Context: an optimization exercise on an open-source flow, tuned for small area. The choices shown serve that exercise and are no tape-out recipe.
In this exercise RTL edits were held to simulation tests only and were not proved equivalent to the original.
Not every run is shown, and edits may drop behaviour that the tests do not exercise.

### config.mk
export PLATFORM = sky130hd
export DESIGN_NAME = complex_mult
export DESIGN_NICKNAME = complex_mult
export VERILOG_FILES = /design/flow/design.v
export SDC_FILE = /design/flow/constraint.sdc
export NUM_CORES = 4
export LEC_CHECK = 0
export ABC_AREA = 1
export CAP_MARGIN = 20
export CORE_MARGIN = 2
export CORE_UTILIZATION = 65
export CTS_BUF_LIST = sky130_fd_sc_hd__clkbuf_4
export SLEW_MARGIN = 20
### constraint.sdc
create_clock -name core_clock -period 7.0 [get_ports {clk}]
set_input_delay 1.4000 -clock core_clock [delete_from_list [all_inputs] [get_ports {clk}]]
set_output_delay 1.4000 -clock core_clock [all_outputs]
set_load 0.01 [all_outputs]
### design.v
`timescale 1ns / 1ps
module complex_mult
#(
    parameter AWIDTH = 16,
    parameter BWIDTH = 16,
    parameter OUTWIDTH = 33
) (
    input  wire clk,
    input  wire [  AWIDTH-1:0] a_real,
    input  wire [  AWIDTH-1:0] a_imag,
    input  wire [  BWIDTH-1:0] b_real,
    input  wire [  BWIDTH-1:0] b_imag,
    input  wire                 valid,
    output wire [OUTWIDTH-1:0] z_real,
    output wire [OUTWIDTH-1:0] z_imag
);
  reg [15:0] ar1, ai1, br1, bi1;
  reg [15:0] ar2, ai2, br2, bi2;
  reg [15:0] ar3, ai3, br3, bi3;
  reg [15:0] ar4, ai4, br4, bi4;
  reg [15:0] ar5, ai5, br5, bi5;
  reg [15:0] ar6, ai6, br6;
  reg [16:0] ps1, ps2, ps3;
  reg [32:0] zr7, zi7;
  always @(posedge clk) begin
    if (valid) begin
      ar1 <= a_real; ai1 <= a_imag; br1 <= b_real; bi1 <= b_imag;
    end
  end
  always @(posedge clk) begin
    ar2 <= ar1; ai2 <= ai1; br2 <= br1; bi2 <= bi1;
    ar3 <= ar2; ai3 <= ai2; br3 <= br2; bi3 <= bi2;
    ar4 <= ar3; ai4 <= ai3; br4 <= br3; bi4 <= bi3;
    ar5 <= ar4; ai5 <= ai4; br5 <= br4; bi5 <= bi4;
  end
  wire pas1 = ar5[0] ^ ai5[0] ^ 1'b0;
  wire pac2 = (ar5[0] & ai5[0]) | (ar5[0] & 1'b0) | (ai5[0] & 1'b0);
  wire pas3 = ar5[1] ^ ai5[1] ^ pac2;
  wire pac4 = (ar5[1] & ai5[1]) | (ar5[1] & pac2) | (ai5[1] & pac2);
  wire pas5 = ar5[2] ^ ai5[2] ^ pac4;
  wire pac6 = (ar5[2] & ai5[2]) | (ar5[2] & pac4) | (ai5[2] & pac4);
  wire pas7 = ar5[3] ^ ai5[3] ^ pac6;
  wire pac8 = (ar5[3] & ai5[3]) | (ar5[3] & pac6) | (ai5[3] & pac6);
  wire pas9 = ar5[4] ^ ai5[4] ^ pac8;
  wire pac10 = (ar5[4] & ai5[4]) | (ar5[4] & pac8) | (ai5[4] & pac8);
  wire pas11 = ar5[5] ^ ai5[5] ^ pac10;
  wire pac12 = (ar5[5] & ai5[5]) | (ar5[5] & pac10) | (ai5[5] & pac10);
  wire pas13 = ar5[6] ^ ai5[6] ^ pac12;
  wire pac14 = (ar5[6] & ai5[6]) | (ar5[6] & pac12) | (ai5[6] & pac12);
  wire pas15 = ar5[7] ^ ai5[7] ^ pac14;
  wire pac16 = (ar5[7] & ai5[7]) | (ar5[7] & pac14) | (ai5[7] & pac14);
  wire pas17 = ar5[8] ^ ai5[8] ^ pac16;
  wire pac18 = (ar5[8] & ai5[8]) | (ar5[8] & pac16) | (ai5[8] & pac16);
  wire pas19 = ar5[9] ^ ai5[9] ^ pac18;
  wire pac20 = (ar5[9] & ai5[9]) | (ar5[9] & pac18) | (ai5[9] & pac18);
  wire pas21 = ar5[10] ^ ai5[10] ^ pac20;
  wire pac22 = (ar5[10] & ai5[10]) | (ar5[10] & pac20) | (ai5[10] & pac20);
  wire pas23 = ar5[11] ^ ai5[11] ^ pac22;
  wire pac24 = (ar5[11] & ai5[11]) | (ar5[11] & pac22) | (ai5[11] & pac22);
  wire pas25 = ar5[12] ^ ai5[12] ^ pac24;
  wire pac26 = (ar5[12] & ai5[12]) | (ar5[12] & pac24) | (ai5[12] & pac24);
  wire pas27 = ar5[13] ^ ai5[13] ^ pac26;
  wire pac28 = (ar5[13] & ai5[13]) | (ar5[13] & pac26) | (ai5[13] & pac26);
  wire pas29 = ar5[14] ^ ai5[14] ^ pac28;
  wire pac30 = (ar5[14] & ai5[14]) | (ar5[14] & pac28) | (ai5[14] & pac28);
  wire pas31 = ar5[15] ^ ai5[15] ^ pac30;
  wire pac32 = (ar5[15] & ai5[15]) | (ar5[15] & pac30) | (ai5[15] & pac30);
  wire pas33 = ar5[15] ^ ai5[15] ^ pac32;
  wire pbs34 = bi5[0] ^ ~br5[0] ^ 1'b1;
  wire pbc35 = (bi5[0] & ~br5[0]) | (bi5[0] & 1'b1) | (~br5[0] & 1'b1);
  wire pbs36 = bi5[1] ^ ~br5[1] ^ pbc35;
  wire pbc37 = (bi5[1] & ~br5[1]) | (bi5[1] & pbc35) | (~br5[1] & pbc35);
  wire pbs38 = bi5[2] ^ ~br5[2] ^ pbc37;
  wire pbc39 = (bi5[2] & ~br5[2]) | (bi5[2] & pbc37) | (~br5[2] & pbc37);
  wire pbs40 = bi5[3] ^ ~br5[3] ^ pbc39;
  wire pbc41 = (bi5[3] & ~br5[3]) | (bi5[3] & pbc39) | (~br5[3] & pbc39);
  wire pbs42 = bi5[4] ^ ~br5[4] ^ pbc41;
  wire pbc43 = (bi5[4] & ~br5[4]) | (bi5[4] & pbc41) | (~br5[4] & pbc41);
  wire pbs44 = bi5[5] ^ ~br5[5] ^ pbc43;
  wire pbc45 = (bi5[5] & ~br5[5]) | (bi5[5] & pbc43) | (~br5[5] & pbc43);
  wire pbs46 = bi5[6] ^ ~br5[6] ^ pbc45;
  wire pbc47 = (bi5[6] & ~br5[6]) | (bi5[6] & pbc45) | (~br5[6] & pbc45);
  wire pbs48 = bi5[7] ^ ~br5[7] ^ pbc47;
  wire pbc49 = (bi5[7] & ~br5[7]) | (bi5[7] & pbc47) | (~br5[7] & pbc47);
  wire pbs50 = bi5[8] ^ ~br5[8] ^ pbc49;
  wire pbc51 = (bi5[8] & ~br5[8]) | (bi5[8] & pbc49) | (~br5[8] & pbc49);
  wire pbs52 = bi5[9] ^ ~br5[9] ^ pbc51;
  wire pbc53 = (bi5[9] & ~br5[9]) | (bi5[9] & pbc51) | (~br5[9] & pbc51);
  wire pbs54 = bi5[10] ^ ~br5[10] ^ pbc53;
  wire pbc55 = (bi5[10] & ~br5[10]) | (bi5[10] & pbc53) | (~br5[10] & pbc53);
  wire pbs56 = bi5[11] ^ ~br5[11] ^ pbc55;
  wire pbc57 = (bi5[11] & ~br5[11]) | (bi5[11] & pbc55) | (~br5[11] & pbc55);
  wire pbs58 = bi5[12] ^ ~br5[12] ^ pbc57;
  wire pbc59 = (bi5[12] & ~br5[12]) | (bi5[12] & pbc57) | (~br5[12] & pbc57);
  wire pbs60 = bi5[13] ^ ~br5[13] ^ pbc59;
  wire pbc61 = (bi5[13] & ~br5[13]) | (bi5[13] & pbc59) | (~br5[13] & pbc59);
  wire pbs62 = bi5[14] ^ ~br5[14] ^ pbc61;
  wire pbc63 = (bi5[14] & ~br5[14]) | (bi5[14] & pbc61) | (~br5[14] & pbc61);
  wire pbs64 = bi5[15] ^ ~br5[15] ^ pbc63;
  wire pbc65 = (bi5[15] & ~br5[15]) | (bi5[15] & pbc63) | (~br5[15] & pbc63);
  wire pbs66 = bi5[15] ^ ~br5[15] ^ pbc65;
  wire pcs67 = br5[0] ^ bi5[0] ^ 1'b0;
  wire pcc68 = (br5[0] & bi5[0]) | (br5[0] & 1'b0) | (bi5[0] & 1'b0);
  wire pcs69 = br5[1] ^ bi5[1] ^ pcc68;
  wire pcc70 = (br5[1] & bi5[1]) | (br5[1] & pcc68) | (bi5[1] & pcc68);
  wire pcs71 = br5[2] ^ bi5[2] ^ pcc70;
  wire pcc72 = (br5[2] & bi5[2]) | (br5[2] & pcc70) | (bi5[2] & pcc70);
  wire pcs73 = br5[3] ^ bi5[3] ^ pcc72;
  wire pcc74 = (br5[3] & bi5[3]) | (br5[3] & pcc72) | (bi5[3] & pcc72);
  wire pcs75 = br5[4] ^ bi5[4] ^ pcc74;
  wire pcc76 = (br5[4] & bi5[4]) | (br5[4] & pcc74) | (bi5[4] & pcc74);
  wire pcs77 = br5[5] ^ bi5[5] ^ pcc76;
  wire pcc78 = (br5[5] & bi5[5]) | (br5[5] & pcc76) | (bi5[5] & pcc76);
  wire pcs79 = br5[6] ^ bi5[6] ^ pcc78;
  wire pcc80 = (br5[6] & bi5[6]) | (br5[6] & pcc78) | (bi5[6] & pcc78);
  wire pcs81 = br5[7] ^ bi5[7] ^ pcc80;
  wire pcc82 = (br5[7] & bi5[7]) | (br5[7] & pcc80) | (bi5[7] & pcc80);
  wire pcs83 = br5[8] ^ bi5[8] ^ pcc82;
  wire pcc84 = (br5[8] & bi5[8]) | (br5[8] & pcc82) | (bi5[8] & pcc82);
  wire pcs85 = br5[9] ^ bi5[9] ^ pcc84;
  wire pcc86 = (br5[9] & bi5[9]) | (br5[9] & pcc84) | (bi5[9] & pcc84);
  wire pcs87 = br5[10] ^ bi5[10] ^ pcc86;
  wire pcc88 = (br5[10] & bi5[10]) | (br5[10] & pcc86) | (bi5[10] & pcc86);
  wire pcs89 = br5[11] ^ bi5[11] ^ pcc88;
  wire pcc90 = (br5[11] & bi5[11]) | (br5[11] & pcc88) | (bi5[11] & pcc88);
  wire pcs91 = br5[12] ^ bi5[12] ^ pcc90;
  wire pcc92 = (br5[12] & bi5[12]) | (br5[12] & pcc90) | (bi5[12] & pcc90);
  wire pcs93 = br5[13] ^ bi5[13] ^ pcc92;
  wire pcc94 = (br5[13] & bi5[13]) | (br5[13] & pcc92) | (bi5[13] & pcc92);
  wire pcs95 = br5[14] ^ bi5[14] ^ pcc94;
  wire pcc96 = (br5[14] & bi5[14]) | (br5[14] & pcc94) | (bi5[14] & pcc94);
  wire pcs97 = br5[15] ^ bi5[15] ^ pcc96;
  wire pcc98 = (br5[15] & bi5[15]) | (br5[15] & pcc96) | (bi5[15] & pcc96);
  wire pcs99 = br5[15] ^ bi5[15] ^ pcc98;
  wire [16:0] s1_d = {pas33, pas31, pas29, pas27, pas25, pas23, pas21, pas19, pas17, pas15, pas13, pas11, pas9, pas7, pas5, pas3, pas1};
  wire [16:0] s2_d = {pbs66, pbs64, pbs62, pbs60, pbs58, pbs56, pbs54, pbs52, pbs50, pbs48, pbs46, pbs44, pbs42, pbs40, pbs38, pbs36, pbs34};
  wire [16:0] s3_d = {pcs99, pcs97, pcs95, pcs93, pcs91, pcs89, pcs87, pcs85, pcs83, pcs81, pcs79, pcs77, pcs75, pcs73, pcs71, pcs69, pcs67};
  always @(posedge clk) begin
    ar6 <= ar5; ai6 <= ai5; br6 <= br5;
    ps1 <= s1_d; ps2 <= s2_d; ps3 <= s3_d;
  end
  wire [32:0] zr_d, zi_d;
  wire k1two100 = br6[1] & ~br6[0];
  wire k1neg101 = br6[1];
  wire k1pp102 = (br6[0] & ps1[0]) ^ k1neg101;
  wire k1pp103 = ((br6[0] & ps1[1]) | (k1two100 & ps1[0])) ^ k1neg101;
  wire k1pp104 = ((br6[0] & ps1[2]) | (k1two100 & ps1[1])) ^ k1neg101;
  wire k1pp105 = ((br6[0] & ps1[3]) | (k1two100 & ps1[2])) ^ k1neg101;
  wire k1pp106 = ((br6[0] & ps1[4]) | (k1two100 & ps1[3])) ^ k1neg101;
  wire k1pp107 = ((br6[0] & ps1[5]) | (k1two100 & ps1[4])) ^ k1neg101;
  wire k1pp108 = ((br6[0] & ps1[6]) | (k1two100 & ps1[5])) ^ k1neg101;
  wire k1pp109 = ((br6[0] & ps1[7]) | (k1two100 & ps1[6])) ^ k1neg101;
  wire k1pp110 = ((br6[0] & ps1[8]) | (k1two100 & ps1[7])) ^ k1neg101;
  wire k1pp111 = ((br6[0] & ps1[9]) | (k1two100 & ps1[8])) ^ k1neg101;
  wire k1pp112 = ((br6[0] & ps1[10]) | (k1two100 & ps1[9])) ^ k1neg101;
  wire k1pp113 = ((br6[0] & ps1[11]) | (k1two100 & ps1[10])) ^ k1neg101;
  wire k1pp114 = ((br6[0] & ps1[12]) | (k1two100 & ps1[11])) ^ k1neg101;
  wire k1pp115 = ((br6[0] & ps1[13]) | (k1two100 & ps1[12])) ^ k1neg101;
  wire k1pp116 = ((br6[0] & ps1[14]) | (k1two100 & ps1[13])) ^ k1neg101;
  wire k1pp117 = ((br6[0] & ps1[15]) | (k1two100 & ps1[14])) ^ k1neg101;
  wire k1pp118 = ((br6[0] & ps1[16]) | (k1two100 & ps1[15])) ^ k1neg101;
  wire k1pp119 = ~(((br6[0] & ps1[16]) | (k1two100 & ps1[16])) ^ k1neg101);
  wire k1one120 = br6[2] ^ br6[1];
  wire k1two121 = (br6[3] & ~br6[2] & ~br6[1]) | (~br6[3] & br6[2] & br6[1]);
  wire k1neg122 = br6[3];
  wire k1pp123 = (k1one120 & ps1[0]) ^ k1neg122;
  wire k1pp124 = ((k1one120 & ps1[1]) | (k1two121 & ps1[0])) ^ k1neg122;
  wire k1pp125 = ((k1one120 & ps1[2]) | (k1two121 & ps1[1])) ^ k1neg122;
  wire k1pp126 = ((k1one120 & ps1[3]) | (k1two121 & ps1[2])) ^ k1neg122;
  wire k1pp127 = ((k1one120 & ps1[4]) | (k1two121 & ps1[3])) ^ k1neg122;
  wire k1pp128 = ((k1one120 & ps1[5]) | (k1two121 & ps1[4])) ^ k1neg122;
  wire k1pp129 = ((k1one120 & ps1[6]) | (k1two121 & ps1[5])) ^ k1neg122;
  wire k1pp130 = ((k1one120 & ps1[7]) | (k1two121 & ps1[6])) ^ k1neg122;
  wire k1pp131 = ((k1one120 & ps1[8]) | (k1two121 & ps1[7])) ^ k1neg122;
  wire k1pp132 = ((k1one120 & ps1[9]) | (k1two121 & ps1[8])) ^ k1neg122;
  wire k1pp133 = ((k1one120 & ps1[10]) | (k1two121 & ps1[9])) ^ k1neg122;
  wire k1pp134 = ((k1one120 & ps1[11]) | (k1two121 & ps1[10])) ^ k1neg122;
  wire k1pp135 = ((k1one120 & ps1[12]) | (k1two121 & ps1[11])) ^ k1neg122;
  wire k1pp136 = ((k1one120 & ps1[13]) | (k1two121 & ps1[12])) ^ k1neg122;
  wire k1pp137 = ((k1one120 & ps1[14]) | (k1two121 & ps1[13])) ^ k1neg122;
  wire k1pp138 = ((k1one120 & ps1[15]) | (k1two121 & ps1[14])) ^ k1neg122;
  wire k1pp139 = ((k1one120 & ps1[16]) | (k1two121 & ps1[15])) ^ k1neg122;
  wire k1pp140 = ~(((k1one120 & ps1[16]) | (k1two121 & ps1[16])) ^ k1neg122);
  wire k1one141 = br6[4] ^ br6[3];
  wire k1two142 = (br6[5] & ~br6[4] & ~br6[3]) | (~br6[5] & br6[4] & br6[3]);
  wire k1neg143 = br6[5];
  wire k1pp144 = (k1one141 & ps1[0]) ^ k1neg143;
  wire k1pp145 = ((k1one141 & ps1[1]) | (k1two142 & ps1[0])) ^ k1neg143;
  wire k1pp146 = ((k1one141 & ps1[2]) | (k1two142 & ps1[1])) ^ k1neg143;
  wire k1pp147 = ((k1one141 & ps1[3]) | (k1two142 & ps1[2])) ^ k1neg143;
  wire k1pp148 = ((k1one141 & ps1[4]) | (k1two142 & ps1[3])) ^ k1neg143;
  wire k1pp149 = ((k1one141 & ps1[5]) | (k1two142 & ps1[4])) ^ k1neg143;
  wire k1pp150 = ((k1one141 & ps1[6]) | (k1two142 & ps1[5])) ^ k1neg143;
  wire k1pp151 = ((k1one141 & ps1[7]) | (k1two142 & ps1[6])) ^ k1neg143;
  wire k1pp152 = ((k1one141 & ps1[8]) | (k1two142 & ps1[7])) ^ k1neg143;
  wire k1pp153 = ((k1one141 & ps1[9]) | (k1two142 & ps1[8])) ^ k1neg143;
  wire k1pp154 = ((k1one141 & ps1[10]) | (k1two142 & ps1[9])) ^ k1neg143;
  wire k1pp155 = ((k1one141 & ps1[11]) | (k1two142 & ps1[10])) ^ k1neg143;
  wire k1pp156 = ((k1one141 & ps1[12]) | (k1two142 & ps1[11])) ^ k1neg143;
  wire k1pp157 = ((k1one141 & ps1[13]) | (k1two142 & ps1[12])) ^ k1neg143;
  wire k1pp158 = ((k1one141 & ps1[14]) | (k1two142 & ps1[13])) ^ k1neg143;
  wire k1pp159 = ((k1one141 & ps1[15]) | (k1two142 & ps1[14])) ^ k1neg143;
  wire k1pp160 = ((k1one141 & ps1[16]) | (k1two142 & ps1[15])) ^ k1neg143;
  wire k1pp161 = ~(((k1one141 & ps1[16]) | (k1two142 & ps1[16])) ^ k1neg143);
  wire k1one162 = br6[6] ^ br6[5];
  wire k1two163 = (br6[7] & ~br6[6] & ~br6[5]) | (~br6[7] & br6[6] & br6[5]);
  wire k1neg164 = br6[7];
  wire k1pp165 = (k1one162 & ps1[0]) ^ k1neg164;
  wire k1pp166 = ((k1one162 & ps1[1]) | (k1two163 & ps1[0])) ^ k1neg164;
  wire k1pp167 = ((k1one162 & ps1[2]) | (k1two163 & ps1[1])) ^ k1neg164;
  wire k1pp168 = ((k1one162 & ps1[3]) | (k1two163 & ps1[2])) ^ k1neg164;
  wire k1pp169 = ((k1one162 & ps1[4]) | (k1two163 & ps1[3])) ^ k1neg164;
  wire k1pp170 = ((k1one162 & ps1[5]) | (k1two163 & ps1[4])) ^ k1neg164;
  wire k1pp171 = ((k1one162 & ps1[6]) | (k1two163 & ps1[5])) ^ k1neg164;
  wire k1pp172 = ((k1one162 & ps1[7]) | (k1two163 & ps1[6])) ^ k1neg164;
  wire k1pp173 = ((k1one162 & ps1[8]) | (k1two163 & ps1[7])) ^ k1neg164;
  wire k1pp174 = ((k1one162 & ps1[9]) | (k1two163 & ps1[8])) ^ k1neg164;
  wire k1pp175 = ((k1one162 & ps1[10]) | (k1two163 & ps1[9])) ^ k1neg164;
  wire k1pp176 = ((k1one162 & ps1[11]) | (k1two163 & ps1[10])) ^ k1neg164;
  wire k1pp177 = ((k1one162 & ps1[12]) | (k1two163 & ps1[11])) ^ k1neg164;
  wire k1pp178 = ((k1one162 & ps1[13]) | (k1two163 & ps1[12])) ^ k1neg164;
  wire k1pp179 = ((k1one162 & ps1[14]) | (k1two163 & ps1[13])) ^ k1neg164;
  wire k1pp180 = ((k1one162 & ps1[15]) | (k1two163 & ps1[14])) ^ k1neg164;
  wire k1pp181 = ((k1one162 & ps1[16]) | (k1two163 & ps1[15])) ^ k1neg164;
  wire k1pp182 = ~(((k1one162 & ps1[16]) | (k1two163 & ps1[16])) ^ k1neg164);
  wire k1one183 = br6[8] ^ br6[7];
  wire k1two184 = (br6[9] & ~br6[8] & ~br6[7]) | (~br6[9] & br6[8] & br6[7]);
  wire k1neg185 = br6[9];
  wire k1pp186 = (k1one183 & ps1[0]) ^ k1neg185;
  wire k1pp187 = ((k1one183 & ps1[1]) | (k1two184 & ps1[0])) ^ k1neg185;
  wire k1pp188 = ((k1one183 & ps1[2]) | (k1two184 & ps1[1])) ^ k1neg185;
  wire k1pp189 = ((k1one183 & ps1[3]) | (k1two184 & ps1[2])) ^ k1neg185;
  wire k1pp190 = ((k1one183 & ps1[4]) | (k1two184 & ps1[3])) ^ k1neg185;
  wire k1pp191 = ((k1one183 & ps1[5]) | (k1two184 & ps1[4])) ^ k1neg185;
  wire k1pp192 = ((k1one183 & ps1[6]) | (k1two184 & ps1[5])) ^ k1neg185;
  wire k1pp193 = ((k1one183 & ps1[7]) | (k1two184 & ps1[6])) ^ k1neg185;
  wire k1pp194 = ((k1one183 & ps1[8]) | (k1two184 & ps1[7])) ^ k1neg185;
  wire k1pp195 = ((k1one183 & ps1[9]) | (k1two184 & ps1[8])) ^ k1neg185;
  wire k1pp196 = ((k1one183 & ps1[10]) | (k1two184 & ps1[9])) ^ k1neg185;
  wire k1pp197 = ((k1one183 & ps1[11]) | (k1two184 & ps1[10])) ^ k1neg185;
  wire k1pp198 = ((k1one183 & ps1[12]) | (k1two184 & ps1[11])) ^ k1neg185;
  wire k1pp199 = ((k1one183 & ps1[13]) | (k1two184 & ps1[12])) ^ k1neg185;
  wire k1pp200 = ((k1one183 & ps1[14]) | (k1two184 & ps1[13])) ^ k1neg185;
  wire k1pp201 = ((k1one183 & ps1[15]) | (k1two184 & ps1[14])) ^ k1neg185;
  wire k1pp202 = ((k1one183 & ps1[16]) | (k1two184 & ps1[15])) ^ k1neg185;
  wire k1pp203 = ~(((k1one183 & ps1[16]) | (k1two184 & ps1[16])) ^ k1neg185);
  wire k1one204 = br6[10] ^ br6[9];
  wire k1two205 = (br6[11] & ~br6[10] & ~br6[9]) | (~br6[11] & br6[10] & br6[9]);
  wire k1neg206 = br6[11];
  wire k1pp207 = (k1one204 & ps1[0]) ^ k1neg206;
  wire k1pp208 = ((k1one204 & ps1[1]) | (k1two205 & ps1[0])) ^ k1neg206;
  wire k1pp209 = ((k1one204 & ps1[2]) | (k1two205 & ps1[1])) ^ k1neg206;
  wire k1pp210 = ((k1one204 & ps1[3]) | (k1two205 & ps1[2])) ^ k1neg206;
  wire k1pp211 = ((k1one204 & ps1[4]) | (k1two205 & ps1[3])) ^ k1neg206;
  wire k1pp212 = ((k1one204 & ps1[5]) | (k1two205 & ps1[4])) ^ k1neg206;
  wire k1pp213 = ((k1one204 & ps1[6]) | (k1two205 & ps1[5])) ^ k1neg206;
  wire k1pp214 = ((k1one204 & ps1[7]) | (k1two205 & ps1[6])) ^ k1neg206;
  wire k1pp215 = ((k1one204 & ps1[8]) | (k1two205 & ps1[7])) ^ k1neg206;
  wire k1pp216 = ((k1one204 & ps1[9]) | (k1two205 & ps1[8])) ^ k1neg206;
  wire k1pp217 = ((k1one204 & ps1[10]) | (k1two205 & ps1[9])) ^ k1neg206;
  wire k1pp218 = ((k1one204 & ps1[11]) | (k1two205 & ps1[10])) ^ k1neg206;
  wire k1pp219 = ((k1one204 & ps1[12]) | (k1two205 & ps1[11])) ^ k1neg206;
  wire k1pp220 = ((k1one204 & ps1[13]) | (k1two205 & ps1[12])) ^ k1neg206;
  wire k1pp221 = ((k1one204 & ps1[14]) | (k1two205 & ps1[13])) ^ k1neg206;
  wire k1pp222 = ((k1one204 & ps1[15]) | (k1two205 & ps1[14])) ^ k1neg206;
  wire k1pp223 = ((k1one204 & ps1[16]) | (k1two205 & ps1[15])) ^ k1neg206;
  wire k1pp224 = ~(((k1one204 & ps1[16]) | (k1two205 & ps1[16])) ^ k1neg206);
  wire k1one225 = br6[12] ^ br6[11];
  wire k1two226 = (br6[13] & ~br6[12] & ~br6[11]) | (~br6[13] & br6[12] & br6[11]);
  wire k1neg227 = br6[13];
  wire k1pp228 = (k1one225 & ps1[0]) ^ k1neg227;
  wire k1pp229 = ((k1one225 & ps1[1]) | (k1two226 & ps1[0])) ^ k1neg227;
  wire k1pp230 = ((k1one225 & ps1[2]) | (k1two226 & ps1[1])) ^ k1neg227;
  wire k1pp231 = ((k1one225 & ps1[3]) | (k1two226 & ps1[2])) ^ k1neg227;
  wire k1pp232 = ((k1one225 & ps1[4]) | (k1two226 & ps1[3])) ^ k1neg227;
  wire k1pp233 = ((k1one225 & ps1[5]) | (k1two226 & ps1[4])) ^ k1neg227;
  wire k1pp234 = ((k1one225 & ps1[6]) | (k1two226 & ps1[5])) ^ k1neg227;
  wire k1pp235 = ((k1one225 & ps1[7]) | (k1two226 & ps1[6])) ^ k1neg227;
  wire k1pp236 = ((k1one225 & ps1[8]) | (k1two226 & ps1[7])) ^ k1neg227;
  wire k1pp237 = ((k1one225 & ps1[9]) | (k1two226 & ps1[8])) ^ k1neg227;
  wire k1pp238 = ((k1one225 & ps1[10]) | (k1two226 & ps1[9])) ^ k1neg227;
  wire k1pp239 = ((k1one225 & ps1[11]) | (k1two226 & ps1[10])) ^ k1neg227;
  wire k1pp240 = ((k1one225 & ps1[12]) | (k1two226 & ps1[11])) ^ k1neg227;
  wire k1pp241 = ((k1one225 & ps1[13]) | (k1two226 & ps1[12])) ^ k1neg227;
  wire k1pp242 = ((k1one225 & ps1[14]) | (k1two226 & ps1[13])) ^ k1neg227;
  wire k1pp243 = ((k1one225 & ps1[15]) | (k1two226 & ps1[14])) ^ k1neg227;
  wire k1pp244 = ((k1one225 & ps1[16]) | (k1two226 & ps1[15])) ^ k1neg227;
  wire k1pp245 = ~(((k1one225 & ps1[16]) | (k1two226 & ps1[16])) ^ k1neg227);
  wire k1one246 = br6[14] ^ br6[13];
  wire k1two247 = (br6[15] & ~br6[14] & ~br6[13]) | (~br6[15] & br6[14] & br6[13]);
  wire k1neg248 = br6[15];
  wire k1pp249 = (k1one246 & ps1[0]) ^ k1neg248;
  wire k1pp250 = ((k1one246 & ps1[1]) | (k1two247 & ps1[0])) ^ k1neg248;
  wire k1pp251 = ((k1one246 & ps1[2]) | (k1two247 & ps1[1])) ^ k1neg248;
  wire k1pp252 = ((k1one246 & ps1[3]) | (k1two247 & ps1[2])) ^ k1neg248;
  wire k1pp253 = ((k1one246 & ps1[4]) | (k1two247 & ps1[3])) ^ k1neg248;
  wire k1pp254 = ((k1one246 & ps1[5]) | (k1two247 & ps1[4])) ^ k1neg248;
  wire k1pp255 = ((k1one246 & ps1[6]) | (k1two247 & ps1[5])) ^ k1neg248;
  wire k1pp256 = ((k1one246 & ps1[7]) | (k1two247 & ps1[6])) ^ k1neg248;
  wire k1pp257 = ((k1one246 & ps1[8]) | (k1two247 & ps1[7])) ^ k1neg248;
  wire k1pp258 = ((k1one246 & ps1[9]) | (k1two247 & ps1[8])) ^ k1neg248;
  wire k1pp259 = ((k1one246 & ps1[10]) | (k1two247 & ps1[9])) ^ k1neg248;
  wire k1pp260 = ((k1one246 & ps1[11]) | (k1two247 & ps1[10])) ^ k1neg248;
  wire k1pp261 = ((k1one246 & ps1[12]) | (k1two247 & ps1[11])) ^ k1neg248;
  wire k1pp262 = ((k1one246 & ps1[13]) | (k1two247 & ps1[12])) ^ k1neg248;
  wire k1pp263 = ((k1one246 & ps1[14]) | (k1two247 & ps1[13])) ^ k1neg248;
  wire k1pp264 = ((k1one246 & ps1[15]) | (k1two247 & ps1[14])) ^ k1neg248;
  wire k1pp265 = ((k1one246 & ps1[16]) | (k1two247 & ps1[15])) ^ k1neg248;
  wire k1pp266 = ~(((k1one246 & ps1[16]) | (k1two247 & ps1[16])) ^ k1neg248);
  wire k2two267 = ar6[1] & ~ar6[0];
  wire k2neg268 = ar6[1];
  wire k2pp269 = (ar6[0] & ps2[0]) ^ k2neg268;
  wire k2pp270 = ((ar6[0] & ps2[1]) | (k2two267 & ps2[0])) ^ k2neg268;
  wire k2pp271 = ((ar6[0] & ps2[2]) | (k2two267 & ps2[1])) ^ k2neg268;
  wire k2pp272 = ((ar6[0] & ps2[3]) | (k2two267 & ps2[2])) ^ k2neg268;
  wire k2pp273 = ((ar6[0] & ps2[4]) | (k2two267 & ps2[3])) ^ k2neg268;
  wire k2pp274 = ((ar6[0] & ps2[5]) | (k2two267 & ps2[4])) ^ k2neg268;
  wire k2pp275 = ((ar6[0] & ps2[6]) | (k2two267 & ps2[5])) ^ k2neg268;
  wire k2pp276 = ((ar6[0] & ps2[7]) | (k2two267 & ps2[6])) ^ k2neg268;
  wire k2pp277 = ((ar6[0] & ps2[8]) | (k2two267 & ps2[7])) ^ k2neg268;
  wire k2pp278 = ((ar6[0] & ps2[9]) | (k2two267 & ps2[8])) ^ k2neg268;
  wire k2pp279 = ((ar6[0] & ps2[10]) | (k2two267 & ps2[9])) ^ k2neg268;
  wire k2pp280 = ((ar6[0] & ps2[11]) | (k2two267 & ps2[10])) ^ k2neg268;
  wire k2pp281 = ((ar6[0] & ps2[12]) | (k2two267 & ps2[11])) ^ k2neg268;
  wire k2pp282 = ((ar6[0] & ps2[13]) | (k2two267 & ps2[12])) ^ k2neg268;
  wire k2pp283 = ((ar6[0] & ps2[14]) | (k2two267 & ps2[13])) ^ k2neg268;
  wire k2pp284 = ((ar6[0] & ps2[15]) | (k2two267 & ps2[14])) ^ k2neg268;
  wire k2pp285 = ((ar6[0] & ps2[16]) | (k2two267 & ps2[15])) ^ k2neg268;
  wire k2pp286 = ~(((ar6[0] & ps2[16]) | (k2two267 & ps2[16])) ^ k2neg268);
  wire k2one287 = ar6[2] ^ ar6[1];
  wire k2two288 = (ar6[3] & ~ar6[2] & ~ar6[1]) | (~ar6[3] & ar6[2] & ar6[1]);
  wire k2neg289 = ar6[3];
  wire k2pp290 = (k2one287 & ps2[0]) ^ k2neg289;
  wire k2pp291 = ((k2one287 & ps2[1]) | (k2two288 & ps2[0])) ^ k2neg289;
  wire k2pp292 = ((k2one287 & ps2[2]) | (k2two288 & ps2[1])) ^ k2neg289;
  wire k2pp293 = ((k2one287 & ps2[3]) | (k2two288 & ps2[2])) ^ k2neg289;
  wire k2pp294 = ((k2one287 & ps2[4]) | (k2two288 & ps2[3])) ^ k2neg289;
  wire k2pp295 = ((k2one287 & ps2[5]) | (k2two288 & ps2[4])) ^ k2neg289;
  wire k2pp296 = ((k2one287 & ps2[6]) | (k2two288 & ps2[5])) ^ k2neg289;
  wire k2pp297 = ((k2one287 & ps2[7]) | (k2two288 & ps2[6])) ^ k2neg289;
  wire k2pp298 = ((k2one287 & ps2[8]) | (k2two288 & ps2[7])) ^ k2neg289;
  wire k2pp299 = ((k2one287 & ps2[9]) | (k2two288 & ps2[8])) ^ k2neg289;
  wire k2pp300 = ((k2one287 & ps2[10]) | (k2two288 & ps2[9])) ^ k2neg289;
  wire k2pp301 = ((k2one287 & ps2[11]) | (k2two288 & ps2[10])) ^ k2neg289;
  wire k2pp302 = ((k2one287 & ps2[12]) | (k2two288 & ps2[11])) ^ k2neg289;
  wire k2pp303 = ((k2one287 & ps2[13]) | (k2two288 & ps2[12])) ^ k2neg289;
  wire k2pp304 = ((k2one287 & ps2[14]) | (k2two288 & ps2[13])) ^ k2neg289;
  wire k2pp305 = ((k2one287 & ps2[15]) | (k2two288 & ps2[14])) ^ k2neg289;
  wire k2pp306 = ((k2one287 & ps2[16]) | (k2two288 & ps2[15])) ^ k2neg289;
  wire k2pp307 = ~(((k2one287 & ps2[16]) | (k2two288 & ps2[16])) ^ k2neg289);
  wire k2one308 = ar6[4] ^ ar6[3];
  wire k2two309 = (ar6[5] & ~ar6[4] & ~ar6[3]) | (~ar6[5] & ar6[4] & ar6[3]);
  wire k2neg310 = ar6[5];
  wire k2pp311 = (k2one308 & ps2[0]) ^ k2neg310;
  wire k2pp312 = ((k2one308 & ps2[1]) | (k2two309 & ps2[0])) ^ k2neg310;
  wire k2pp313 = ((k2one308 & ps2[2]) | (k2two309 & ps2[1])) ^ k2neg310;
  wire k2pp314 = ((k2one308 & ps2[3]) | (k2two309 & ps2[2])) ^ k2neg310;
  wire k2pp315 = ((k2one308 & ps2[4]) | (k2two309 & ps2[3])) ^ k2neg310;
  wire k2pp316 = ((k2one308 & ps2[5]) | (k2two309 & ps2[4])) ^ k2neg310;
  wire k2pp317 = ((k2one308 & ps2[6]) | (k2two309 & ps2[5])) ^ k2neg310;
  wire k2pp318 = ((k2one308 & ps2[7]) | (k2two309 & ps2[6])) ^ k2neg310;
  wire k2pp319 = ((k2one308 & ps2[8]) | (k2two309 & ps2[7])) ^ k2neg310;
  wire k2pp320 = ((k2one308 & ps2[9]) | (k2two309 & ps2[8])) ^ k2neg310;
  wire k2pp321 = ((k2one308 & ps2[10]) | (k2two309 & ps2[9])) ^ k2neg310;
  wire k2pp322 = ((k2one308 & ps2[11]) | (k2two309 & ps2[10])) ^ k2neg310;
  wire k2pp323 = ((k2one308 & ps2[12]) | (k2two309 & ps2[11])) ^ k2neg310;
  wire k2pp324 = ((k2one308 & ps2[13]) | (k2two309 & ps2[12])) ^ k2neg310;
  wire k2pp325 = ((k2one308 & ps2[14]) | (k2two309 & ps2[13])) ^ k2neg310;
  wire k2pp326 = ((k2one308 & ps2[15]) | (k2two309 & ps2[14])) ^ k2neg310;
  wire k2pp327 = ((k2one308 & ps2[16]) | (k2two309 & ps2[15])) ^ k2neg310;
  wire k2pp328 = ~(((k2one308 & ps2[16]) | (k2two309 & ps2[16])) ^ k2neg310);
  wire k2one329 = ar6[6] ^ ar6[5];
  wire k2two330 = (ar6[7] & ~ar6[6] & ~ar6[5]) | (~ar6[7] & ar6[6] & ar6[5]);
  wire k2neg331 = ar6[7];
  wire k2pp332 = (k2one329 & ps2[0]) ^ k2neg331;
  wire k2pp333 = ((k2one329 & ps2[1]) | (k2two330 & ps2[0])) ^ k2neg331;
  wire k2pp334 = ((k2one329 & ps2[2]) | (k2two330 & ps2[1])) ^ k2neg331;
  wire k2pp335 = ((k2one329 & ps2[3]) | (k2two330 & ps2[2])) ^ k2neg331;
  wire k2pp336 = ((k2one329 & ps2[4]) | (k2two330 & ps2[3])) ^ k2neg331;
  wire k2pp337 = ((k2one329 & ps2[5]) | (k2two330 & ps2[4])) ^ k2neg331;
  wire k2pp338 = ((k2one329 & ps2[6]) | (k2two330 & ps2[5])) ^ k2neg331;
  wire k2pp339 = ((k2one329 & ps2[7]) | (k2two330 & ps2[6])) ^ k2neg331;
  wire k2pp340 = ((k2one329 & ps2[8]) | (k2two330 & ps2[7])) ^ k2neg331;
  wire k2pp341 = ((k2one329 & ps2[9]) | (k2two330 & ps2[8])) ^ k2neg331;
  wire k2pp342 = ((k2one329 & ps2[10]) | (k2two330 & ps2[9])) ^ k2neg331;
  wire k2pp343 = ((k2one329 & ps2[11]) | (k2two330 & ps2[10])) ^ k2neg331;
  wire k2pp344 = ((k2one329 & ps2[12]) | (k2two330 & ps2[11])) ^ k2neg331;
  wire k2pp345 = ((k2one329 & ps2[13]) | (k2two330 & ps2[12])) ^ k2neg331;
  wire k2pp346 = ((k2one329 & ps2[14]) | (k2two330 & ps2[13])) ^ k2neg331;
  wire k2pp347 = ((k2one329 & ps2[15]) | (k2two330 & ps2[14])) ^ k2neg331;
  wire k2pp348 = ((k2one329 & ps2[16]) | (k2two330 & ps2[15])) ^ k2neg331;
  wire k2pp349 = ~(((k2one329 & ps2[16]) | (k2two330 & ps2[16])) ^ k2neg331);
  wire k2one350 = ar6[8] ^ ar6[7];
  wire k2two351 = (ar6[9] & ~ar6[8] & ~ar6[7]) | (~ar6[9] & ar6[8] & ar6[7]);
  wire k2neg352 = ar6[9];
  wire k2pp353 = (k2one350 & ps2[0]) ^ k2neg352;
  wire k2pp354 = ((k2one350 & ps2[1]) | (k2two351 & ps2[0])) ^ k2neg352;
  wire k2pp355 = ((k2one350 & ps2[2]) | (k2two351 & ps2[1])) ^ k2neg352;
  wire k2pp356 = ((k2one350 & ps2[3]) | (k2two351 & ps2[2])) ^ k2neg352;
  wire k2pp357 = ((k2one350 & ps2[4]) | (k2two351 & ps2[3])) ^ k2neg352;
  wire k2pp358 = ((k2one350 & ps2[5]) | (k2two351 & ps2[4])) ^ k2neg352;
  wire k2pp359 = ((k2one350 & ps2[6]) | (k2two351 & ps2[5])) ^ k2neg352;
  wire k2pp360 = ((k2one350 & ps2[7]) | (k2two351 & ps2[6])) ^ k2neg352;
  wire k2pp361 = ((k2one350 & ps2[8]) | (k2two351 & ps2[7])) ^ k2neg352;
  wire k2pp362 = ((k2one350 & ps2[9]) | (k2two351 & ps2[8])) ^ k2neg352;
  wire k2pp363 = ((k2one350 & ps2[10]) | (k2two351 & ps2[9])) ^ k2neg352;
  wire k2pp364 = ((k2one350 & ps2[11]) | (k2two351 & ps2[10])) ^ k2neg352;
  wire k2pp365 = ((k2one350 & ps2[12]) | (k2two351 & ps2[11])) ^ k2neg352;
  wire k2pp366 = ((k2one350 & ps2[13]) | (k2two351 & ps2[12])) ^ k2neg352;
  wire k2pp367 = ((k2one350 & ps2[14]) | (k2two351 & ps2[13])) ^ k2neg352;
  wire k2pp368 = ((k2one350 & ps2[15]) | (k2two351 & ps2[14])) ^ k2neg352;
  wire k2pp369 = ((k2one350 & ps2[16]) | (k2two351 & ps2[15])) ^ k2neg352;
  wire k2pp370 = ~(((k2one350 & ps2[16]) | (k2two351 & ps2[16])) ^ k2neg352);
  wire k2one371 = ar6[10] ^ ar6[9];
  wire k2two372 = (ar6[11] & ~ar6[10] & ~ar6[9]) | (~ar6[11] & ar6[10] & ar6[9]);
  wire k2neg373 = ar6[11];
  wire k2pp374 = (k2one371 & ps2[0]) ^ k2neg373;
  wire k2pp375 = ((k2one371 & ps2[1]) | (k2two372 & ps2[0])) ^ k2neg373;
  wire k2pp376 = ((k2one371 & ps2[2]) | (k2two372 & ps2[1])) ^ k2neg373;
  wire k2pp377 = ((k2one371 & ps2[3]) | (k2two372 & ps2[2])) ^ k2neg373;
  wire k2pp378 = ((k2one371 & ps2[4]) | (k2two372 & ps2[3])) ^ k2neg373;
  wire k2pp379 = ((k2one371 & ps2[5]) | (k2two372 & ps2[4])) ^ k2neg373;
  wire k2pp380 = ((k2one371 & ps2[6]) | (k2two372 & ps2[5])) ^ k2neg373;
  wire k2pp381 = ((k2one371 & ps2[7]) | (k2two372 & ps2[6])) ^ k2neg373;
  wire k2pp382 = ((k2one371 & ps2[8]) | (k2two372 & ps2[7])) ^ k2neg373;
  wire k2pp383 = ((k2one371 & ps2[9]) | (k2two372 & ps2[8])) ^ k2neg373;
  wire k2pp384 = ((k2one371 & ps2[10]) | (k2two372 & ps2[9])) ^ k2neg373;
  wire k2pp385 = ((k2one371 & ps2[11]) | (k2two372 & ps2[10])) ^ k2neg373;
  wire k2pp386 = ((k2one371 & ps2[12]) | (k2two372 & ps2[11])) ^ k2neg373;
  wire k2pp387 = ((k2one371 & ps2[13]) | (k2two372 & ps2[12])) ^ k2neg373;
  wire k2pp388 = ((k2one371 & ps2[14]) | (k2two372 & ps2[13])) ^ k2neg373;
  wire k2pp389 = ((k2one371 & ps2[15]) | (k2two372 & ps2[14])) ^ k2neg373;
  wire k2pp390 = ((k2one371 & ps2[16]) | (k2two372 & ps2[15])) ^ k2neg373;
  wire k2pp391 = ~(((k2one371 & ps2[16]) | (k2two372 & ps2[16])) ^ k2neg373);
  wire k2one392 = ar6[12] ^ ar6[11];
  wire k2two393 = (ar6[13] & ~ar6[12] & ~ar6[11]) | (~ar6[13] & ar6[12] & ar6[11]);
  wire k2neg394 = ar6[13];
  wire k2pp395 = (k2one392 & ps2[0]) ^ k2neg394;
  wire k2pp396 = ((k2one392 & ps2[1]) | (k2two393 & ps2[0])) ^ k2neg394;
  wire k2pp397 = ((k2one392 & ps2[2]) | (k2two393 & ps2[1])) ^ k2neg394;
  wire k2pp398 = ((k2one392 & ps2[3]) | (k2two393 & ps2[2])) ^ k2neg394;
  wire k2pp399 = ((k2one392 & ps2[4]) | (k2two393 & ps2[3])) ^ k2neg394;
  wire k2pp400 = ((k2one392 & ps2[5]) | (k2two393 & ps2[4])) ^ k2neg394;
  wire k2pp401 = ((k2one392 & ps2[6]) | (k2two393 & ps2[5])) ^ k2neg394;
  wire k2pp402 = ((k2one392 & ps2[7]) | (k2two393 & ps2[6])) ^ k2neg394;
  wire k2pp403 = ((k2one392 & ps2[8]) | (k2two393 & ps2[7])) ^ k2neg394;
  wire k2pp404 = ((k2one392 & ps2[9]) | (k2two393 & ps2[8])) ^ k2neg394;
  wire k2pp405 = ((k2one392 & ps2[10]) | (k2two393 & ps2[9])) ^ k2neg394;
  wire k2pp406 = ((k2one392 & ps2[11]) | (k2two393 & ps2[10])) ^ k2neg394;
  wire k2pp407 = ((k2one392 & ps2[12]) | (k2two393 & ps2[11])) ^ k2neg394;
  wire k2pp408 = ((k2one392 & ps2[13]) | (k2two393 & ps2[12])) ^ k2neg394;
  wire k2pp409 = ((k2one392 & ps2[14]) | (k2two393 & ps2[13])) ^ k2neg394;
  wire k2pp410 = ((k2one392 & ps2[15]) | (k2two393 & ps2[14])) ^ k2neg394;
  wire k2pp411 = ((k2one392 & ps2[16]) | (k2two393 & ps2[15])) ^ k2neg394;
  wire k2pp412 = ~(((k2one392 & ps2[16]) | (k2two393 & ps2[16])) ^ k2neg394);
  wire k2one413 = ar6[14] ^ ar6[13];
  wire k2two414 = (ar6[15] & ~ar6[14] & ~ar6[13]) | (~ar6[15] & ar6[14] & ar6[13]);
  wire k2neg415 = ar6[15];
  wire k2pp416 = (k2one413 & ps2[0]) ^ k2neg415;
  wire k2pp417 = ((k2one413 & ps2[1]) | (k2two414 & ps2[0])) ^ k2neg415;
  wire k2pp418 = ((k2one413 & ps2[2]) | (k2two414 & ps2[1])) ^ k2neg415;
  wire k2pp419 = ((k2one413 & ps2[3]) | (k2two414 & ps2[2])) ^ k2neg415;
  wire k2pp420 = ((k2one413 & ps2[4]) | (k2two414 & ps2[3])) ^ k2neg415;
  wire k2pp421 = ((k2one413 & ps2[5]) | (k2two414 & ps2[4])) ^ k2neg415;
  wire k2pp422 = ((k2one413 & ps2[6]) | (k2two414 & ps2[5])) ^ k2neg415;
  wire k2pp423 = ((k2one413 & ps2[7]) | (k2two414 & ps2[6])) ^ k2neg415;
  wire k2pp424 = ((k2one413 & ps2[8]) | (k2two414 & ps2[7])) ^ k2neg415;
  wire k2pp425 = ((k2one413 & ps2[9]) | (k2two414 & ps2[8])) ^ k2neg415;
  wire k2pp426 = ((k2one413 & ps2[10]) | (k2two414 & ps2[9])) ^ k2neg415;
  wire k2pp427 = ((k2one413 & ps2[11]) | (k2two414 & ps2[10])) ^ k2neg415;
  wire k2pp428 = ((k2one413 & ps2[12]) | (k2two414 & ps2[11])) ^ k2neg415;
  wire k2pp429 = ((k2one413 & ps2[13]) | (k2two414 & ps2[12])) ^ k2neg415;
  wire k2pp430 = ((k2one413 & ps2[14]) | (k2two414 & ps2[13])) ^ k2neg415;
  wire k2pp431 = ((k2one413 & ps2[15]) | (k2two414 & ps2[14])) ^ k2neg415;
  wire k2pp432 = ((k2one413 & ps2[16]) | (k2two414 & ps2[15])) ^ k2neg415;
  wire k2pp433 = ~(((k2one413 & ps2[16]) | (k2two414 & ps2[16])) ^ k2neg415);
  wire k3two434 = ai6[1] & ~ai6[0];
  wire k3neg435 = ~ai6[1];
  wire k3pp436 = (ai6[0] & ps3[0]) ^ k3neg435;
  wire k3pp437 = ((ai6[0] & ps3[1]) | (k3two434 & ps3[0])) ^ k3neg435;
  wire k3pp438 = ((ai6[0] & ps3[2]) | (k3two434 & ps3[1])) ^ k3neg435;
  wire k3pp439 = ((ai6[0] & ps3[3]) | (k3two434 & ps3[2])) ^ k3neg435;
  wire k3pp440 = ((ai6[0] & ps3[4]) | (k3two434 & ps3[3])) ^ k3neg435;
  wire k3pp441 = ((ai6[0] & ps3[5]) | (k3two434 & ps3[4])) ^ k3neg435;
  wire k3pp442 = ((ai6[0] & ps3[6]) | (k3two434 & ps3[5])) ^ k3neg435;
  wire k3pp443 = ((ai6[0] & ps3[7]) | (k3two434 & ps3[6])) ^ k3neg435;
  wire k3pp444 = ((ai6[0] & ps3[8]) | (k3two434 & ps3[7])) ^ k3neg435;
  wire k3pp445 = ((ai6[0] & ps3[9]) | (k3two434 & ps3[8])) ^ k3neg435;
  wire k3pp446 = ((ai6[0] & ps3[10]) | (k3two434 & ps3[9])) ^ k3neg435;
  wire k3pp447 = ((ai6[0] & ps3[11]) | (k3two434 & ps3[10])) ^ k3neg435;
  wire k3pp448 = ((ai6[0] & ps3[12]) | (k3two434 & ps3[11])) ^ k3neg435;
  wire k3pp449 = ((ai6[0] & ps3[13]) | (k3two434 & ps3[12])) ^ k3neg435;
  wire k3pp450 = ((ai6[0] & ps3[14]) | (k3two434 & ps3[13])) ^ k3neg435;
  wire k3pp451 = ((ai6[0] & ps3[15]) | (k3two434 & ps3[14])) ^ k3neg435;
  wire k3pp452 = ((ai6[0] & ps3[16]) | (k3two434 & ps3[15])) ^ k3neg435;
  wire k3pp453 = ~(((ai6[0] & ps3[16]) | (k3two434 & ps3[16])) ^ k3neg435);
  wire k3one454 = ai6[2] ^ ai6[1];
  wire k3two455 = (ai6[3] & ~ai6[2] & ~ai6[1]) | (~ai6[3] & ai6[2] & ai6[1]);
  wire k3neg456 = ~ai6[3];
  wire k3pp457 = (k3one454 & ps3[0]) ^ k3neg456;
  wire k3pp458 = ((k3one454 & ps3[1]) | (k3two455 & ps3[0])) ^ k3neg456;
  wire k3pp459 = ((k3one454 & ps3[2]) | (k3two455 & ps3[1])) ^ k3neg456;
  wire k3pp460 = ((k3one454 & ps3[3]) | (k3two455 & ps3[2])) ^ k3neg456;
  wire k3pp461 = ((k3one454 & ps3[4]) | (k3two455 & ps3[3])) ^ k3neg456;
  wire k3pp462 = ((k3one454 & ps3[5]) | (k3two455 & ps3[4])) ^ k3neg456;
  wire k3pp463 = ((k3one454 & ps3[6]) | (k3two455 & ps3[5])) ^ k3neg456;
  wire k3pp464 = ((k3one454 & ps3[7]) | (k3two455 & ps3[6])) ^ k3neg456;
  wire k3pp465 = ((k3one454 & ps3[8]) | (k3two455 & ps3[7])) ^ k3neg456;
  wire k3pp466 = ((k3one454 & ps3[9]) | (k3two455 & ps3[8])) ^ k3neg456;
  wire k3pp467 = ((k3one454 & ps3[10]) | (k3two455 & ps3[9])) ^ k3neg456;
  wire k3pp468 = ((k3one454 & ps3[11]) | (k3two455 & ps3[10])) ^ k3neg456;
  wire k3pp469 = ((k3one454 & ps3[12]) | (k3two455 & ps3[11])) ^ k3neg456;
  wire k3pp470 = ((k3one454 & ps3[13]) | (k3two455 & ps3[12])) ^ k3neg456;
  wire k3pp471 = ((k3one454 & ps3[14]) | (k3two455 & ps3[13])) ^ k3neg456;
  wire k3pp472 = ((k3one454 & ps3[15]) | (k3two455 & ps3[14])) ^ k3neg456;
  wire k3pp473 = ((k3one454 & ps3[16]) | (k3two455 & ps3[15])) ^ k3neg456;
  wire k3pp474 = ~(((k3one454 & ps3[16]) | (k3two455 & ps3[16])) ^ k3neg456);
  wire k3one475 = ai6[4] ^ ai6[3];
  wire k3two476 = (ai6[5] & ~ai6[4] & ~ai6[3]) | (~ai6[5] & ai6[4] & ai6[3]);
  wire k3neg477 = ~ai6[5];
  wire k3pp478 = (k3one475 & ps3[0]) ^ k3neg477;
  wire k3pp479 = ((k3one475 & ps3[1]) | (k3two476 & ps3[0])) ^ k3neg477;
  wire k3pp480 = ((k3one475 & ps3[2]) | (k3two476 & ps3[1])) ^ k3neg477;
  wire k3pp481 = ((k3one475 & ps3[3]) | (k3two476 & ps3[2])) ^ k3neg477;
  wire k3pp482 = ((k3one475 & ps3[4]) | (k3two476 & ps3[3])) ^ k3neg477;
  wire k3pp483 = ((k3one475 & ps3[5]) | (k3two476 & ps3[4])) ^ k3neg477;
  wire k3pp484 = ((k3one475 & ps3[6]) | (k3two476 & ps3[5])) ^ k3neg477;
  wire k3pp485 = ((k3one475 & ps3[7]) | (k3two476 & ps3[6])) ^ k3neg477;
  wire k3pp486 = ((k3one475 & ps3[8]) | (k3two476 & ps3[7])) ^ k3neg477;
  wire k3pp487 = ((k3one475 & ps3[9]) | (k3two476 & ps3[8])) ^ k3neg477;
  wire k3pp488 = ((k3one475 & ps3[10]) | (k3two476 & ps3[9])) ^ k3neg477;
  wire k3pp489 = ((k3one475 & ps3[11]) | (k3two476 & ps3[10])) ^ k3neg477;
  wire k3pp490 = ((k3one475 & ps3[12]) | (k3two476 & ps3[11])) ^ k3neg477;
  wire k3pp491 = ((k3one475 & ps3[13]) | (k3two476 & ps3[12])) ^ k3neg477;
  wire k3pp492 = ((k3one475 & ps3[14]) | (k3two476 & ps3[13])) ^ k3neg477;
  wire k3pp493 = ((k3one475 & ps3[15]) | (k3two476 & ps3[14])) ^ k3neg477;
  wire k3pp494 = ((k3one475 & ps3[16]) | (k3two476 & ps3[15])) ^ k3neg477;
  wire k3pp495 = ~(((k3one475 & ps3[16]) | (k3two476 & ps3[16])) ^ k3neg477);
  wire k3one496 = ai6[6] ^ ai6[5];
  wire k3two497 = (ai6[7] & ~ai6[6] & ~ai6[5]) | (~ai6[7] & ai6[6] & ai6[5]);
  wire k3neg498 = ~ai6[7];
  wire k3pp499 = (k3one496 & ps3[0]) ^ k3neg498;
  wire k3pp500 = ((k3one496 & ps3[1]) | (k3two497 & ps3[0])) ^ k3neg498;
  wire k3pp501 = ((k3one496 & ps3[2]) | (k3two497 & ps3[1])) ^ k3neg498;
  wire k3pp502 = ((k3one496 & ps3[3]) | (k3two497 & ps3[2])) ^ k3neg498;
  wire k3pp503 = ((k3one496 & ps3[4]) | (k3two497 & ps3[3])) ^ k3neg498;
  wire k3pp504 = ((k3one496 & ps3[5]) | (k3two497 & ps3[4])) ^ k3neg498;
  wire k3pp505 = ((k3one496 & ps3[6]) | (k3two497 & ps3[5])) ^ k3neg498;
  wire k3pp506 = ((k3one496 & ps3[7]) | (k3two497 & ps3[6])) ^ k3neg498;
  wire k3pp507 = ((k3one496 & ps3[8]) | (k3two497 & ps3[7])) ^ k3neg498;
  wire k3pp508 = ((k3one496 & ps3[9]) | (k3two497 & ps3[8])) ^ k3neg498;
  wire k3pp509 = ((k3one496 & ps3[10]) | (k3two497 & ps3[9])) ^ k3neg498;
  wire k3pp510 = ((k3one496 & ps3[11]) | (k3two497 & ps3[10])) ^ k3neg498;
  wire k3pp511 = ((k3one496 & ps3[12]) | (k3two497 & ps3[11])) ^ k3neg498;
  wire k3pp512 = ((k3one496 & ps3[13]) | (k3two497 & ps3[12])) ^ k3neg498;
  wire k3pp513 = ((k3one496 & ps3[14]) | (k3two497 & ps3[13])) ^ k3neg498;
  wire k3pp514 = ((k3one496 & ps3[15]) | (k3two497 & ps3[14])) ^ k3neg498;
  wire k3pp515 = ((k3one496 & ps3[16]) | (k3two497 & ps3[15])) ^ k3neg498;
  wire k3pp516 = ~(((k3one496 & ps3[16]) | (k3two497 & ps3[16])) ^ k3neg498);
  wire k3one517 = ai6[8] ^ ai6[7];
  wire k3two518 = (ai6[9] & ~ai6[8] & ~ai6[7]) | (~ai6[9] & ai6[8] & ai6[7]);
  wire k3neg519 = ~ai6[9];
  wire k3pp520 = (k3one517 & ps3[0]) ^ k3neg519;
  wire k3pp521 = ((k3one517 & ps3[1]) | (k3two518 & ps3[0])) ^ k3neg519;
  wire k3pp522 = ((k3one517 & ps3[2]) | (k3two518 & ps3[1])) ^ k3neg519;
  wire k3pp523 = ((k3one517 & ps3[3]) | (k3two518 & ps3[2])) ^ k3neg519;
  wire k3pp524 = ((k3one517 & ps3[4]) | (k3two518 & ps3[3])) ^ k3neg519;
  wire k3pp525 = ((k3one517 & ps3[5]) | (k3two518 & ps3[4])) ^ k3neg519;
  wire k3pp526 = ((k3one517 & ps3[6]) | (k3two518 & ps3[5])) ^ k3neg519;
  wire k3pp527 = ((k3one517 & ps3[7]) | (k3two518 & ps3[6])) ^ k3neg519;
  wire k3pp528 = ((k3one517 & ps3[8]) | (k3two518 & ps3[7])) ^ k3neg519;
  wire k3pp529 = ((k3one517 & ps3[9]) | (k3two518 & ps3[8])) ^ k3neg519;
  wire k3pp530 = ((k3one517 & ps3[10]) | (k3two518 & ps3[9])) ^ k3neg519;
  wire k3pp531 = ((k3one517 & ps3[11]) | (k3two518 & ps3[10])) ^ k3neg519;
  wire k3pp532 = ((k3one517 & ps3[12]) | (k3two518 & ps3[11])) ^ k3neg519;
  wire k3pp533 = ((k3one517 & ps3[13]) | (k3two518 & ps3[12])) ^ k3neg519;
  wire k3pp534 = ((k3one517 & ps3[14]) | (k3two518 & ps3[13])) ^ k3neg519;
  wire k3pp535 = ((k3one517 & ps3[15]) | (k3two518 & ps3[14])) ^ k3neg519;
  wire k3pp536 = ((k3one517 & ps3[16]) | (k3two518 & ps3[15])) ^ k3neg519;
  wire k3pp537 = ~(((k3one517 & ps3[16]) | (k3two518 & ps3[16])) ^ k3neg519);
  wire k3one538 = ai6[10] ^ ai6[9];
  wire k3two539 = (ai6[11] & ~ai6[10] & ~ai6[9]) | (~ai6[11] & ai6[10] & ai6[9]);
  wire k3neg540 = ~ai6[11];
  wire k3pp541 = (k3one538 & ps3[0]) ^ k3neg540;
  wire k3pp542 = ((k3one538 & ps3[1]) | (k3two539 & ps3[0])) ^ k3neg540;
  wire k3pp543 = ((k3one538 & ps3[2]) | (k3two539 & ps3[1])) ^ k3neg540;
  wire k3pp544 = ((k3one538 & ps3[3]) | (k3two539 & ps3[2])) ^ k3neg540;
  wire k3pp545 = ((k3one538 & ps3[4]) | (k3two539 & ps3[3])) ^ k3neg540;
  wire k3pp546 = ((k3one538 & ps3[5]) | (k3two539 & ps3[4])) ^ k3neg540;
  wire k3pp547 = ((k3one538 & ps3[6]) | (k3two539 & ps3[5])) ^ k3neg540;
  wire k3pp548 = ((k3one538 & ps3[7]) | (k3two539 & ps3[6])) ^ k3neg540;
  wire k3pp549 = ((k3one538 & ps3[8]) | (k3two539 & ps3[7])) ^ k3neg540;
  wire k3pp550 = ((k3one538 & ps3[9]) | (k3two539 & ps3[8])) ^ k3neg540;
  wire k3pp551 = ((k3one538 & ps3[10]) | (k3two539 & ps3[9])) ^ k3neg540;
  wire k3pp552 = ((k3one538 & ps3[11]) | (k3two539 & ps3[10])) ^ k3neg540;
  wire k3pp553 = ((k3one538 & ps3[12]) | (k3two539 & ps3[11])) ^ k3neg540;
  wire k3pp554 = ((k3one538 & ps3[13]) | (k3two539 & ps3[12])) ^ k3neg540;
  wire k3pp555 = ((k3one538 & ps3[14]) | (k3two539 & ps3[13])) ^ k3neg540;
  wire k3pp556 = ((k3one538 & ps3[15]) | (k3two539 & ps3[14])) ^ k3neg540;
  wire k3pp557 = ((k3one538 & ps3[16]) | (k3two539 & ps3[15])) ^ k3neg540;
  wire k3pp558 = ~(((k3one538 & ps3[16]) | (k3two539 & ps3[16])) ^ k3neg540);
  wire k3one559 = ai6[12] ^ ai6[11];
  wire k3two560 = (ai6[13] & ~ai6[12] & ~ai6[11]) | (~ai6[13] & ai6[12] & ai6[11]);
  wire k3neg561 = ~ai6[13];
  wire k3pp562 = (k3one559 & ps3[0]) ^ k3neg561;
  wire k3pp563 = ((k3one559 & ps3[1]) | (k3two560 & ps3[0])) ^ k3neg561;
  wire k3pp564 = ((k3one559 & ps3[2]) | (k3two560 & ps3[1])) ^ k3neg561;
  wire k3pp565 = ((k3one559 & ps3[3]) | (k3two560 & ps3[2])) ^ k3neg561;
  wire k3pp566 = ((k3one559 & ps3[4]) | (k3two560 & ps3[3])) ^ k3neg561;
  wire k3pp567 = ((k3one559 & ps3[5]) | (k3two560 & ps3[4])) ^ k3neg561;
  wire k3pp568 = ((k3one559 & ps3[6]) | (k3two560 & ps3[5])) ^ k3neg561;
  wire k3pp569 = ((k3one559 & ps3[7]) | (k3two560 & ps3[6])) ^ k3neg561;
  wire k3pp570 = ((k3one559 & ps3[8]) | (k3two560 & ps3[7])) ^ k3neg561;
  wire k3pp571 = ((k3one559 & ps3[9]) | (k3two560 & ps3[8])) ^ k3neg561;
  wire k3pp572 = ((k3one559 & ps3[10]) | (k3two560 & ps3[9])) ^ k3neg561;
  wire k3pp573 = ((k3one559 & ps3[11]) | (k3two560 & ps3[10])) ^ k3neg561;
  wire k3pp574 = ((k3one559 & ps3[12]) | (k3two560 & ps3[11])) ^ k3neg561;
  wire k3pp575 = ((k3one559 & ps3[13]) | (k3two560 & ps3[12])) ^ k3neg561;
  wire k3pp576 = ((k3one559 & ps3[14]) | (k3two560 & ps3[13])) ^ k3neg561;
  wire k3pp577 = ((k3one559 & ps3[15]) | (k3two560 & ps3[14])) ^ k3neg561;
  wire k3pp578 = ((k3one559 & ps3[16]) | (k3two560 & ps3[15])) ^ k3neg561;
  wire k3pp579 = ~(((k3one559 & ps3[16]) | (k3two560 & ps3[16])) ^ k3neg561);
  wire k3one580 = ai6[14] ^ ai6[13];
  wire k3two581 = (ai6[15] & ~ai6[14] & ~ai6[13]) | (~ai6[15] & ai6[14] & ai6[13]);
  wire k3neg582 = ~ai6[15];
  wire k3pp583 = (k3one580 & ps3[0]) ^ k3neg582;
  wire k3pp584 = ((k3one580 & ps3[1]) | (k3two581 & ps3[0])) ^ k3neg582;
  wire k3pp585 = ((k3one580 & ps3[2]) | (k3two581 & ps3[1])) ^ k3neg582;
  wire k3pp586 = ((k3one580 & ps3[3]) | (k3two581 & ps3[2])) ^ k3neg582;
  wire k3pp587 = ((k3one580 & ps3[4]) | (k3two581 & ps3[3])) ^ k3neg582;
  wire k3pp588 = ((k3one580 & ps3[5]) | (k3two581 & ps3[4])) ^ k3neg582;
  wire k3pp589 = ((k3one580 & ps3[6]) | (k3two581 & ps3[5])) ^ k3neg582;
  wire k3pp590 = ((k3one580 & ps3[7]) | (k3two581 & ps3[6])) ^ k3neg582;
  wire k3pp591 = ((k3one580 & ps3[8]) | (k3two581 & ps3[7])) ^ k3neg582;
  wire k3pp592 = ((k3one580 & ps3[9]) | (k3two581 & ps3[8])) ^ k3neg582;
  wire k3pp593 = ((k3one580 & ps3[10]) | (k3two581 & ps3[9])) ^ k3neg582;
  wire k3pp594 = ((k3one580 & ps3[11]) | (k3two581 & ps3[10])) ^ k3neg582;
  wire k3pp595 = ((k3one580 & ps3[12]) | (k3two581 & ps3[11])) ^ k3neg582;
  wire k3pp596 = ((k3one580 & ps3[13]) | (k3two581 & ps3[12])) ^ k3neg582;
  wire k3pp597 = ((k3one580 & ps3[14]) | (k3two581 & ps3[13])) ^ k3neg582;
  wire k3pp598 = ((k3one580 & ps3[15]) | (k3two581 & ps3[14])) ^ k3neg582;
  wire k3pp599 = ((k3one580 & ps3[16]) | (k3two581 & ps3[15])) ^ k3neg582;
  wire k3pp600 = ~(((k3one580 & ps3[16]) | (k3two581 & ps3[16])) ^ k3neg582);
  wire s601 = k1neg122 ^ k1pp104 ^ k1pp123;
  wire c602 = (k1neg122 & k1pp104) | (k1neg122 & k1pp123) | (k1pp104 & k1pp123);
  wire s603 = k1pp105 ^ k1pp124;
  wire c604 = k1pp105 & k1pp124;
  wire s605 = k1neg143 ^ k1pp106 ^ k1pp125;
  wire c606 = (k1neg143 & k1pp106) | (k1neg143 & k1pp125) | (k1pp106 & k1pp125);
  wire s607 = k1pp144 ^ c604;
  wire c608 = k1pp144 & c604;
  wire s609 = k1pp107 ^ k1pp126 ^ k1pp145;
  wire c610 = (k1pp107 & k1pp126) | (k1pp107 & k1pp145) | (k1pp126 & k1pp145);
  wire s611 = c606 ^ s609 ^ c608;
  wire c612 = (c606 & s609) | (c606 & c608) | (s609 & c608);
  wire s613 = k1neg164 ^ k1pp108 ^ k1pp127;
  wire c614 = (k1neg164 & k1pp108) | (k1neg164 & k1pp127) | (k1pp108 & k1pp127);
  wire s615 = k1pp146 ^ k1pp165 ^ c610;
  wire c616 = (k1pp146 & k1pp165) | (k1pp146 & c610) | (k1pp165 & c610);
  wire s617 = s613 ^ s615 ^ c612;
  wire c618 = (s613 & s615) | (s613 & c612) | (s615 & c612);
  wire s619 = k1pp109 ^ k1pp128 ^ k1pp147;
  wire c620 = (k1pp109 & k1pp128) | (k1pp109 & k1pp147) | (k1pp128 & k1pp147);
  wire s621 = k1pp166 ^ c614 ^ s619;
  wire c622 = (k1pp166 & c614) | (k1pp166 & s619) | (c614 & s619);
  wire s623 = c616 ^ s621;
  wire c624 = c616 & s621;
  wire s625 = k1neg185 ^ k1pp110 ^ k1pp129;
  wire c626 = (k1neg185 & k1pp110) | (k1neg185 & k1pp129) | (k1pp110 & k1pp129);
  wire s627 = k1pp148 ^ k1pp167 ^ k1pp186;
  wire c628 = (k1pp148 & k1pp167) | (k1pp148 & k1pp186) | (k1pp167 & k1pp186);
  wire s629 = c620 ^ s625 ^ s627;
  wire c630 = (c620 & s625) | (c620 & s627) | (s625 & s627);
  wire s631 = c622 ^ s629;
  wire c632 = c622 & s629;
  wire s633 = k1pp111 ^ k1pp130 ^ k1pp149;
  wire c634 = (k1pp111 & k1pp130) | (k1pp111 & k1pp149) | (k1pp130 & k1pp149);
  wire s635 = k1pp168 ^ k1pp187 ^ c626;
  wire c636 = (k1pp168 & k1pp187) | (k1pp168 & c626) | (k1pp187 & c626);
  wire s637 = c628 ^ s633 ^ c630;
  wire c638 = (c628 & s633) | (c628 & c630) | (s633 & c630);
  wire s639 = s635 ^ c632 ^ s637;
  wire c640 = (s635 & c632) | (s635 & s637) | (c632 & s637);
  wire s641 = k1neg206 ^ k1pp112 ^ k1pp131;
  wire c642 = (k1neg206 & k1pp112) | (k1neg206 & k1pp131) | (k1pp112 & k1pp131);
  wire s643 = k1pp150 ^ k1pp169 ^ k1pp188;
  wire c644 = (k1pp150 & k1pp169) | (k1pp150 & k1pp188) | (k1pp169 & k1pp188);
  wire s645 = k1pp207 ^ c634 ^ s641;
  wire c646 = (k1pp207 & c634) | (k1pp207 & s641) | (c634 & s641);
  wire s647 = s643 ^ c636 ^ s645;
  wire c648 = (s643 & c636) | (s643 & s645) | (c636 & s645);
  wire s649 = c638 ^ s647;
  wire c650 = c638 & s647;
  wire s651 = k1pp113 ^ k1pp132 ^ k1pp151;
  wire c652 = (k1pp113 & k1pp132) | (k1pp113 & k1pp151) | (k1pp132 & k1pp151);
  wire s653 = k1pp170 ^ k1pp189 ^ k1pp208;
  wire c654 = (k1pp170 & k1pp189) | (k1pp170 & k1pp208) | (k1pp189 & k1pp208);
  wire s655 = c642 ^ c644 ^ s651;
  wire c656 = (c642 & c644) | (c642 & s651) | (c644 & s651);
  wire s657 = s653 ^ c646 ^ s655;
  wire c658 = (s653 & c646) | (s653 & s655) | (c646 & s655);
  wire s659 = c648 ^ s657;
  wire c660 = c648 & s657;
  wire s661 = k1neg227 ^ k1pp114 ^ k1pp133;
  wire c662 = (k1neg227 & k1pp114) | (k1neg227 & k1pp133) | (k1pp114 & k1pp133);
  wire s663 = k1pp152 ^ k1pp171 ^ k1pp190;
  wire c664 = (k1pp152 & k1pp171) | (k1pp152 & k1pp190) | (k1pp171 & k1pp190);
  wire s665 = k1pp209 ^ k1pp228 ^ c652;
  wire c666 = (k1pp209 & k1pp228) | (k1pp209 & c652) | (k1pp228 & c652);
  wire s667 = c654 ^ s661 ^ s663;
  wire c668 = (c654 & s661) | (c654 & s663) | (s661 & s663);
  wire s669 = c656 ^ s665 ^ s667;
  wire c670 = (c656 & s665) | (c656 & s667) | (s665 & s667);
  wire s671 = c658 ^ s669;
  wire c672 = c658 & s669;
  wire s673 = k1pp115 ^ k1pp134 ^ k1pp153;
  wire c674 = (k1pp115 & k1pp134) | (k1pp115 & k1pp153) | (k1pp134 & k1pp153);
  wire s675 = k1pp172 ^ k1pp191 ^ k1pp210;
  wire c676 = (k1pp172 & k1pp191) | (k1pp172 & k1pp210) | (k1pp191 & k1pp210);
  wire s677 = k1pp229 ^ c662 ^ c664;
  wire c678 = (k1pp229 & c662) | (k1pp229 & c664) | (c662 & c664);
  wire s679 = s673 ^ s675 ^ c666;
  wire c680 = (s673 & s675) | (s673 & c666) | (s675 & c666);
  wire s681 = c668 ^ s677 ^ s679;
  wire c682 = (c668 & s677) | (c668 & s679) | (s677 & s679);
  wire s683 = c670 ^ c672 ^ s681;
  wire c684 = (c670 & c672) | (c670 & s681) | (c672 & s681);
  wire s685 = k1neg248 ^ k1pp116 ^ k1pp135;
  wire c686 = (k1neg248 & k1pp116) | (k1neg248 & k1pp135) | (k1pp116 & k1pp135);
  wire s687 = k1pp154 ^ k1pp173 ^ k1pp192;
  wire c688 = (k1pp154 & k1pp173) | (k1pp154 & k1pp192) | (k1pp173 & k1pp192);
  wire s689 = k1pp211 ^ k1pp230 ^ k1pp249;
  wire c690 = (k1pp211 & k1pp230) | (k1pp211 & k1pp249) | (k1pp230 & k1pp249);
  wire s691 = c674 ^ c676 ^ s685;
  wire c692 = (c674 & c676) | (c674 & s685) | (c676 & s685);
  wire s693 = s687 ^ s689 ^ c678;
  wire c694 = (s687 & s689) | (s687 & c678) | (s689 & c678);
  wire s695 = s691 ^ c680 ^ s693;
  wire c696 = (s691 & c680) | (s691 & s693) | (c680 & s693);
  wire s697 = c682 ^ s695;
  wire c698 = c682 & s695;
  wire s699 = k1pp117 ^ k1pp136 ^ k1pp155;
  wire c700 = (k1pp117 & k1pp136) | (k1pp117 & k1pp155) | (k1pp136 & k1pp155);
  wire s701 = k1pp174 ^ k1pp193 ^ k1pp212;
  wire c702 = (k1pp174 & k1pp193) | (k1pp174 & k1pp212) | (k1pp193 & k1pp212);
  wire s703 = k1pp231 ^ k1pp250 ^ c686;
  wire c704 = (k1pp231 & k1pp250) | (k1pp231 & c686) | (k1pp250 & c686);
  wire s705 = c688 ^ c690 ^ s699;
  wire c706 = (c688 & c690) | (c688 & s699) | (c690 & s699);
  wire s707 = s701 ^ c692 ^ s703;
  wire c708 = (s701 & c692) | (s701 & s703) | (c692 & s703);
  wire s709 = s705 ^ c694 ^ s707;
  wire c710 = (s705 & c694) | (s705 & s707) | (c694 & s707);
  wire s711 = c696 ^ s709;
  wire c712 = c696 & s709;
  wire s713 = k1pp118 ^ k1pp137 ^ k1pp156;
  wire c714 = (k1pp118 & k1pp137) | (k1pp118 & k1pp156) | (k1pp137 & k1pp156);
  wire s715 = k1pp175 ^ k1pp194 ^ k1pp213;
  wire c716 = (k1pp175 & k1pp194) | (k1pp175 & k1pp213) | (k1pp194 & k1pp213);
  wire s717 = k1pp232 ^ k1pp251 ^ c700;
  wire c718 = (k1pp232 & k1pp251) | (k1pp232 & c700) | (k1pp251 & c700);
  wire s719 = c702 ^ s713 ^ s715;
  wire c720 = (c702 & s713) | (c702 & s715) | (s713 & s715);
  wire s721 = c704 ^ c706 ^ s717;
  wire c722 = (c704 & c706) | (c704 & s717) | (c706 & s717);
  wire s723 = s719 ^ c708 ^ s721;
  wire c724 = (s719 & c708) | (s719 & s721) | (c708 & s721);
  wire s725 = c710 ^ s723;
  wire c726 = c710 & s723;
  wire s727 = k1pp119 ^ k1pp138 ^ k1pp157;
  wire c728 = (k1pp119 & k1pp138) | (k1pp119 & k1pp157) | (k1pp138 & k1pp157);
  wire s729 = k1pp176 ^ k1pp195 ^ k1pp214;
  wire c730 = (k1pp176 & k1pp195) | (k1pp176 & k1pp214) | (k1pp195 & k1pp214);
  wire s731 = k1pp233 ^ k1pp252 ^ c714;
  wire c732 = (k1pp233 & k1pp252) | (k1pp233 & c714) | (k1pp252 & c714);
  wire s733 = c716 ^ s727 ^ s729;
  wire c734 = (c716 & s727) | (c716 & s729) | (s727 & s729);
  wire s735 = c718 ^ c720 ^ s731;
  wire c736 = (c718 & c720) | (c718 & s731) | (c720 & s731);
  wire s737 = s733 ^ c722 ^ s735;
  wire c738 = (s733 & c722) | (s733 & s735) | (c722 & s735);
  wire s739 = c724 ^ s737;
  wire c740 = c724 & s737;
  wire s741 = k1pp139 ^ k1pp158 ^ k1pp177;
  wire c742 = (k1pp139 & k1pp158) | (k1pp139 & k1pp177) | (k1pp158 & k1pp177);
  wire s743 = k1pp196 ^ k1pp215 ^ k1pp234;
  wire c744 = (k1pp196 & k1pp215) | (k1pp196 & k1pp234) | (k1pp215 & k1pp234);
  wire s745 = k1pp253 ^ c728 ^ c730;
  wire c746 = (k1pp253 & c728) | (k1pp253 & c730) | (c728 & c730);
  wire s747 = s741 ^ s743 ^ c732;
  wire c748 = (s741 & s743) | (s741 & c732) | (s743 & c732);
  wire s749 = c734 ^ s745 ^ c736;
  wire c750 = (c734 & s745) | (c734 & c736) | (s745 & c736);
  wire s751 = s747 ^ c738 ^ s749;
  wire c752 = (s747 & c738) | (s747 & s749) | (c738 & s749);
  wire s753 = k1pp140 ^ k1pp159 ^ k1pp178;
  wire c754 = (k1pp140 & k1pp159) | (k1pp140 & k1pp178) | (k1pp159 & k1pp178);
  wire s755 = k1pp197 ^ k1pp216 ^ k1pp235;
  wire c756 = (k1pp197 & k1pp216) | (k1pp197 & k1pp235) | (k1pp216 & k1pp235);
  wire s757 = k1pp254 ^ c742 ^ c744;
  wire c758 = (k1pp254 & c742) | (k1pp254 & c744) | (c742 & c744);
  wire s759 = s753 ^ s755 ^ c746;
  wire c760 = (s753 & s755) | (s753 & c746) | (s755 & c746);
  wire s761 = s757 ^ c748 ^ s759;
  wire c762 = (s757 & c748) | (s757 & s759) | (c748 & s759);
  wire s763 = c750 ^ s761;
  wire c764 = c750 & s761;
  wire s765 = k1pp160 ^ k1pp179 ^ k1pp198;
  wire c766 = (k1pp160 & k1pp179) | (k1pp160 & k1pp198) | (k1pp179 & k1pp198);
  wire s767 = k1pp217 ^ k1pp236 ^ k1pp255;
  wire c768 = (k1pp217 & k1pp236) | (k1pp217 & k1pp255) | (k1pp236 & k1pp255);
  wire s769 = c754 ^ c756 ^ s765;
  wire c770 = (c754 & c756) | (c754 & s765) | (c756 & s765);
  wire s771 = s767 ^ c758 ^ s769;
  wire c772 = (s767 & c758) | (s767 & s769) | (c758 & s769);
  wire s773 = c760 ^ s771 ^ c762;
  wire c774 = (c760 & s771) | (c760 & c762) | (s771 & c762);
  wire s775 = k1pp161 ^ k1pp180 ^ k1pp199;
  wire c776 = (k1pp161 & k1pp180) | (k1pp161 & k1pp199) | (k1pp180 & k1pp199);
  wire s777 = k1pp218 ^ k1pp237 ^ k1pp256;
  wire c778 = (k1pp218 & k1pp237) | (k1pp218 & k1pp256) | (k1pp237 & k1pp256);
  wire s779 = c766 ^ c768 ^ s775;
  wire c780 = (c766 & c768) | (c766 & s775) | (c768 & s775);
  wire s781 = s777 ^ c770 ^ s779;
  wire c782 = (s777 & c770) | (s777 & s779) | (c770 & s779);
  wire s783 = c772 ^ s781;
  wire c784 = c772 & s781;
  wire s785 = k1pp181 ^ k1pp200 ^ k1pp219;
  wire c786 = (k1pp181 & k1pp200) | (k1pp181 & k1pp219) | (k1pp200 & k1pp219);
  wire s787 = k1pp238 ^ k1pp257 ^ c776;
  wire c788 = (k1pp238 & k1pp257) | (k1pp238 & c776) | (k1pp257 & c776);
  wire s789 = c778 ^ s785 ^ c780;
  wire c790 = (c778 & s785) | (c778 & c780) | (s785 & c780);
  wire s791 = s787 ^ c782 ^ s789;
  wire c792 = (s787 & c782) | (s787 & s789) | (c782 & s789);
  wire s793 = k1pp182 ^ k1pp201 ^ k1pp220;
  wire c794 = (k1pp182 & k1pp201) | (k1pp182 & k1pp220) | (k1pp201 & k1pp220);
  wire s795 = k1pp239 ^ k1pp258 ^ c786;
  wire c796 = (k1pp239 & k1pp258) | (k1pp239 & c786) | (k1pp258 & c786);
  wire s797 = s793 ^ c788 ^ s795;
  wire c798 = (s793 & c788) | (s793 & s795) | (c788 & s795);
  wire s799 = c790 ^ s797;
  wire c800 = c790 & s797;
  wire s801 = k1pp202 ^ k1pp221 ^ k1pp240;
  wire c802 = (k1pp202 & k1pp221) | (k1pp202 & k1pp240) | (k1pp221 & k1pp240);
  wire s803 = k1pp259 ^ c794 ^ s801;
  wire c804 = (k1pp259 & c794) | (k1pp259 & s801) | (c794 & s801);
  wire s805 = c796 ^ s803 ^ c798;
  wire c806 = (c796 & s803) | (c796 & c798) | (s803 & c798);
  wire s807 = k1pp203 ^ k1pp222 ^ k1pp241;
  wire c808 = (k1pp203 & k1pp222) | (k1pp203 & k1pp241) | (k1pp222 & k1pp241);
  wire s809 = k1pp260 ^ c802 ^ s807;
  wire c810 = (k1pp260 & c802) | (k1pp260 & s807) | (c802 & s807);
  wire s811 = c804 ^ s809;
  wire c812 = c804 & s809;
  wire s813 = k1pp223 ^ k1pp242 ^ k1pp261;
  wire c814 = (k1pp223 & k1pp242) | (k1pp223 & k1pp261) | (k1pp242 & k1pp261);
  wire s815 = c808 ^ s813 ^ c810;
  wire c816 = (c808 & s813) | (c808 & c810) | (s813 & c810);
  wire s817 = k1pp224 ^ k1pp243 ^ k1pp262;
  wire c818 = (k1pp224 & k1pp243) | (k1pp224 & k1pp262) | (k1pp243 & k1pp262);
  wire s819 = c814 ^ s817;
  wire c820 = c814 & s817;
  wire s821 = k1pp244 ^ k1pp263 ^ c818;
  wire c822 = (k1pp244 & k1pp263) | (k1pp244 & c818) | (k1pp263 & c818);
  wire s823 = k1pp245 ^ k1pp264;
  wire c824 = k1pp245 & k1pp264;
  wire s825 = k1neg101 ^ k3neg435 ^ k1pp102;
  wire c826 = (k1neg101 & k3neg435) | (k1neg101 & k1pp102) | (k3neg435 & k1pp102);
  wire s827 = k1pp103 ^ k3pp437;
  wire c828 = k1pp103 & k3pp437;
  wire s829 = k3neg456 ^ k3pp438 ^ k3pp457;
  wire c830 = (k3neg456 & k3pp438) | (k3neg456 & k3pp457) | (k3pp438 & k3pp457);
  wire s831 = c828 ^ s601 ^ s829;
  wire c832 = (c828 & s601) | (c828 & s829) | (s601 & s829);
  wire s833 = k3pp439 ^ k3pp458 ^ s603;
  wire c834 = (k3pp439 & k3pp458) | (k3pp439 & s603) | (k3pp458 & s603);
  wire s835 = c602 ^ c830 ^ s833;
  wire c836 = (c602 & c830) | (c602 & s833) | (c830 & s833);
  wire s837 = k3neg477 ^ k3pp440 ^ k3pp459;
  wire c838 = (k3neg477 & k3pp440) | (k3neg477 & k3pp459) | (k3pp440 & k3pp459);
  wire s839 = k3pp478 ^ s605 ^ s837;
  wire c840 = (k3pp478 & s605) | (k3pp478 & s837) | (s605 & s837);
  wire s841 = s607 ^ c834 ^ s839;
  wire c842 = (s607 & c834) | (s607 & s839) | (c834 & s839);
  wire s843 = k3pp441 ^ k3pp460 ^ k3pp479;
  wire c844 = (k3pp441 & k3pp460) | (k3pp441 & k3pp479) | (k3pp460 & k3pp479);
  wire s845 = c838 ^ s843 ^ c840;
  wire c846 = (c838 & s843) | (c838 & c840) | (s843 & c840);
  wire s847 = s611 ^ c842 ^ s845;
  wire c848 = (s611 & c842) | (s611 & s845) | (c842 & s845);
  wire s849 = k3neg498 ^ k3pp442 ^ k3pp461;
  wire c850 = (k3neg498 & k3pp442) | (k3neg498 & k3pp461) | (k3pp442 & k3pp461);
  wire s851 = k3pp480 ^ k3pp499 ^ c844;
  wire c852 = (k3pp480 & k3pp499) | (k3pp480 & c844) | (k3pp499 & c844);
  wire s853 = s849 ^ s851 ^ c846;
  wire c854 = (s849 & s851) | (s849 & c846) | (s851 & c846);
  wire s855 = s617 ^ c848 ^ s853;
  wire c856 = (s617 & c848) | (s617 & s853) | (c848 & s853);
  wire s857 = k3pp443 ^ k3pp462 ^ k3pp481;
  wire c858 = (k3pp443 & k3pp462) | (k3pp443 & k3pp481) | (k3pp462 & k3pp481);
  wire s859 = k3pp500 ^ c850 ^ s857;
  wire c860 = (k3pp500 & c850) | (k3pp500 & s857) | (c850 & s857);
  wire s861 = c852 ^ s859 ^ s623;
  wire c862 = (c852 & s859) | (c852 & s623) | (s859 & s623);
  wire s863 = c618 ^ c854 ^ s861;
  wire c864 = (c618 & c854) | (c618 & s861) | (c854 & s861);
  wire s865 = k3neg519 ^ k3pp444 ^ k3pp463;
  wire c866 = (k3neg519 & k3pp444) | (k3neg519 & k3pp463) | (k3pp444 & k3pp463);
  wire s867 = k3pp482 ^ k3pp501 ^ k3pp520;
  wire c868 = (k3pp482 & k3pp501) | (k3pp482 & k3pp520) | (k3pp501 & k3pp520);
  wire s869 = c858 ^ s865 ^ s867;
  wire c870 = (c858 & s865) | (c858 & s867) | (s865 & s867);
  wire s871 = c860 ^ s869 ^ c624;
  wire c872 = (c860 & s869) | (c860 & c624) | (s869 & c624);
  wire s873 = s631 ^ c862 ^ s871;
  wire c874 = (s631 & c862) | (s631 & s871) | (c862 & s871);
  wire s875 = k3pp445 ^ k3pp464 ^ k3pp483;
  wire c876 = (k3pp445 & k3pp464) | (k3pp445 & k3pp483) | (k3pp464 & k3pp483);
  wire s877 = k3pp502 ^ k3pp521 ^ c866;
  wire c878 = (k3pp502 & k3pp521) | (k3pp502 & c866) | (k3pp521 & c866);
  wire s879 = c868 ^ s875 ^ c870;
  wire c880 = (c868 & s875) | (c868 & c870) | (s875 & c870);
  wire s881 = s877 ^ s879 ^ c872;
  wire c882 = (s877 & s879) | (s877 & c872) | (s879 & c872);
  wire s883 = s639 ^ c874 ^ s881;
  wire c884 = (s639 & c874) | (s639 & s881) | (c874 & s881);
  wire s885 = k3neg540 ^ k3pp446 ^ k3pp465;
  wire c886 = (k3neg540 & k3pp446) | (k3neg540 & k3pp465) | (k3pp446 & k3pp465);
  wire s887 = k3pp484 ^ k3pp503 ^ k3pp522;
  wire c888 = (k3pp484 & k3pp503) | (k3pp484 & k3pp522) | (k3pp503 & k3pp522);
  wire s889 = k3pp541 ^ c876 ^ s885;
  wire c890 = (k3pp541 & c876) | (k3pp541 & s885) | (c876 & s885);
  wire s891 = s887 ^ c878 ^ s889;
  wire c892 = (s887 & c878) | (s887 & s889) | (c878 & s889);
  wire s893 = c880 ^ s891 ^ s649;
  wire c894 = (c880 & s891) | (c880 & s649) | (s891 & s649);
  wire s895 = c640 ^ c882 ^ s893;
  wire c896 = (c640 & c882) | (c640 & s893) | (c882 & s893);
  wire s897 = k3pp447 ^ k3pp466 ^ k3pp485;
  wire c898 = (k3pp447 & k3pp466) | (k3pp447 & k3pp485) | (k3pp466 & k3pp485);
  wire s899 = k3pp504 ^ k3pp523 ^ k3pp542;
  wire c900 = (k3pp504 & k3pp523) | (k3pp504 & k3pp542) | (k3pp523 & k3pp542);
  wire s901 = c886 ^ c888 ^ s897;
  wire c902 = (c886 & c888) | (c886 & s897) | (c888 & s897);
  wire s903 = s899 ^ c890 ^ s901;
  wire c904 = (s899 & c890) | (s899 & s901) | (c890 & s901);
  wire s905 = c892 ^ s903 ^ c650;
  wire c906 = (c892 & s903) | (c892 & c650) | (s903 & c650);
  wire s907 = s659 ^ c894 ^ s905;
  wire c908 = (s659 & c894) | (s659 & s905) | (c894 & s905);
  wire s909 = k3neg561 ^ k3pp448 ^ k3pp467;
  wire c910 = (k3neg561 & k3pp448) | (k3neg561 & k3pp467) | (k3pp448 & k3pp467);
  wire s911 = k3pp486 ^ k3pp505 ^ k3pp524;
  wire c912 = (k3pp486 & k3pp505) | (k3pp486 & k3pp524) | (k3pp505 & k3pp524);
  wire s913 = k3pp543 ^ k3pp562 ^ c898;
  wire c914 = (k3pp543 & k3pp562) | (k3pp543 & c898) | (k3pp562 & c898);
  wire s915 = c900 ^ s909 ^ s911;
  wire c916 = (c900 & s909) | (c900 & s911) | (s909 & s911);
  wire s917 = c902 ^ s913 ^ s915;
  wire c918 = (c902 & s913) | (c902 & s915) | (s913 & s915);
  wire s919 = c904 ^ s917 ^ c660;
  wire c920 = (c904 & s917) | (c904 & c660) | (s917 & c660);
  wire s921 = s671 ^ c906 ^ s919;
  wire c922 = (s671 & c906) | (s671 & s919) | (c906 & s919);
  wire s923 = k3pp449 ^ k3pp468 ^ k3pp487;
  wire c924 = (k3pp449 & k3pp468) | (k3pp449 & k3pp487) | (k3pp468 & k3pp487);
  wire s925 = k3pp506 ^ k3pp525 ^ k3pp544;
  wire c926 = (k3pp506 & k3pp525) | (k3pp506 & k3pp544) | (k3pp525 & k3pp544);
  wire s927 = k3pp563 ^ c910 ^ c912;
  wire c928 = (k3pp563 & c910) | (k3pp563 & c912) | (c910 & c912);
  wire s929 = s923 ^ s925 ^ c914;
  wire c930 = (s923 & s925) | (s923 & c914) | (s925 & c914);
  wire s931 = c916 ^ s927 ^ s929;
  wire c932 = (c916 & s927) | (c916 & s929) | (s927 & s929);
  wire s933 = c918 ^ s931 ^ c920;
  wire c934 = (c918 & s931) | (c918 & c920) | (s931 & c920);
  wire s935 = s683 ^ c922 ^ s933;
  wire c936 = (s683 & c922) | (s683 & s933) | (c922 & s933);
  wire s937 = k3neg582 ^ k3pp450 ^ k3pp469;
  wire c938 = (k3neg582 & k3pp450) | (k3neg582 & k3pp469) | (k3pp450 & k3pp469);
  wire s939 = k3pp488 ^ k3pp507 ^ k3pp526;
  wire c940 = (k3pp488 & k3pp507) | (k3pp488 & k3pp526) | (k3pp507 & k3pp526);
  wire s941 = k3pp545 ^ k3pp564 ^ k3pp583;
  wire c942 = (k3pp545 & k3pp564) | (k3pp545 & k3pp583) | (k3pp564 & k3pp583);
  wire s943 = c924 ^ c926 ^ s937;
  wire c944 = (c924 & c926) | (c924 & s937) | (c926 & s937);
  wire s945 = s939 ^ s941 ^ c928;
  wire c946 = (s939 & s941) | (s939 & c928) | (s941 & c928);
  wire s947 = s943 ^ c930 ^ s945;
  wire c948 = (s943 & c930) | (s943 & s945) | (c930 & s945);
  wire s949 = c932 ^ s947 ^ s697;
  wire c950 = (c932 & s947) | (c932 & s697) | (s947 & s697);
  wire s951 = c684 ^ c934 ^ s949;
  wire c952 = (c684 & c934) | (c684 & s949) | (c934 & s949);
  wire s953 = k3pp451 ^ k3pp470 ^ k3pp489;
  wire c954 = (k3pp451 & k3pp470) | (k3pp451 & k3pp489) | (k3pp470 & k3pp489);
  wire s955 = k3pp508 ^ k3pp527 ^ k3pp546;
  wire c956 = (k3pp508 & k3pp527) | (k3pp508 & k3pp546) | (k3pp527 & k3pp546);
  wire s957 = k3pp565 ^ k3pp584 ^ c938;
  wire c958 = (k3pp565 & k3pp584) | (k3pp565 & c938) | (k3pp584 & c938);
  wire s959 = c940 ^ c942 ^ s953;
  wire c960 = (c940 & c942) | (c940 & s953) | (c942 & s953);
  wire s961 = s955 ^ c944 ^ s957;
  wire c962 = (s955 & c944) | (s955 & s957) | (c944 & s957);
  wire s963 = s959 ^ c946 ^ s961;
  wire c964 = (s959 & c946) | (s959 & s961) | (c946 & s961);
  wire s965 = c948 ^ s963 ^ c698;
  wire c966 = (c948 & s963) | (c948 & c698) | (s963 & c698);
  wire s967 = s711 ^ c950 ^ s965;
  wire c968 = (s711 & c950) | (s711 & s965) | (c950 & s965);
  wire s969 = k3pp452 ^ k3pp471 ^ k3pp490;
  wire c970 = (k3pp452 & k3pp471) | (k3pp452 & k3pp490) | (k3pp471 & k3pp490);
  wire s971 = k3pp509 ^ k3pp528 ^ k3pp547;
  wire c972 = (k3pp509 & k3pp528) | (k3pp509 & k3pp547) | (k3pp528 & k3pp547);
  wire s973 = k3pp566 ^ k3pp585 ^ c954;
  wire c974 = (k3pp566 & k3pp585) | (k3pp566 & c954) | (k3pp585 & c954);
  wire s975 = c956 ^ s969 ^ s971;
  wire c976 = (c956 & s969) | (c956 & s971) | (s969 & s971);
  wire s977 = c958 ^ c960 ^ s973;
  wire c978 = (c958 & c960) | (c958 & s973) | (c960 & s973);
  wire s979 = s975 ^ c962 ^ s977;
  wire c980 = (s975 & c962) | (s975 & s977) | (c962 & s977);
  wire s981 = c964 ^ s979 ^ c712;
  wire c982 = (c964 & s979) | (c964 & c712) | (s979 & c712);
  wire s983 = s725 ^ c966 ^ s981;
  wire c984 = (s725 & c966) | (s725 & s981) | (c966 & s981);
  wire s985 = k3pp453 ^ k3pp472 ^ k3pp491;
  wire c986 = (k3pp453 & k3pp472) | (k3pp453 & k3pp491) | (k3pp472 & k3pp491);
  wire s987 = k3pp510 ^ k3pp529 ^ k3pp548;
  wire c988 = (k3pp510 & k3pp529) | (k3pp510 & k3pp548) | (k3pp529 & k3pp548);
  wire s989 = k3pp567 ^ k3pp586 ^ c970;
  wire c990 = (k3pp567 & k3pp586) | (k3pp567 & c970) | (k3pp586 & c970);
  wire s991 = c972 ^ s985 ^ s987;
  wire c992 = (c972 & s985) | (c972 & s987) | (s985 & s987);
  wire s993 = c974 ^ c976 ^ s989;
  wire c994 = (c974 & c976) | (c974 & s989) | (c976 & s989);
  wire s995 = s991 ^ c978 ^ s993;
  wire c996 = (s991 & c978) | (s991 & s993) | (c978 & s993);
  wire s997 = c980 ^ s995 ^ c726;
  wire c998 = (c980 & s995) | (c980 & c726) | (s995 & c726);
  wire s999 = s739 ^ c982 ^ s997;
  wire c1000 = (s739 & c982) | (s739 & s997) | (c982 & s997);
  wire s1001 = ~(k3pp473 ^ k3pp492);
  wire c1002 = k3pp473 | k3pp492;
  wire s1003 = k3pp511 ^ k3pp530 ^ k3pp549;
  wire c1004 = (k3pp511 & k3pp530) | (k3pp511 & k3pp549) | (k3pp530 & k3pp549);
  wire s1005 = k3pp568 ^ k3pp587 ^ c986;
  wire c1006 = (k3pp568 & k3pp587) | (k3pp568 & c986) | (k3pp587 & c986);
  wire s1007 = c988 ^ s1001 ^ s1003;
  wire c1008 = (c988 & s1001) | (c988 & s1003) | (s1001 & s1003);
  wire s1009 = c990 ^ c992 ^ s1005;
  wire c1010 = (c990 & c992) | (c990 & s1005) | (c992 & s1005);
  wire s1011 = s1007 ^ c994 ^ s1009;
  wire c1012 = (s1007 & c994) | (s1007 & s1009) | (c994 & s1009);
  wire s1013 = c996 ^ s1011 ^ c740;
  wire c1014 = (c996 & s1011) | (c996 & c740) | (s1011 & c740);
  wire s1015 = s751 ^ c998 ^ s1013;
  wire c1016 = (s751 & c998) | (s751 & s1013) | (c998 & s1013);
  wire s1017 = ~(k3pp474 ^ k3pp493);
  wire c1018 = k3pp474 | k3pp493;
  wire s1019 = k3pp512 ^ k3pp531 ^ k3pp550;
  wire c1020 = (k3pp512 & k3pp531) | (k3pp512 & k3pp550) | (k3pp531 & k3pp550);
  wire s1021 = k3pp569 ^ k3pp588 ^ c1002;
  wire c1022 = (k3pp569 & k3pp588) | (k3pp569 & c1002) | (k3pp588 & c1002);
  wire s1023 = c1004 ^ s1017 ^ s1019;
  wire c1024 = (c1004 & s1017) | (c1004 & s1019) | (s1017 & s1019);
  wire s1025 = c1006 ^ c1008 ^ s1021;
  wire c1026 = (c1006 & c1008) | (c1006 & s1021) | (c1008 & s1021);
  wire s1027 = s1023 ^ c1010 ^ s1025;
  wire c1028 = (s1023 & c1010) | (s1023 & s1025) | (c1010 & s1025);
  wire s1029 = c1012 ^ s1027 ^ s763;
  wire c1030 = (c1012 & s1027) | (c1012 & s763) | (s1027 & s763);
  wire s1031 = c752 ^ c1014 ^ s1029;
  wire c1032 = (c752 & c1014) | (c752 & s1029) | (c1014 & s1029);
  wire s1033 = k3pp494 ^ k3pp513 ^ k3pp532;
  wire c1034 = (k3pp494 & k3pp513) | (k3pp494 & k3pp532) | (k3pp513 & k3pp532);
  wire s1035 = k3pp551 ^ k3pp570 ^ k3pp589;
  wire c1036 = (k3pp551 & k3pp570) | (k3pp551 & k3pp589) | (k3pp570 & k3pp589);
  wire s1037 = c1018 ^ c1020 ^ s1033;
  wire c1038 = (c1018 & c1020) | (c1018 & s1033) | (c1020 & s1033);
  wire s1039 = s1035 ^ c1022 ^ c1024;
  wire c1040 = (s1035 & c1022) | (s1035 & c1024) | (c1022 & c1024);
  wire s1041 = s1037 ^ c1026 ^ s1039;
  wire c1042 = (s1037 & c1026) | (s1037 & s1039) | (c1026 & s1039);
  wire s1043 = c1028 ^ s1041 ^ c764;
  wire c1044 = (c1028 & s1041) | (c1028 & c764) | (s1041 & c764);
  wire s1045 = s773 ^ c1030 ^ s1043;
  wire c1046 = (s773 & c1030) | (s773 & s1043) | (c1030 & s1043);
  wire s1047 = ~(k3pp495 ^ k3pp514);
  wire c1048 = k3pp495 | k3pp514;
  wire s1049 = k3pp533 ^ k3pp552 ^ k3pp571;
  wire c1050 = (k3pp533 & k3pp552) | (k3pp533 & k3pp571) | (k3pp552 & k3pp571);
  wire s1051 = k3pp590 ^ c1034 ^ c1036;
  wire c1052 = (k3pp590 & c1034) | (k3pp590 & c1036) | (c1034 & c1036);
  wire s1053 = s1047 ^ s1049 ^ c1038;
  wire c1054 = (s1047 & s1049) | (s1047 & c1038) | (s1049 & c1038);
  wire s1055 = s1051 ^ c1040 ^ s1053;
  wire c1056 = (s1051 & c1040) | (s1051 & s1053) | (c1040 & s1053);
  wire s1057 = s783 ^ c1042 ^ s1055;
  wire c1058 = (s783 & c1042) | (s783 & s1055) | (c1042 & s1055);
  wire s1059 = c774 ^ s1057 ^ c1044;
  wire c1060 = (c774 & s1057) | (c774 & c1044) | (s1057 & c1044);
  wire s1061 = k3pp515 ^ k3pp534 ^ k3pp553;
  wire c1062 = (k3pp515 & k3pp534) | (k3pp515 & k3pp553) | (k3pp534 & k3pp553);
  wire s1063 = k3pp572 ^ k3pp591 ^ c1048;
  wire c1064 = (k3pp572 & k3pp591) | (k3pp572 & c1048) | (k3pp591 & c1048);
  wire s1065 = c1050 ^ s1061 ^ c1052;
  wire c1066 = (c1050 & s1061) | (c1050 & c1052) | (s1061 & c1052);
  wire s1067 = s1063 ^ c1054 ^ s1065;
  wire c1068 = (s1063 & c1054) | (s1063 & s1065) | (c1054 & s1065);
  wire s1069 = c784 ^ c1056 ^ s1067;
  wire c1070 = (c784 & c1056) | (c784 & s1067) | (c1056 & s1067);
  wire s1071 = s791 ^ c1058 ^ s1069;
  wire c1072 = (s791 & c1058) | (s791 & s1069) | (c1058 & s1069);
  wire s1073 = ~(k3pp516 ^ k3pp535);
  wire c1074 = k3pp516 | k3pp535;
  wire s1075 = k3pp554 ^ k3pp573 ^ k3pp592;
  wire c1076 = (k3pp554 & k3pp573) | (k3pp554 & k3pp592) | (k3pp573 & k3pp592);
  wire s1077 = c1062 ^ s1073 ^ s1075;
  wire c1078 = (c1062 & s1073) | (c1062 & s1075) | (s1073 & s1075);
  wire s1079 = c1064 ^ s1077 ^ c1066;
  wire c1080 = (c1064 & s1077) | (c1064 & c1066) | (s1077 & c1066);
  wire s1081 = s799 ^ c1068 ^ s1079;
  wire c1082 = (s799 & c1068) | (s799 & s1079) | (c1068 & s1079);
  wire s1083 = c792 ^ c1070 ^ s1081;
  wire c1084 = (c792 & c1070) | (c792 & s1081) | (c1070 & s1081);
  wire s1085 = k3pp536 ^ k3pp555 ^ k3pp574;
  wire c1086 = (k3pp536 & k3pp555) | (k3pp536 & k3pp574) | (k3pp555 & k3pp574);
  wire s1087 = k3pp593 ^ c1074 ^ c1076;
  wire c1088 = (k3pp593 & c1074) | (k3pp593 & c1076) | (c1074 & c1076);
  wire s1089 = s1085 ^ c1078 ^ s1087;
  wire c1090 = (s1085 & c1078) | (s1085 & s1087) | (c1078 & s1087);
  wire s1091 = s1089 ^ c800 ^ c1080;
  wire c1092 = (s1089 & c800) | (s1089 & c1080) | (c800 & c1080);
  wire s1093 = s805 ^ c1082 ^ s1091;
  wire c1094 = (s805 & c1082) | (s805 & s1091) | (c1082 & s1091);
  wire s1095 = ~(k3pp537 ^ k3pp556);
  wire c1096 = k3pp537 | k3pp556;
  wire s1097 = k3pp575 ^ k3pp594 ^ c1086;
  wire c1098 = (k3pp575 & k3pp594) | (k3pp575 & c1086) | (k3pp594 & c1086);
  wire s1099 = s1095 ^ c1088 ^ s1097;
  wire c1100 = (s1095 & c1088) | (s1095 & s1097) | (c1088 & s1097);
  wire s1101 = s811 ^ c1090 ^ s1099;
  wire c1102 = (s811 & c1090) | (s811 & s1099) | (c1090 & s1099);
  wire s1103 = c806 ^ s1101 ^ c1092;
  wire c1104 = (c806 & s1101) | (c806 & c1092) | (s1101 & c1092);
  wire s1105 = k3pp557 ^ k3pp576 ^ k3pp595;
  wire c1106 = (k3pp557 & k3pp576) | (k3pp557 & k3pp595) | (k3pp576 & k3pp595);
  wire s1107 = c1096 ^ s1105 ^ c1098;
  wire c1108 = (c1096 & s1105) | (c1096 & c1098) | (s1105 & c1098);
  wire s1109 = c812 ^ c1100 ^ s1107;
  wire c1110 = (c812 & c1100) | (c812 & s1107) | (c1100 & s1107);
  wire s1111 = s815 ^ c1102 ^ s1109;
  wire c1112 = (s815 & c1102) | (s815 & s1109) | (c1102 & s1109);
  wire s1113 = ~(k3pp558 ^ k3pp577);
  wire c1114 = k3pp558 | k3pp577;
  wire s1115 = k3pp596 ^ c1106 ^ s1113;
  wire c1116 = (k3pp596 & c1106) | (k3pp596 & s1113) | (c1106 & s1113);
  wire s1117 = s819 ^ s1115 ^ c1108;
  wire c1118 = (s819 & s1115) | (s819 & c1108) | (s1115 & c1108);
  wire s1119 = c816 ^ c1110 ^ s1117;
  wire c1120 = (c816 & c1110) | (c816 & s1117) | (c1110 & s1117);
  wire s1121 = k3pp578 ^ k3pp597 ^ c1114;
  wire c1122 = (k3pp578 & k3pp597) | (k3pp578 & c1114) | (k3pp597 & c1114);
  wire s1123 = c820 ^ s821 ^ c1116;
  wire c1124 = (c820 & s821) | (c820 & c1116) | (s821 & c1116);
  wire s1125 = s1121 ^ s1123 ^ c1118;
  wire c1126 = (s1121 & s1123) | (s1121 & c1118) | (s1123 & c1118);
  wire s1127 = ~(k3pp579 ^ k3pp598);
  wire c1128 = k3pp579 | k3pp598;
  wire s1129 = s823 ^ s1127 ^ c822;
  wire c1130 = (s823 & s1127) | (s823 & c822) | (s1127 & c822);
  wire s1131 = c1122 ^ c1124 ^ s1129;
  wire c1132 = (c1122 & c1124) | (c1122 & s1129) | (c1124 & s1129);
  wire s1133 = k1pp265 ^ k3pp599 ^ c824;
  wire c1134 = (k1pp265 & k3pp599) | (k1pp265 & c824) | (k3pp599 & c824);
  wire s1135 = c1128 ^ s1133 ^ c1130;
  wire c1136 = (c1128 & s1133) | (c1128 & c1130) | (s1133 & c1130);
  wire s1137 = ~(k1pp266 ^ k3pp600);
  wire c1138 = k1pp266 | k3pp600;
  wire s1139 = s1137 ^ c1134;
  wire c1140 = s1137 & c1134;
  wire s1141 = k1neg101 ^ k2neg268 ^ k1pp102;
  wire c1142 = (k1neg101 & k2neg268) | (k1neg101 & k1pp102) | (k2neg268 & k1pp102);
  wire s1143 = k1pp103 ^ k2pp270;
  wire c1144 = k1pp103 & k2pp270;
  wire s1145 = k2neg289 ^ k2pp271 ^ k2pp290;
  wire c1146 = (k2neg289 & k2pp271) | (k2neg289 & k2pp290) | (k2pp271 & k2pp290);
  wire s1147 = c1144 ^ s601 ^ s1145;
  wire c1148 = (c1144 & s601) | (c1144 & s1145) | (s601 & s1145);
  wire s1149 = k2pp272 ^ k2pp291 ^ s603;
  wire c1150 = (k2pp272 & k2pp291) | (k2pp272 & s603) | (k2pp291 & s603);
  wire s1151 = c602 ^ c1146 ^ s1149;
  wire c1152 = (c602 & c1146) | (c602 & s1149) | (c1146 & s1149);
  wire s1153 = k2neg310 ^ k2pp273 ^ k2pp292;
  wire c1154 = (k2neg310 & k2pp273) | (k2neg310 & k2pp292) | (k2pp273 & k2pp292);
  wire s1155 = k2pp311 ^ s605 ^ s1153;
  wire c1156 = (k2pp311 & s605) | (k2pp311 & s1153) | (s605 & s1153);
  wire s1157 = s607 ^ c1150 ^ s1155;
  wire c1158 = (s607 & c1150) | (s607 & s1155) | (c1150 & s1155);
  wire s1159 = k2pp274 ^ k2pp293 ^ k2pp312;
  wire c1160 = (k2pp274 & k2pp293) | (k2pp274 & k2pp312) | (k2pp293 & k2pp312);
  wire s1161 = c1154 ^ s1159 ^ c1156;
  wire c1162 = (c1154 & s1159) | (c1154 & c1156) | (s1159 & c1156);
  wire s1163 = s611 ^ c1158 ^ s1161;
  wire c1164 = (s611 & c1158) | (s611 & s1161) | (c1158 & s1161);
  wire s1165 = k2neg331 ^ k2pp275 ^ k2pp294;
  wire c1166 = (k2neg331 & k2pp275) | (k2neg331 & k2pp294) | (k2pp275 & k2pp294);
  wire s1167 = k2pp313 ^ k2pp332 ^ c1160;
  wire c1168 = (k2pp313 & k2pp332) | (k2pp313 & c1160) | (k2pp332 & c1160);
  wire s1169 = s1165 ^ s1167 ^ c1162;
  wire c1170 = (s1165 & s1167) | (s1165 & c1162) | (s1167 & c1162);
  wire s1171 = s617 ^ c1164 ^ s1169;
  wire c1172 = (s617 & c1164) | (s617 & s1169) | (c1164 & s1169);
  wire s1173 = k2pp276 ^ k2pp295 ^ k2pp314;
  wire c1174 = (k2pp276 & k2pp295) | (k2pp276 & k2pp314) | (k2pp295 & k2pp314);
  wire s1175 = k2pp333 ^ c1166 ^ s1173;
  wire c1176 = (k2pp333 & c1166) | (k2pp333 & s1173) | (c1166 & s1173);
  wire s1177 = c1168 ^ s1175 ^ s623;
  wire c1178 = (c1168 & s1175) | (c1168 & s623) | (s1175 & s623);
  wire s1179 = c618 ^ c1170 ^ s1177;
  wire c1180 = (c618 & c1170) | (c618 & s1177) | (c1170 & s1177);
  wire s1181 = k2neg352 ^ k2pp277 ^ k2pp296;
  wire c1182 = (k2neg352 & k2pp277) | (k2neg352 & k2pp296) | (k2pp277 & k2pp296);
  wire s1183 = k2pp315 ^ k2pp334 ^ k2pp353;
  wire c1184 = (k2pp315 & k2pp334) | (k2pp315 & k2pp353) | (k2pp334 & k2pp353);
  wire s1185 = c1174 ^ s1181 ^ s1183;
  wire c1186 = (c1174 & s1181) | (c1174 & s1183) | (s1181 & s1183);
  wire s1187 = c1176 ^ s1185 ^ c624;
  wire c1188 = (c1176 & s1185) | (c1176 & c624) | (s1185 & c624);
  wire s1189 = s631 ^ c1178 ^ s1187;
  wire c1190 = (s631 & c1178) | (s631 & s1187) | (c1178 & s1187);
  wire s1191 = k2pp278 ^ k2pp297 ^ k2pp316;
  wire c1192 = (k2pp278 & k2pp297) | (k2pp278 & k2pp316) | (k2pp297 & k2pp316);
  wire s1193 = k2pp335 ^ k2pp354 ^ c1182;
  wire c1194 = (k2pp335 & k2pp354) | (k2pp335 & c1182) | (k2pp354 & c1182);
  wire s1195 = c1184 ^ s1191 ^ c1186;
  wire c1196 = (c1184 & s1191) | (c1184 & c1186) | (s1191 & c1186);
  wire s1197 = s1193 ^ s1195 ^ c1188;
  wire c1198 = (s1193 & s1195) | (s1193 & c1188) | (s1195 & c1188);
  wire s1199 = s639 ^ c1190 ^ s1197;
  wire c1200 = (s639 & c1190) | (s639 & s1197) | (c1190 & s1197);
  wire s1201 = k2neg373 ^ k2pp279 ^ k2pp298;
  wire c1202 = (k2neg373 & k2pp279) | (k2neg373 & k2pp298) | (k2pp279 & k2pp298);
  wire s1203 = k2pp317 ^ k2pp336 ^ k2pp355;
  wire c1204 = (k2pp317 & k2pp336) | (k2pp317 & k2pp355) | (k2pp336 & k2pp355);
  wire s1205 = k2pp374 ^ c1192 ^ s1201;
  wire c1206 = (k2pp374 & c1192) | (k2pp374 & s1201) | (c1192 & s1201);
  wire s1207 = s1203 ^ c1194 ^ s1205;
  wire c1208 = (s1203 & c1194) | (s1203 & s1205) | (c1194 & s1205);
  wire s1209 = c1196 ^ s1207 ^ s649;
  wire c1210 = (c1196 & s1207) | (c1196 & s649) | (s1207 & s649);
  wire s1211 = c640 ^ c1198 ^ s1209;
  wire c1212 = (c640 & c1198) | (c640 & s1209) | (c1198 & s1209);
  wire s1213 = k2pp280 ^ k2pp299 ^ k2pp318;
  wire c1214 = (k2pp280 & k2pp299) | (k2pp280 & k2pp318) | (k2pp299 & k2pp318);
  wire s1215 = k2pp337 ^ k2pp356 ^ k2pp375;
  wire c1216 = (k2pp337 & k2pp356) | (k2pp337 & k2pp375) | (k2pp356 & k2pp375);
  wire s1217 = c1202 ^ c1204 ^ s1213;
  wire c1218 = (c1202 & c1204) | (c1202 & s1213) | (c1204 & s1213);
  wire s1219 = s1215 ^ c1206 ^ s1217;
  wire c1220 = (s1215 & c1206) | (s1215 & s1217) | (c1206 & s1217);
  wire s1221 = c1208 ^ s1219 ^ c650;
  wire c1222 = (c1208 & s1219) | (c1208 & c650) | (s1219 & c650);
  wire s1223 = s659 ^ c1210 ^ s1221;
  wire c1224 = (s659 & c1210) | (s659 & s1221) | (c1210 & s1221);
  wire s1225 = k2neg394 ^ k2pp281 ^ k2pp300;
  wire c1226 = (k2neg394 & k2pp281) | (k2neg394 & k2pp300) | (k2pp281 & k2pp300);
  wire s1227 = k2pp319 ^ k2pp338 ^ k2pp357;
  wire c1228 = (k2pp319 & k2pp338) | (k2pp319 & k2pp357) | (k2pp338 & k2pp357);
  wire s1229 = k2pp376 ^ k2pp395 ^ c1214;
  wire c1230 = (k2pp376 & k2pp395) | (k2pp376 & c1214) | (k2pp395 & c1214);
  wire s1231 = c1216 ^ s1225 ^ s1227;
  wire c1232 = (c1216 & s1225) | (c1216 & s1227) | (s1225 & s1227);
  wire s1233 = c1218 ^ s1229 ^ s1231;
  wire c1234 = (c1218 & s1229) | (c1218 & s1231) | (s1229 & s1231);
  wire s1235 = c1220 ^ s1233 ^ c660;
  wire c1236 = (c1220 & s1233) | (c1220 & c660) | (s1233 & c660);
  wire s1237 = s671 ^ c1222 ^ s1235;
  wire c1238 = (s671 & c1222) | (s671 & s1235) | (c1222 & s1235);
  wire s1239 = k2pp282 ^ k2pp301 ^ k2pp320;
  wire c1240 = (k2pp282 & k2pp301) | (k2pp282 & k2pp320) | (k2pp301 & k2pp320);
  wire s1241 = k2pp339 ^ k2pp358 ^ k2pp377;
  wire c1242 = (k2pp339 & k2pp358) | (k2pp339 & k2pp377) | (k2pp358 & k2pp377);
  wire s1243 = k2pp396 ^ c1226 ^ c1228;
  wire c1244 = (k2pp396 & c1226) | (k2pp396 & c1228) | (c1226 & c1228);
  wire s1245 = s1239 ^ s1241 ^ c1230;
  wire c1246 = (s1239 & s1241) | (s1239 & c1230) | (s1241 & c1230);
  wire s1247 = c1232 ^ s1243 ^ s1245;
  wire c1248 = (c1232 & s1243) | (c1232 & s1245) | (s1243 & s1245);
  wire s1249 = c1234 ^ s1247 ^ c1236;
  wire c1250 = (c1234 & s1247) | (c1234 & c1236) | (s1247 & c1236);
  wire s1251 = s683 ^ c1238 ^ s1249;
  wire c1252 = (s683 & c1238) | (s683 & s1249) | (c1238 & s1249);
  wire s1253 = k2neg415 ^ k2pp283 ^ k2pp302;
  wire c1254 = (k2neg415 & k2pp283) | (k2neg415 & k2pp302) | (k2pp283 & k2pp302);
  wire s1255 = k2pp321 ^ k2pp340 ^ k2pp359;
  wire c1256 = (k2pp321 & k2pp340) | (k2pp321 & k2pp359) | (k2pp340 & k2pp359);
  wire s1257 = k2pp378 ^ k2pp397 ^ k2pp416;
  wire c1258 = (k2pp378 & k2pp397) | (k2pp378 & k2pp416) | (k2pp397 & k2pp416);
  wire s1259 = c1240 ^ c1242 ^ s1253;
  wire c1260 = (c1240 & c1242) | (c1240 & s1253) | (c1242 & s1253);
  wire s1261 = s1255 ^ s1257 ^ c1244;
  wire c1262 = (s1255 & s1257) | (s1255 & c1244) | (s1257 & c1244);
  wire s1263 = s1259 ^ c1246 ^ s1261;
  wire c1264 = (s1259 & c1246) | (s1259 & s1261) | (c1246 & s1261);
  wire s1265 = c1248 ^ s1263 ^ s697;
  wire c1266 = (c1248 & s1263) | (c1248 & s697) | (s1263 & s697);
  wire s1267 = c684 ^ c1250 ^ s1265;
  wire c1268 = (c684 & c1250) | (c684 & s1265) | (c1250 & s1265);
  wire s1269 = k2pp284 ^ k2pp303 ^ k2pp322;
  wire c1270 = (k2pp284 & k2pp303) | (k2pp284 & k2pp322) | (k2pp303 & k2pp322);
  wire s1271 = k2pp341 ^ k2pp360 ^ k2pp379;
  wire c1272 = (k2pp341 & k2pp360) | (k2pp341 & k2pp379) | (k2pp360 & k2pp379);
  wire s1273 = k2pp398 ^ k2pp417 ^ c1254;
  wire c1274 = (k2pp398 & k2pp417) | (k2pp398 & c1254) | (k2pp417 & c1254);
  wire s1275 = c1256 ^ c1258 ^ s1269;
  wire c1276 = (c1256 & c1258) | (c1256 & s1269) | (c1258 & s1269);
  wire s1277 = s1271 ^ c1260 ^ s1273;
  wire c1278 = (s1271 & c1260) | (s1271 & s1273) | (c1260 & s1273);
  wire s1279 = s1275 ^ c1262 ^ s1277;
  wire c1280 = (s1275 & c1262) | (s1275 & s1277) | (c1262 & s1277);
  wire s1281 = c1264 ^ s1279 ^ c698;
  wire c1282 = (c1264 & s1279) | (c1264 & c698) | (s1279 & c698);
  wire s1283 = s711 ^ c1266 ^ s1281;
  wire c1284 = (s711 & c1266) | (s711 & s1281) | (c1266 & s1281);
  wire s1285 = k2pp285 ^ k2pp304 ^ k2pp323;
  wire c1286 = (k2pp285 & k2pp304) | (k2pp285 & k2pp323) | (k2pp304 & k2pp323);
  wire s1287 = k2pp342 ^ k2pp361 ^ k2pp380;
  wire c1288 = (k2pp342 & k2pp361) | (k2pp342 & k2pp380) | (k2pp361 & k2pp380);
  wire s1289 = k2pp399 ^ k2pp418 ^ c1270;
  wire c1290 = (k2pp399 & k2pp418) | (k2pp399 & c1270) | (k2pp418 & c1270);
  wire s1291 = c1272 ^ s1285 ^ s1287;
  wire c1292 = (c1272 & s1285) | (c1272 & s1287) | (s1285 & s1287);
  wire s1293 = c1274 ^ c1276 ^ s1289;
  wire c1294 = (c1274 & c1276) | (c1274 & s1289) | (c1276 & s1289);
  wire s1295 = s1291 ^ c1278 ^ s1293;
  wire c1296 = (s1291 & c1278) | (s1291 & s1293) | (c1278 & s1293);
  wire s1297 = c1280 ^ s1295 ^ c712;
  wire c1298 = (c1280 & s1295) | (c1280 & c712) | (s1295 & c712);
  wire s1299 = s725 ^ c1282 ^ s1297;
  wire c1300 = (s725 & c1282) | (s725 & s1297) | (c1282 & s1297);
  wire s1301 = k2pp286 ^ k2pp305 ^ k2pp324;
  wire c1302 = (k2pp286 & k2pp305) | (k2pp286 & k2pp324) | (k2pp305 & k2pp324);
  wire s1303 = k2pp343 ^ k2pp362 ^ k2pp381;
  wire c1304 = (k2pp343 & k2pp362) | (k2pp343 & k2pp381) | (k2pp362 & k2pp381);
  wire s1305 = k2pp400 ^ k2pp419 ^ c1286;
  wire c1306 = (k2pp400 & k2pp419) | (k2pp400 & c1286) | (k2pp419 & c1286);
  wire s1307 = c1288 ^ s1301 ^ s1303;
  wire c1308 = (c1288 & s1301) | (c1288 & s1303) | (s1301 & s1303);
  wire s1309 = c1290 ^ c1292 ^ s1305;
  wire c1310 = (c1290 & c1292) | (c1290 & s1305) | (c1292 & s1305);
  wire s1311 = s1307 ^ c1294 ^ s1309;
  wire c1312 = (s1307 & c1294) | (s1307 & s1309) | (c1294 & s1309);
  wire s1313 = c1296 ^ s1311 ^ c726;
  wire c1314 = (c1296 & s1311) | (c1296 & c726) | (s1311 & c726);
  wire s1315 = s739 ^ c1298 ^ s1313;
  wire c1316 = (s739 & c1298) | (s739 & s1313) | (c1298 & s1313);
  wire s1317 = ~(k2pp306 ^ k2pp325);
  wire c1318 = k2pp306 | k2pp325;
  wire s1319 = k2pp344 ^ k2pp363 ^ k2pp382;
  wire c1320 = (k2pp344 & k2pp363) | (k2pp344 & k2pp382) | (k2pp363 & k2pp382);
  wire s1321 = k2pp401 ^ k2pp420 ^ c1302;
  wire c1322 = (k2pp401 & k2pp420) | (k2pp401 & c1302) | (k2pp420 & c1302);
  wire s1323 = c1304 ^ s1317 ^ s1319;
  wire c1324 = (c1304 & s1317) | (c1304 & s1319) | (s1317 & s1319);
  wire s1325 = c1306 ^ c1308 ^ s1321;
  wire c1326 = (c1306 & c1308) | (c1306 & s1321) | (c1308 & s1321);
  wire s1327 = s1323 ^ c1310 ^ s1325;
  wire c1328 = (s1323 & c1310) | (s1323 & s1325) | (c1310 & s1325);
  wire s1329 = c1312 ^ s1327 ^ c740;
  wire c1330 = (c1312 & s1327) | (c1312 & c740) | (s1327 & c740);
  wire s1331 = s751 ^ c1314 ^ s1329;
  wire c1332 = (s751 & c1314) | (s751 & s1329) | (c1314 & s1329);
  wire s1333 = ~(k2pp307 ^ k2pp326);
  wire c1334 = k2pp307 | k2pp326;
  wire s1335 = k2pp345 ^ k2pp364 ^ k2pp383;
  wire c1336 = (k2pp345 & k2pp364) | (k2pp345 & k2pp383) | (k2pp364 & k2pp383);
  wire s1337 = k2pp402 ^ k2pp421 ^ c1318;
  wire c1338 = (k2pp402 & k2pp421) | (k2pp402 & c1318) | (k2pp421 & c1318);
  wire s1339 = c1320 ^ s1333 ^ s1335;
  wire c1340 = (c1320 & s1333) | (c1320 & s1335) | (s1333 & s1335);
  wire s1341 = c1322 ^ c1324 ^ s1337;
  wire c1342 = (c1322 & c1324) | (c1322 & s1337) | (c1324 & s1337);
  wire s1343 = s1339 ^ c1326 ^ s1341;
  wire c1344 = (s1339 & c1326) | (s1339 & s1341) | (c1326 & s1341);
  wire s1345 = c1328 ^ s1343 ^ s763;
  wire c1346 = (c1328 & s1343) | (c1328 & s763) | (s1343 & s763);
  wire s1347 = c752 ^ c1330 ^ s1345;
  wire c1348 = (c752 & c1330) | (c752 & s1345) | (c1330 & s1345);
  wire s1349 = k2pp327 ^ k2pp346 ^ k2pp365;
  wire c1350 = (k2pp327 & k2pp346) | (k2pp327 & k2pp365) | (k2pp346 & k2pp365);
  wire s1351 = k2pp384 ^ k2pp403 ^ k2pp422;
  wire c1352 = (k2pp384 & k2pp403) | (k2pp384 & k2pp422) | (k2pp403 & k2pp422);
  wire s1353 = c1334 ^ c1336 ^ s1349;
  wire c1354 = (c1334 & c1336) | (c1334 & s1349) | (c1336 & s1349);
  wire s1355 = s1351 ^ c1338 ^ c1340;
  wire c1356 = (s1351 & c1338) | (s1351 & c1340) | (c1338 & c1340);
  wire s1357 = s1353 ^ c1342 ^ s1355;
  wire c1358 = (s1353 & c1342) | (s1353 & s1355) | (c1342 & s1355);
  wire s1359 = c1344 ^ s1357 ^ c764;
  wire c1360 = (c1344 & s1357) | (c1344 & c764) | (s1357 & c764);
  wire s1361 = s773 ^ c1346 ^ s1359;
  wire c1362 = (s773 & c1346) | (s773 & s1359) | (c1346 & s1359);
  wire s1363 = ~(k2pp328 ^ k2pp347);
  wire c1364 = k2pp328 | k2pp347;
  wire s1365 = k2pp366 ^ k2pp385 ^ k2pp404;
  wire c1366 = (k2pp366 & k2pp385) | (k2pp366 & k2pp404) | (k2pp385 & k2pp404);
  wire s1367 = k2pp423 ^ c1350 ^ c1352;
  wire c1368 = (k2pp423 & c1350) | (k2pp423 & c1352) | (c1350 & c1352);
  wire s1369 = s1363 ^ s1365 ^ c1354;
  wire c1370 = (s1363 & s1365) | (s1363 & c1354) | (s1365 & c1354);
  wire s1371 = s1367 ^ c1356 ^ s1369;
  wire c1372 = (s1367 & c1356) | (s1367 & s1369) | (c1356 & s1369);
  wire s1373 = s783 ^ c1358 ^ s1371;
  wire c1374 = (s783 & c1358) | (s783 & s1371) | (c1358 & s1371);
  wire s1375 = c774 ^ s1373 ^ c1360;
  wire c1376 = (c774 & s1373) | (c774 & c1360) | (s1373 & c1360);
  wire s1377 = k2pp348 ^ k2pp367 ^ k2pp386;
  wire c1378 = (k2pp348 & k2pp367) | (k2pp348 & k2pp386) | (k2pp367 & k2pp386);
  wire s1379 = k2pp405 ^ k2pp424 ^ c1364;
  wire c1380 = (k2pp405 & k2pp424) | (k2pp405 & c1364) | (k2pp424 & c1364);
  wire s1381 = c1366 ^ s1377 ^ c1368;
  wire c1382 = (c1366 & s1377) | (c1366 & c1368) | (s1377 & c1368);
  wire s1383 = s1379 ^ c1370 ^ s1381;
  wire c1384 = (s1379 & c1370) | (s1379 & s1381) | (c1370 & s1381);
  wire s1385 = c784 ^ c1372 ^ s1383;
  wire c1386 = (c784 & c1372) | (c784 & s1383) | (c1372 & s1383);
  wire s1387 = s791 ^ c1374 ^ s1385;
  wire c1388 = (s791 & c1374) | (s791 & s1385) | (c1374 & s1385);
  wire s1389 = ~(k2pp349 ^ k2pp368);
  wire c1390 = k2pp349 | k2pp368;
  wire s1391 = k2pp387 ^ k2pp406 ^ k2pp425;
  wire c1392 = (k2pp387 & k2pp406) | (k2pp387 & k2pp425) | (k2pp406 & k2pp425);
  wire s1393 = c1378 ^ s1389 ^ s1391;
  wire c1394 = (c1378 & s1389) | (c1378 & s1391) | (s1389 & s1391);
  wire s1395 = c1380 ^ s1393 ^ c1382;
  wire c1396 = (c1380 & s1393) | (c1380 & c1382) | (s1393 & c1382);
  wire s1397 = s799 ^ c1384 ^ s1395;
  wire c1398 = (s799 & c1384) | (s799 & s1395) | (c1384 & s1395);
  wire s1399 = c792 ^ c1386 ^ s1397;
  wire c1400 = (c792 & c1386) | (c792 & s1397) | (c1386 & s1397);
  wire s1401 = k2pp369 ^ k2pp388 ^ k2pp407;
  wire c1402 = (k2pp369 & k2pp388) | (k2pp369 & k2pp407) | (k2pp388 & k2pp407);
  wire s1403 = k2pp426 ^ c1390 ^ c1392;
  wire c1404 = (k2pp426 & c1390) | (k2pp426 & c1392) | (c1390 & c1392);
  wire s1405 = s1401 ^ c1394 ^ s1403;
  wire c1406 = (s1401 & c1394) | (s1401 & s1403) | (c1394 & s1403);
  wire s1407 = s1405 ^ c800 ^ c1396;
  wire c1408 = (s1405 & c800) | (s1405 & c1396) | (c800 & c1396);
  wire s1409 = s805 ^ c1398 ^ s1407;
  wire c1410 = (s805 & c1398) | (s805 & s1407) | (c1398 & s1407);
  wire s1411 = ~(k2pp370 ^ k2pp389);
  wire c1412 = k2pp370 | k2pp389;
  wire s1413 = k2pp408 ^ k2pp427 ^ c1402;
  wire c1414 = (k2pp408 & k2pp427) | (k2pp408 & c1402) | (k2pp427 & c1402);
  wire s1415 = s1411 ^ c1404 ^ s1413;
  wire c1416 = (s1411 & c1404) | (s1411 & s1413) | (c1404 & s1413);
  wire s1417 = s811 ^ c1406 ^ s1415;
  wire c1418 = (s811 & c1406) | (s811 & s1415) | (c1406 & s1415);
  wire s1419 = c806 ^ s1417 ^ c1408;
  wire c1420 = (c806 & s1417) | (c806 & c1408) | (s1417 & c1408);
  wire s1421 = k2pp390 ^ k2pp409 ^ k2pp428;
  wire c1422 = (k2pp390 & k2pp409) | (k2pp390 & k2pp428) | (k2pp409 & k2pp428);
  wire s1423 = c1412 ^ s1421 ^ c1414;
  wire c1424 = (c1412 & s1421) | (c1412 & c1414) | (s1421 & c1414);
  wire s1425 = c812 ^ c1416 ^ s1423;
  wire c1426 = (c812 & c1416) | (c812 & s1423) | (c1416 & s1423);
  wire s1427 = s815 ^ c1418 ^ s1425;
  wire c1428 = (s815 & c1418) | (s815 & s1425) | (c1418 & s1425);
  wire s1429 = ~(k2pp391 ^ k2pp410);
  wire c1430 = k2pp391 | k2pp410;
  wire s1431 = k2pp429 ^ c1422 ^ s1429;
  wire c1432 = (k2pp429 & c1422) | (k2pp429 & s1429) | (c1422 & s1429);
  wire s1433 = s819 ^ s1431 ^ c1424;
  wire c1434 = (s819 & s1431) | (s819 & c1424) | (s1431 & c1424);
  wire s1435 = c816 ^ c1426 ^ s1433;
  wire c1436 = (c816 & c1426) | (c816 & s1433) | (c1426 & s1433);
  wire s1437 = k2pp411 ^ k2pp430 ^ c1430;
  wire c1438 = (k2pp411 & k2pp430) | (k2pp411 & c1430) | (k2pp430 & c1430);
  wire s1439 = c820 ^ s821 ^ c1432;
  wire c1440 = (c820 & s821) | (c820 & c1432) | (s821 & c1432);
  wire s1441 = s1437 ^ s1439 ^ c1434;
  wire c1442 = (s1437 & s1439) | (s1437 & c1434) | (s1439 & c1434);
  wire s1443 = ~(k2pp412 ^ k2pp431);
  wire c1444 = k2pp412 | k2pp431;
  wire s1445 = s823 ^ s1443 ^ c822;
  wire c1446 = (s823 & s1443) | (s823 & c822) | (s1443 & c822);
  wire s1447 = c1438 ^ c1440 ^ s1445;
  wire c1448 = (c1438 & c1440) | (c1438 & s1445) | (c1440 & s1445);
  wire s1449 = k1pp265 ^ k2pp432 ^ c824;
  wire c1450 = (k1pp265 & k2pp432) | (k1pp265 & c824) | (k2pp432 & c824);
  wire s1451 = c1444 ^ s1449 ^ c1446;
  wire c1452 = (c1444 & s1449) | (c1444 & c1446) | (s1449 & c1446);
  wire s1453 = ~(k1pp266 ^ k2pp433);
  wire c1454 = k1pp266 | k2pp433;
  wire s1455 = s1453 ^ c1450;
  wire c1456 = s1453 & c1450;
  wire p1457 = k3pp436 ^ s825;
  wire g1458 = k3pp436 & s825;
  wire p1459 = s827 ^ c826;
  wire g1460 = s827 & c826;
  wire p1461 = s831 ^ 1'b0;
  wire g1462 = s831 & 1'b0;
  wire p1463 = c832 ^ s835;
  wire g1464 = c832 & s835;
  wire p1465 = c836 ^ s841;
  wire g1466 = c836 & s841;
  wire p1467 = s847 ^ 1'b0;
  wire g1468 = s847 & 1'b0;
  wire p1469 = s855 ^ 1'b0;
  wire g1470 = s855 & 1'b0;
  wire p1471 = c856 ^ s863;
  wire g1472 = c856 & s863;
  wire p1473 = c864 ^ s873;
  wire g1474 = c864 & s873;
  wire p1475 = s883 ^ 1'b0;
  wire g1476 = s883 & 1'b0;
  wire p1477 = c884 ^ s895;
  wire g1478 = c884 & s895;
  wire p1479 = c896 ^ s907;
  wire g1480 = c896 & s907;
  wire p1481 = c908 ^ s921;
  wire g1482 = c908 & s921;
  wire p1483 = s935 ^ 1'b0;
  wire g1484 = s935 & 1'b0;
  wire p1485 = c936 ^ s951;
  wire g1486 = c936 & s951;
  wire p1487 = c952 ^ s967;
  wire g1488 = c952 & s967;
  wire p1489 = c968 ^ s983;
  wire g1490 = c968 & s983;
  wire p1491 = c984 ^ s999;
  wire g1492 = c984 & s999;
  wire p1493 = c1000 ^ s1015;
  wire g1494 = c1000 & s1015;
  wire p1495 = c1016 ^ s1031;
  wire g1496 = c1016 & s1031;
  wire p1497 = c1032 ^ s1045;
  wire g1498 = c1032 & s1045;
  wire p1499 = c1046 ^ s1059;
  wire g1500 = c1046 & s1059;
  wire p1501 = s1071 ^ c1060;
  wire g1502 = s1071 & c1060;
  wire p1503 = c1072 ^ s1083;
  wire g1504 = c1072 & s1083;
  wire p1505 = c1084 ^ s1093;
  wire g1506 = c1084 & s1093;
  wire p1507 = c1094 ^ s1103;
  wire g1508 = c1094 & s1103;
  wire p1509 = s1111 ^ c1104;
  wire g1510 = s1111 & c1104;
  wire p1511 = c1112 ^ s1119;
  wire g1512 = c1112 & s1119;
  wire p1513 = c1120 ^ s1125;
  wire g1514 = c1120 & s1125;
  wire p1515 = s1131 ^ c1126;
  wire g1516 = s1131 & c1126;
  wire p1517 = c1132 ^ s1135;
  wire g1518 = c1132 & s1135;
  wire p1519 = s1139 ^ c1136;
  wire g1520 = s1139 & c1136;
  wire p1521 = c1138 ^ c1140;
  wire g1522 = c1138 & c1140;
  wire g1523 = g1458 | (p1457 & 1'b0);
  wire G1524 = g1460 | (p1459 & g1523);
  wire P1525 = p1459 & p1457;
  wire G1526 = g1464 | (p1463 & g1462);
  wire P1527 = p1463 & p1461;
  wire G1528 = g1468 | (p1467 & g1466);
  wire P1529 = p1467 & p1465;
  wire G1530 = g1472 | (p1471 & g1470);
  wire P1531 = p1471 & p1469;
  wire G1532 = g1476 | (p1475 & g1474);
  wire P1533 = p1475 & p1473;
  wire G1534 = g1480 | (p1479 & g1478);
  wire P1535 = p1479 & p1477;
  wire G1536 = g1484 | (p1483 & g1482);
  wire P1537 = p1483 & p1481;
  wire G1538 = g1488 | (p1487 & g1486);
  wire P1539 = p1487 & p1485;
  wire G1540 = g1492 | (p1491 & g1490);
  wire P1541 = p1491 & p1489;
  wire G1542 = g1496 | (p1495 & g1494);
  wire P1543 = p1495 & p1493;
  wire G1544 = g1500 | (p1499 & g1498);
  wire P1545 = p1499 & p1497;
  wire G1546 = g1504 | (p1503 & g1502);
  wire P1547 = p1503 & p1501;
  wire G1548 = g1508 | (p1507 & g1506);
  wire P1549 = p1507 & p1505;
  wire G1550 = g1512 | (p1511 & g1510);
  wire P1551 = p1511 & p1509;
  wire G1552 = g1516 | (p1515 & g1514);
  wire P1553 = p1515 & p1513;
  wire G1554 = g1520 | (p1519 & g1518);
  wire P1555 = p1519 & p1517;
  wire G1556 = G1526 | (P1527 & G1524);
  wire P1557 = P1527 & P1525;
  wire G1558 = G1530 | (P1531 & G1528);
  wire P1559 = P1531 & P1529;
  wire G1560 = G1534 | (P1535 & G1532);
  wire P1561 = P1535 & P1533;
  wire G1562 = G1538 | (P1539 & G1536);
  wire P1563 = P1539 & P1537;
  wire G1564 = G1542 | (P1543 & G1540);
  wire P1565 = P1543 & P1541;
  wire G1566 = G1546 | (P1547 & G1544);
  wire P1567 = P1547 & P1545;
  wire G1568 = G1550 | (P1551 & G1548);
  wire P1569 = P1551 & P1549;
  wire G1570 = G1554 | (P1555 & G1552);
  wire P1571 = P1555 & P1553;
  wire G1572 = G1558 | (P1559 & G1556);
  wire P1573 = P1559 & P1557;
  wire G1574 = G1562 | (P1563 & G1560);
  wire P1575 = P1563 & P1561;
  wire G1576 = G1566 | (P1567 & G1564);
  wire P1577 = P1567 & P1565;
  wire G1578 = G1570 | (P1571 & G1568);
  wire P1579 = P1571 & P1569;
  wire G1580 = G1574 | (P1575 & G1572);
  wire P1581 = P1575 & P1573;
  wire G1582 = G1578 | (P1579 & G1576);
  wire P1583 = P1579 & P1577;
  wire G1584 = G1582 | (P1583 & G1580);
  wire P1585 = P1583 & P1581;
  wire G1586 = G1576 | (P1577 & G1580);
  wire P1587 = P1577 & P1581;
  wire G1588 = G1560 | (P1561 & G1572);
  wire P1589 = P1561 & P1573;
  wire G1590 = G1564 | (P1565 & G1580);
  wire P1591 = P1565 & P1581;
  wire G1592 = G1568 | (P1569 & G1586);
  wire P1593 = P1569 & P1587;
  wire G1594 = G1528 | (P1529 & G1556);
  wire P1595 = P1529 & P1557;
  wire G1596 = G1532 | (P1533 & G1572);
  wire P1597 = P1533 & P1573;
  wire G1598 = G1536 | (P1537 & G1588);
  wire P1599 = P1537 & P1589;
  wire G1600 = G1540 | (P1541 & G1580);
  wire P1601 = P1541 & P1581;
  wire G1602 = G1544 | (P1545 & G1590);
  wire P1603 = P1545 & P1591;
  wire G1604 = G1548 | (P1549 & G1586);
  wire P1605 = P1549 & P1587;
  wire G1606 = G1552 | (P1553 & G1592);
  wire P1607 = P1553 & P1593;
  wire G1608 = g1462 | (p1461 & G1524);
  wire P1609 = p1461 & P1525;
  wire G1610 = g1466 | (p1465 & G1556);
  wire P1611 = p1465 & P1557;
  wire G1612 = g1470 | (p1469 & G1594);
  wire P1613 = p1469 & P1595;
  wire G1614 = g1474 | (p1473 & G1572);
  wire P1615 = p1473 & P1573;
  wire G1616 = g1478 | (p1477 & G1596);
  wire P1617 = p1477 & P1597;
  wire G1618 = g1482 | (p1481 & G1588);
  wire P1619 = p1481 & P1589;
  wire G1620 = g1486 | (p1485 & G1598);
  wire P1621 = p1485 & P1599;
  wire G1622 = g1490 | (p1489 & G1580);
  wire P1623 = p1489 & P1581;
  wire G1624 = g1494 | (p1493 & G1600);
  wire P1625 = p1493 & P1601;
  wire G1626 = g1498 | (p1497 & G1590);
  wire P1627 = p1497 & P1591;
  wire G1628 = g1502 | (p1501 & G1602);
  wire P1629 = p1501 & P1603;
  wire G1630 = g1506 | (p1505 & G1586);
  wire P1631 = p1505 & P1587;
  wire G1632 = g1510 | (p1509 & G1604);
  wire P1633 = p1509 & P1605;
  wire G1634 = g1514 | (p1513 & G1592);
  wire P1635 = p1513 & P1593;
  wire G1636 = g1518 | (p1517 & G1606);
  wire P1637 = p1517 & P1607;
  wire G1638 = g1522 | (p1521 & G1584);
  wire P1639 = p1521 & P1585;
  wire sum1640 = p1457 ^ 1'b0;
  wire sum1641 = p1459 ^ g1523;
  wire sum1642 = p1461 ^ G1524;
  wire sum1643 = p1463 ^ G1608;
  wire sum1644 = p1465 ^ G1556;
  wire sum1645 = p1467 ^ G1610;
  wire sum1646 = p1469 ^ G1594;
  wire sum1647 = p1471 ^ G1612;
  wire sum1648 = p1473 ^ G1572;
  wire sum1649 = p1475 ^ G1614;
  wire sum1650 = p1477 ^ G1596;
  wire sum1651 = p1479 ^ G1616;
  wire sum1652 = p1481 ^ G1588;
  wire sum1653 = p1483 ^ G1618;
  wire sum1654 = p1485 ^ G1598;
  wire sum1655 = p1487 ^ G1620;
  wire sum1656 = p1489 ^ G1580;
  wire sum1657 = p1491 ^ G1622;
  wire sum1658 = p1493 ^ G1600;
  wire sum1659 = p1495 ^ G1624;
  wire sum1660 = p1497 ^ G1590;
  wire sum1661 = p1499 ^ G1626;
  wire sum1662 = p1501 ^ G1602;
  wire sum1663 = p1503 ^ G1628;
  wire sum1664 = p1505 ^ G1586;
  wire sum1665 = p1507 ^ G1630;
  wire sum1666 = p1509 ^ G1604;
  wire sum1667 = p1511 ^ G1632;
  wire sum1668 = p1513 ^ G1592;
  wire sum1669 = p1515 ^ G1634;
  wire sum1670 = p1517 ^ G1606;
  wire sum1671 = p1519 ^ G1636;
  wire sum1672 = p1521 ^ G1584;
  assign zr_d = {sum1672, sum1671, sum1670, sum1669, sum1668, sum1667, sum1666, sum1665, sum1664, sum1663, sum1662, sum1661, sum1660, sum1659, sum1658, sum1657, sum1656, sum1655, sum1654, sum1653, sum1652, sum1651, sum1650, sum1649, sum1648, sum1647, sum1646, sum1645, sum1644, sum1643, sum1642, sum1641, sum1640};
  wire p1673 = k2pp269 ^ s1141;
  wire g1674 = k2pp269 & s1141;
  wire p1675 = s1143 ^ c1142;
  wire g1676 = s1143 & c1142;
  wire p1677 = s1147 ^ 1'b0;
  wire g1678 = s1147 & 1'b0;
  wire p1679 = c1148 ^ s1151;
  wire g1680 = c1148 & s1151;
  wire p1681 = c1152 ^ s1157;
  wire g1682 = c1152 & s1157;
  wire p1683 = s1163 ^ 1'b0;
  wire g1684 = s1163 & 1'b0;
  wire p1685 = s1171 ^ 1'b0;
  wire g1686 = s1171 & 1'b0;
  wire p1687 = c1172 ^ s1179;
  wire g1688 = c1172 & s1179;
  wire p1689 = c1180 ^ s1189;
  wire g1690 = c1180 & s1189;
  wire p1691 = s1199 ^ 1'b0;
  wire g1692 = s1199 & 1'b0;
  wire p1693 = c1200 ^ s1211;
  wire g1694 = c1200 & s1211;
  wire p1695 = c1212 ^ s1223;
  wire g1696 = c1212 & s1223;
  wire p1697 = c1224 ^ s1237;
  wire g1698 = c1224 & s1237;
  wire p1699 = s1251 ^ 1'b0;
  wire g1700 = s1251 & 1'b0;
  wire p1701 = c1252 ^ s1267;
  wire g1702 = c1252 & s1267;
  wire p1703 = c1268 ^ s1283;
  wire g1704 = c1268 & s1283;
  wire p1705 = c1284 ^ s1299;
  wire g1706 = c1284 & s1299;
  wire p1707 = c1300 ^ s1315;
  wire g1708 = c1300 & s1315;
  wire p1709 = c1316 ^ s1331;
  wire g1710 = c1316 & s1331;
  wire p1711 = c1332 ^ s1347;
  wire g1712 = c1332 & s1347;
  wire p1713 = c1348 ^ s1361;
  wire g1714 = c1348 & s1361;
  wire p1715 = c1362 ^ s1375;
  wire g1716 = c1362 & s1375;
  wire p1717 = s1387 ^ c1376;
  wire g1718 = s1387 & c1376;
  wire p1719 = c1388 ^ s1399;
  wire g1720 = c1388 & s1399;
  wire p1721 = c1400 ^ s1409;
  wire g1722 = c1400 & s1409;
  wire p1723 = c1410 ^ s1419;
  wire g1724 = c1410 & s1419;
  wire p1725 = s1427 ^ c1420;
  wire g1726 = s1427 & c1420;
  wire p1727 = c1428 ^ s1435;
  wire g1728 = c1428 & s1435;
  wire p1729 = c1436 ^ s1441;
  wire g1730 = c1436 & s1441;
  wire p1731 = s1447 ^ c1442;
  wire g1732 = s1447 & c1442;
  wire p1733 = c1448 ^ s1451;
  wire g1734 = c1448 & s1451;
  wire p1735 = s1455 ^ c1452;
  wire g1736 = s1455 & c1452;
  wire p1737 = c1454 ^ c1456;
  wire g1738 = c1454 & c1456;
  wire g1739 = g1674 | (p1673 & 1'b0);
  wire G1740 = g1676 | (p1675 & g1739);
  wire P1741 = p1675 & p1673;
  wire G1742 = g1680 | (p1679 & g1678);
  wire P1743 = p1679 & p1677;
  wire G1744 = g1684 | (p1683 & g1682);
  wire P1745 = p1683 & p1681;
  wire G1746 = g1688 | (p1687 & g1686);
  wire P1747 = p1687 & p1685;
  wire G1748 = g1692 | (p1691 & g1690);
  wire P1749 = p1691 & p1689;
  wire G1750 = g1696 | (p1695 & g1694);
  wire P1751 = p1695 & p1693;
  wire G1752 = g1700 | (p1699 & g1698);
  wire P1753 = p1699 & p1697;
  wire G1754 = g1704 | (p1703 & g1702);
  wire P1755 = p1703 & p1701;
  wire G1756 = g1708 | (p1707 & g1706);
  wire P1757 = p1707 & p1705;
  wire G1758 = g1712 | (p1711 & g1710);
  wire P1759 = p1711 & p1709;
  wire G1760 = g1716 | (p1715 & g1714);
  wire P1761 = p1715 & p1713;
  wire G1762 = g1720 | (p1719 & g1718);
  wire P1763 = p1719 & p1717;
  wire G1764 = g1724 | (p1723 & g1722);
  wire P1765 = p1723 & p1721;
  wire G1766 = g1728 | (p1727 & g1726);
  wire P1767 = p1727 & p1725;
  wire G1768 = g1732 | (p1731 & g1730);
  wire P1769 = p1731 & p1729;
  wire G1770 = g1736 | (p1735 & g1734);
  wire P1771 = p1735 & p1733;
  wire G1772 = G1742 | (P1743 & G1740);
  wire P1773 = P1743 & P1741;
  wire G1774 = G1746 | (P1747 & G1744);
  wire P1775 = P1747 & P1745;
  wire G1776 = G1750 | (P1751 & G1748);
  wire P1777 = P1751 & P1749;
  wire G1778 = G1754 | (P1755 & G1752);
  wire P1779 = P1755 & P1753;
  wire G1780 = G1758 | (P1759 & G1756);
  wire P1781 = P1759 & P1757;
  wire G1782 = G1762 | (P1763 & G1760);
  wire P1783 = P1763 & P1761;
  wire G1784 = G1766 | (P1767 & G1764);
  wire P1785 = P1767 & P1765;
  wire G1786 = G1770 | (P1771 & G1768);
  wire P1787 = P1771 & P1769;
  wire G1788 = G1774 | (P1775 & G1772);
  wire P1789 = P1775 & P1773;
  wire G1790 = G1778 | (P1779 & G1776);
  wire P1791 = P1779 & P1777;
  wire G1792 = G1782 | (P1783 & G1780);
  wire P1793 = P1783 & P1781;
  wire G1794 = G1786 | (P1787 & G1784);
  wire P1795 = P1787 & P1785;
  wire G1796 = G1790 | (P1791 & G1788);
  wire P1797 = P1791 & P1789;
  wire G1798 = G1794 | (P1795 & G1792);
  wire P1799 = P1795 & P1793;
  wire G1800 = G1798 | (P1799 & G1796);
  wire P1801 = P1799 & P1797;
  wire G1802 = G1792 | (P1793 & G1796);
  wire P1803 = P1793 & P1797;
  wire G1804 = G1776 | (P1777 & G1788);
  wire P1805 = P1777 & P1789;
  wire G1806 = G1780 | (P1781 & G1796);
  wire P1807 = P1781 & P1797;
  wire G1808 = G1784 | (P1785 & G1802);
  wire P1809 = P1785 & P1803;
  wire G1810 = G1744 | (P1745 & G1772);
  wire P1811 = P1745 & P1773;
  wire G1812 = G1748 | (P1749 & G1788);
  wire P1813 = P1749 & P1789;
  wire G1814 = G1752 | (P1753 & G1804);
  wire P1815 = P1753 & P1805;
  wire G1816 = G1756 | (P1757 & G1796);
  wire P1817 = P1757 & P1797;
  wire G1818 = G1760 | (P1761 & G1806);
  wire P1819 = P1761 & P1807;
  wire G1820 = G1764 | (P1765 & G1802);
  wire P1821 = P1765 & P1803;
  wire G1822 = G1768 | (P1769 & G1808);
  wire P1823 = P1769 & P1809;
  wire G1824 = g1678 | (p1677 & G1740);
  wire P1825 = p1677 & P1741;
  wire G1826 = g1682 | (p1681 & G1772);
  wire P1827 = p1681 & P1773;
  wire G1828 = g1686 | (p1685 & G1810);
  wire P1829 = p1685 & P1811;
  wire G1830 = g1690 | (p1689 & G1788);
  wire P1831 = p1689 & P1789;
  wire G1832 = g1694 | (p1693 & G1812);
  wire P1833 = p1693 & P1813;
  wire G1834 = g1698 | (p1697 & G1804);
  wire P1835 = p1697 & P1805;
  wire G1836 = g1702 | (p1701 & G1814);
  wire P1837 = p1701 & P1815;
  wire G1838 = g1706 | (p1705 & G1796);
  wire P1839 = p1705 & P1797;
  wire G1840 = g1710 | (p1709 & G1816);
  wire P1841 = p1709 & P1817;
  wire G1842 = g1714 | (p1713 & G1806);
  wire P1843 = p1713 & P1807;
  wire G1844 = g1718 | (p1717 & G1818);
  wire P1845 = p1717 & P1819;
  wire G1846 = g1722 | (p1721 & G1802);
  wire P1847 = p1721 & P1803;
  wire G1848 = g1726 | (p1725 & G1820);
  wire P1849 = p1725 & P1821;
  wire G1850 = g1730 | (p1729 & G1808);
  wire P1851 = p1729 & P1809;
  wire G1852 = g1734 | (p1733 & G1822);
  wire P1853 = p1733 & P1823;
  wire G1854 = g1738 | (p1737 & G1800);
  wire P1855 = p1737 & P1801;
  wire sum1856 = p1673 ^ 1'b0;
  wire sum1857 = p1675 ^ g1739;
  wire sum1858 = p1677 ^ G1740;
  wire sum1859 = p1679 ^ G1824;
  wire sum1860 = p1681 ^ G1772;
  wire sum1861 = p1683 ^ G1826;
  wire sum1862 = p1685 ^ G1810;
  wire sum1863 = p1687 ^ G1828;
  wire sum1864 = p1689 ^ G1788;
  wire sum1865 = p1691 ^ G1830;
  wire sum1866 = p1693 ^ G1812;
  wire sum1867 = p1695 ^ G1832;
  wire sum1868 = p1697 ^ G1804;
  wire sum1869 = p1699 ^ G1834;
  wire sum1870 = p1701 ^ G1814;
  wire sum1871 = p1703 ^ G1836;
  wire sum1872 = p1705 ^ G1796;
  wire sum1873 = p1707 ^ G1838;
  wire sum1874 = p1709 ^ G1816;
  wire sum1875 = p1711 ^ G1840;
  wire sum1876 = p1713 ^ G1806;
  wire sum1877 = p1715 ^ G1842;
  wire sum1878 = p1717 ^ G1818;
  wire sum1879 = p1719 ^ G1844;
  wire sum1880 = p1721 ^ G1802;
  wire sum1881 = p1723 ^ G1846;
  wire sum1882 = p1725 ^ G1820;
  wire sum1883 = p1727 ^ G1848;
  wire sum1884 = p1729 ^ G1808;
  wire sum1885 = p1731 ^ G1850;
  wire sum1886 = p1733 ^ G1822;
  wire sum1887 = p1735 ^ G1852;
  wire sum1888 = p1737 ^ G1800;
  assign zi_d = {sum1888, sum1887, sum1886, sum1885, sum1884, sum1883, sum1882, sum1881, sum1880, sum1879, sum1878, sum1877, sum1876, sum1875, sum1874, sum1873, sum1872, sum1871, sum1870, sum1869, sum1868, sum1867, sum1866, sum1865, sum1864, sum1863, sum1862, sum1861, sum1860, sum1859, sum1858, sum1857, sum1856};
  always @(posedge clk) begin
    zr7 <= zr_d; zi7 <= zi_d;
  end
  assign z_real = zr7;
  assign z_imag = zi7;
endmodule
### flow/run.sh
#!/bin/bash
# Standard synthesis, then an inverter clean-up around full adders and XOR gates
# (flow/invopt.py), then the standard layout with 1x port buffers.
set -euo pipefail
R=orfs/results/${FLOW_PLATFORM}/complex_mult/base
bash standard.sh synth > synth.log 2>&1
cp $R/1_2_yosys.v $R/1_2_yosys_std.v
python3 flow/invopt.py $R/1_2_yosys_std.v $R/1_2_yosys.v > invopt.log 2>&1
touch $R/1_2_yosys.v
bash standard.sh BUFFER_PORTS_ARGS="-buffer_cell sky130_fd_sc_hd__buf_1" "CTS_ARGS=-sink_clustering_enable -repair_clock_nets -dont_use_dummy_load -buf_list sky130_fd_sc_hd__clkbuf_4 -sink_clustering_size 10 -sink_clustering_max_diameter 50" GPL_KEEP_OVERFLOW=0 finish > layout.log 2>&1
### flow/invopt.py
#!/usr/bin/env python3
"""Remove inverters around full adders and XOR gates in a flat sky130 Yosys netlist.

A full adder is self-dual: FA(~a,~b,~c) = (~sum, ~cout), so each fa cell may be
flipped (all its pins complemented) without changing the logic.  An XOR gate can
absorb an inversion on any input or on its output by swapping xor2 <-> xnor2.
A greedy search picks flips that minimise the inverters needed; the netlist is
then rewritten with at most one inverter per signal whose complement is used.
Registers and every other cell are kept as they are.
usage: invopt2.py in.v out.v
"""
import re, sys, random
from collections import defaultdict

P = 'sky130_fd_sc_hd__'
INV = {P + 'inv_1', P + 'inv_2', P + 'clkinv_1'}
FA = {P + 'fa_1', P + 'fa_2', P + 'fa_4'}
XOR = {P + 'xor2_1': (P + 'xor2_1', P + 'xnor2_1', 0), P + 'xnor2_1': (P + 'xor2_1', P + 'xnor2_1', 1),
       P + 'xor2_2': (P + 'xor2_2', P + 'xnor2_2', 0), P + 'xnor2_2': (P + 'xor2_2', P + 'xnor2_2', 1),
       P + 'xor3_1': (P + 'xor3_1', P + 'xnor3_1', 0), P + 'xnor3_1': (P + 'xor3_1', P + 'xnor3_1', 1)}
OUTPINS = {'X', 'Y', 'Q', 'Q_N', 'SUM', 'COUT', 'HI', 'LO'}

src = open(sys.argv[1]).read()
mod = re.search(r'^(module\s+\w+\s*\(.*?\);)(.*)^(endmodule)', src, re.S | re.M)
pre, head, body, tail = src[:mod.start()], mod.group(1), mod.group(2), src[mod.start(3):]

cell_re = re.compile(r'^\s*(sky130_fd_sc_hd__\w+)\s+(\\\S+|\S+)\s*\((.*?)\);\n?', re.S | re.M)
pin_re = re.compile(r'\.(\w+)\(\s*(\\\S+\s|[^()\s]+)\s*\)')
cells = []
for mm in cell_re.finditer(body):
    typ, name, pins = mm.groups()
    pm = {p: n.strip() for p, n in pin_re.findall(pins)}
    cells.append([typ, name, pm])
rest = cell_re.sub('', body)

def q(n):
    return n + ' ' if n.startswith('\\') else n

protected = set()   # nets named in assigns or ports: their polarity is fixed
for a in re.findall(r'assign\s+(.*?);', rest, re.S):
    for tok in re.findall(r'\\\S+|[A-Za-z_][\w$]*(?:\[\d+\])?', a):
        protected.add(tok)
ports = set()
for d in re.findall(r'^\s*(?:input|output)\b([^;]*);', rest, re.M):
    for tok in re.findall(r'[A-Za-z_]\w*', d.split(']')[-1]):
        ports.add(tok)
def is_port_net(n):
    return n.split('[')[0] in ports or n in protected

drv = {}
for i, (typ, name, pm) in enumerate(cells):
    for p, n in pm.items():
        if p in OUTPINS:
            drv[n] = i
isinv = [c[0] in INV for c in cells]
isfa = [c[0] in FA for c in cells]
isxor = [c[0] in XOR for c in cells]

def resolve(n):
    i = drv.get(n)
    if i is not None and isinv[i] and not is_port_net(n):
        return cells[i][2]['A'], 1
    return n, 0

# loads of each base signal: (cell, pin, w0); w0 = 1 if it currently reads the complement
loads = defaultdict(list)
for i, (typ, name, pm) in enumerate(cells):
    if isinv[i] and not is_port_net(pm['Y']):
        continue
    for p, n in pm.items():
        if p in OUTPINS:
            continue
        b, w = resolve(n)
        loads[b].append((i, p, w))

flip = [0] * len(cells)       # FA: all pins complemented; XOR: output complemented
pinned = set()
for i, (typ, name, pm) in enumerate(cells):
    if isfa[i] or isxor[i]:
        for p, n in pm.items():
            if p in OUTPINS and is_port_net(n):
                pinned.add(i)

def dpol(b):
    i = drv.get(b)
    return flip[i] if i is not None and (isfa[i] or isxor[i]) else 0

def need(b):
    d = dpol(b)
    for (i, p, w) in loads[b]:
        if isxor[i]:
            continue
        wf = w ^ (flip[i] if isfa[i] else 0)
        if wf != d:
            return 1
    return 0

touch = defaultdict(set)
for b, ls in loads.items():
    for (i, p, w) in ls:
        touch[i].add(b)
for b in loads:
    i = drv.get(b)
    if i is not None:
        touch[i].add(b)

before = sum(need(b) for b in loads)
cand = [i for i in range(len(cells)) if (isfa[i] or isxor[i]) and i not in pinned]
best_flip, best = list(flip), before
random.seed(1)
for restart in range(int(sys.argv[3]) if len(sys.argv) > 3 else 8):
    if restart:
        flip = list(best_flip)
        for i in random.sample(cand, len(cand) // 10):
            flip[i] ^= 1
    changed = True
    while changed:
        changed = False
        order = cand[:]
        random.shuffle(order)
        for i in order:
            bs = touch[i]
            c0 = sum(need(b) for b in bs)
            flip[i] ^= 1
            c1 = sum(need(b) for b in bs)
            if c1 < c0 or (c1 == c0 and random.random() < 0.3):
                changed = changed or c1 < c0
            else:
                flip[i] ^= 1
    tot = sum(need(b) for b in loads)
    if tot < best:
        best, best_flip = tot, list(flip)
flip = best_flip
print(f'inverters: {sum(isinv)} in netlist, {before} signals needing a complement -> {best}', file=sys.stderr)

# rewrite
compl = {}
newcells = []
def comp_net(b):
    if b not in compl:
        nm = f'_invopt_{len(compl)}_'
        compl[b] = nm
        newcells.append((P + 'inv_1', nm + 'i', {'A': b, 'Y': nm}))
    return compl[b]

out = []
for i, (typ, name, pm) in enumerate(cells):
    if isinv[i] and not is_port_net(pm['Y']):
        continue
    npm = {}
    par = 0
    for p, n in pm.items():
        if p in OUTPINS:
            npm[p] = n
            continue
        b, w = resolve(n)
        d = dpol(b)
        if isxor[i]:
            npm[p] = b
            par ^= w ^ d          # reads b^d physically, wanted b^w
        else:
            wf = w ^ (flip[i] if isfa[i] else 0)
            npm[p] = b if wf == d else comp_net(b)
    if isxor[i]:
        xt, xnt, inv0 = XOR[typ]
        # wanted out = xor(inputs wanted) ^ inv0; physical output = wanted ^ flip
        typ = xnt if (inv0 ^ par ^ flip[i]) else xt
        opin = 'Y' if 'xnor2' in typ else 'X'
        onet = npm.pop('X', None) or npm.pop('Y')
        npm[opin] = onet
    out.append((typ, name, npm))

lines = [f'  wire {n};' for n in compl.values()]
for typ, name, pm in newcells + out:
    pins = ', '.join(f'.{p}({q(n)})' for p, n in pm.items())
    lines.append(f'  {typ} {q(name)} ({pins});')
open(sys.argv[2], 'w').write(pre + head + rest + '\n'.join(lines) + '\n' + tail)
### standard.sh
#!/bin/bash
# synth_recipe.tcl (not shown) runs the flow's synth.tcl, then flattens the netlist and writes it again
# the make line also repeats each setting of config.mk as NAME=value (left out here)
make -C /OpenROAD-flow-scripts/flow DESIGN_CONFIG=/design/flow/config.mk WORK_HOME=/design/flow/orfs CLKGATE_MAP_FILE= SYNTH_SCRIPT=/design/flow/synth_recipe.tcl "${@:-finish}"
==> impl_metrics.json, run 1 <==
{
  "core-area_sq_mm": 0.0466,
  "clock_tree.htree_level_count": 2,
  "placement.cell_area_sq_mm": 0.0312,
  "crit_path_cell_trace": "inv_1, o22ai_1, xor2_1, fa_1, fa_1, fa_1, inv_1, fa_1, fa_1, fa_1, ha_1, nand2_1, nor2_1, inv_1, nor2_1, nand2_1, nand2_4, nand2_1, nand2_1, nand2_1, nand2_1, nand2_1, nand2_1, fa_1",
  "setup.reg_to_reg.worst_slack_ns": 0.27,
  "maximum_number_of_pins_on_one_net_before_global_route_repair": 37,
  "number_of_inverters_outside_the_clock_class_in_the_layout": 277,
  "avgViaCountPerCell": 6.13,
  "worstPathMaxFanout": 16,
  "diodes": 4,
  "critical_path_arrival_ns": 7.38,
  "post_route_worst_setup_slack_ns": 0.265,
  "status": "complete, no violations",
  "whs_endpoint": "br4[14]$_DFF_P_",
  "largest_class": "multi-input gates",
  "average_footprint_of_a_synthesized_cell_sq_um": 11.4,
  "overflow": 0,
  "stdcell_count": 3476,
  "final_cell_mix": "sky130_fd_sc_hd__fa_1, sky130_fd_sc_hd__dfxtp_1, sky130_fd_sc_hd__o22ai_1",
  "tritoncts_buffers": 59,
  "multi_input_comb_area_sq_mm": 0.0188,
  "timing.critical_path.buf_inv": 3,
  "critical_path.max_stage_delay_ns": 0.61,
  "yosysWarnings": 1,
  "worst-r2r-cell-count": 24,
  "final.hold.worst_slack_ns": 0.268,
  "timing.hold.worst_path_depth": 0,
  "dp_slack_ns": -1.17,
  "end_kind": "flip-flop",
  "setup.worst_path.class": "flip-flop to flip-flop",
  "critical_path.endpoint": "zr7[30]$_DFF_P_",
  "worstMarginPinSlew_ns": 1.06,
  "grt_pass1_wl_um": 129000,
  "n_sequential_cell": 484,
  "crit-reg2reg-launch": "ps3[4]$_DFF_P_",
  "layout_commonest_cell": "sky130_fd_sc_hd__fa_1",
  "slowest_stage": "sky130_fd_sc_hd__fa_1",
  "drtPass1Iterations": 6,
  "max_clock_freq_mhz": 148,
  "cts.clk_slew.worst_paths_ns": 0.09,
  "hold_viol": 0,
  "grt.met1_usage_pct": 47.9,
  "syn_inst_count": 2686,
  "signal_buffers": 271,
  "buffer_area_share_pct": 5.23
}
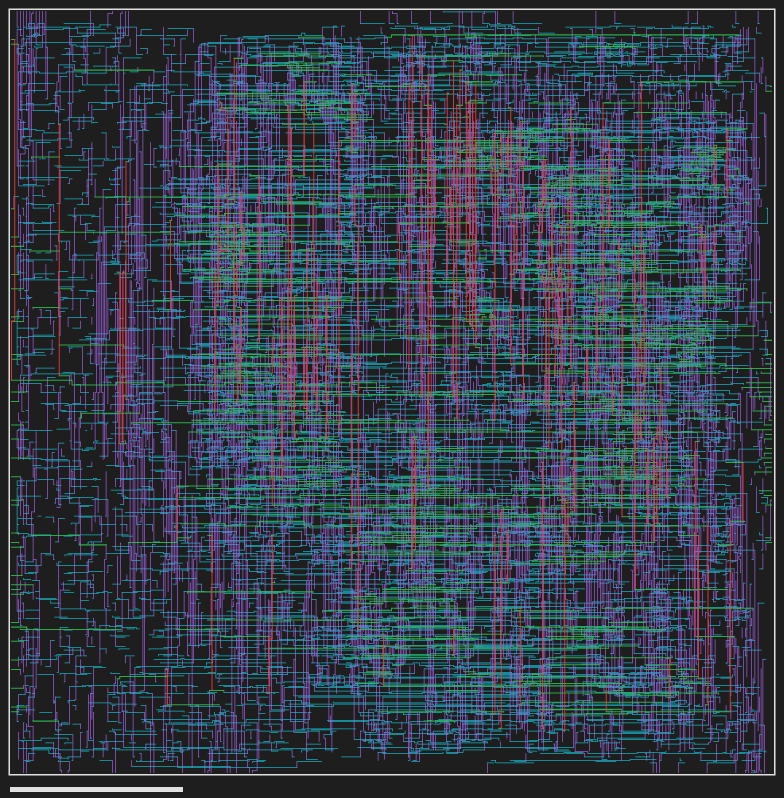
**Above:** run 1 (signal wires by layer).
Scale bar: 50 um.
[cyan] M1 | wire length: 32.3 mm
[green] M3 | wire length: 9600 um
[purple] M2 | wire length: 39.4 mm
[red] M4 | wire length: 4780 um

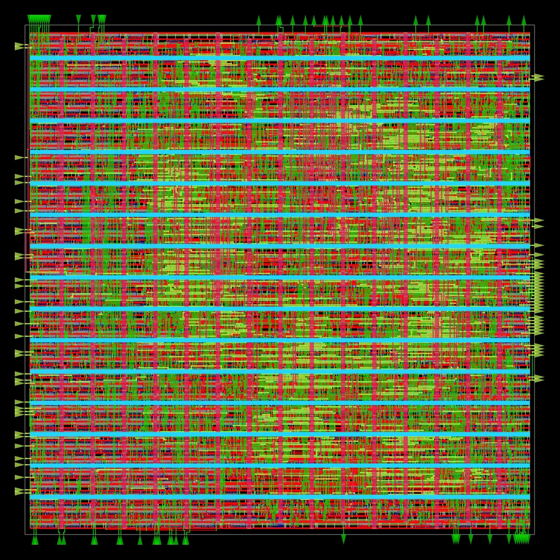
**Above:** run 1 (full-chip view from the flow's report step).
die span in x: 221 um
routed wire length: 86100 um
final core area utilization: 71.6%
post-route cell area: 0.0333 sq mm

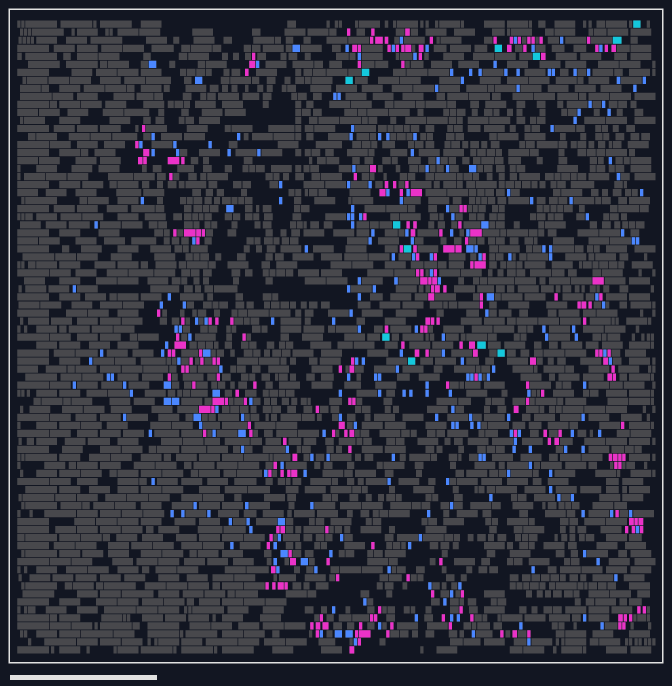
**Above:** run 1 (gate families picked out).
Scale bar: 50 um.
[blue] inv cells | cells: 277 | most used: inv_1 | where: all over the die
[cyan] non-inverting ao/oa cells | cells: 12 | most used: a21o_1
[magenta] nand cells | cells: 233 | most used: nand2_1 | where: all over the die

**Run 1: met1 routing**

Supply wires on this layer in grey.
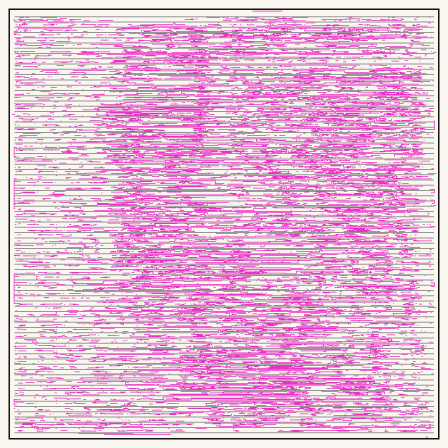

==> run 2: changes to the inputs <==
==> flow/run.sh (replaced) <==
#!/bin/bash
# Standard synthesis, then an inverter clean-up around full adders and XOR gates
# (flow/invopt.py), then the standard layout with 1x port buffers.
set -euo pipefail
R=orfs/results/${FLOW_PLATFORM}/complex_mult/base
bash standard.sh synth > synth.log 2>&1
cp $R/1_2_yosys.v $R/1_2_yosys_std.v
python3 flow/invopt.py $R/1_2_yosys_std.v $R/1_2_yosys.v > invopt.log 2>&1
touch $R/1_2_yosys.v
bash standard.sh BUFFER_PORTS_ARGS="-buffer_cell sky130_fd_sc_hd__buf_1" "CTS_ARGS=-sink_clustering_enable -repair_clock_nets -dont_use_dummy_load -buf_list sky130_fd_sc_hd__clkbuf_4 -sink_clustering_size 10 -sink_clustering_max_diameter 50" finish > layout.log 2>&1
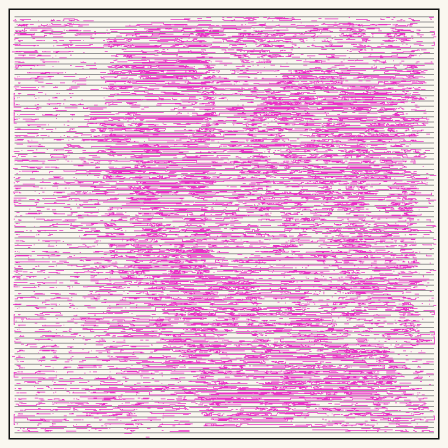
**Above:** run 2 (met1 routing).
Supply wires on this layer in grey.
wire length on this layer: 32.1 mm
nets with wire on the layer: 3200
share of all routed wire: 37%
longest straight run: 75.0 um
routed wire length: 87100 um
routed via count: 21100
routing usage on met1: 47.1%

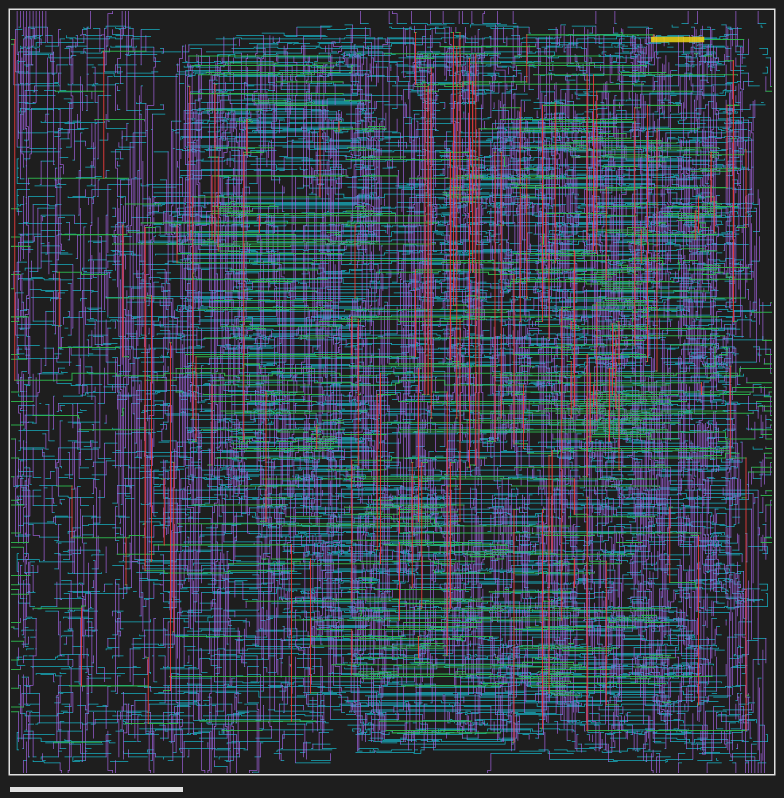
**Above:** run 2 (signal wires by layer).
Scale bar: 50 um.
[yellow] M5 | wire length: 13.8 um
[cyan] M1 | wire length: 32.1 mm
[purple] M2 | wire length: 41.1 mm
[green] M3 | wire length: 9290 um
[red] M4 | wire length: 4610 um

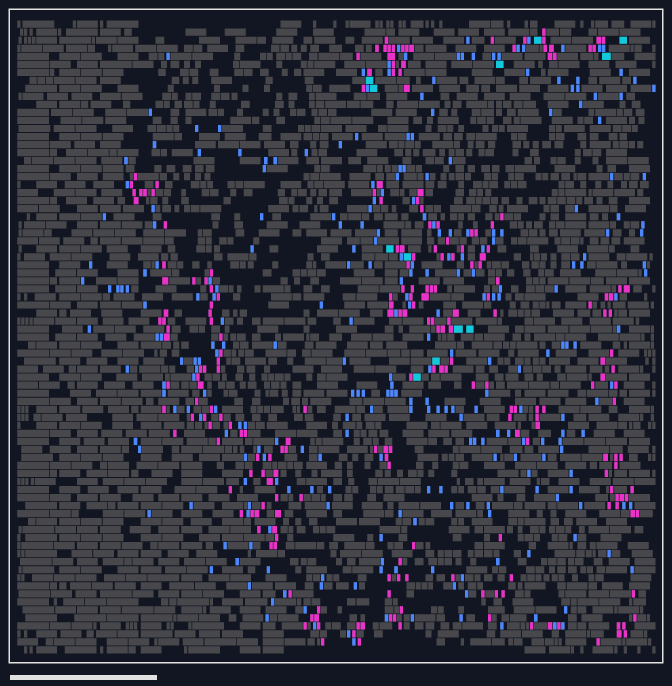
**Above:** run 2 (gate families picked out).
Scale bar: 50 um.
[blue] inv cells | cells: 277 | most used: inv_1 | where: all over the die
[cyan] non-inverting ao/oa cells | cells: 12 | most used: a21o_1
[magenta] nand cells | cells: 233 | most used: nand2_1 | where: all over the die

==> impl_metrics.json, run 2 <==
{
  "crit-reg2reg-launch": "br5[0]$_DFF_P_",
  "layout-drive-gt1-share_pct": 8.36,
  "worst_path_dominant_cell_family": "adder cells",
  "n_tap_cell": 607,
  "number_of_inverters_outside_the_clock_class_in_the_layout": 277,
  "clock_tree.htree_level_count": 2,
  "design.portCount": 132,
  "final_core_util_pct": 70.1,
  "diodes": 2,
  "die_area_sq_mm": 0.0489,
  "slowest_stage": "sky130_fd_sc_hd__fa_1",
  "critical_path.endpoint": "ps2[15]$_DFF_P_",
  "multi_input_comb_area_sq_mm": 0.0185,
  "signal_buffers": 267,
  "worstMarginPinSlew_ns": 1.11,
  "timing.rr.end": "ps2[15]$_DFF_P_",
  "multi_input_gate_share_of_total_cell_area_pct": 56.7,
  "setup.reg_to_reg.worst_slack_ns": 0.12,
  "stdcell_count": 3469,
  "timing.hold.worst_path_depth": 0,
  "nNetsFinal": 3485,
  "grt_use_met3_pct": 9.15,
  "dp_slack_ns": -0.00547,
  "critical_path_arrival_ns": 7.54,
  "overflow": 0,
  "tritoncts_num_sinks": 484,
  "maximum_number_of_pins_on_one_net_before_global_route_repair": 65,
  "final_cell_mix": "sky130_fd_sc_hd__fa_1, sky130_fd_sc_hd__dfxtp_1, sky130_fd_sc_hd__o22ai_1",
  "sum_of_negative_setup_slack_ns": 0,
  "core-area_sq_mm": 0.0466,
  "fp.dieH_um": 221,
  "layout_commonest_cell": "sky130_fd_sc_hd__fa_1",
  "final.setup_skew_ns": 0.144,
  "postLayoutCellArea_sq_mm": 0.0326,
  "setup.worst_path.class": "flip-flop to flip-flop",
  "worst-r2r-cell-count": 17,
  "fp-row-count": 79,
  "post-dp-hpwl_um": 70700,
  "cts_tree": "done",
  "top_usage_layer": "met2",
  "seq_area_sq_mm": 0.0103,
  "post_route_worst_setup_slack_ns": 0.123,
  "status": "complete, no violations",
  "clockRootBuffer": "sky130_fd_sc_hd__clkbuf_4",
  "route.met3.wl_um": 9290,
  "final.hold.worst_slack_ns": 0.260,
  "avgViaCountPerCell": 6.09,
  "first_global_vias": 22500,
  "critical_path.most_common_cell": "sky130_fd_sc_hd__fa_1",
  "yosysWarnings": 1,
  "average_footprint_of_a_synthesized_cell_sq_um": 11.4,
  "grt_setup_unrepaired": "yes",
  "syn_inst_count": 2686,
  "critPathLaunch": "br5[0]$_DFF_P_",
  "crit_path_cell_trace": "ha_1, inv_1, fa_1, fa_1, fa_1, fa_1, fa_1, fa_1, fa_1, fa_1, fa_1, fa_1, fa_1, fa_1, fa_1, fa_1, fa_1",
  "critical_path.max_stage_delay_ns": 0.51,
  "grt_pass1_wl_um": 133000,
  "drtPass1Iterations": 8,
  "critical_path_data_required_time_ns": 7.66,
  "largest_class": "multi-input gates",
  "cts.clk_slew.worst_paths_ns": 0.10,
  "worstPathMaxFanout": 3,
  "global_route.usage.met2_pct": 58.6,
  "layout.clock.cell_area_share_pct": 1.33,
  "initial_core_util_pct": 65.8,
  "drc": 0,
  "slew_headroom_pct": 25.2,
  "n_sequential_cell": 484,
  "buffer_area_share_pct": 4.75,
  "fp.dieW_um": 221,
  "drt-met1-wl_um": 32100,
  "end_kind": "flip-flop",
  "cts_setup_buffers": 0,
  "clockBufferDepth": 3,
  "max_clock_freq_mhz": 145,
  "largest_registers_in_the_final_layout": "zi7 (33), zr7 (33)",
  "tritoncts_buffers": 58,
  "worst-path-stages": 17,
  "hold_viol": 0,
  "placement.cell_area_sq_mm": 0.0322,
  "period_utilisation_layout_pct": 98.2,
  "timing.critical_path.buf_inv": 1,
  "whs_endpoint": "ai3[3]$_DFF_P_",
  "seq_share_pct": 31.7
}
**Run 2: placed standard cells**

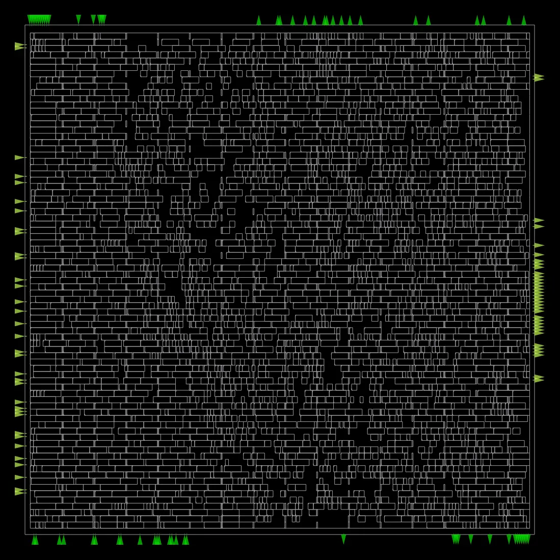

## Run 3: large edit since run 2, in outline
design.v: 1939 -> 1936 lines; modules unchanged: 0
  complex_mult: edited, 1938 -> 1935 lines
==> flow/run.sh (replaced) <==
#!/bin/bash
# Standard synthesis, then an inverter clean-up around full adders and XOR gates
# (flow/invopt.py), then the standard layout with 1x port buffers.
set -euo pipefail
R=orfs/results/${FLOW_PLATFORM}/complex_mult/base
bash standard.sh synth > synth.log 2>&1
cp $R/1_2_yosys.v $R/1_2_yosys_std.v
python3 flow/invopt.py $R/1_2_yosys_std.v $R/1_2_yosys.v > invopt.log 2>&1
touch $R/1_2_yosys.v
bash standard.sh BUFFER_PORTS_ARGS="-buffer_cell sky130_fd_sc_hd__buf_1" "CTS_ARGS=-sink_clustering_enable -repair_clock_nets -dont_use_dummy_load -buf_list sky130_fd_sc_hd__clkbuf_4 -sink_clustering_size 12 -sink_clustering_max_diameter 45" finish > layout.log 2>&1
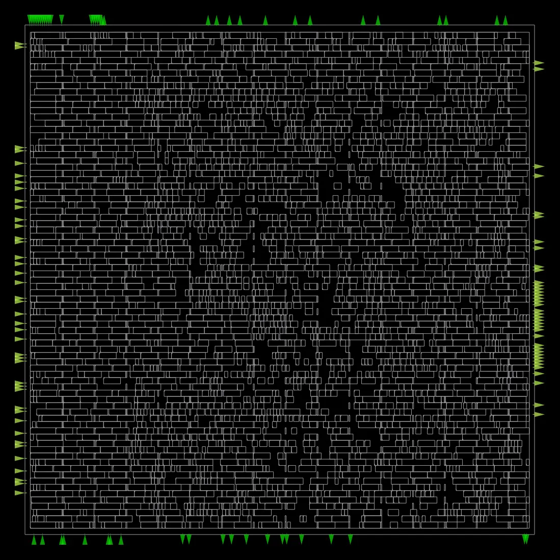
**Above:** run 3 (placed standard cells).
Layout Cells excl Fill: 3468
n_taps: 607
fraction of area in registers: 31.6%
count of sequential standard cells: 483
number of core rows: 79

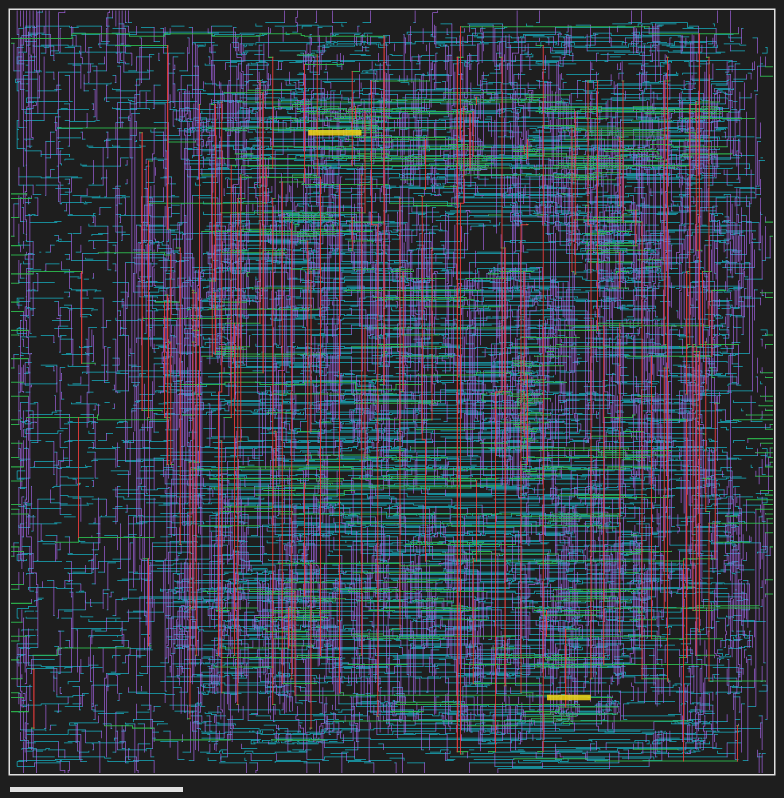
**Above:** run 3 (signal wires by layer).
Scale bar: 50 um.
[red] M4 | wire length: 7030 um
[cyan] M1 | wire length: 32.7 mm
[yellow] M5 | wire length: 24.8 um
[green] M3 | wire length: 6850 um
[purple] M2 | wire length: 34.8 mm

==> impl_metrics.json, run 3 <==
{
  "layout.clock.cell_area_share_pct": 1.31,
  "core-area_sq_mm": 0.0465,
  "max_clock_freq_mhz": 147,
  "clockBufferDepth": 3,
  "hold_viol": 0,
  "critical_path.endpoint": "ps2[15]$_DFF_P_",
  "global_route.usage.met2_pct": 50.5,
  "first_global_vias": 21200,
  "worst-r2r-cell-count": 17,
  "yosysWarnings": 1,
  "final_cell_mix": "sky130_fd_sc_hd__fa_1, sky130_fd_sc_hd__dfxtp_1, sky130_fd_sc_hd__o22ai_1",
  "critical_path_data_required_time_ns": 7.68,
  "diodes": 1,
  "worstPathMaxFanout": 3,
  "setup.worst_path.class": "flip-flop to flip-flop",
  "sum_of_negative_setup_slack_ns": 0,
  "average_footprint_of_a_synthesized_cell_sq_um": 11.4,
  "crit_path_cell_trace": "ha_1, inv_1, fa_1, fa_1, fa_1, fa_1, fa_1, fa_1, fa_1, fa_1, fa_1, fa_1, fa_1, fa_1, fa_1, fa_1, fa_1",
  "drt-met1-wl_um": 32700,
  "cts_tree": "done",
  "initial_core_util_pct": 65.7,
  "status": "complete, no violations",
  "critical_path.most_common_cell": "sky130_fd_sc_hd__fa_1",
  "critPathLaunch": "br5[0]$_DFF_P_",
  "timing.hold.worst_path_depth": 0,
  "avgViaCountPerCell": 5.89,
  "setup.reg_to_reg.worst_slack_ns": 0.19,
  "maximum_number_of_pins_on_one_net_before_global_route_repair": 65,
  "period_utilisation_layout_pct": 97.4,
  "multi_input_gate_share_of_total_cell_area_pct": 56.6,
  "worstMarginPinSlew_ns": 0.822,
  "clock_tree.htree_level_count": 2,
  "seq_area_sq_mm": 0.0103,
  "signal_buffers": 274,
  "timing.critical_path.buf_inv": 1,
  "timing.rr.end": "ps2[15]$_DFF_P_",
  "whs_endpoint": "ar3[11]$_DFF_P_",
  "route.met3.wl_um": 6850,
  "worst_path_dominant_cell_family": "adder cells",
  "crit-reg2reg-launch": "br5[0]$_DFF_P_",
  "critical_path.max_stage_delay_ns": 0.47,
  "overflow": 0,
  "grt_setup_unrepaired": "yes",
  "die_area_sq_mm": 0.0487,
  "grt_pass1_wl_um": 123000,
  "wl_um": 81400,
  "dp_slack_ns": 0.161,
  "placement.cell_area_sq_mm": 0.0321,
  "number_of_inverters_outside_the_clock_class_in_the_layout": 285,
  "end_kind": "flip-flop",
  "clockRootBuffer": "sky130_fd_sc_hd__clkbuf_4",
  "syn_inst_count": 2680,
  "design.portCount": 132,
  "worst-path-stages": 17
}
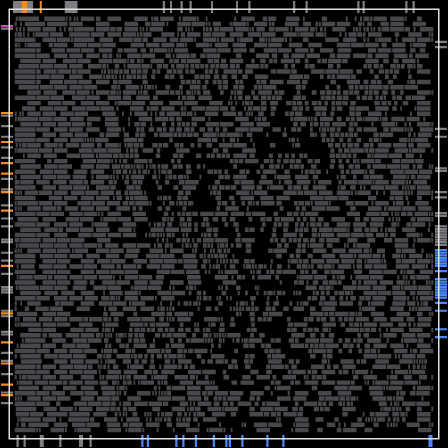
**Above:** run 3 (pin map).
Pins as bars across the die edge, other pins in grey.
[blue] z_imag | pins: 33 | direction: output | edge: 20 right, 13 bottom
[magenta] clk | pins: 1 | direction: input | edge: left
[orange] b_imag | pins: 16 | direction: input | edge: 12 left, 4 top
all pins by edge: 41 left, 38 right, 32 top, 21 bottom

**Run 3: met1 routing**

Supply wires on this layer in grey.
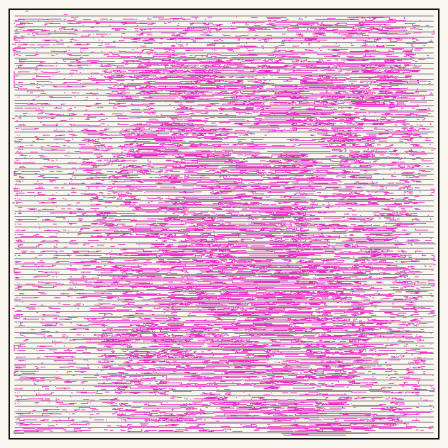

==> run 4: changes to the inputs <==
==> flow/run.sh (replaced) <==
#!/bin/bash
# Standard synthesis, then an inverter clean-up around full adders and XOR gates
# (flow/invopt.py), then the standard layout with 1x port buffers.
set -euo pipefail
R=orfs/results/${FLOW_PLATFORM}/complex_mult/base
bash standard.sh synth > synth.log 2>&1
cp $R/1_2_yosys.v $R/1_2_yosys_std.v
python3 flow/invopt.py $R/1_2_yosys_std.v $R/1_2_yosys.v > invopt.log 2>&1
touch $R/1_2_yosys.v
bash standard.sh BUFFER_PORTS_ARGS="-buffer_cell sky130_fd_sc_hd__buf_1" "CTS_ARGS=-sink_clustering_enable -repair_clock_nets -dont_use_dummy_load -buf_list sky130_fd_sc_hd__clkbuf_4 -sink_clustering_size 10 -sink_clustering_max_diameter 50" "GLOBAL_PLACEMENT_ARGS=-timing_driven_nets_percentage 3" finish > layout.log 2>&1
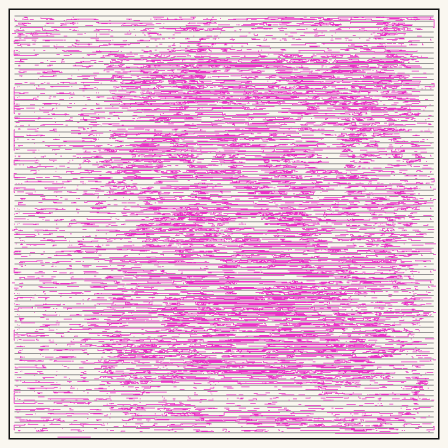
**Above:** run 4 (met1 routing).
Supply wires on this layer in grey.
main direction: horizontal
longest straight run: 88.3 um
share of all routed wire: 39%

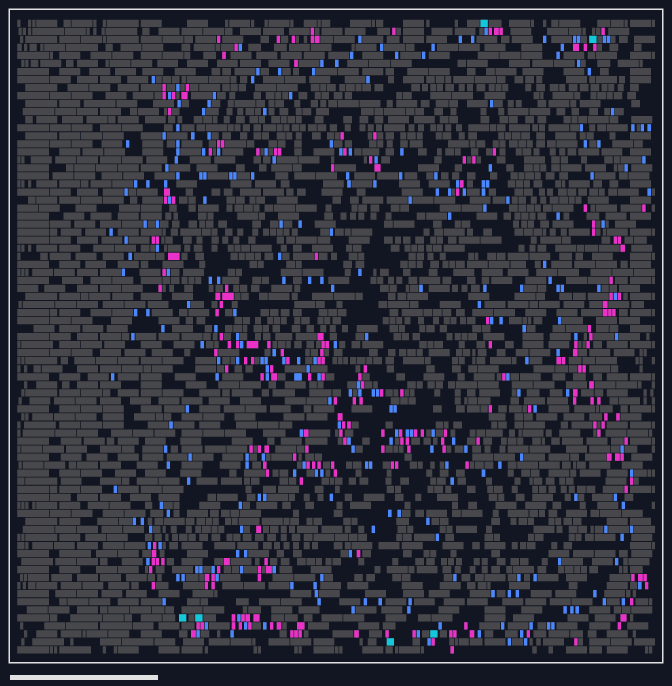
**Above:** run 4 (gate families picked out).
Scale bar: 50 um.
most common library cell in the layout ignoring fill and taps: sky130_fd_sc_hd__fa_1
Layout Cells excl Fill: 3485
multi-input gate share of total cell area: 56.4%

==> impl_metrics.json, run 4 <==
{
  "whs_endpoint": "bi5[10]$_DFF_P_",
  "worst-path-stages": 16,
  "post_route_worst_setup_slack_ns": 0.145,
  "cts.clk_slew.worst_paths_ns": 0.10,
  "worst_path_dominant_cell_family": "adder cells",
  "n_tap_cell": 607,
  "end_kind": "flip-flop",
  "setup.worst_path.class": "flip-flop to flip-flop",
  "final_cell_mix": "sky130_fd_sc_hd__fa_1, sky130_fd_sc_hd__dfxtp_1, sky130_fd_sc_hd__o22ai_1",
  "clockRootBuffer": "sky130_fd_sc_hd__clkbuf_4",
  "grt_pass1_wl_um": 121000,
  "die_area_sq_mm": 0.0487,
  "maxSlewViolCount": 0,
  "yosysWarnings": 1,
  "critical_path.max_stage_delay_ns": 0.51,
  "post-dp-hpwl_um": 66300,
  "diodes": 3,
  "sum_of_negative_setup_slack_ns": 0,
  "drc": 0,
  "fp.dieH_um": 221,
  "signal_buffers": 286,
  "syn_inst_count": 2680,
  "tritoncts_buffers": 60,
  "timing.hold.worst_path_depth": 0,
  "critPathLaunch": "br5[1]$_DFF_P_",
  "status": "complete, no violations",
  "critical_path.endpoint": "ps2[15]$_DFF_P_",
  "period_utilisation_layout_pct": 97.9,
  "route.met3.wl_um": 7670,
  "largest_registers_in_the_final_layout": "zi7 (33), zr7 (32)",
  "max_clock_freq_mhz": 146,
  "clockBufferDepth": 3,
  "n_sequential_cell": 483,
  "flow.area_growth_from_synthesis_pct": 7.21,
  "crit-reg2reg-launch": "br5[1]$_DFF_P_",
  "cts_setup_buffers": 0,
  "design.portCount": 132,
  "global_route.usage.met2_pct": 50.0,
  "avgViaCountPerCell": 5.94,
  "final.hold.worst_slack_ns": 0.269,
  "first_global_vias": 20700,
  "grt_setup_unrepaired": "yes",
  "multi_input_comb_area_sq_mm": 0.0185,
  "final_core_util_pct": 70.5,
  "grt_use_met3_pct": 5.97,
  "layout-drive-gt1-share_pct": 9.46,
  "critical_path_arrival_ns": 7.58,
  "average_footprint_of_a_synthesized_cell_sq_um": 11.4,
  "fp-row-count": 79,
  "dp_slack_ns": 0.121,
  "seq_area_sq_mm": 0.0103,
  "seq_share_pct": 31.5,
  "drt-met1-wl_um": 31500,
  "grt.met1_usage_pct": 46.5,
  "nNetsFinal": 3496,
  "layout.clock.cell_area_share_pct": 1.38,
  "final.setup_skew_ns": 0.141,
  "number_of_inverters_outside_the_clock_class_in_the_layout": 285,
  "postLayoutCellArea_sq_mm": 0.0327,
  "overflow": 0,
  "critical_path_data_required_time_ns": 7.72,
  "cts_tree": "done",
  "placement.cell_area_sq_mm": 0.0322,
  "crit_path_cell_trace": "inv_1, fa_1, fa_1, fa_1, fa_1, fa_1, fa_1, fa_1, fa_1, fa_1, fa_1, fa_1, fa_1, fa_1, fa_1, fa_1",
  "clock_tree.htree_level_count": 2,
  "setup.reg_to_reg.worst_slack_ns": 0.14,
  "maximum_number_of_pins_on_one_net_before_global_route_repair": 65,
  "critical_path.most_common_cell": "sky130_fd_sc_hd__fa_1",
  "hold_viol": 0,
  "drtPass1Iterations": 8,
  "core-area_sq_mm": 0.0465,
  "top_usage_layer": "met2",
  "worst-r2r-cell-count": 16,
  "slowest_stage": "sky130_fd_sc_hd__fa_1",
  "worstPathMaxFanout": 3,
  "worstMarginPinSlew_ns": 0.792,
  "slew_headroom_pct": 47.1,
  "maxCapViolCount": 0,
  "timing.rr.end": "ps2[15]$_DFF_P_",
  "tritoncts_num_sinks": 483,
  "initial_core_util_pct": 65.7,
  "buffer_area_share_pct": 5.10,
  "fp.dieW_um": 221
}
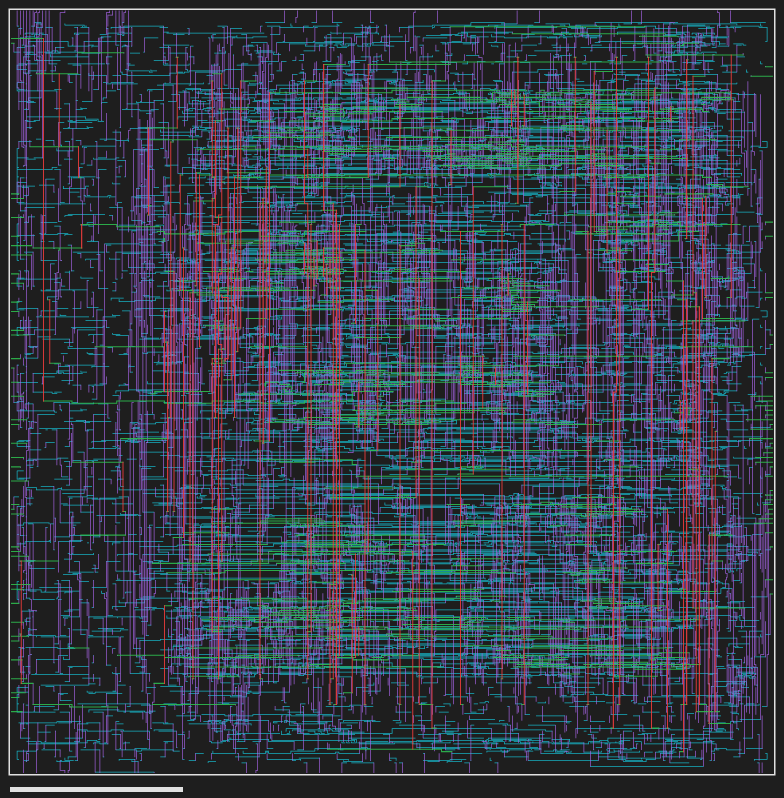
**Above:** run 4 (signal wires by layer).
Scale bar: 50 um.
routed wire length: 80800 um
All-Layer GR Usage: 34.1%
final routed wire length divided by cell count: 23.2 um
routed via count: 20700

**Run 4: pin map**

Pins as bars across the die edge, other pins in grey.
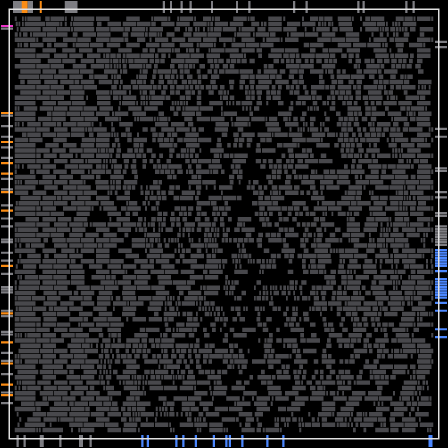

==> run 5: changes to the inputs <==
==> flow/run.sh (replaced) <==
#!/bin/bash
# Standard synthesis, then an inverter clean-up around full adders and XOR gates
# (flow/invopt.py), then the standard layout with 1x port buffers.
set -euo pipefail
R=orfs/results/${FLOW_PLATFORM}/complex_mult/base
bash standard.sh synth > synth.log 2>&1
cp $R/1_2_yosys.v $R/1_2_yosys_std.v
python3 flow/invopt.py $R/1_2_yosys_std.v $R/1_2_yosys.v > invopt.log 2>&1
touch $R/1_2_yosys.v
bash standard.sh BUFFER_PORTS_ARGS="-buffer_cell sky130_fd_sc_hd__buf_1" "CTS_ARGS=-sink_clustering_enable -repair_clock_nets -dont_use_dummy_load -buf_list sky130_fd_sc_hd__clkbuf_4 -sink_clustering_size 10 -sink_clustering_max_diameter 50" "GLOBAL_PLACEMENT_ARGS=-timing_driven_repair_tns_end_percent 0" finish > layout.log 2>&1
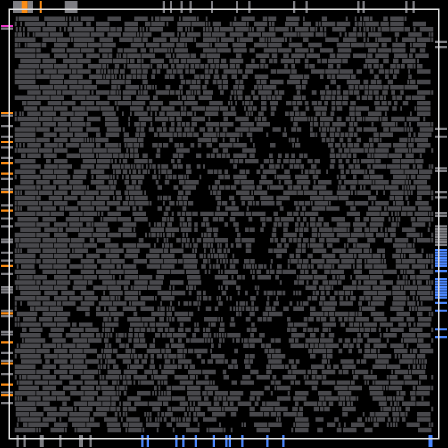
**Above:** run 5 (pin map).
Pins as bars across the die edge, other pins in grey.
[orange] b_imag | pins: 16 | direction: input | edge: 12 left, 4 top
[blue] z_imag | pins: 33 | direction: output | edge: 20 right, 13 bottom
[magenta] clk | pins: 1 | direction: input | edge: left
number of input and output port buffers inserted: 131
die span in x: 221 um
die extent in y: 221 um

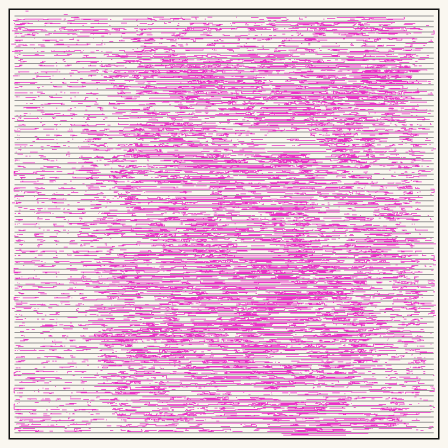
**Above:** run 5 (met1 routing).
Supply wires on this layer in grey.
main direction: horizontal
nets with wire on the layer: 3189
share of all routed wire: 40%
longest straight run: 150 um
wire length on this layer: 32.5 mm

==> impl_metrics.json, run 5 <==
{
  "status": "complete, no violations",
  "wl_per_cell_um": 23.4,
  "timing.hold.worst_path_depth": 0,
  "critical_path_data_required_time_ns": 7.65,
  "dp_slack_ns": 0.161,
  "final.hold.worst_slack_ns": 0.251,
  "maxSlewViolCount": 0,
  "layout_commonest_cell": "sky130_fd_sc_hd__fa_1",
  "timing.rr.end": "ps2[15]$_DFF_P_",
  "multi_input_comb_area_sq_mm": 0.0184,
  "drt-met1-wl_um": 32500,
  "worstPathMaxFanout": 3,
  "cts.clk_slew.worst_paths_ns": 0.10,
  "post_route_worst_setup_slack_ns": 0.190,
  "seq_area_sq_mm": 0.0103,
  "grt_use_met3_pct": 6.67,
  "layout.clock.cell_area_share_pct": 1.40,
  "diodes": 2,
  "slowest_stage": "sky130_fd_sc_hd__fa_1",
  "fp-row-count": 79,
  "critical_path_arrival_ns": 7.46,
  "route.met3.wl_um": 6900,
  "largest_registers_in_the_final_layout": "zi7 (33), zr7 (32)",
  "clock_tree.htree_level_count": 2,
  "n_sequential_cell": 483,
  "sum_of_negative_setup_slack_ns": 0,
  "tritoncts_buffers": 61,
  "drtPass1Iterations": 6,
  "stdcell_count": 3472,
  "critPathLaunch": "br5[0]$_DFF_P_",
  "multi_input_gate_share_of_total_cell_area_pct": 56.5,
  "syn_inst_count": 2680,
  "global_route.usage.met2_pct": 51.1,
  "max_clock_freq_mhz": 147,
  "design.portCount": 132,
  "number_of_inverters_outside_the_clock_class_in_the_layout": 285,
  "whs_endpoint": "br5[11]$_DFF_P_",
  "average_footprint_of_a_synthesized_cell_sq_um": 11.4,
  "placement.cell_area_sq_mm": 0.0321,
  "worst-path-stages": 17,
  "post-dp-hpwl_um": 66400,
  "flow.area_growth_from_synthesis_pct": 6.83,
  "crit_path_cell_trace": "ha_1, inv_1, fa_1, fa_1, fa_1, fa_1, fa_1, fa_1, fa_1, fa_1, fa_1, fa_1, fa_1, fa_1, fa_1, fa_1, fa_1",
  "clockRootBuffer": "sky130_fd_sc_hd__clkbuf_4",
  "cts_setup_buffers": 0,
  "clockBufferDepth": 3,
  "initial_core_util_pct": 65.7,
  "nNetsFinal": 3484,
  "maximum_number_of_pins_on_one_net_before_global_route_repair": 65,
  "grt_pass1_wl_um": 123000,
  "overflow": 0,
  "drc": 0,
  "grt.met1_usage_pct": 46.2,
  "crit-reg2reg-launch": "br5[0]$_DFF_P_",
  "period_utilisation_layout_pct": 97.3,
  "layout-drive-gt1-share_pct": 9.12,
  "top_usage_layer": "met2",
  "worst-r2r-cell-count": 17,
  "critical_path.max_stage_delay_ns": 0.46,
  "maxCapViolCount": 0,
  "critical_path.most_common_cell": "sky130_fd_sc_hd__fa_1",
  "worst_path_dominant_cell_family": "adder cells",
  "end_kind": "flip-flop",
  "critical_path.endpoint": "ps2[15]$_DFF_P_",
  "first_global_vias": 21300,
  "tritoncts_num_sinks": 483,
  "worstMarginPinSlew_ns": 0.813
}
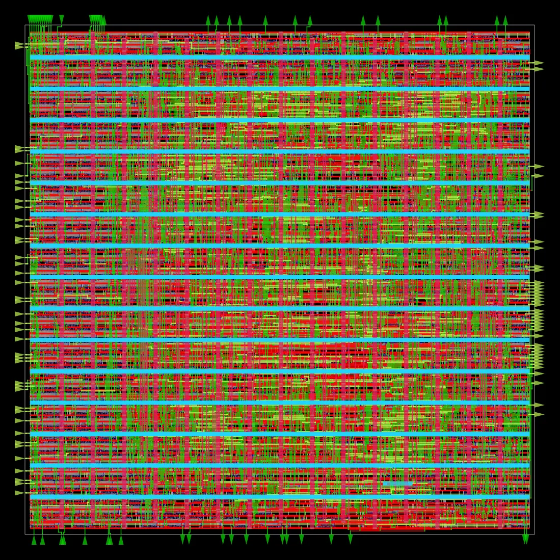
**Above:** run 5 (full-chip view from the flow's report step).
routed wire length: 81400 um
Die Outline Area: 0.0487 sq mm
post-route cell area: 0.0326 sq mm
final core area utilization: 70.2%

**Run 5: gate families picked out**

Scale bar: 50 um.
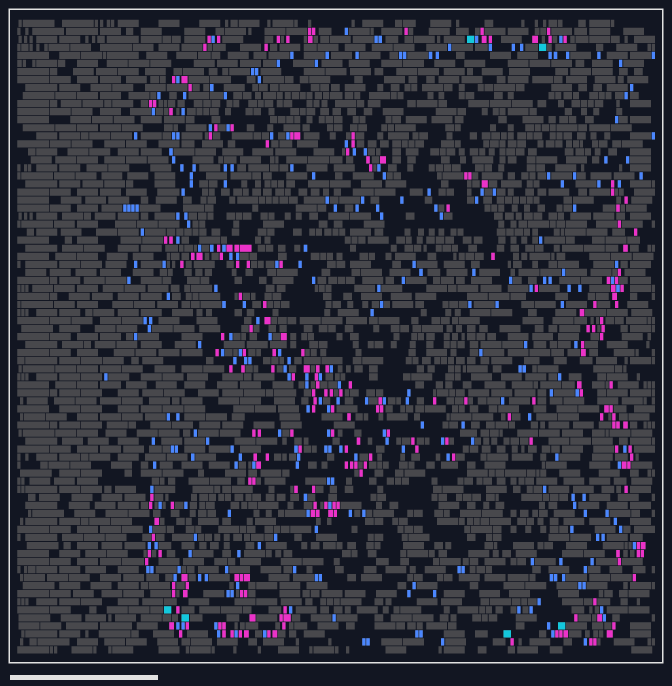

==> run 6: changes to the inputs <==
==> flow/run.sh (replaced) <==
#!/bin/bash
# Standard synthesis, then an inverter clean-up around full adders and XOR gates
# (flow/invopt.py), then the standard layout with 1x port buffers.
set -euo pipefail
R=orfs/results/${FLOW_PLATFORM}/complex_mult/base
bash standard.sh synth > synth.log 2>&1
cp $R/1_2_yosys.v $R/1_2_yosys_std.v
python3 flow/invopt.py $R/1_2_yosys_std.v $R/1_2_yosys.v > invopt.log 2>&1
touch $R/1_2_yosys.v
bash standard.sh BUFFER_PORTS_ARGS="-buffer_cell sky130_fd_sc_hd__buf_1" "CTS_ARGS=-sink_clustering_enable -repair_clock_nets -dont_use_dummy_load -buf_list sky130_fd_sc_hd__clkbuf_4 -sink_clustering_size 10 -sink_clustering_max_diameter 50" finish > layout.log 2>&1
--- a/config.mk
+++ b/config.mk
@@ -9,5 +9,6 @@
 export CAP_MARGIN = 20
 export CORE_MARGIN = 2
-export CORE_UTILIZATION = 65
+export CORE_UTILIZATION = 58
 export CTS_BUF_LIST = sky130_fd_sc_hd__clkbuf_4
+export PLACE_DENSITY = 0.6
 export SLEW_MARGIN = 20
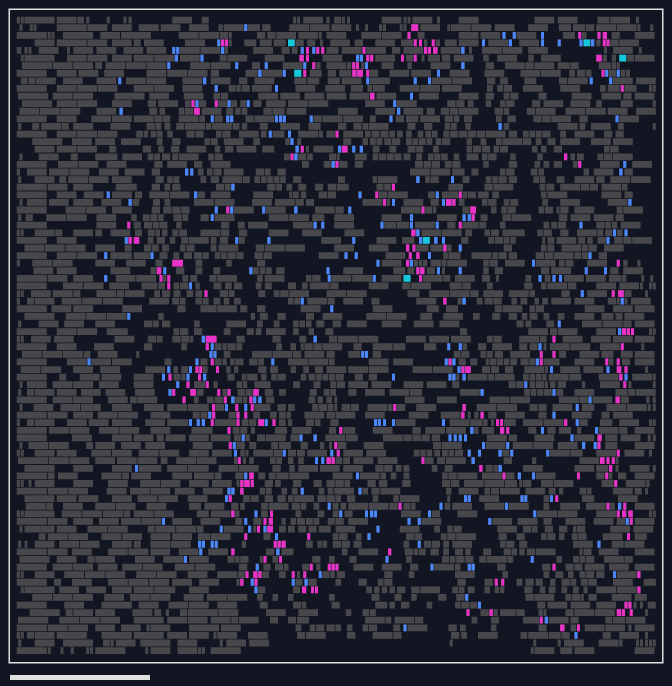
**Above:** run 6 (gate families picked out).
Scale bar: 50 um.
[cyan] non-inverting ao/oa cells | cells: 6 | most used: a21o_1
[magenta] nand cells | cells: 215 | most used: nand2_1 | where: all over the die
[blue] inv cells | cells: 285 | most used: inv_1

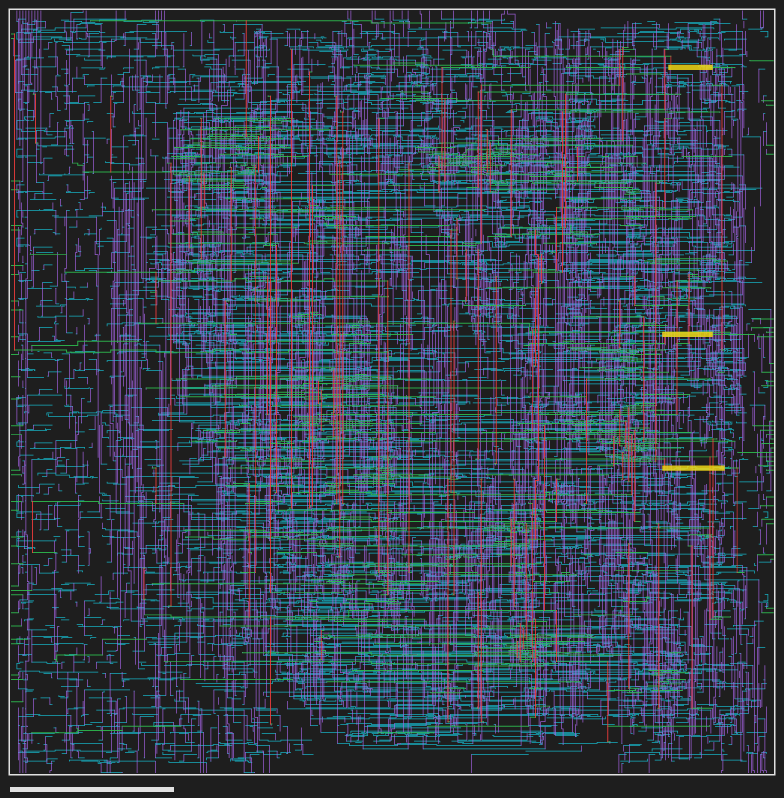
**Above:** run 6 (signal wires by layer).
Scale bar: 50 um.
[purple] M2 | wire length: 39.9 mm
[red] M4 | wire length: 4240 um
[green] M3 | wire length: 8120 um
[yellow] M5 | wire length: 43.2 um
[cyan] M1 | wire length: 34.9 mm
All-Layer GR Usage: 32.8%
routed wire length: 87300 um
final routed wire length divided by cell count: 24.5 um
routed via count: 20800

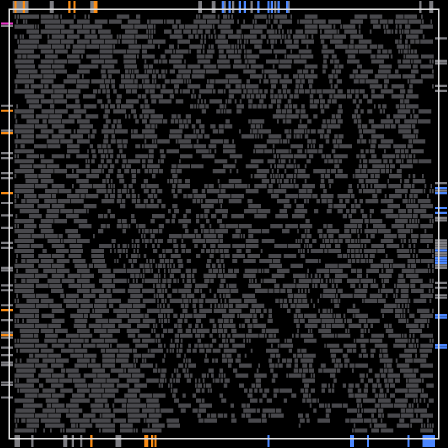
**Above:** run 6 (pin map).
Pins as bars across the die edge, other pins in grey.
die span in x: 233 um
die extent in y: 233 um

==> impl_metrics.json, run 6 <==
{
  "post-dp-hpwl_um": 72300,
  "syn_inst_count": 2680,
  "maximum_number_of_pins_on_one_net_before_global_route_repair": 65,
  "hold_viol": 0,
  "layout_commonest_cell": "sky130_fd_sc_hd__fa_1",
  "design.portCount": 132,
  "seq_area_sq_mm": 0.0103,
  "number_of_inverters_outside_the_clock_class_in_the_layout": 285,
  "top_usage_layer": "met2",
  "worstMarginPinSlew_ns": 0.813,
  "seq_share_pct": 31.4,
  "worstPathMaxFanout": 2,
  "diodes": 3,
  "maxCapViolCount": 0,
  "n_tap_cell": 688,
  "cts.clk_slew.worst_paths_ns": 0.11,
  "slew_headroom_pct": 45.2,
  "post_route_worst_setup_slack_ns": 0.142,
  "cts_setup_buffers": 0,
  "multi_input_comb_area_sq_mm": 0.0185,
  "critical_path.max_stage_delay_ns": 0.45,
  "final_core_util_pct": 62.8,
  "worst-r2r-cell-count": 16,
  "drtPass1Iterations": 9,
  "n_sequential_cell": 483,
  "crit_path_cell_trace": "ha_1, fa_1, fa_1, fa_1, fa_1, fa_1, fa_1, fa_1, fa_1, fa_1, fa_1, fa_1, fa_1, fa_1, fa_1, fa_1",
  "initial_core_util_pct": 58.3,
  "avgViaCountPerCell": 5.83,
  "clock_tree.htree_level_count": 2,
  "die_area_sq_mm": 0.0545,
  "stdcell_count": 3561,
  "core-area_sq_mm": 0.0523,
  "tritoncts_num_sinks": 483,
  "largest_class": "multi-input gates",
  "critPathLaunch": "bi5[0]$_DFF_P_",
  "setup.worst_path.class": "flip-flop to flip-flop",
  "worst_path_dominant_cell_family": "adder cells",
  "critical_path.most_common_cell": "sky130_fd_sc_hd__fa_1",
  "timing.rr.end": "ps3[15]$_DFF_P_",
  "buffer_ports.inserted": 131,
  "maxSlewViolCount": 0,
  "tritoncts_buffers": 57,
  "buffer_area_share_pct": 5.07,
  "critical_path_arrival_ns": 7.59,
  "global_route.usage.met2_pct": 51.8,
  "first_global_vias": 21100,
  "yosysWarnings": 1,
  "dp_slack_ns": -0.000163,
  "drc": 0,
  "layout-drive-gt1-share_pct": 9.69,
  "grt_pass1_wl_um": 129000,
  "status": "complete, no violations",
  "timing.hold.worst_path_depth": 0,
  "max_clock_freq_mhz": 146,
  "placement.cell_area_sq_mm": 0.0323,
  "clockRootBuffer": "sky130_fd_sc_hd__clkbuf_4",
  "cts_tree": "done",
  "largest_registers_in_the_final_layout": "zi7 (33), zr7 (32)",
  "crit-reg2reg-launch": "bi5[0]$_DFF_P_",
  "flow.area_growth_from_synthesis_pct": 7.62,
  "critical_path.endpoint": "ps3[15]$_DFF_P_",
  "grt.met1_usage_pct": 44.4,
  "whs_endpoint": "bi4[6]$_DFF_P_",
  "final.setup_skew_ns": 0.149,
  "worst-path-stages": 16,
  "final.hold.worst_slack_ns": 0.262
}
**Run 6: placed standard cells**

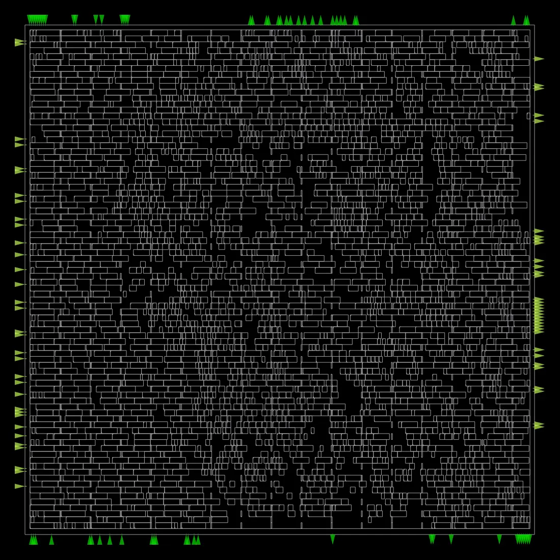

==> run 7: changes to the inputs <==
--- a/config.mk
+++ b/config.mk
@@ -9,6 +9,5 @@
 export CAP_MARGIN = 20
 export CORE_MARGIN = 2
-export CORE_UTILIZATION = 58
+export CORE_UTILIZATION = 65
 export CTS_BUF_LIST = sky130_fd_sc_hd__clkbuf_4
-export PLACE_DENSITY = 0.6
 export SLEW_MARGIN = 20
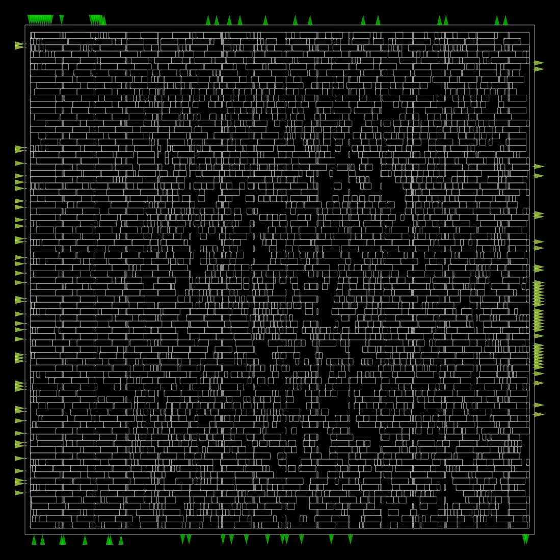
**Above:** run 7 (placed standard cells).
fillers: 3371
Layout Cells excl Fill: 3472
fraction of area in registers: 31.6%
core outline area: 0.0465 sq mm

==> impl_metrics.json, run 7 <==
{
  "status": "complete, no violations",
  "drc": 0,
  "critical_path_arrival_ns": 7.46,
  "dp_slack_ns": 0.161,
  "cts_setup_buffers": 0,
  "grt_pass1_wl_um": 123000,
  "worstPathMaxFanout": 3,
  "clockBufferDepth": 3,
  "post_route_worst_setup_slack_ns": 0.190,
  "largest_registers_in_the_final_layout": "zi7 (33), zr7 (32)",
  "initial_core_util_pct": 65.7,
  "timing.critical_path.buf_inv": 1,
  "top_usage_layer": "met2",
  "critical_path.max_stage_delay_ns": 0.46,
  "multi_input_gate_share_of_total_cell_area_pct": 56.5,
  "placedCellCount": 3409,
  "crit_path_cell_trace": "ha_1, inv_1, fa_1, fa_1, fa_1, fa_1, fa_1, fa_1, fa_1, fa_1, fa_1, fa_1, fa_1, fa_1, fa_1, fa_1, fa_1",
  "postLayoutCellArea_sq_mm": 0.0326,
  "hold_viol": 0,
  "critPathLaunch": "br5[0]$_DFF_P_",
  "yosysWarnings": 1,
  "final_core_util_pct": 70.2,
  "post-dp-hpwl_um": 66400,
  "cts_tree": "done",
  "signal_buffers": 273,
  "fp.dieH_um": 221,
  "clockRootBuffer": "sky130_fd_sc_hd__clkbuf_4",
  "critical_path.endpoint": "ps2[15]$_DFF_P_",
  "number_of_inverters_outside_the_clock_class_in_the_layout": 285,
  "period_utilisation_layout_pct": 97.3,
  "grt_use_met3_pct": 6.67,
  "average_footprint_of_a_synthesized_cell_sq_um": 11.4,
  "drt-met1-wl_um": 32500,
  "grt_setup_unrepaired": "no",
  "timing.rr.end": "ps2[15]$_DFF_P_",
  "flow.area_growth_from_synthesis_pct": 6.83,
  "grt.met1_usage_pct": 46.2,
  "maxCapViolCount": 0,
  "slew_headroom_pct": 45.4,
  "avgViaCountPerCell": 5.89,
  "layout-drive-gt1-share_pct": 9.12,
  "worst-path-stages": 17,
  "route.met3.wl_um": 6900,
  "worst-r2r-cell-count": 17,
  "layout_commonest_cell": "sky130_fd_sc_hd__fa_1",
  "type_of_element_launching_the_critical_path": "flip-flop",
  "first_global_vias": 21300,
  "layout.clock.cell_area_share_pct": 1.40,
  "design.portCount": 132,
  "largest_class": "multi-input gates",
  "nNetsFinal": 3484,
  "diodes": 2,
  "timing.hold.worst_path_depth": 0,
  "final_cell_mix": "sky130_fd_sc_hd__fa_1, sky130_fd_sc_hd__dfxtp_1, sky130_fd_sc_hd__o22ai_1",
  "fp.dieW_um": 221,
  "cts.clk_slew.worst_paths_ns": 0.10,
  "setup.worst_path.class": "flip-flop to flip-flop",
  "crit-reg2reg-launch": "br5[0]$_DFF_P_",
  "die_area_sq_mm": 0.0487,
  "tritoncts_num_sinks": 483,
  "whs_endpoint": "br5[11]$_DFF_P_",
  "n_tap_cell": 607,
  "setup.reg_to_reg.worst_slack_ns": 0.19,
  "drtPass1Iterations": 6,
  "global_route.usage.met2_pct": 51.1,
  "multi_input_comb_area_sq_mm": 0.0184,
  "worst_path_dominant_cell_family": "adder cells",
  "max_clock_freq_mhz": 147,
  "worstMarginPinSlew_ns": 0.813
}
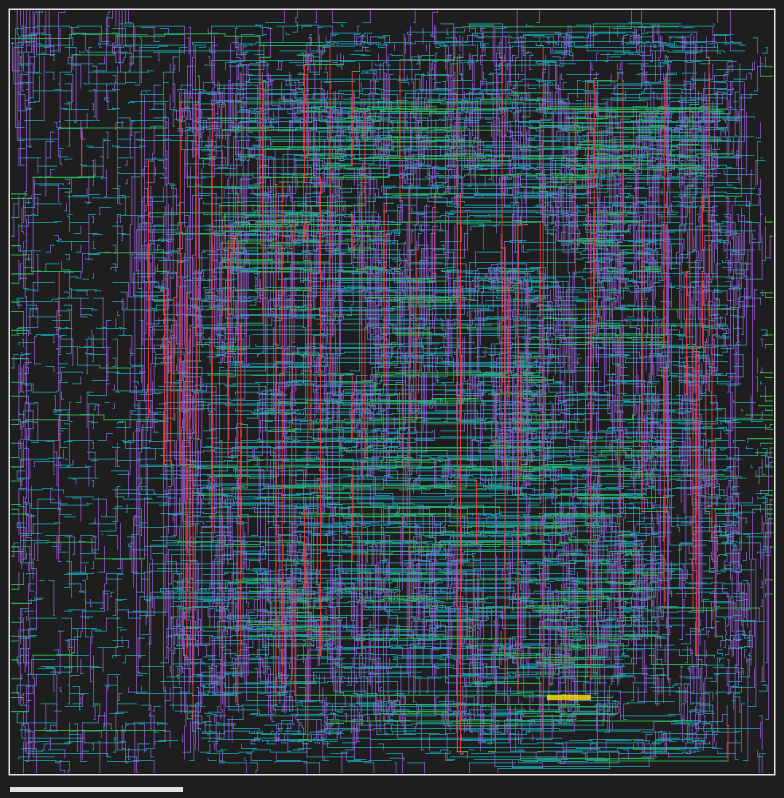
**Above:** run 7 (signal wires by layer).
Scale bar: 50 um.
All-Layer GR Usage: 34.5%
routed via count: 20500
routed wire length: 81400 um
final routed wire length divided by cell count: 23.4 um

==> run 8: changes to the inputs <==
--- a/config.mk
+++ b/config.mk
@@ -11,3 +11,4 @@
 export CORE_UTILIZATION = 65
 export CTS_BUF_LIST = sky130_fd_sc_hd__clkbuf_4
+export PLACE_DENSITY = 0.72
 export SLEW_MARGIN = 20
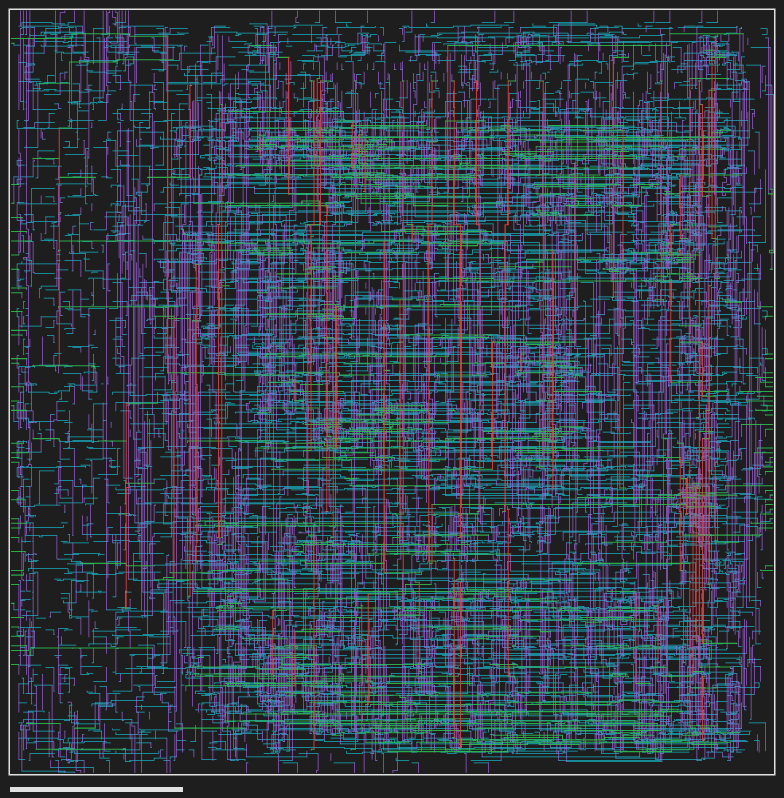
**Above:** run 8 (signal wires by layer).
Scale bar: 50 um.
final routed wire length divided by cell count: 22.8 um
routed via count: 20400
All-Layer GR Usage: 33.9%

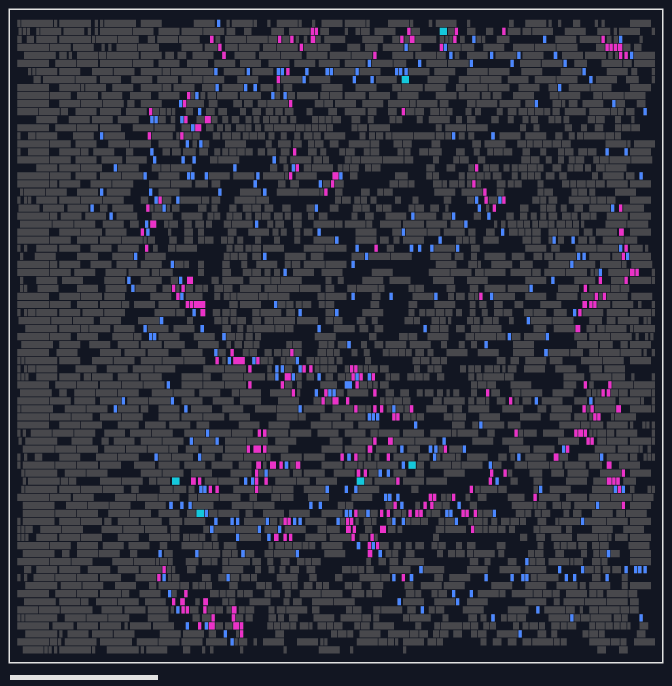
**Above:** run 8 (gate families picked out).
Scale bar: 50 um.
[blue] inv cells | cells: 285 | most used: inv_1 | where: all over the die
[magenta] nand cells | cells: 215 | most used: nand2_1 | where: all over the die
[cyan] non-inverting ao/oa cells | cells: 6 | most used: a21o_1
multi-input gate share of total cell area: 56.6%
Layout Cells excl Fill: 3465

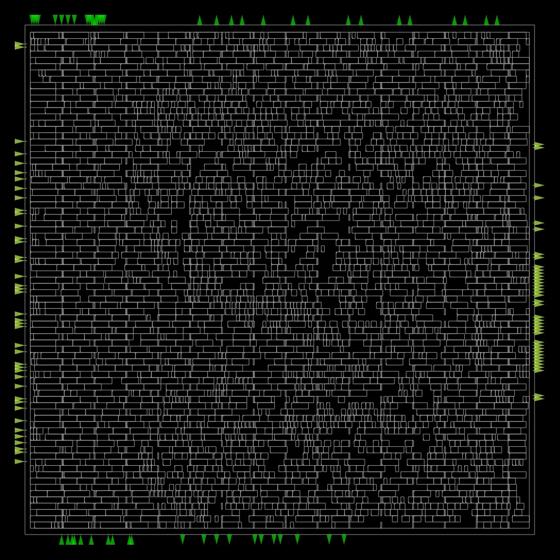
**Above:** run 8 (placed standard cells).
fraction of area in registers: 31.7%
fillers: 3502

==> impl_metrics.json, run 8 <==
{
  "critPathLaunch": "br5[0]$_DFF_P_",
  "signal_buffers": 265,
  "buffer_ports.inserted": 131,
  "global_route.usage.met2_pct": 52.8,
  "core-area_sq_mm": 0.0465,
  "cts_setup_buffers": 0,
  "flow.area_growth_from_synthesis_pct": 6.59,
  "grt_setup_unrepaired": "yes",
  "nNetsFinal": 3476,
  "crit-reg2reg-launch": "br5[0]$_DFF_P_",
  "multi_input_comb_area_sq_mm": 0.0184,
  "crit_path_cell_trace": "ha_1, inv_1, fa_1, fa_1, fa_1, fa_1, fa_1, fa_1, fa_1, fa_1, fa_1, fa_1, fa_1, fa_1, fa_1, fa_1, fa_2",
  "top_usage_layer": "met2",
  "maximum_number_of_pins_on_one_net_before_global_route_repair": 65,
  "final.setup_skew_ns": 0.0677,
  "drt-met1-wl_um": 31100,
  "layout-drive-gt1-share_pct": 8.62,
  "clockBufferDepth": 3,
  "average_footprint_of_a_synthesized_cell_sq_um": 11.4,
  "yosysWarnings": 1,
  "seq_area_sq_mm": 0.0103,
  "setup.reg_to_reg.worst_slack_ns": 0.20,
  "period_utilisation_layout_pct": 97.1,
  "final.hold.worst_slack_ns": 0.277,
  "end_kind": "flip-flop",
  "type_of_element_launching_the_critical_path": "flip-flop",
  "whs_endpoint": "ai4[6]$_DFF_P_",
  "route.met3.wl_um": 7210,
  "overflow": 0,
  "worst_path_dominant_cell_family": "adder cells",
  "slew_headroom_pct": 50.8,
  "clock_tree.htree_level_count": 2,
  "timing.rr.end": "ps2[15]$_DFF_P_",
  "worst-path-stages": 17,
  "drtPass1Iterations": 6,
  "grt_use_met3_pct": 6.76,
  "post-dp-hpwl_um": 65600,
  "n_sequential_cell": 483,
  "maxCapViolCount": 0,
  "placement.cell_area_sq_mm": 0.0320,
  "worstPathMaxFanout": 3,
  "initial_core_util_pct": 65.7,
  "status": "complete, no violations",
  "final_core_util_pct": 70.1,
  "wl_um": 79100,
  "fp.dieW_um": 221,
  "cts.clk_slew.worst_paths_ns": 0.11,
  "n_tap_cell": 607,
  "final_cell_mix": "sky130_fd_sc_hd__fa_1, sky130_fd_sc_hd__dfxtp_1, sky130_fd_sc_hd__o22ai_1",
  "fp.dieH_um": 221,
  "setup.worst_path.class": "flip-flop to flip-flop",
  "placedCellCount": 3401,
  "first_global_vias": 21000,
  "hold_viol": 0,
  "dp_slack_ns": 0.101,
  "grt.met1_usage_pct": 45.6,
  "postLayoutCellArea_sq_mm": 0.0325,
  "clockRootBuffer": "sky130_fd_sc_hd__clkbuf_4",
  "critical_path_data_required_time_ns": 7.75,
  "maxSlewViolCount": 0,
  "cts_tree": "done",
  "worstMarginPinSlew_ns": 0.737,
  "layout_commonest_cell": "sky130_fd_sc_hd__fa_1",
  "largest_registers_in_the_final_layout": "zi7 (33), zr7 (32)",
  "design.portCount": 132,
  "syn_inst_count": 2680,
  "worst-r2r-cell-count": 17,
  "sum_of_negative_setup_slack_ns": 0,
  "die_area_sq_mm": 0.0487
}
**Run 8: met1 routing**

Supply wires on this layer in grey.
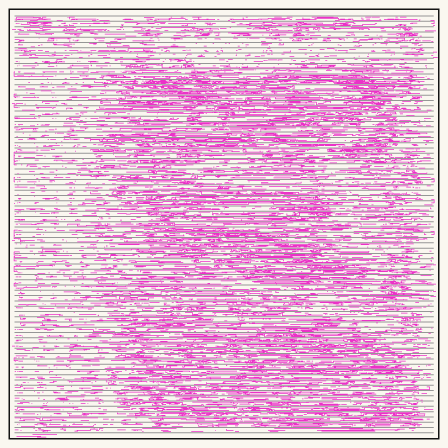

==> run 9: changes to the inputs <==
--- a/flow/invopt.py
+++ b/flow/invopt.py
@@ -8,5 +8,5 @@
 then rewritten with at most one inverter per signal whose complement is used.
 Registers and every other cell are kept as they are.
-usage: invopt2.py in.v out.v
+usage: invopt.py in.v out.v [unused] [annealing steps]
 """
 import re, sys, random
@@ -109,26 +109,39 @@
 best_flip, best = list(flip), before
 random.seed(1)
-for restart in range(int(sys.argv[3]) if len(sys.argv) > 3 else 8):
-    if restart:
-        flip = list(best_flip)
-        for i in random.sample(cand, len(cand) // 10):
+import math
+cur = before
+# simulated annealing over flips with the exact inverter count
+T = 2.0
+steps = int(sys.argv[4]) if len(sys.argv) > 4 else 2000000
+for k in range(steps):
+    i = random.choice(cand)
+    bs = touch[i]
+    c0 = sum(need(b) for b in bs)
+    flip[i] ^= 1
+    c1 = sum(need(b) for b in bs)
+    d = c1 - c0
+    if d <= 0 or random.random() < math.exp(-d / T):
+        cur += d
+        if cur < best:
+            best, best_flip = cur, list(flip)
+    else:
+        flip[i] ^= 1
+    T = max(0.05, 2.0 * (1 - k / steps))
+# final greedy polish
+flip = list(best_flip)
+changed = True
+while changed:
+    changed = False
+    for i in cand:
+        bs = touch[i]
+        c0 = sum(need(b) for b in bs)
+        flip[i] ^= 1
+        c1 = sum(need(b) for b in bs)
+        if c1 < c0:
+            changed = True
+        else:
             flip[i] ^= 1
-    changed = True
-    while changed:
-        changed = False
-        order = cand[:]
-        random.shuffle(order)
-        for i in order:
-            bs = touch[i]
-            c0 = sum(need(b) for b in bs)
-            flip[i] ^= 1
-            c1 = sum(need(b) for b in bs)
-            if c1 < c0 or (c1 == c0 and random.random() < 0.3):
-                changed = changed or c1 < c0
-            else:
-                flip[i] ^= 1
-    tot = sum(need(b) for b in loads)
-    if tot < best:
-        best, best_flip = tot, list(flip)
+best_flip = list(flip)
+best = sum(need(b) for b in loads)
 flip = best_flip
 print(f'inverters: {sum(isinv)} in netlist, {before} signals needing a complement -> {best}', file=sys.stderr)
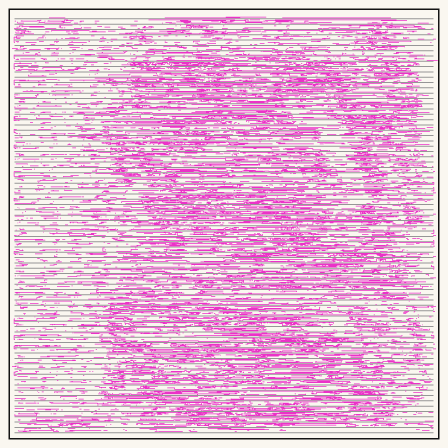
**Above:** run 9 (met1 routing).
Supply wires on this layer in grey.
share of all routed wire: 38%
longest straight run: 74.5 um
main direction: horizontal
wire length on this layer: 31.5 mm
routing usage on met1: 47.6%
routed via count: 20600
routed wire length: 82500 um

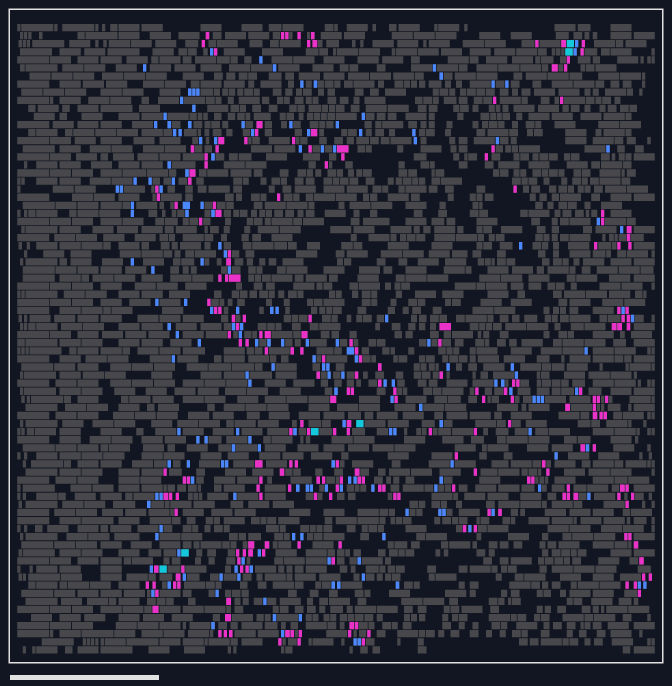
**Above:** run 9 (gate families picked out).
Scale bar: 50 um.
[blue] inv cells | cells: 186 | most used: inv_1
[magenta] nand cells | cells: 215 | most used: nand2_1 | where: all over the die
[cyan] non-inverting ao/oa cells | cells: 6 | most used: a21o_1 | where: all over the die

==> impl_metrics.json, run 9 <==
{
  "status": "complete, no violations",
  "critical_path.max_stage_delay_ns": 0.45,
  "grt_use_met3_pct": 6.69,
  "wl_per_cell_um": 24.5,
  "worst-r2r-cell-count": 16,
  "average_footprint_of_a_synthesized_cell_sq_um": 11.7,
  "critical_path_data_required_time_ns": 7.61,
  "largest_registers_in_the_final_layout": "zi7 (33), zr7 (32)",
  "layout_commonest_cell": "sky130_fd_sc_hd__fa_1",
  "timing.critical_path.buf_inv": 0,
  "first_global_vias": 21200,
  "final_core_util_pct": 70.9,
  "crit-reg2reg-launch": "ar5[0]$_DFF_P_",
  "critical_path.most_common_cell": "sky130_fd_sc_hd__fa_1",
  "maximum_number_of_pins_on_one_net_before_global_route_repair": 54,
  "route.met3.wl_um": 8390,
  "final.setup_skew_ns": 0.164,
  "top_usage_layer": "met2",
  "placement.cell_area_sq_mm": 0.0317,
  "whs_endpoint": "ar4[11]$_DFF_P_",
  "syn_inst_count": 2581,
  "worst_path_dominant_cell_family": "adder cells",
  "critical_path_arrival_ns": 7.43,
  "critical_path.endpoint": "ps1[15]$_DFF_P_",
  "drt-met1-wl_um": 31500,
  "cts_tree": "done",
  "final.hold.worst_slack_ns": 0.194,
  "fp-row-count": 78,
  "worstMarginPinSlew_ns": 0.772,
  "worstPathMaxFanout": 2,
  "drc": 0,
  "worst-path-stages": 16,
  "final_cell_mix": "sky130_fd_sc_hd__fa_1, sky130_fd_sc_hd__dfxtp_1, sky130_fd_sc_hd__o22ai_1",
  "setup.worst_path.class": "flip-flop to flip-flop",
  "cts_setup_buffers": 0,
  "avgViaCountPerCell": 6.13,
  "seq_area_sq_mm": 0.0103,
  "post_route_worst_setup_slack_ns": 0.173,
  "fillCellCount": 3252,
  "n_sequential_cell": 483,
  "number_of_inverters_outside_the_clock_class_in_the_layout": 186,
  "global_route.usage.met2_pct": 54.2,
  "clockRootBuffer": "sky130_fd_sc_hd__clkbuf_4",
  "design.portCount": 132,
  "buffer_ports.inserted": 131,
  "yosysWarnings": 1,
  "sum_of_negative_setup_slack_ns": 0,
  "setup.reg_to_reg.worst_slack_ns": 0.17,
  "layout-drive-gt1-share_pct": 9.62,
  "signal_buffers": 275,
  "initial_core_util_pct": 66.2,
  "period_utilisation_layout_pct": 97.5,
  "postLayoutCellArea_sq_mm": 0.0323,
  "timing.rr.end": "ps1[15]$_DFF_P_",
  "multi_input_gate_share_of_total_cell_area_pct": 57.2,
  "hold_viol": 0,
  "slowest_stage": "sky130_fd_sc_hd__fa_1",
  "seq_share_pct": 31.9,
  "layout.clock.cell_area_share_pct": 1.42,
  "n_tap_cell": 600,
  "critPathLaunch": "ar5[0]$_DFF_P_",
  "multi_input_comb_area_sq_mm": 0.0185,
  "stdcell_count": 3368,
  "tritoncts_num_sinks": 483,
  "clock_tree.htree_level_count": 2,
  "overflow": 0,
  "maxSlewViolCount": 0,
  "placedCellCount": 3298,
  "tritoncts_buffers": 61,
  "die_area_sq_mm": 0.0481,
  "core-area_sq_mm": 0.0456,
  "end_kind": "flip-flop",
  "nNetsFinal": 3387,
  "largest_class": "multi-input gates",
  "cts.clk_slew.worst_paths_ns": 0.11
}
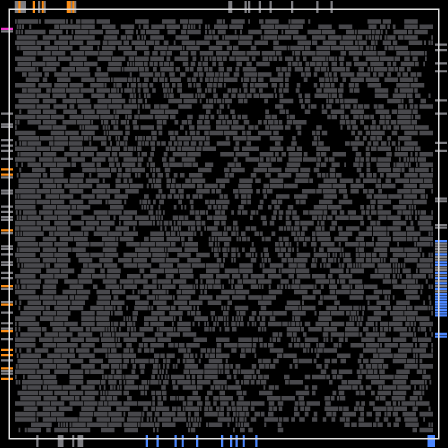
**Above:** run 9 (pin map).
Pins as bars across the die edge, other pins in grey.
[magenta] clk | pins: 1 | direction: input | edge: left
[orange] b_imag | pins: 16 | direction: input | edge: 10 left, 6 top
[blue] z_imag | pins: 33 | direction: output | edge: 19 right, 14 bottom
all pins by edge: 43 left, 43 right, 24 top, 22 bottom
die span in x: 219 um
die extent in y: 219 um

==> run 10: changes to the inputs <==
--- a/flow/invopt.py
+++ b/flow/invopt.py
@@ -5,5 +5,5 @@
 flipped (all its pins complemented) without changing the logic.  An XOR gate can
 absorb an inversion on any input or on its output by swapping xor2 <-> xnor2.
-A greedy search picks flips that minimise the inverters needed; the netlist is
+Simulated annealing picks flips that minimise the inverters needed; the netlist is
 then rewritten with at most one inverter per signal whose complement is used.
 Registers and every other cell are kept as they are.
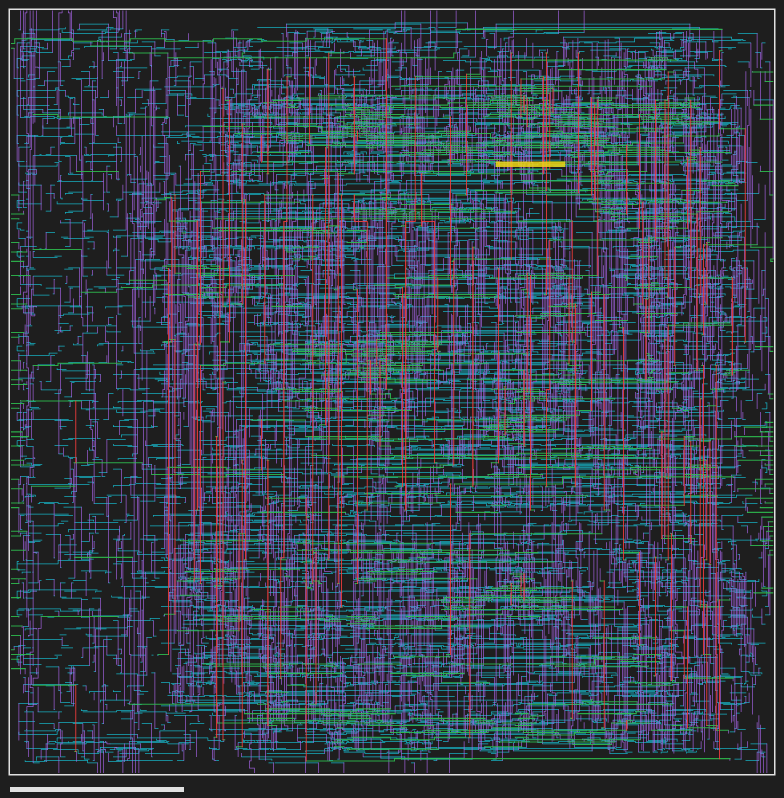
**Above:** run 10 (signal wires by layer).
Scale bar: 50 um.
final routed wire length divided by cell count: 24.5 um
All-Layer GR Usage: 35.5%

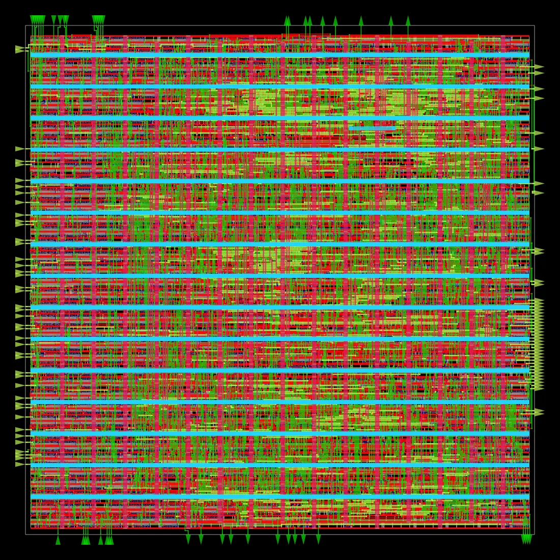
**Above:** run 10 (full-chip view from the flow's report step).
boundary pin count: 132
final core area utilization: 70.9%
Die Outline Area: 0.0481 sq mm

==> impl_metrics.json, run 10 <==
{
  "status": "complete, no violations",
  "drtPass1Iterations": 8,
  "crit_path_cell_trace": "ha_1, fa_1, fa_1, fa_1, fa_1, fa_1, fa_1, fa_1, fa_1, fa_1, fa_1, fa_1, fa_1, fa_1, fa_1, fa_1",
  "critical_path.most_common_cell": "sky130_fd_sc_hd__fa_1",
  "layout.clock.cell_area_share_pct": 1.42,
  "maxSlewViolCount": 0,
  "n_sequential_cell": 483,
  "detailroute.via_count": 20600,
  "grt_setup_unrepaired": "yes",
  "grt_use_met3_pct": 6.69,
  "final_cell_mix": "sky130_fd_sc_hd__fa_1, sky130_fd_sc_hd__dfxtp_1, sky130_fd_sc_hd__o22ai_1",
  "tritoncts_buffers": 61,
  "critical_path_arrival_ns": 7.43,
  "cts_tree": "done",
  "critPathLaunch": "ar5[0]$_DFF_P_",
  "worstMarginPinSlew_ns": 0.772,
  "drc": 0,
  "max_clock_freq_mhz": 146,
  "holdCritStartpoint": "ar3[11]$_DFF_P_",
  "buffer_area_share_pct": 4.92,
  "sum_of_negative_setup_slack_ns": 0,
  "crit-reg2reg-launch": "ar5[0]$_DFF_P_",
  "timing.rr.end": "ps1[15]$_DFF_P_",
  "grt.met1_usage_pct": 47.6,
  "global_route.usage.met2_pct": 54.2,
  "antenna_left": 0,
  "flow.area_growth_from_synthesis_pct": 7.10,
  "maxCapViolCount": 0,
  "first_global_vias": 21200,
  "largest_registers_in_the_final_layout": "zi7 (33), zr7 (32)",
  "cts.clk_slew.worst_paths_ns": 0.11,
  "timing.critical_path.buf_inv": 0,
  "critical_path_data_required_time_ns": 7.61,
  "critical_path.max_stage_delay_ns": 0.45,
  "setup.worst_path.class": "flip-flop to flip-flop",
  "postLayoutCellArea_sq_mm": 0.0323,
  "number_of_inverters_outside_the_clock_class_in_the_layout": 186,
  "worstPathMaxFanout": 2,
  "diodes": 2,
  "setup.reg_to_reg.worst_slack_ns": 0.17,
  "nNetsFinal": 3387,
  "multi_input_gate_share_of_total_cell_area_pct": 57.2,
  "cts_setup_buffers": 0,
  "seq_area_sq_mm": 0.0103,
  "worst_path_dominant_cell_family": "adder cells",
  "end_kind": "flip-flop",
  "buffer_ports.inserted": 131,
  "type_of_element_launching_the_critical_path": "flip-flop",
  "avgViaCountPerCell": 6.13,
  "layout_commonest_cell": "sky130_fd_sc_hd__fa_1",
  "whs_endpoint": "ar4[11]$_DFF_P_",
  "drt-met1-wl_um": 31500,
  "syn_inst_count": 2581,
  "slew_headroom_pct": 48.5,
  "largest_class": "multi-input gates",
  "worst-r2r-cell-count": 16,
  "signal_buffers": 275,
  "placement.cell_area_sq_mm": 0.0317,
  "grt_pass1_wl_um": 125000,
  "stdcell_count": 3368,
  "route.met3.wl_um": 8390,
  "post-dp-hpwl_um": 67000,
  "post_route_worst_setup_slack_ns": 0.173,
  "dp_slack_ns": 0.0741,
  "layout-drive-gt1-share_pct": 9.62,
  "slowest_stage": "sky130_fd_sc_hd__fa_1",
  "average_footprint_of_a_synthesized_cell_sq_um": 11.7,
  "overflow": 0,
  "yosysWarnings": 1,
  "fp.dieH_um": 219,
  "top_usage_layer": "met2",
  "initial_core_util_pct": 66.2,
  "timing.hold.worst_path_depth": 0,
  "fp.dieW_um": 219,
  "maximum_number_of_pins_on_one_net_before_global_route_repair": 54,
  "worst-path-stages": 16,
  "clock_tree.htree_level_count": 2,
  "hold_viol": 0
}
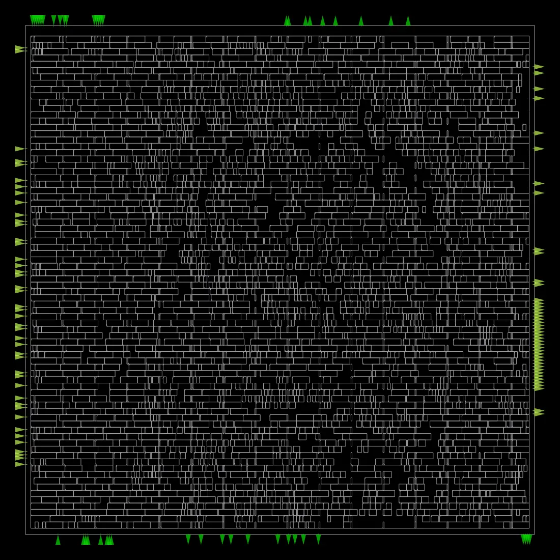
**Above:** run 10 (placed standard cells).
number of core rows: 78
n_taps: 600
fillers: 3252
fraction of area in registers: 31.9%
core outline area: 0.0456 sq mm

==> run 11: changes to the inputs <==
--- a/config.mk
+++ b/config.mk
@@ -11,4 +11,4 @@
 export CORE_UTILIZATION = 65
 export CTS_BUF_LIST = sky130_fd_sc_hd__clkbuf_4
-export PLACE_DENSITY = 0.72
+export PLACE_DENSITY = 0.8
 export SLEW_MARGIN = 20
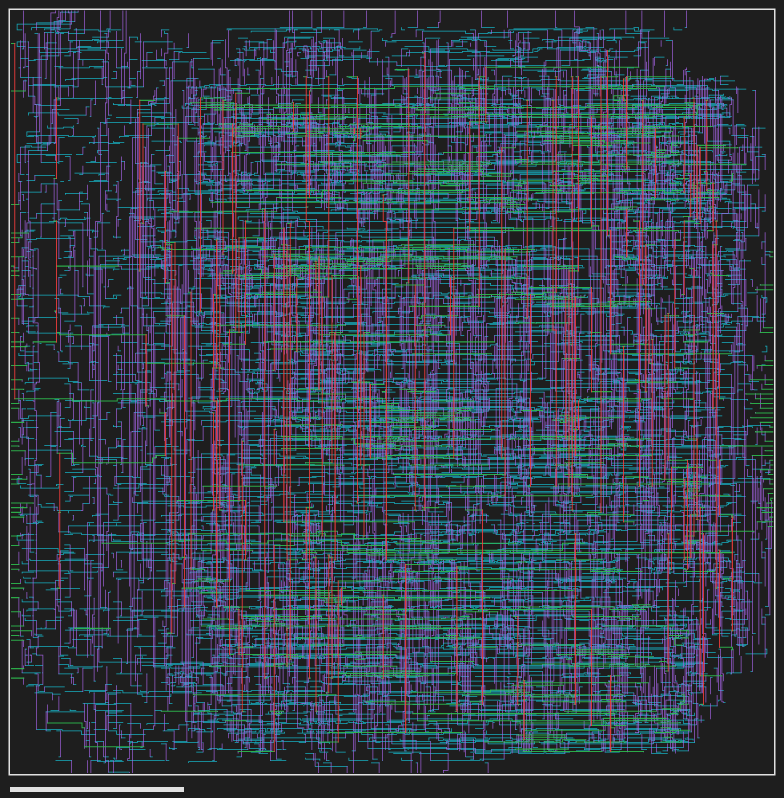
**Above:** run 11 (signal wires by layer).
Scale bar: 50 um.
[cyan] M1 | wire length: 31.3 mm
[green] M3 | wire length: 7780 um
[red] M4 | wire length: 6120 um
[purple] M2 | wire length: 36.8 mm

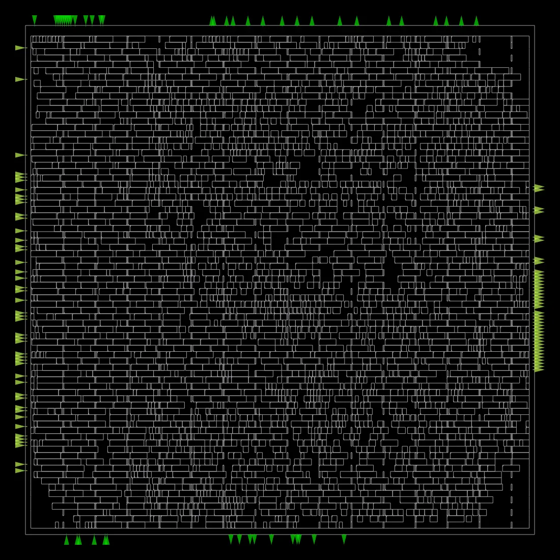
**Above:** run 11 (placed standard cells).
fillers: 3245
final core area utilization: 70.8%
fraction of area in registers: 31.9%

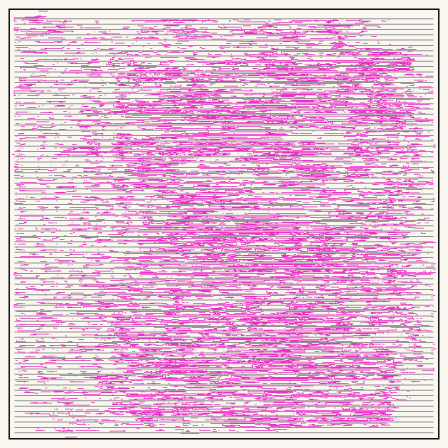
**Above:** run 11 (met1 routing).
Supply wires on this layer in grey.
nets with wire on the layer: 3049
wire length on this layer: 31.3 mm
main direction: horizontal
longest straight run: 66.2 um
routed via count: 20700
routing usage on met1: 46.7%
routed wire length: 82000 um

==> impl_metrics.json, run 11 <==
{
  "largest_registers_in_the_final_layout": "zi7 (33), zr7 (32)",
  "worst-path-stages": 23,
  "worst_path_dominant_cell_family": "adder cells",
  "final_cell_mix": "sky130_fd_sc_hd__fa_1, sky130_fd_sc_hd__dfxtp_1, sky130_fd_sc_hd__o22ai_1",
  "maximum_number_of_pins_on_one_net_before_global_route_repair": 65,
  "final.hold.worst_slack_ns": 0.269,
  "status": "complete, no violations",
  "clockBufferDepth": 3,
  "cts.clk_slew.worst_paths_ns": 0.10,
  "buffer_ports.inserted": 131,
  "signal_buffers": 272,
  "cts_setup_buffers": 0,
  "drtPass1Iterations": 6,
  "post-dp-hpwl_um": 66900,
  "grt_use_met3_pct": 6.82,
  "type_of_element_launching_the_critical_path": "flip-flop",
  "layout.clock.cell_area_share_pct": 1.42,
  "n_tap_cell": 600,
  "number_of_inverters_outside_the_clock_class_in_the_layout": 186,
  "drt-met1-wl_um": 31300,
  "crit_path_cell_trace": "inv_1, buf_4, o22ai_1, xor2_1, fa_1, fa_1, fa_1, fa_1, ha_2, fa_1, fa_1, ha_1, a21oi_1, o21ai_0, a21oi_1, nand2_2, nand2_1, nand2_1, nand2_1, nand2_1, fa_1, xor2_1, xnor2_1",
  "critical_path.most_common_cell": "sky130_fd_sc_hd__fa_1",
  "clock_tree.htree_level_count": 2,
  "placedCellCount": 3302,
  "critPathLaunch": "ps1[8]$_DFF_P_",
  "setup.worst_path.class": "flip-flop to flip-flop",
  "wl_per_cell_um": 24.4,
  "initial_core_util_pct": 66.2,
  "clockRootBuffer": "sky130_fd_sc_hd__clkbuf_4",
  "timing.critical_path.buf_inv": 2,
  "final.setup_skew_ns": 0.119,
  "sum_of_negative_setup_slack_ns": 0,
  "postLayoutCellArea_sq_mm": 0.0323,
  "critical_path_data_required_time_ns": 7.71,
  "largest_class": "multi-input gates",
  "cts_tree": "done",
  "top_usage_layer": "met2",
  "critical_path.endpoint": "zr7[31]$_DFF_P_",
  "nNetsFinal": 3384,
  "crit-reg2reg-launch": "ps1[8]$_DFF_P_",
  "maxSlewViolCount": 0,
  "worstMarginPinSlew_ns": 0.894,
  "post_route_worst_setup_slack_ns": 0.195,
  "critical_path.max_stage_delay_ns": 0.55,
  "maxCapViolCount": 0,
  "flow.area_growth_from_synthesis_pct": 7.03,
  "route.met3.wl_um": 7780,
  "core-area_sq_mm": 0.0456,
  "avgViaCountPerCell": 6.16,
  "fp-row-count": 78,
  "hold_viol": 0,
  "n_sequential_cell": 483,
  "period_utilisation_layout_pct": 97.2,
  "end_kind": "flip-flop"
}
**Run 11: full-chip view from the flow's report step**

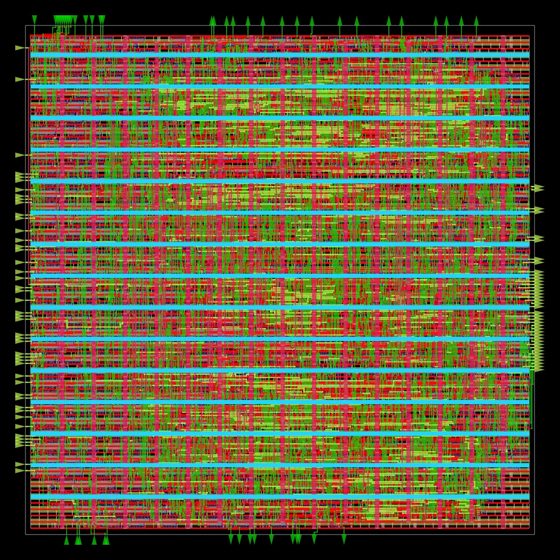

==> run 12: changes to the inputs <==
==> flow/run.sh (replaced) <==
#!/bin/bash
# Standard synthesis, then an inverter clean-up around full adders and XOR gates
# (flow/invopt.py), then the standard layout with 1x port buffers.
set -euo pipefail
R=orfs/results/${FLOW_PLATFORM}/complex_mult/base
bash standard.sh synth > synth.log 2>&1
cp $R/1_2_yosys.v $R/1_2_yosys_std.v
python3 flow/invopt.py $R/1_2_yosys_std.v $R/1_2_yosys.v > invopt.log 2>&1
touch $R/1_2_yosys.v
bash standard.sh BUFFER_PORTS_ARGS="-buffer_cell sky130_fd_sc_hd__buf_1" "CTS_ARGS=-sink_clustering_enable -repair_clock_nets -dont_use_dummy_load -buf_list sky130_fd_sc_hd__clkbuf_4 -sink_clustering_size 10 -sink_clustering_max_diameter 50" RECOVER_POWER=100 finish > layout.log 2>&1
--- a/config.mk
+++ b/config.mk
@@ -11,4 +11,4 @@
 export CORE_UTILIZATION = 65
 export CTS_BUF_LIST = sky130_fd_sc_hd__clkbuf_4
-export PLACE_DENSITY = 0.8
+export PLACE_DENSITY = 0.72
 export SLEW_MARGIN = 20
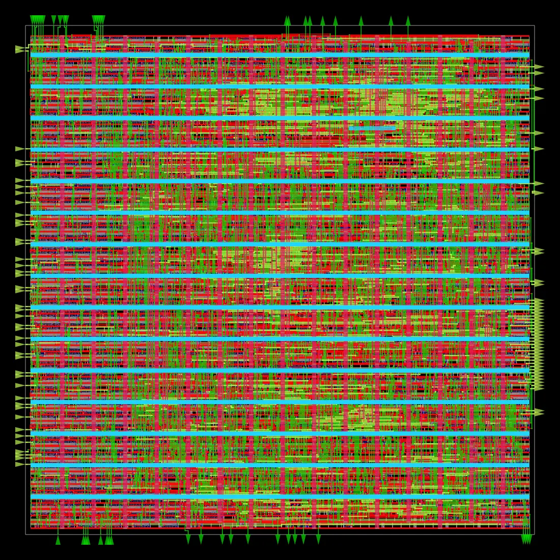
**Above:** run 12 (full-chip view from the flow's report step).
Layout Cells excl Fill: 3368
final core area utilization: 70.9%
routed wire length: 82600 um
post-route cell area: 0.0323 sq mm

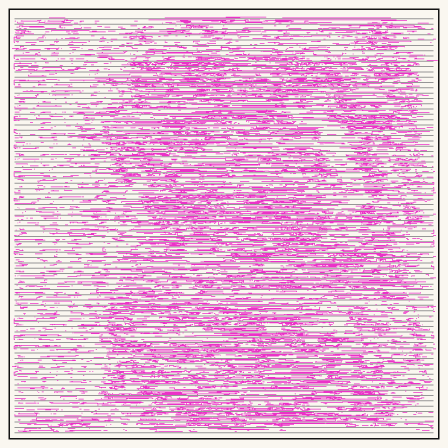
**Above:** run 12 (met1 routing).
Supply wires on this layer in grey.
share of all routed wire: 38%
longest straight run: 74.5 um
main direction: horizontal
wire length on this layer: 31.5 mm
routing usage on met1: 47.6%
routed via count: 20600

==> impl_metrics.json, run 12 <==
{
  "critical_path.most_common_cell": "sky130_fd_sc_hd__fa_1",
  "placement.cell_area_sq_mm": 0.0317,
  "end_kind": "flip-flop",
  "largest_class": "multi-input gates",
  "cts_setup_buffers": 0,
  "tritoncts_buffers": 61,
  "maxCapViolCount": 0,
  "holdCritStartpoint": "ar3[11]$_DFF_P_",
  "status": "complete, no violations",
  "final_cell_mix": "sky130_fd_sc_hd__fa_1, sky130_fd_sc_hd__dfxtp_1, sky130_fd_sc_hd__o22ai_1",
  "whs_endpoint": "ar4[11]$_DFF_P_",
  "setup.worst_path.class": "flip-flop to flip-flop",
  "wl_per_cell_um": 24.5,
  "timing.critical_path.buf_inv": 0,
  "n_tap_cell": 600,
  "multi_input_comb_area_sq_mm": 0.0185,
  "global_route.usage.total_pct": 35.5,
  "seq_share_pct": 31.9,
  "antenna_left": 0,
  "n_sequential_cell": 483,
  "type_of_element_launching_the_critical_path": "flip-flop",
  "buffer_ports.inserted": 131,
  "cts.clk_slew.worst_paths_ns": 0.11,
  "initial_core_util_pct": 66.2,
  "post-dp-hpwl_um": 67000,
  "signal_buffers": 275,
  "maxSlewViolCount": 0,
  "critical_path_arrival_ns": 7.44,
  "slowest_stage": "sky130_fd_sc_hd__fa_1",
  "first_global_vias": 21200,
  "setup.reg_to_reg.worst_slack_ns": 0.17,
  "fp-row-count": 78,
  "grt_use_met3_pct": 6.69,
  "syn_inst_count": 2581,
  "fp.dieH_um": 219,
  "slew_headroom_pct": 48.7,
  "grt_pass1_wl_um": 125000,
  "fillCellCount": 3252,
  "number_of_inverters_outside_the_clock_class_in_the_layout": 186,
  "seq_area_sq_mm": 0.0103,
  "critical_path_data_required_time_ns": 7.61,
  "critical_path.max_stage_delay_ns": 0.45,
  "worstMarginPinSlew_ns": 0.769,
  "worst-path-stages": 16,
  "average_footprint_of_a_synthesized_cell_sq_um": 11.7,
  "diodes": 2,
  "dp_slack_ns": 0.0741,
  "cts_tree": "done",
  "design.portCount": 132,
  "clockRootBuffer": "sky130_fd_sc_hd__clkbuf_4",
  "clock_tree.htree_level_count": 2,
  "route.met3.wl_um": 8510,
  "final.setup_skew_ns": 0.164,
  "overflow": 0,
  "drtPass1Iterations": 7,
  "drt-met1-wl_um": 31500,
  "die_area_sq_mm": 0.0481,
  "timing.rr.end": "ps1[15]$_DFF_P_",
  "clockBufferDepth": 3,
  "flow.area_growth_from_synthesis_pct": 7.09,
  "nNetsFinal": 3387,
  "hold_viol": 0,
  "drc": 0,
  "crit_path_cell_trace": "ha_1, fa_1, fa_1, fa_1, fa_1, fa_1, fa_1, fa_1, fa_1, fa_1, fa_1, fa_1, fa_1, fa_1, fa_1, fa_1",
  "sum_of_negative_setup_slack_ns": 0,
  "final.hold.worst_slack_ns": 0.194,
  "critPathLaunch": "ar5[0]$_DFF_P_",
  "max_clock_freq_mhz": 146,
  "largest_registers_in_the_final_layout": "zi7 (33), zr7 (32)",
  "core-area_sq_mm": 0.0456,
  "layout.clock.cell_area_share_pct": 1.42,
  "critical_path.endpoint": "ps1[15]$_DFF_P_",
  "placedCellCount": 3298,
  "layout_commonest_cell": "sky130_fd_sc_hd__fa_1"
}
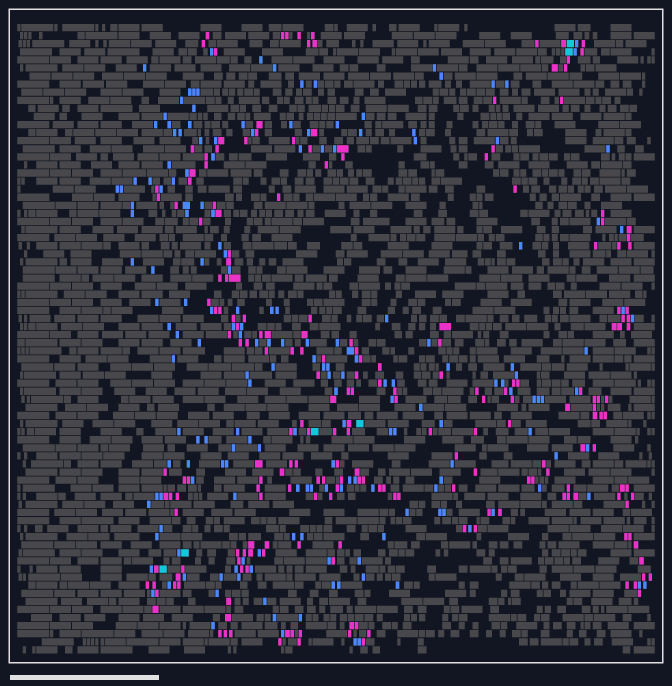
**Above:** run 12 (gate families picked out).
Scale bar: 50 um.
[blue] inv cells | cells: 186 | most used: inv_1
[magenta] nand cells | cells: 215 | most used: nand2_1 | where: all over the die
[cyan] non-inverting ao/oa cells | cells: 6 | most used: a21o_1 | where: all over the die

**Run 12: placed standard cells**

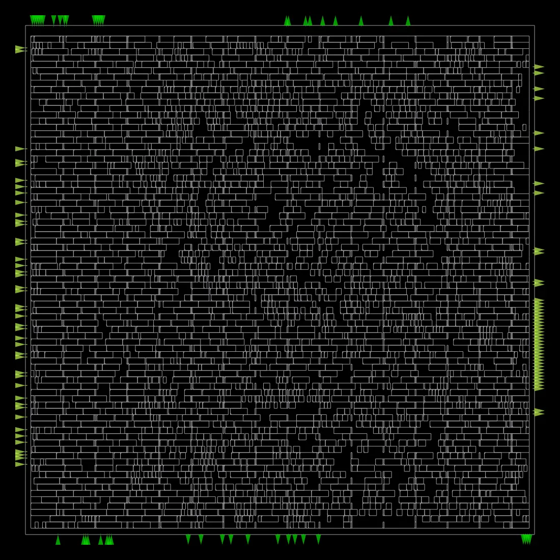

==> run 13: changes to the inputs <==
==> flow/run.sh (replaced) <==
#!/bin/bash
# Standard synthesis, then an inverter clean-up around full adders and XOR gates
# (flow/invopt.py), then the standard layout with 1x port buffers.
set -euo pipefail
R=orfs/results/${FLOW_PLATFORM}/complex_mult/base
bash standard.sh synth > synth.log 2>&1
cp $R/1_2_yosys.v $R/1_2_yosys_std.v
python3 flow/invopt.py $R/1_2_yosys_std.v $R/1_2_yosys.v > invopt.log 2>&1
touch $R/1_2_yosys.v
bash standard.sh BUFFER_PORTS_ARGS="-buffer_cell sky130_fd_sc_hd__buf_1" "CTS_ARGS=-sink_clustering_enable -repair_clock_nets -dont_use_dummy_load -buf_list sky130_fd_sc_hd__clkbuf_4 -sink_clustering_size 10 -sink_clustering_max_diameter 50" finish > layout.log 2>&1
--- a/flow/invopt.py
+++ b/flow/invopt.py
@@ -7,4 +7,5 @@
 Simulated annealing picks flips that minimise the inverters needed; the netlist is
 then rewritten with at most one inverter per signal whose complement is used.
+A half adder whose output is used only complemented is split into two gates.
 Registers and every other cell are kept as they are.
 usage: invopt.py in.v out.v [unused] [annealing steps]
@@ -184,4 +185,40 @@
     out.append((typ, name, npm))
 
+# A half adder whose sum or carry is used only complemented is split into an
+# XOR/XNOR gate and an AND/NAND gate, which drops the inverter at no extra area.
+direct = defaultdict(int)
+for typ, name, pm in out:
+    for p, n in pm.items():
+        if p not in OUTPINS:
+            direct[n] += 1
+inv_of = {b: c for b, c in compl.items()}
+dropped = set()
+split = []
+nsplit = 0
+for k, (typ, name, pm) in enumerate(out):
+    if typ != P + 'ha_1':
+        continue
+    sn, cn = pm['SUM'], pm['COUT']
+    s_only = sn in inv_of and direct[sn] == 0 and not is_port_net(sn)
+    c_only = cn in inv_of and direct[cn] == 0 and not is_port_net(cn)
+    if not (s_only or c_only):
+        continue
+    nsplit += 1
+    a, b = pm['A'], pm['B']
+    if s_only:
+        split.append((P + 'xnor2_1', f'_haopt_{nsplit}_s', {'A': a, 'B': b, 'Y': inv_of[sn]}))
+        dropped.add(sn)
+    else:
+        split.append((P + 'xor2_1', f'_haopt_{nsplit}_s', {'A': a, 'B': b, 'X': sn}))
+    if c_only:
+        split.append((P + 'nand2_1', f'_haopt_{nsplit}_c', {'A': a, 'B': b, 'Y': inv_of[cn]}))
+        dropped.add(cn)
+    else:
+        split.append((P + 'and2_1', f'_haopt_{nsplit}_c', {'A': a, 'B': b, 'X': cn}))
+    out[k] = None
+out = [c for c in out if c is not None] + split
+newcells = [c for c in newcells if c[2]['A'] not in dropped]
+print(f'split {nsplit} half adders, dropped {len(dropped)} inverters', file=sys.stderr)
+
 lines = [f'  wire {n};' for n in compl.values()]
 for typ, name, pm in newcells + out:
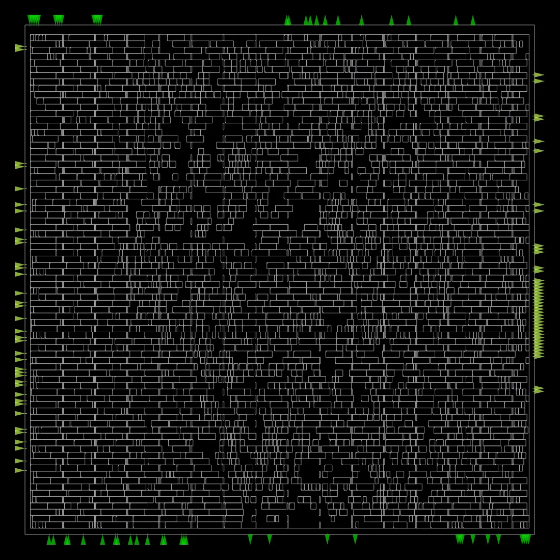
**Above:** run 13 (placed standard cells).
final core area utilization: 70.7%
fraction of area in registers: 32.1%
core outline area: 0.0455 sq mm
fillers: 3168
Layout Cells excl Fill: 3352

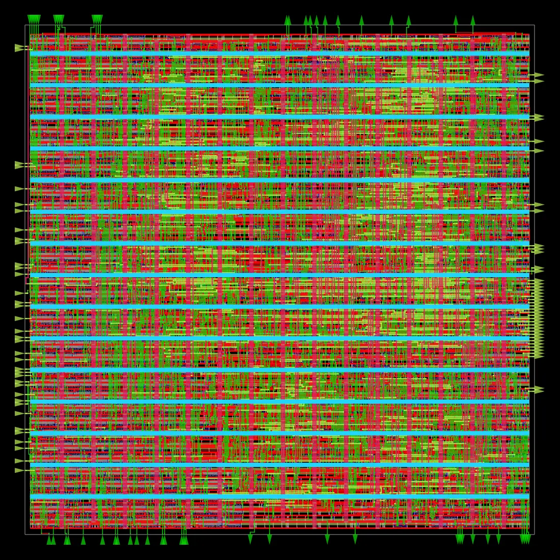
**Above:** run 13 (full-chip view from the flow's report step).
routed wire length: 86500 um
die span in x: 219 um
post-route cell area: 0.0322 sq mm
Die Outline Area: 0.0480 sq mm
die extent in y: 219 um

==> impl_metrics.json, run 13 <==
{
  "first_global_vias": 21600,
  "crit_path_cell_trace": "ha_1, fa_1, fa_1, fa_1, fa_1, fa_1, fa_1, fa_1, fa_1, fa_2, fa_2, fa_1, fa_1, fa_1, fa_1, fa_1",
  "grt_pass1_wl_um": 130000,
  "clockBufferDepth": 3,
  "clockRootBuffer": "sky130_fd_sc_hd__clkbuf_4",
  "buffer_ports.inserted": 131,
  "placement.cell_area_sq_mm": 0.0316,
  "worst-r2r-cell-count": 16,
  "status": "complete, no violations",
  "critical_path_data_required_time_ns": 7.67,
  "syn_inst_count": 2566,
  "grt_setup_unrepaired": "yes",
  "placedCellCount": 3289,
  "cts_setup_buffers": 0,
  "number_of_inverters_outside_the_clock_class_in_the_layout": 153,
  "final_cell_mix": "sky130_fd_sc_hd__fa_1, sky130_fd_sc_hd__dfxtp_1, sky130_fd_sc_hd__o22ai_1",
  "slew_headroom_pct": 30.3,
  "n_tap_cell": 600,
  "worstPathMaxFanout": 4,
  "nNetsFinal": 3353,
  "final.hold.worst_slack_ns": 0.279,
  "holdCritStartpoint": "ai2[4]$_DFF_P_",
  "post-dp-hpwl_um": 69800,
  "setup.worst_path.class": "flip-flop to flip-flop",
  "whs_endpoint": "ai3[4]$_DFF_P_",
  "antenna_left": 0,
  "maxCapViolCount": 0,
  "max_clock_freq_mhz": 146,
  "tritoncts_num_sinks": 483,
  "multi_input_gate_share_of_total_cell_area_pct": 57.4,
  "setup.reg_to_reg.worst_slack_ns": 0.13,
  "worst_path_dominant_cell_family": "adder cells",
  "tritoncts_buffers": 59,
  "slowest_stage": "sky130_fd_sc_hd__fa_1",
  "multi_input_comb_area_sq_mm": 0.0185,
  "largest_class": "multi-input gates",
  "global_route.usage.met2_pct": 57.2,
  "sum_of_negative_setup_slack_ns": 0,
  "critical_path.most_common_cell": "sky130_fd_sc_hd__fa_1",
  "dp_slack_ns": -0.0489,
  "critical_path.max_stage_delay_ns": 0.45,
  "flow.area_growth_from_synthesis_pct": 7.08,
  "maximum_number_of_pins_on_one_net_before_global_route_repair": 56,
  "yosysWarnings": 1,
  "seq_area_sq_mm": 0.0103,
  "crit-reg2reg-launch": "br5[0]$_DFF_P_",
  "period_utilisation_layout_pct": 98.1,
  "maxSlewViolCount": 0,
  "design.portCount": 132,
  "drtPass1Iterations": 6,
  "timing.critical_path.buf_inv": 0,
  "overflow": 0,
  "timing.hold.worst_path_depth": 0,
  "cts.clk_slew.worst_paths_ns": 0.10
}
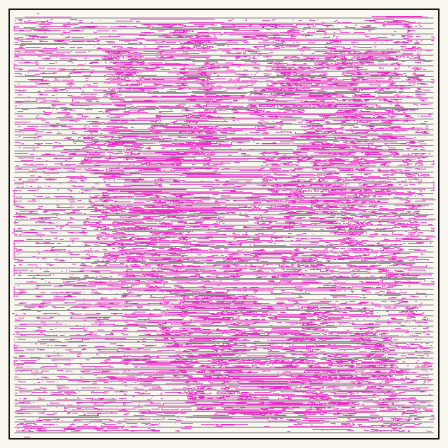
**Above:** run 13 (met1 routing).
Supply wires on this layer in grey.
routing usage on met1: 49.5%
routed via count: 20600

afterwards: timing with drivers on the ports:
In the flow no input, the clock included, has a driving cell. The finished layouts below were timed again as built, in two steps.
Step 1: set_driving_cell puts a clkbuf_16 on clk and a buf_2 on each other input, an assumption about the parent block.
Step 2 adds t to the input delays and takes it off the output delays; t is the mean of the earliest and latest rising clock arrival at the registers after step 1. Input paths then give back, and output paths get back, about the clock's delay inside the block.
Slacks: ideal / step 1 / step 2; pairs: ideal / step 1.
run | t, ns | setup WS [ns] | worst register clock-pin slew, ns | worst slew at a driven data input, ns
run 1 | 0.844 | 0.265 / 0.265 / 0.265 | 0.11 / 0.11 | 0.05
run 2 | 0.854 | 0.123 / 0.123 / 0.123 | 0.11 / 0.11 | 0.05
run 3 | 0.864 | 0.185 / 0.185 / 0.185 | 0.12 / 0.12 | 0.04
run 4 | 0.849 | 0.145 / 0.145 / 0.145 | 0.11 / 0.11 | 0.04
run 5 | 0.865 | 0.190 / 0.190 / 0.190 | 0.11 / 0.11 | 0.04
run 6 | 0.860 | 0.142 / 0.142 / 0.142 | 0.11 / 0.11 | 0.06
run 7 | 0.865 | 0.190 / 0.190 / 0.190 | 0.11 / 0.11 | 0.04
run 8 | 0.859 | 0.205 / 0.205 / 0.205 | 0.11 / 0.11 | 0.06
run 9 | 0.855 | 0.173 / 0.173 / 0.173 | 0.11 / 0.11 | 0.06
run 10 | 0.855 | 0.173 / 0.173 / 0.173 | 0.11 / 0.11 | 0.06
run 11 | 0.846 | 0.195 / 0.195 / 0.195 | 0.10 / 0.10 | 0.05
run 12 | 0.857 | 0.172 / 0.172 / 0.172 | 0.11 / 0.11 | 0.06
run 13 | 0.841 | 0.130 / 0.130 / 0.130 | 0.11 / 0.11 | 0.06
After both steps setup and hold are still met in every run listed.
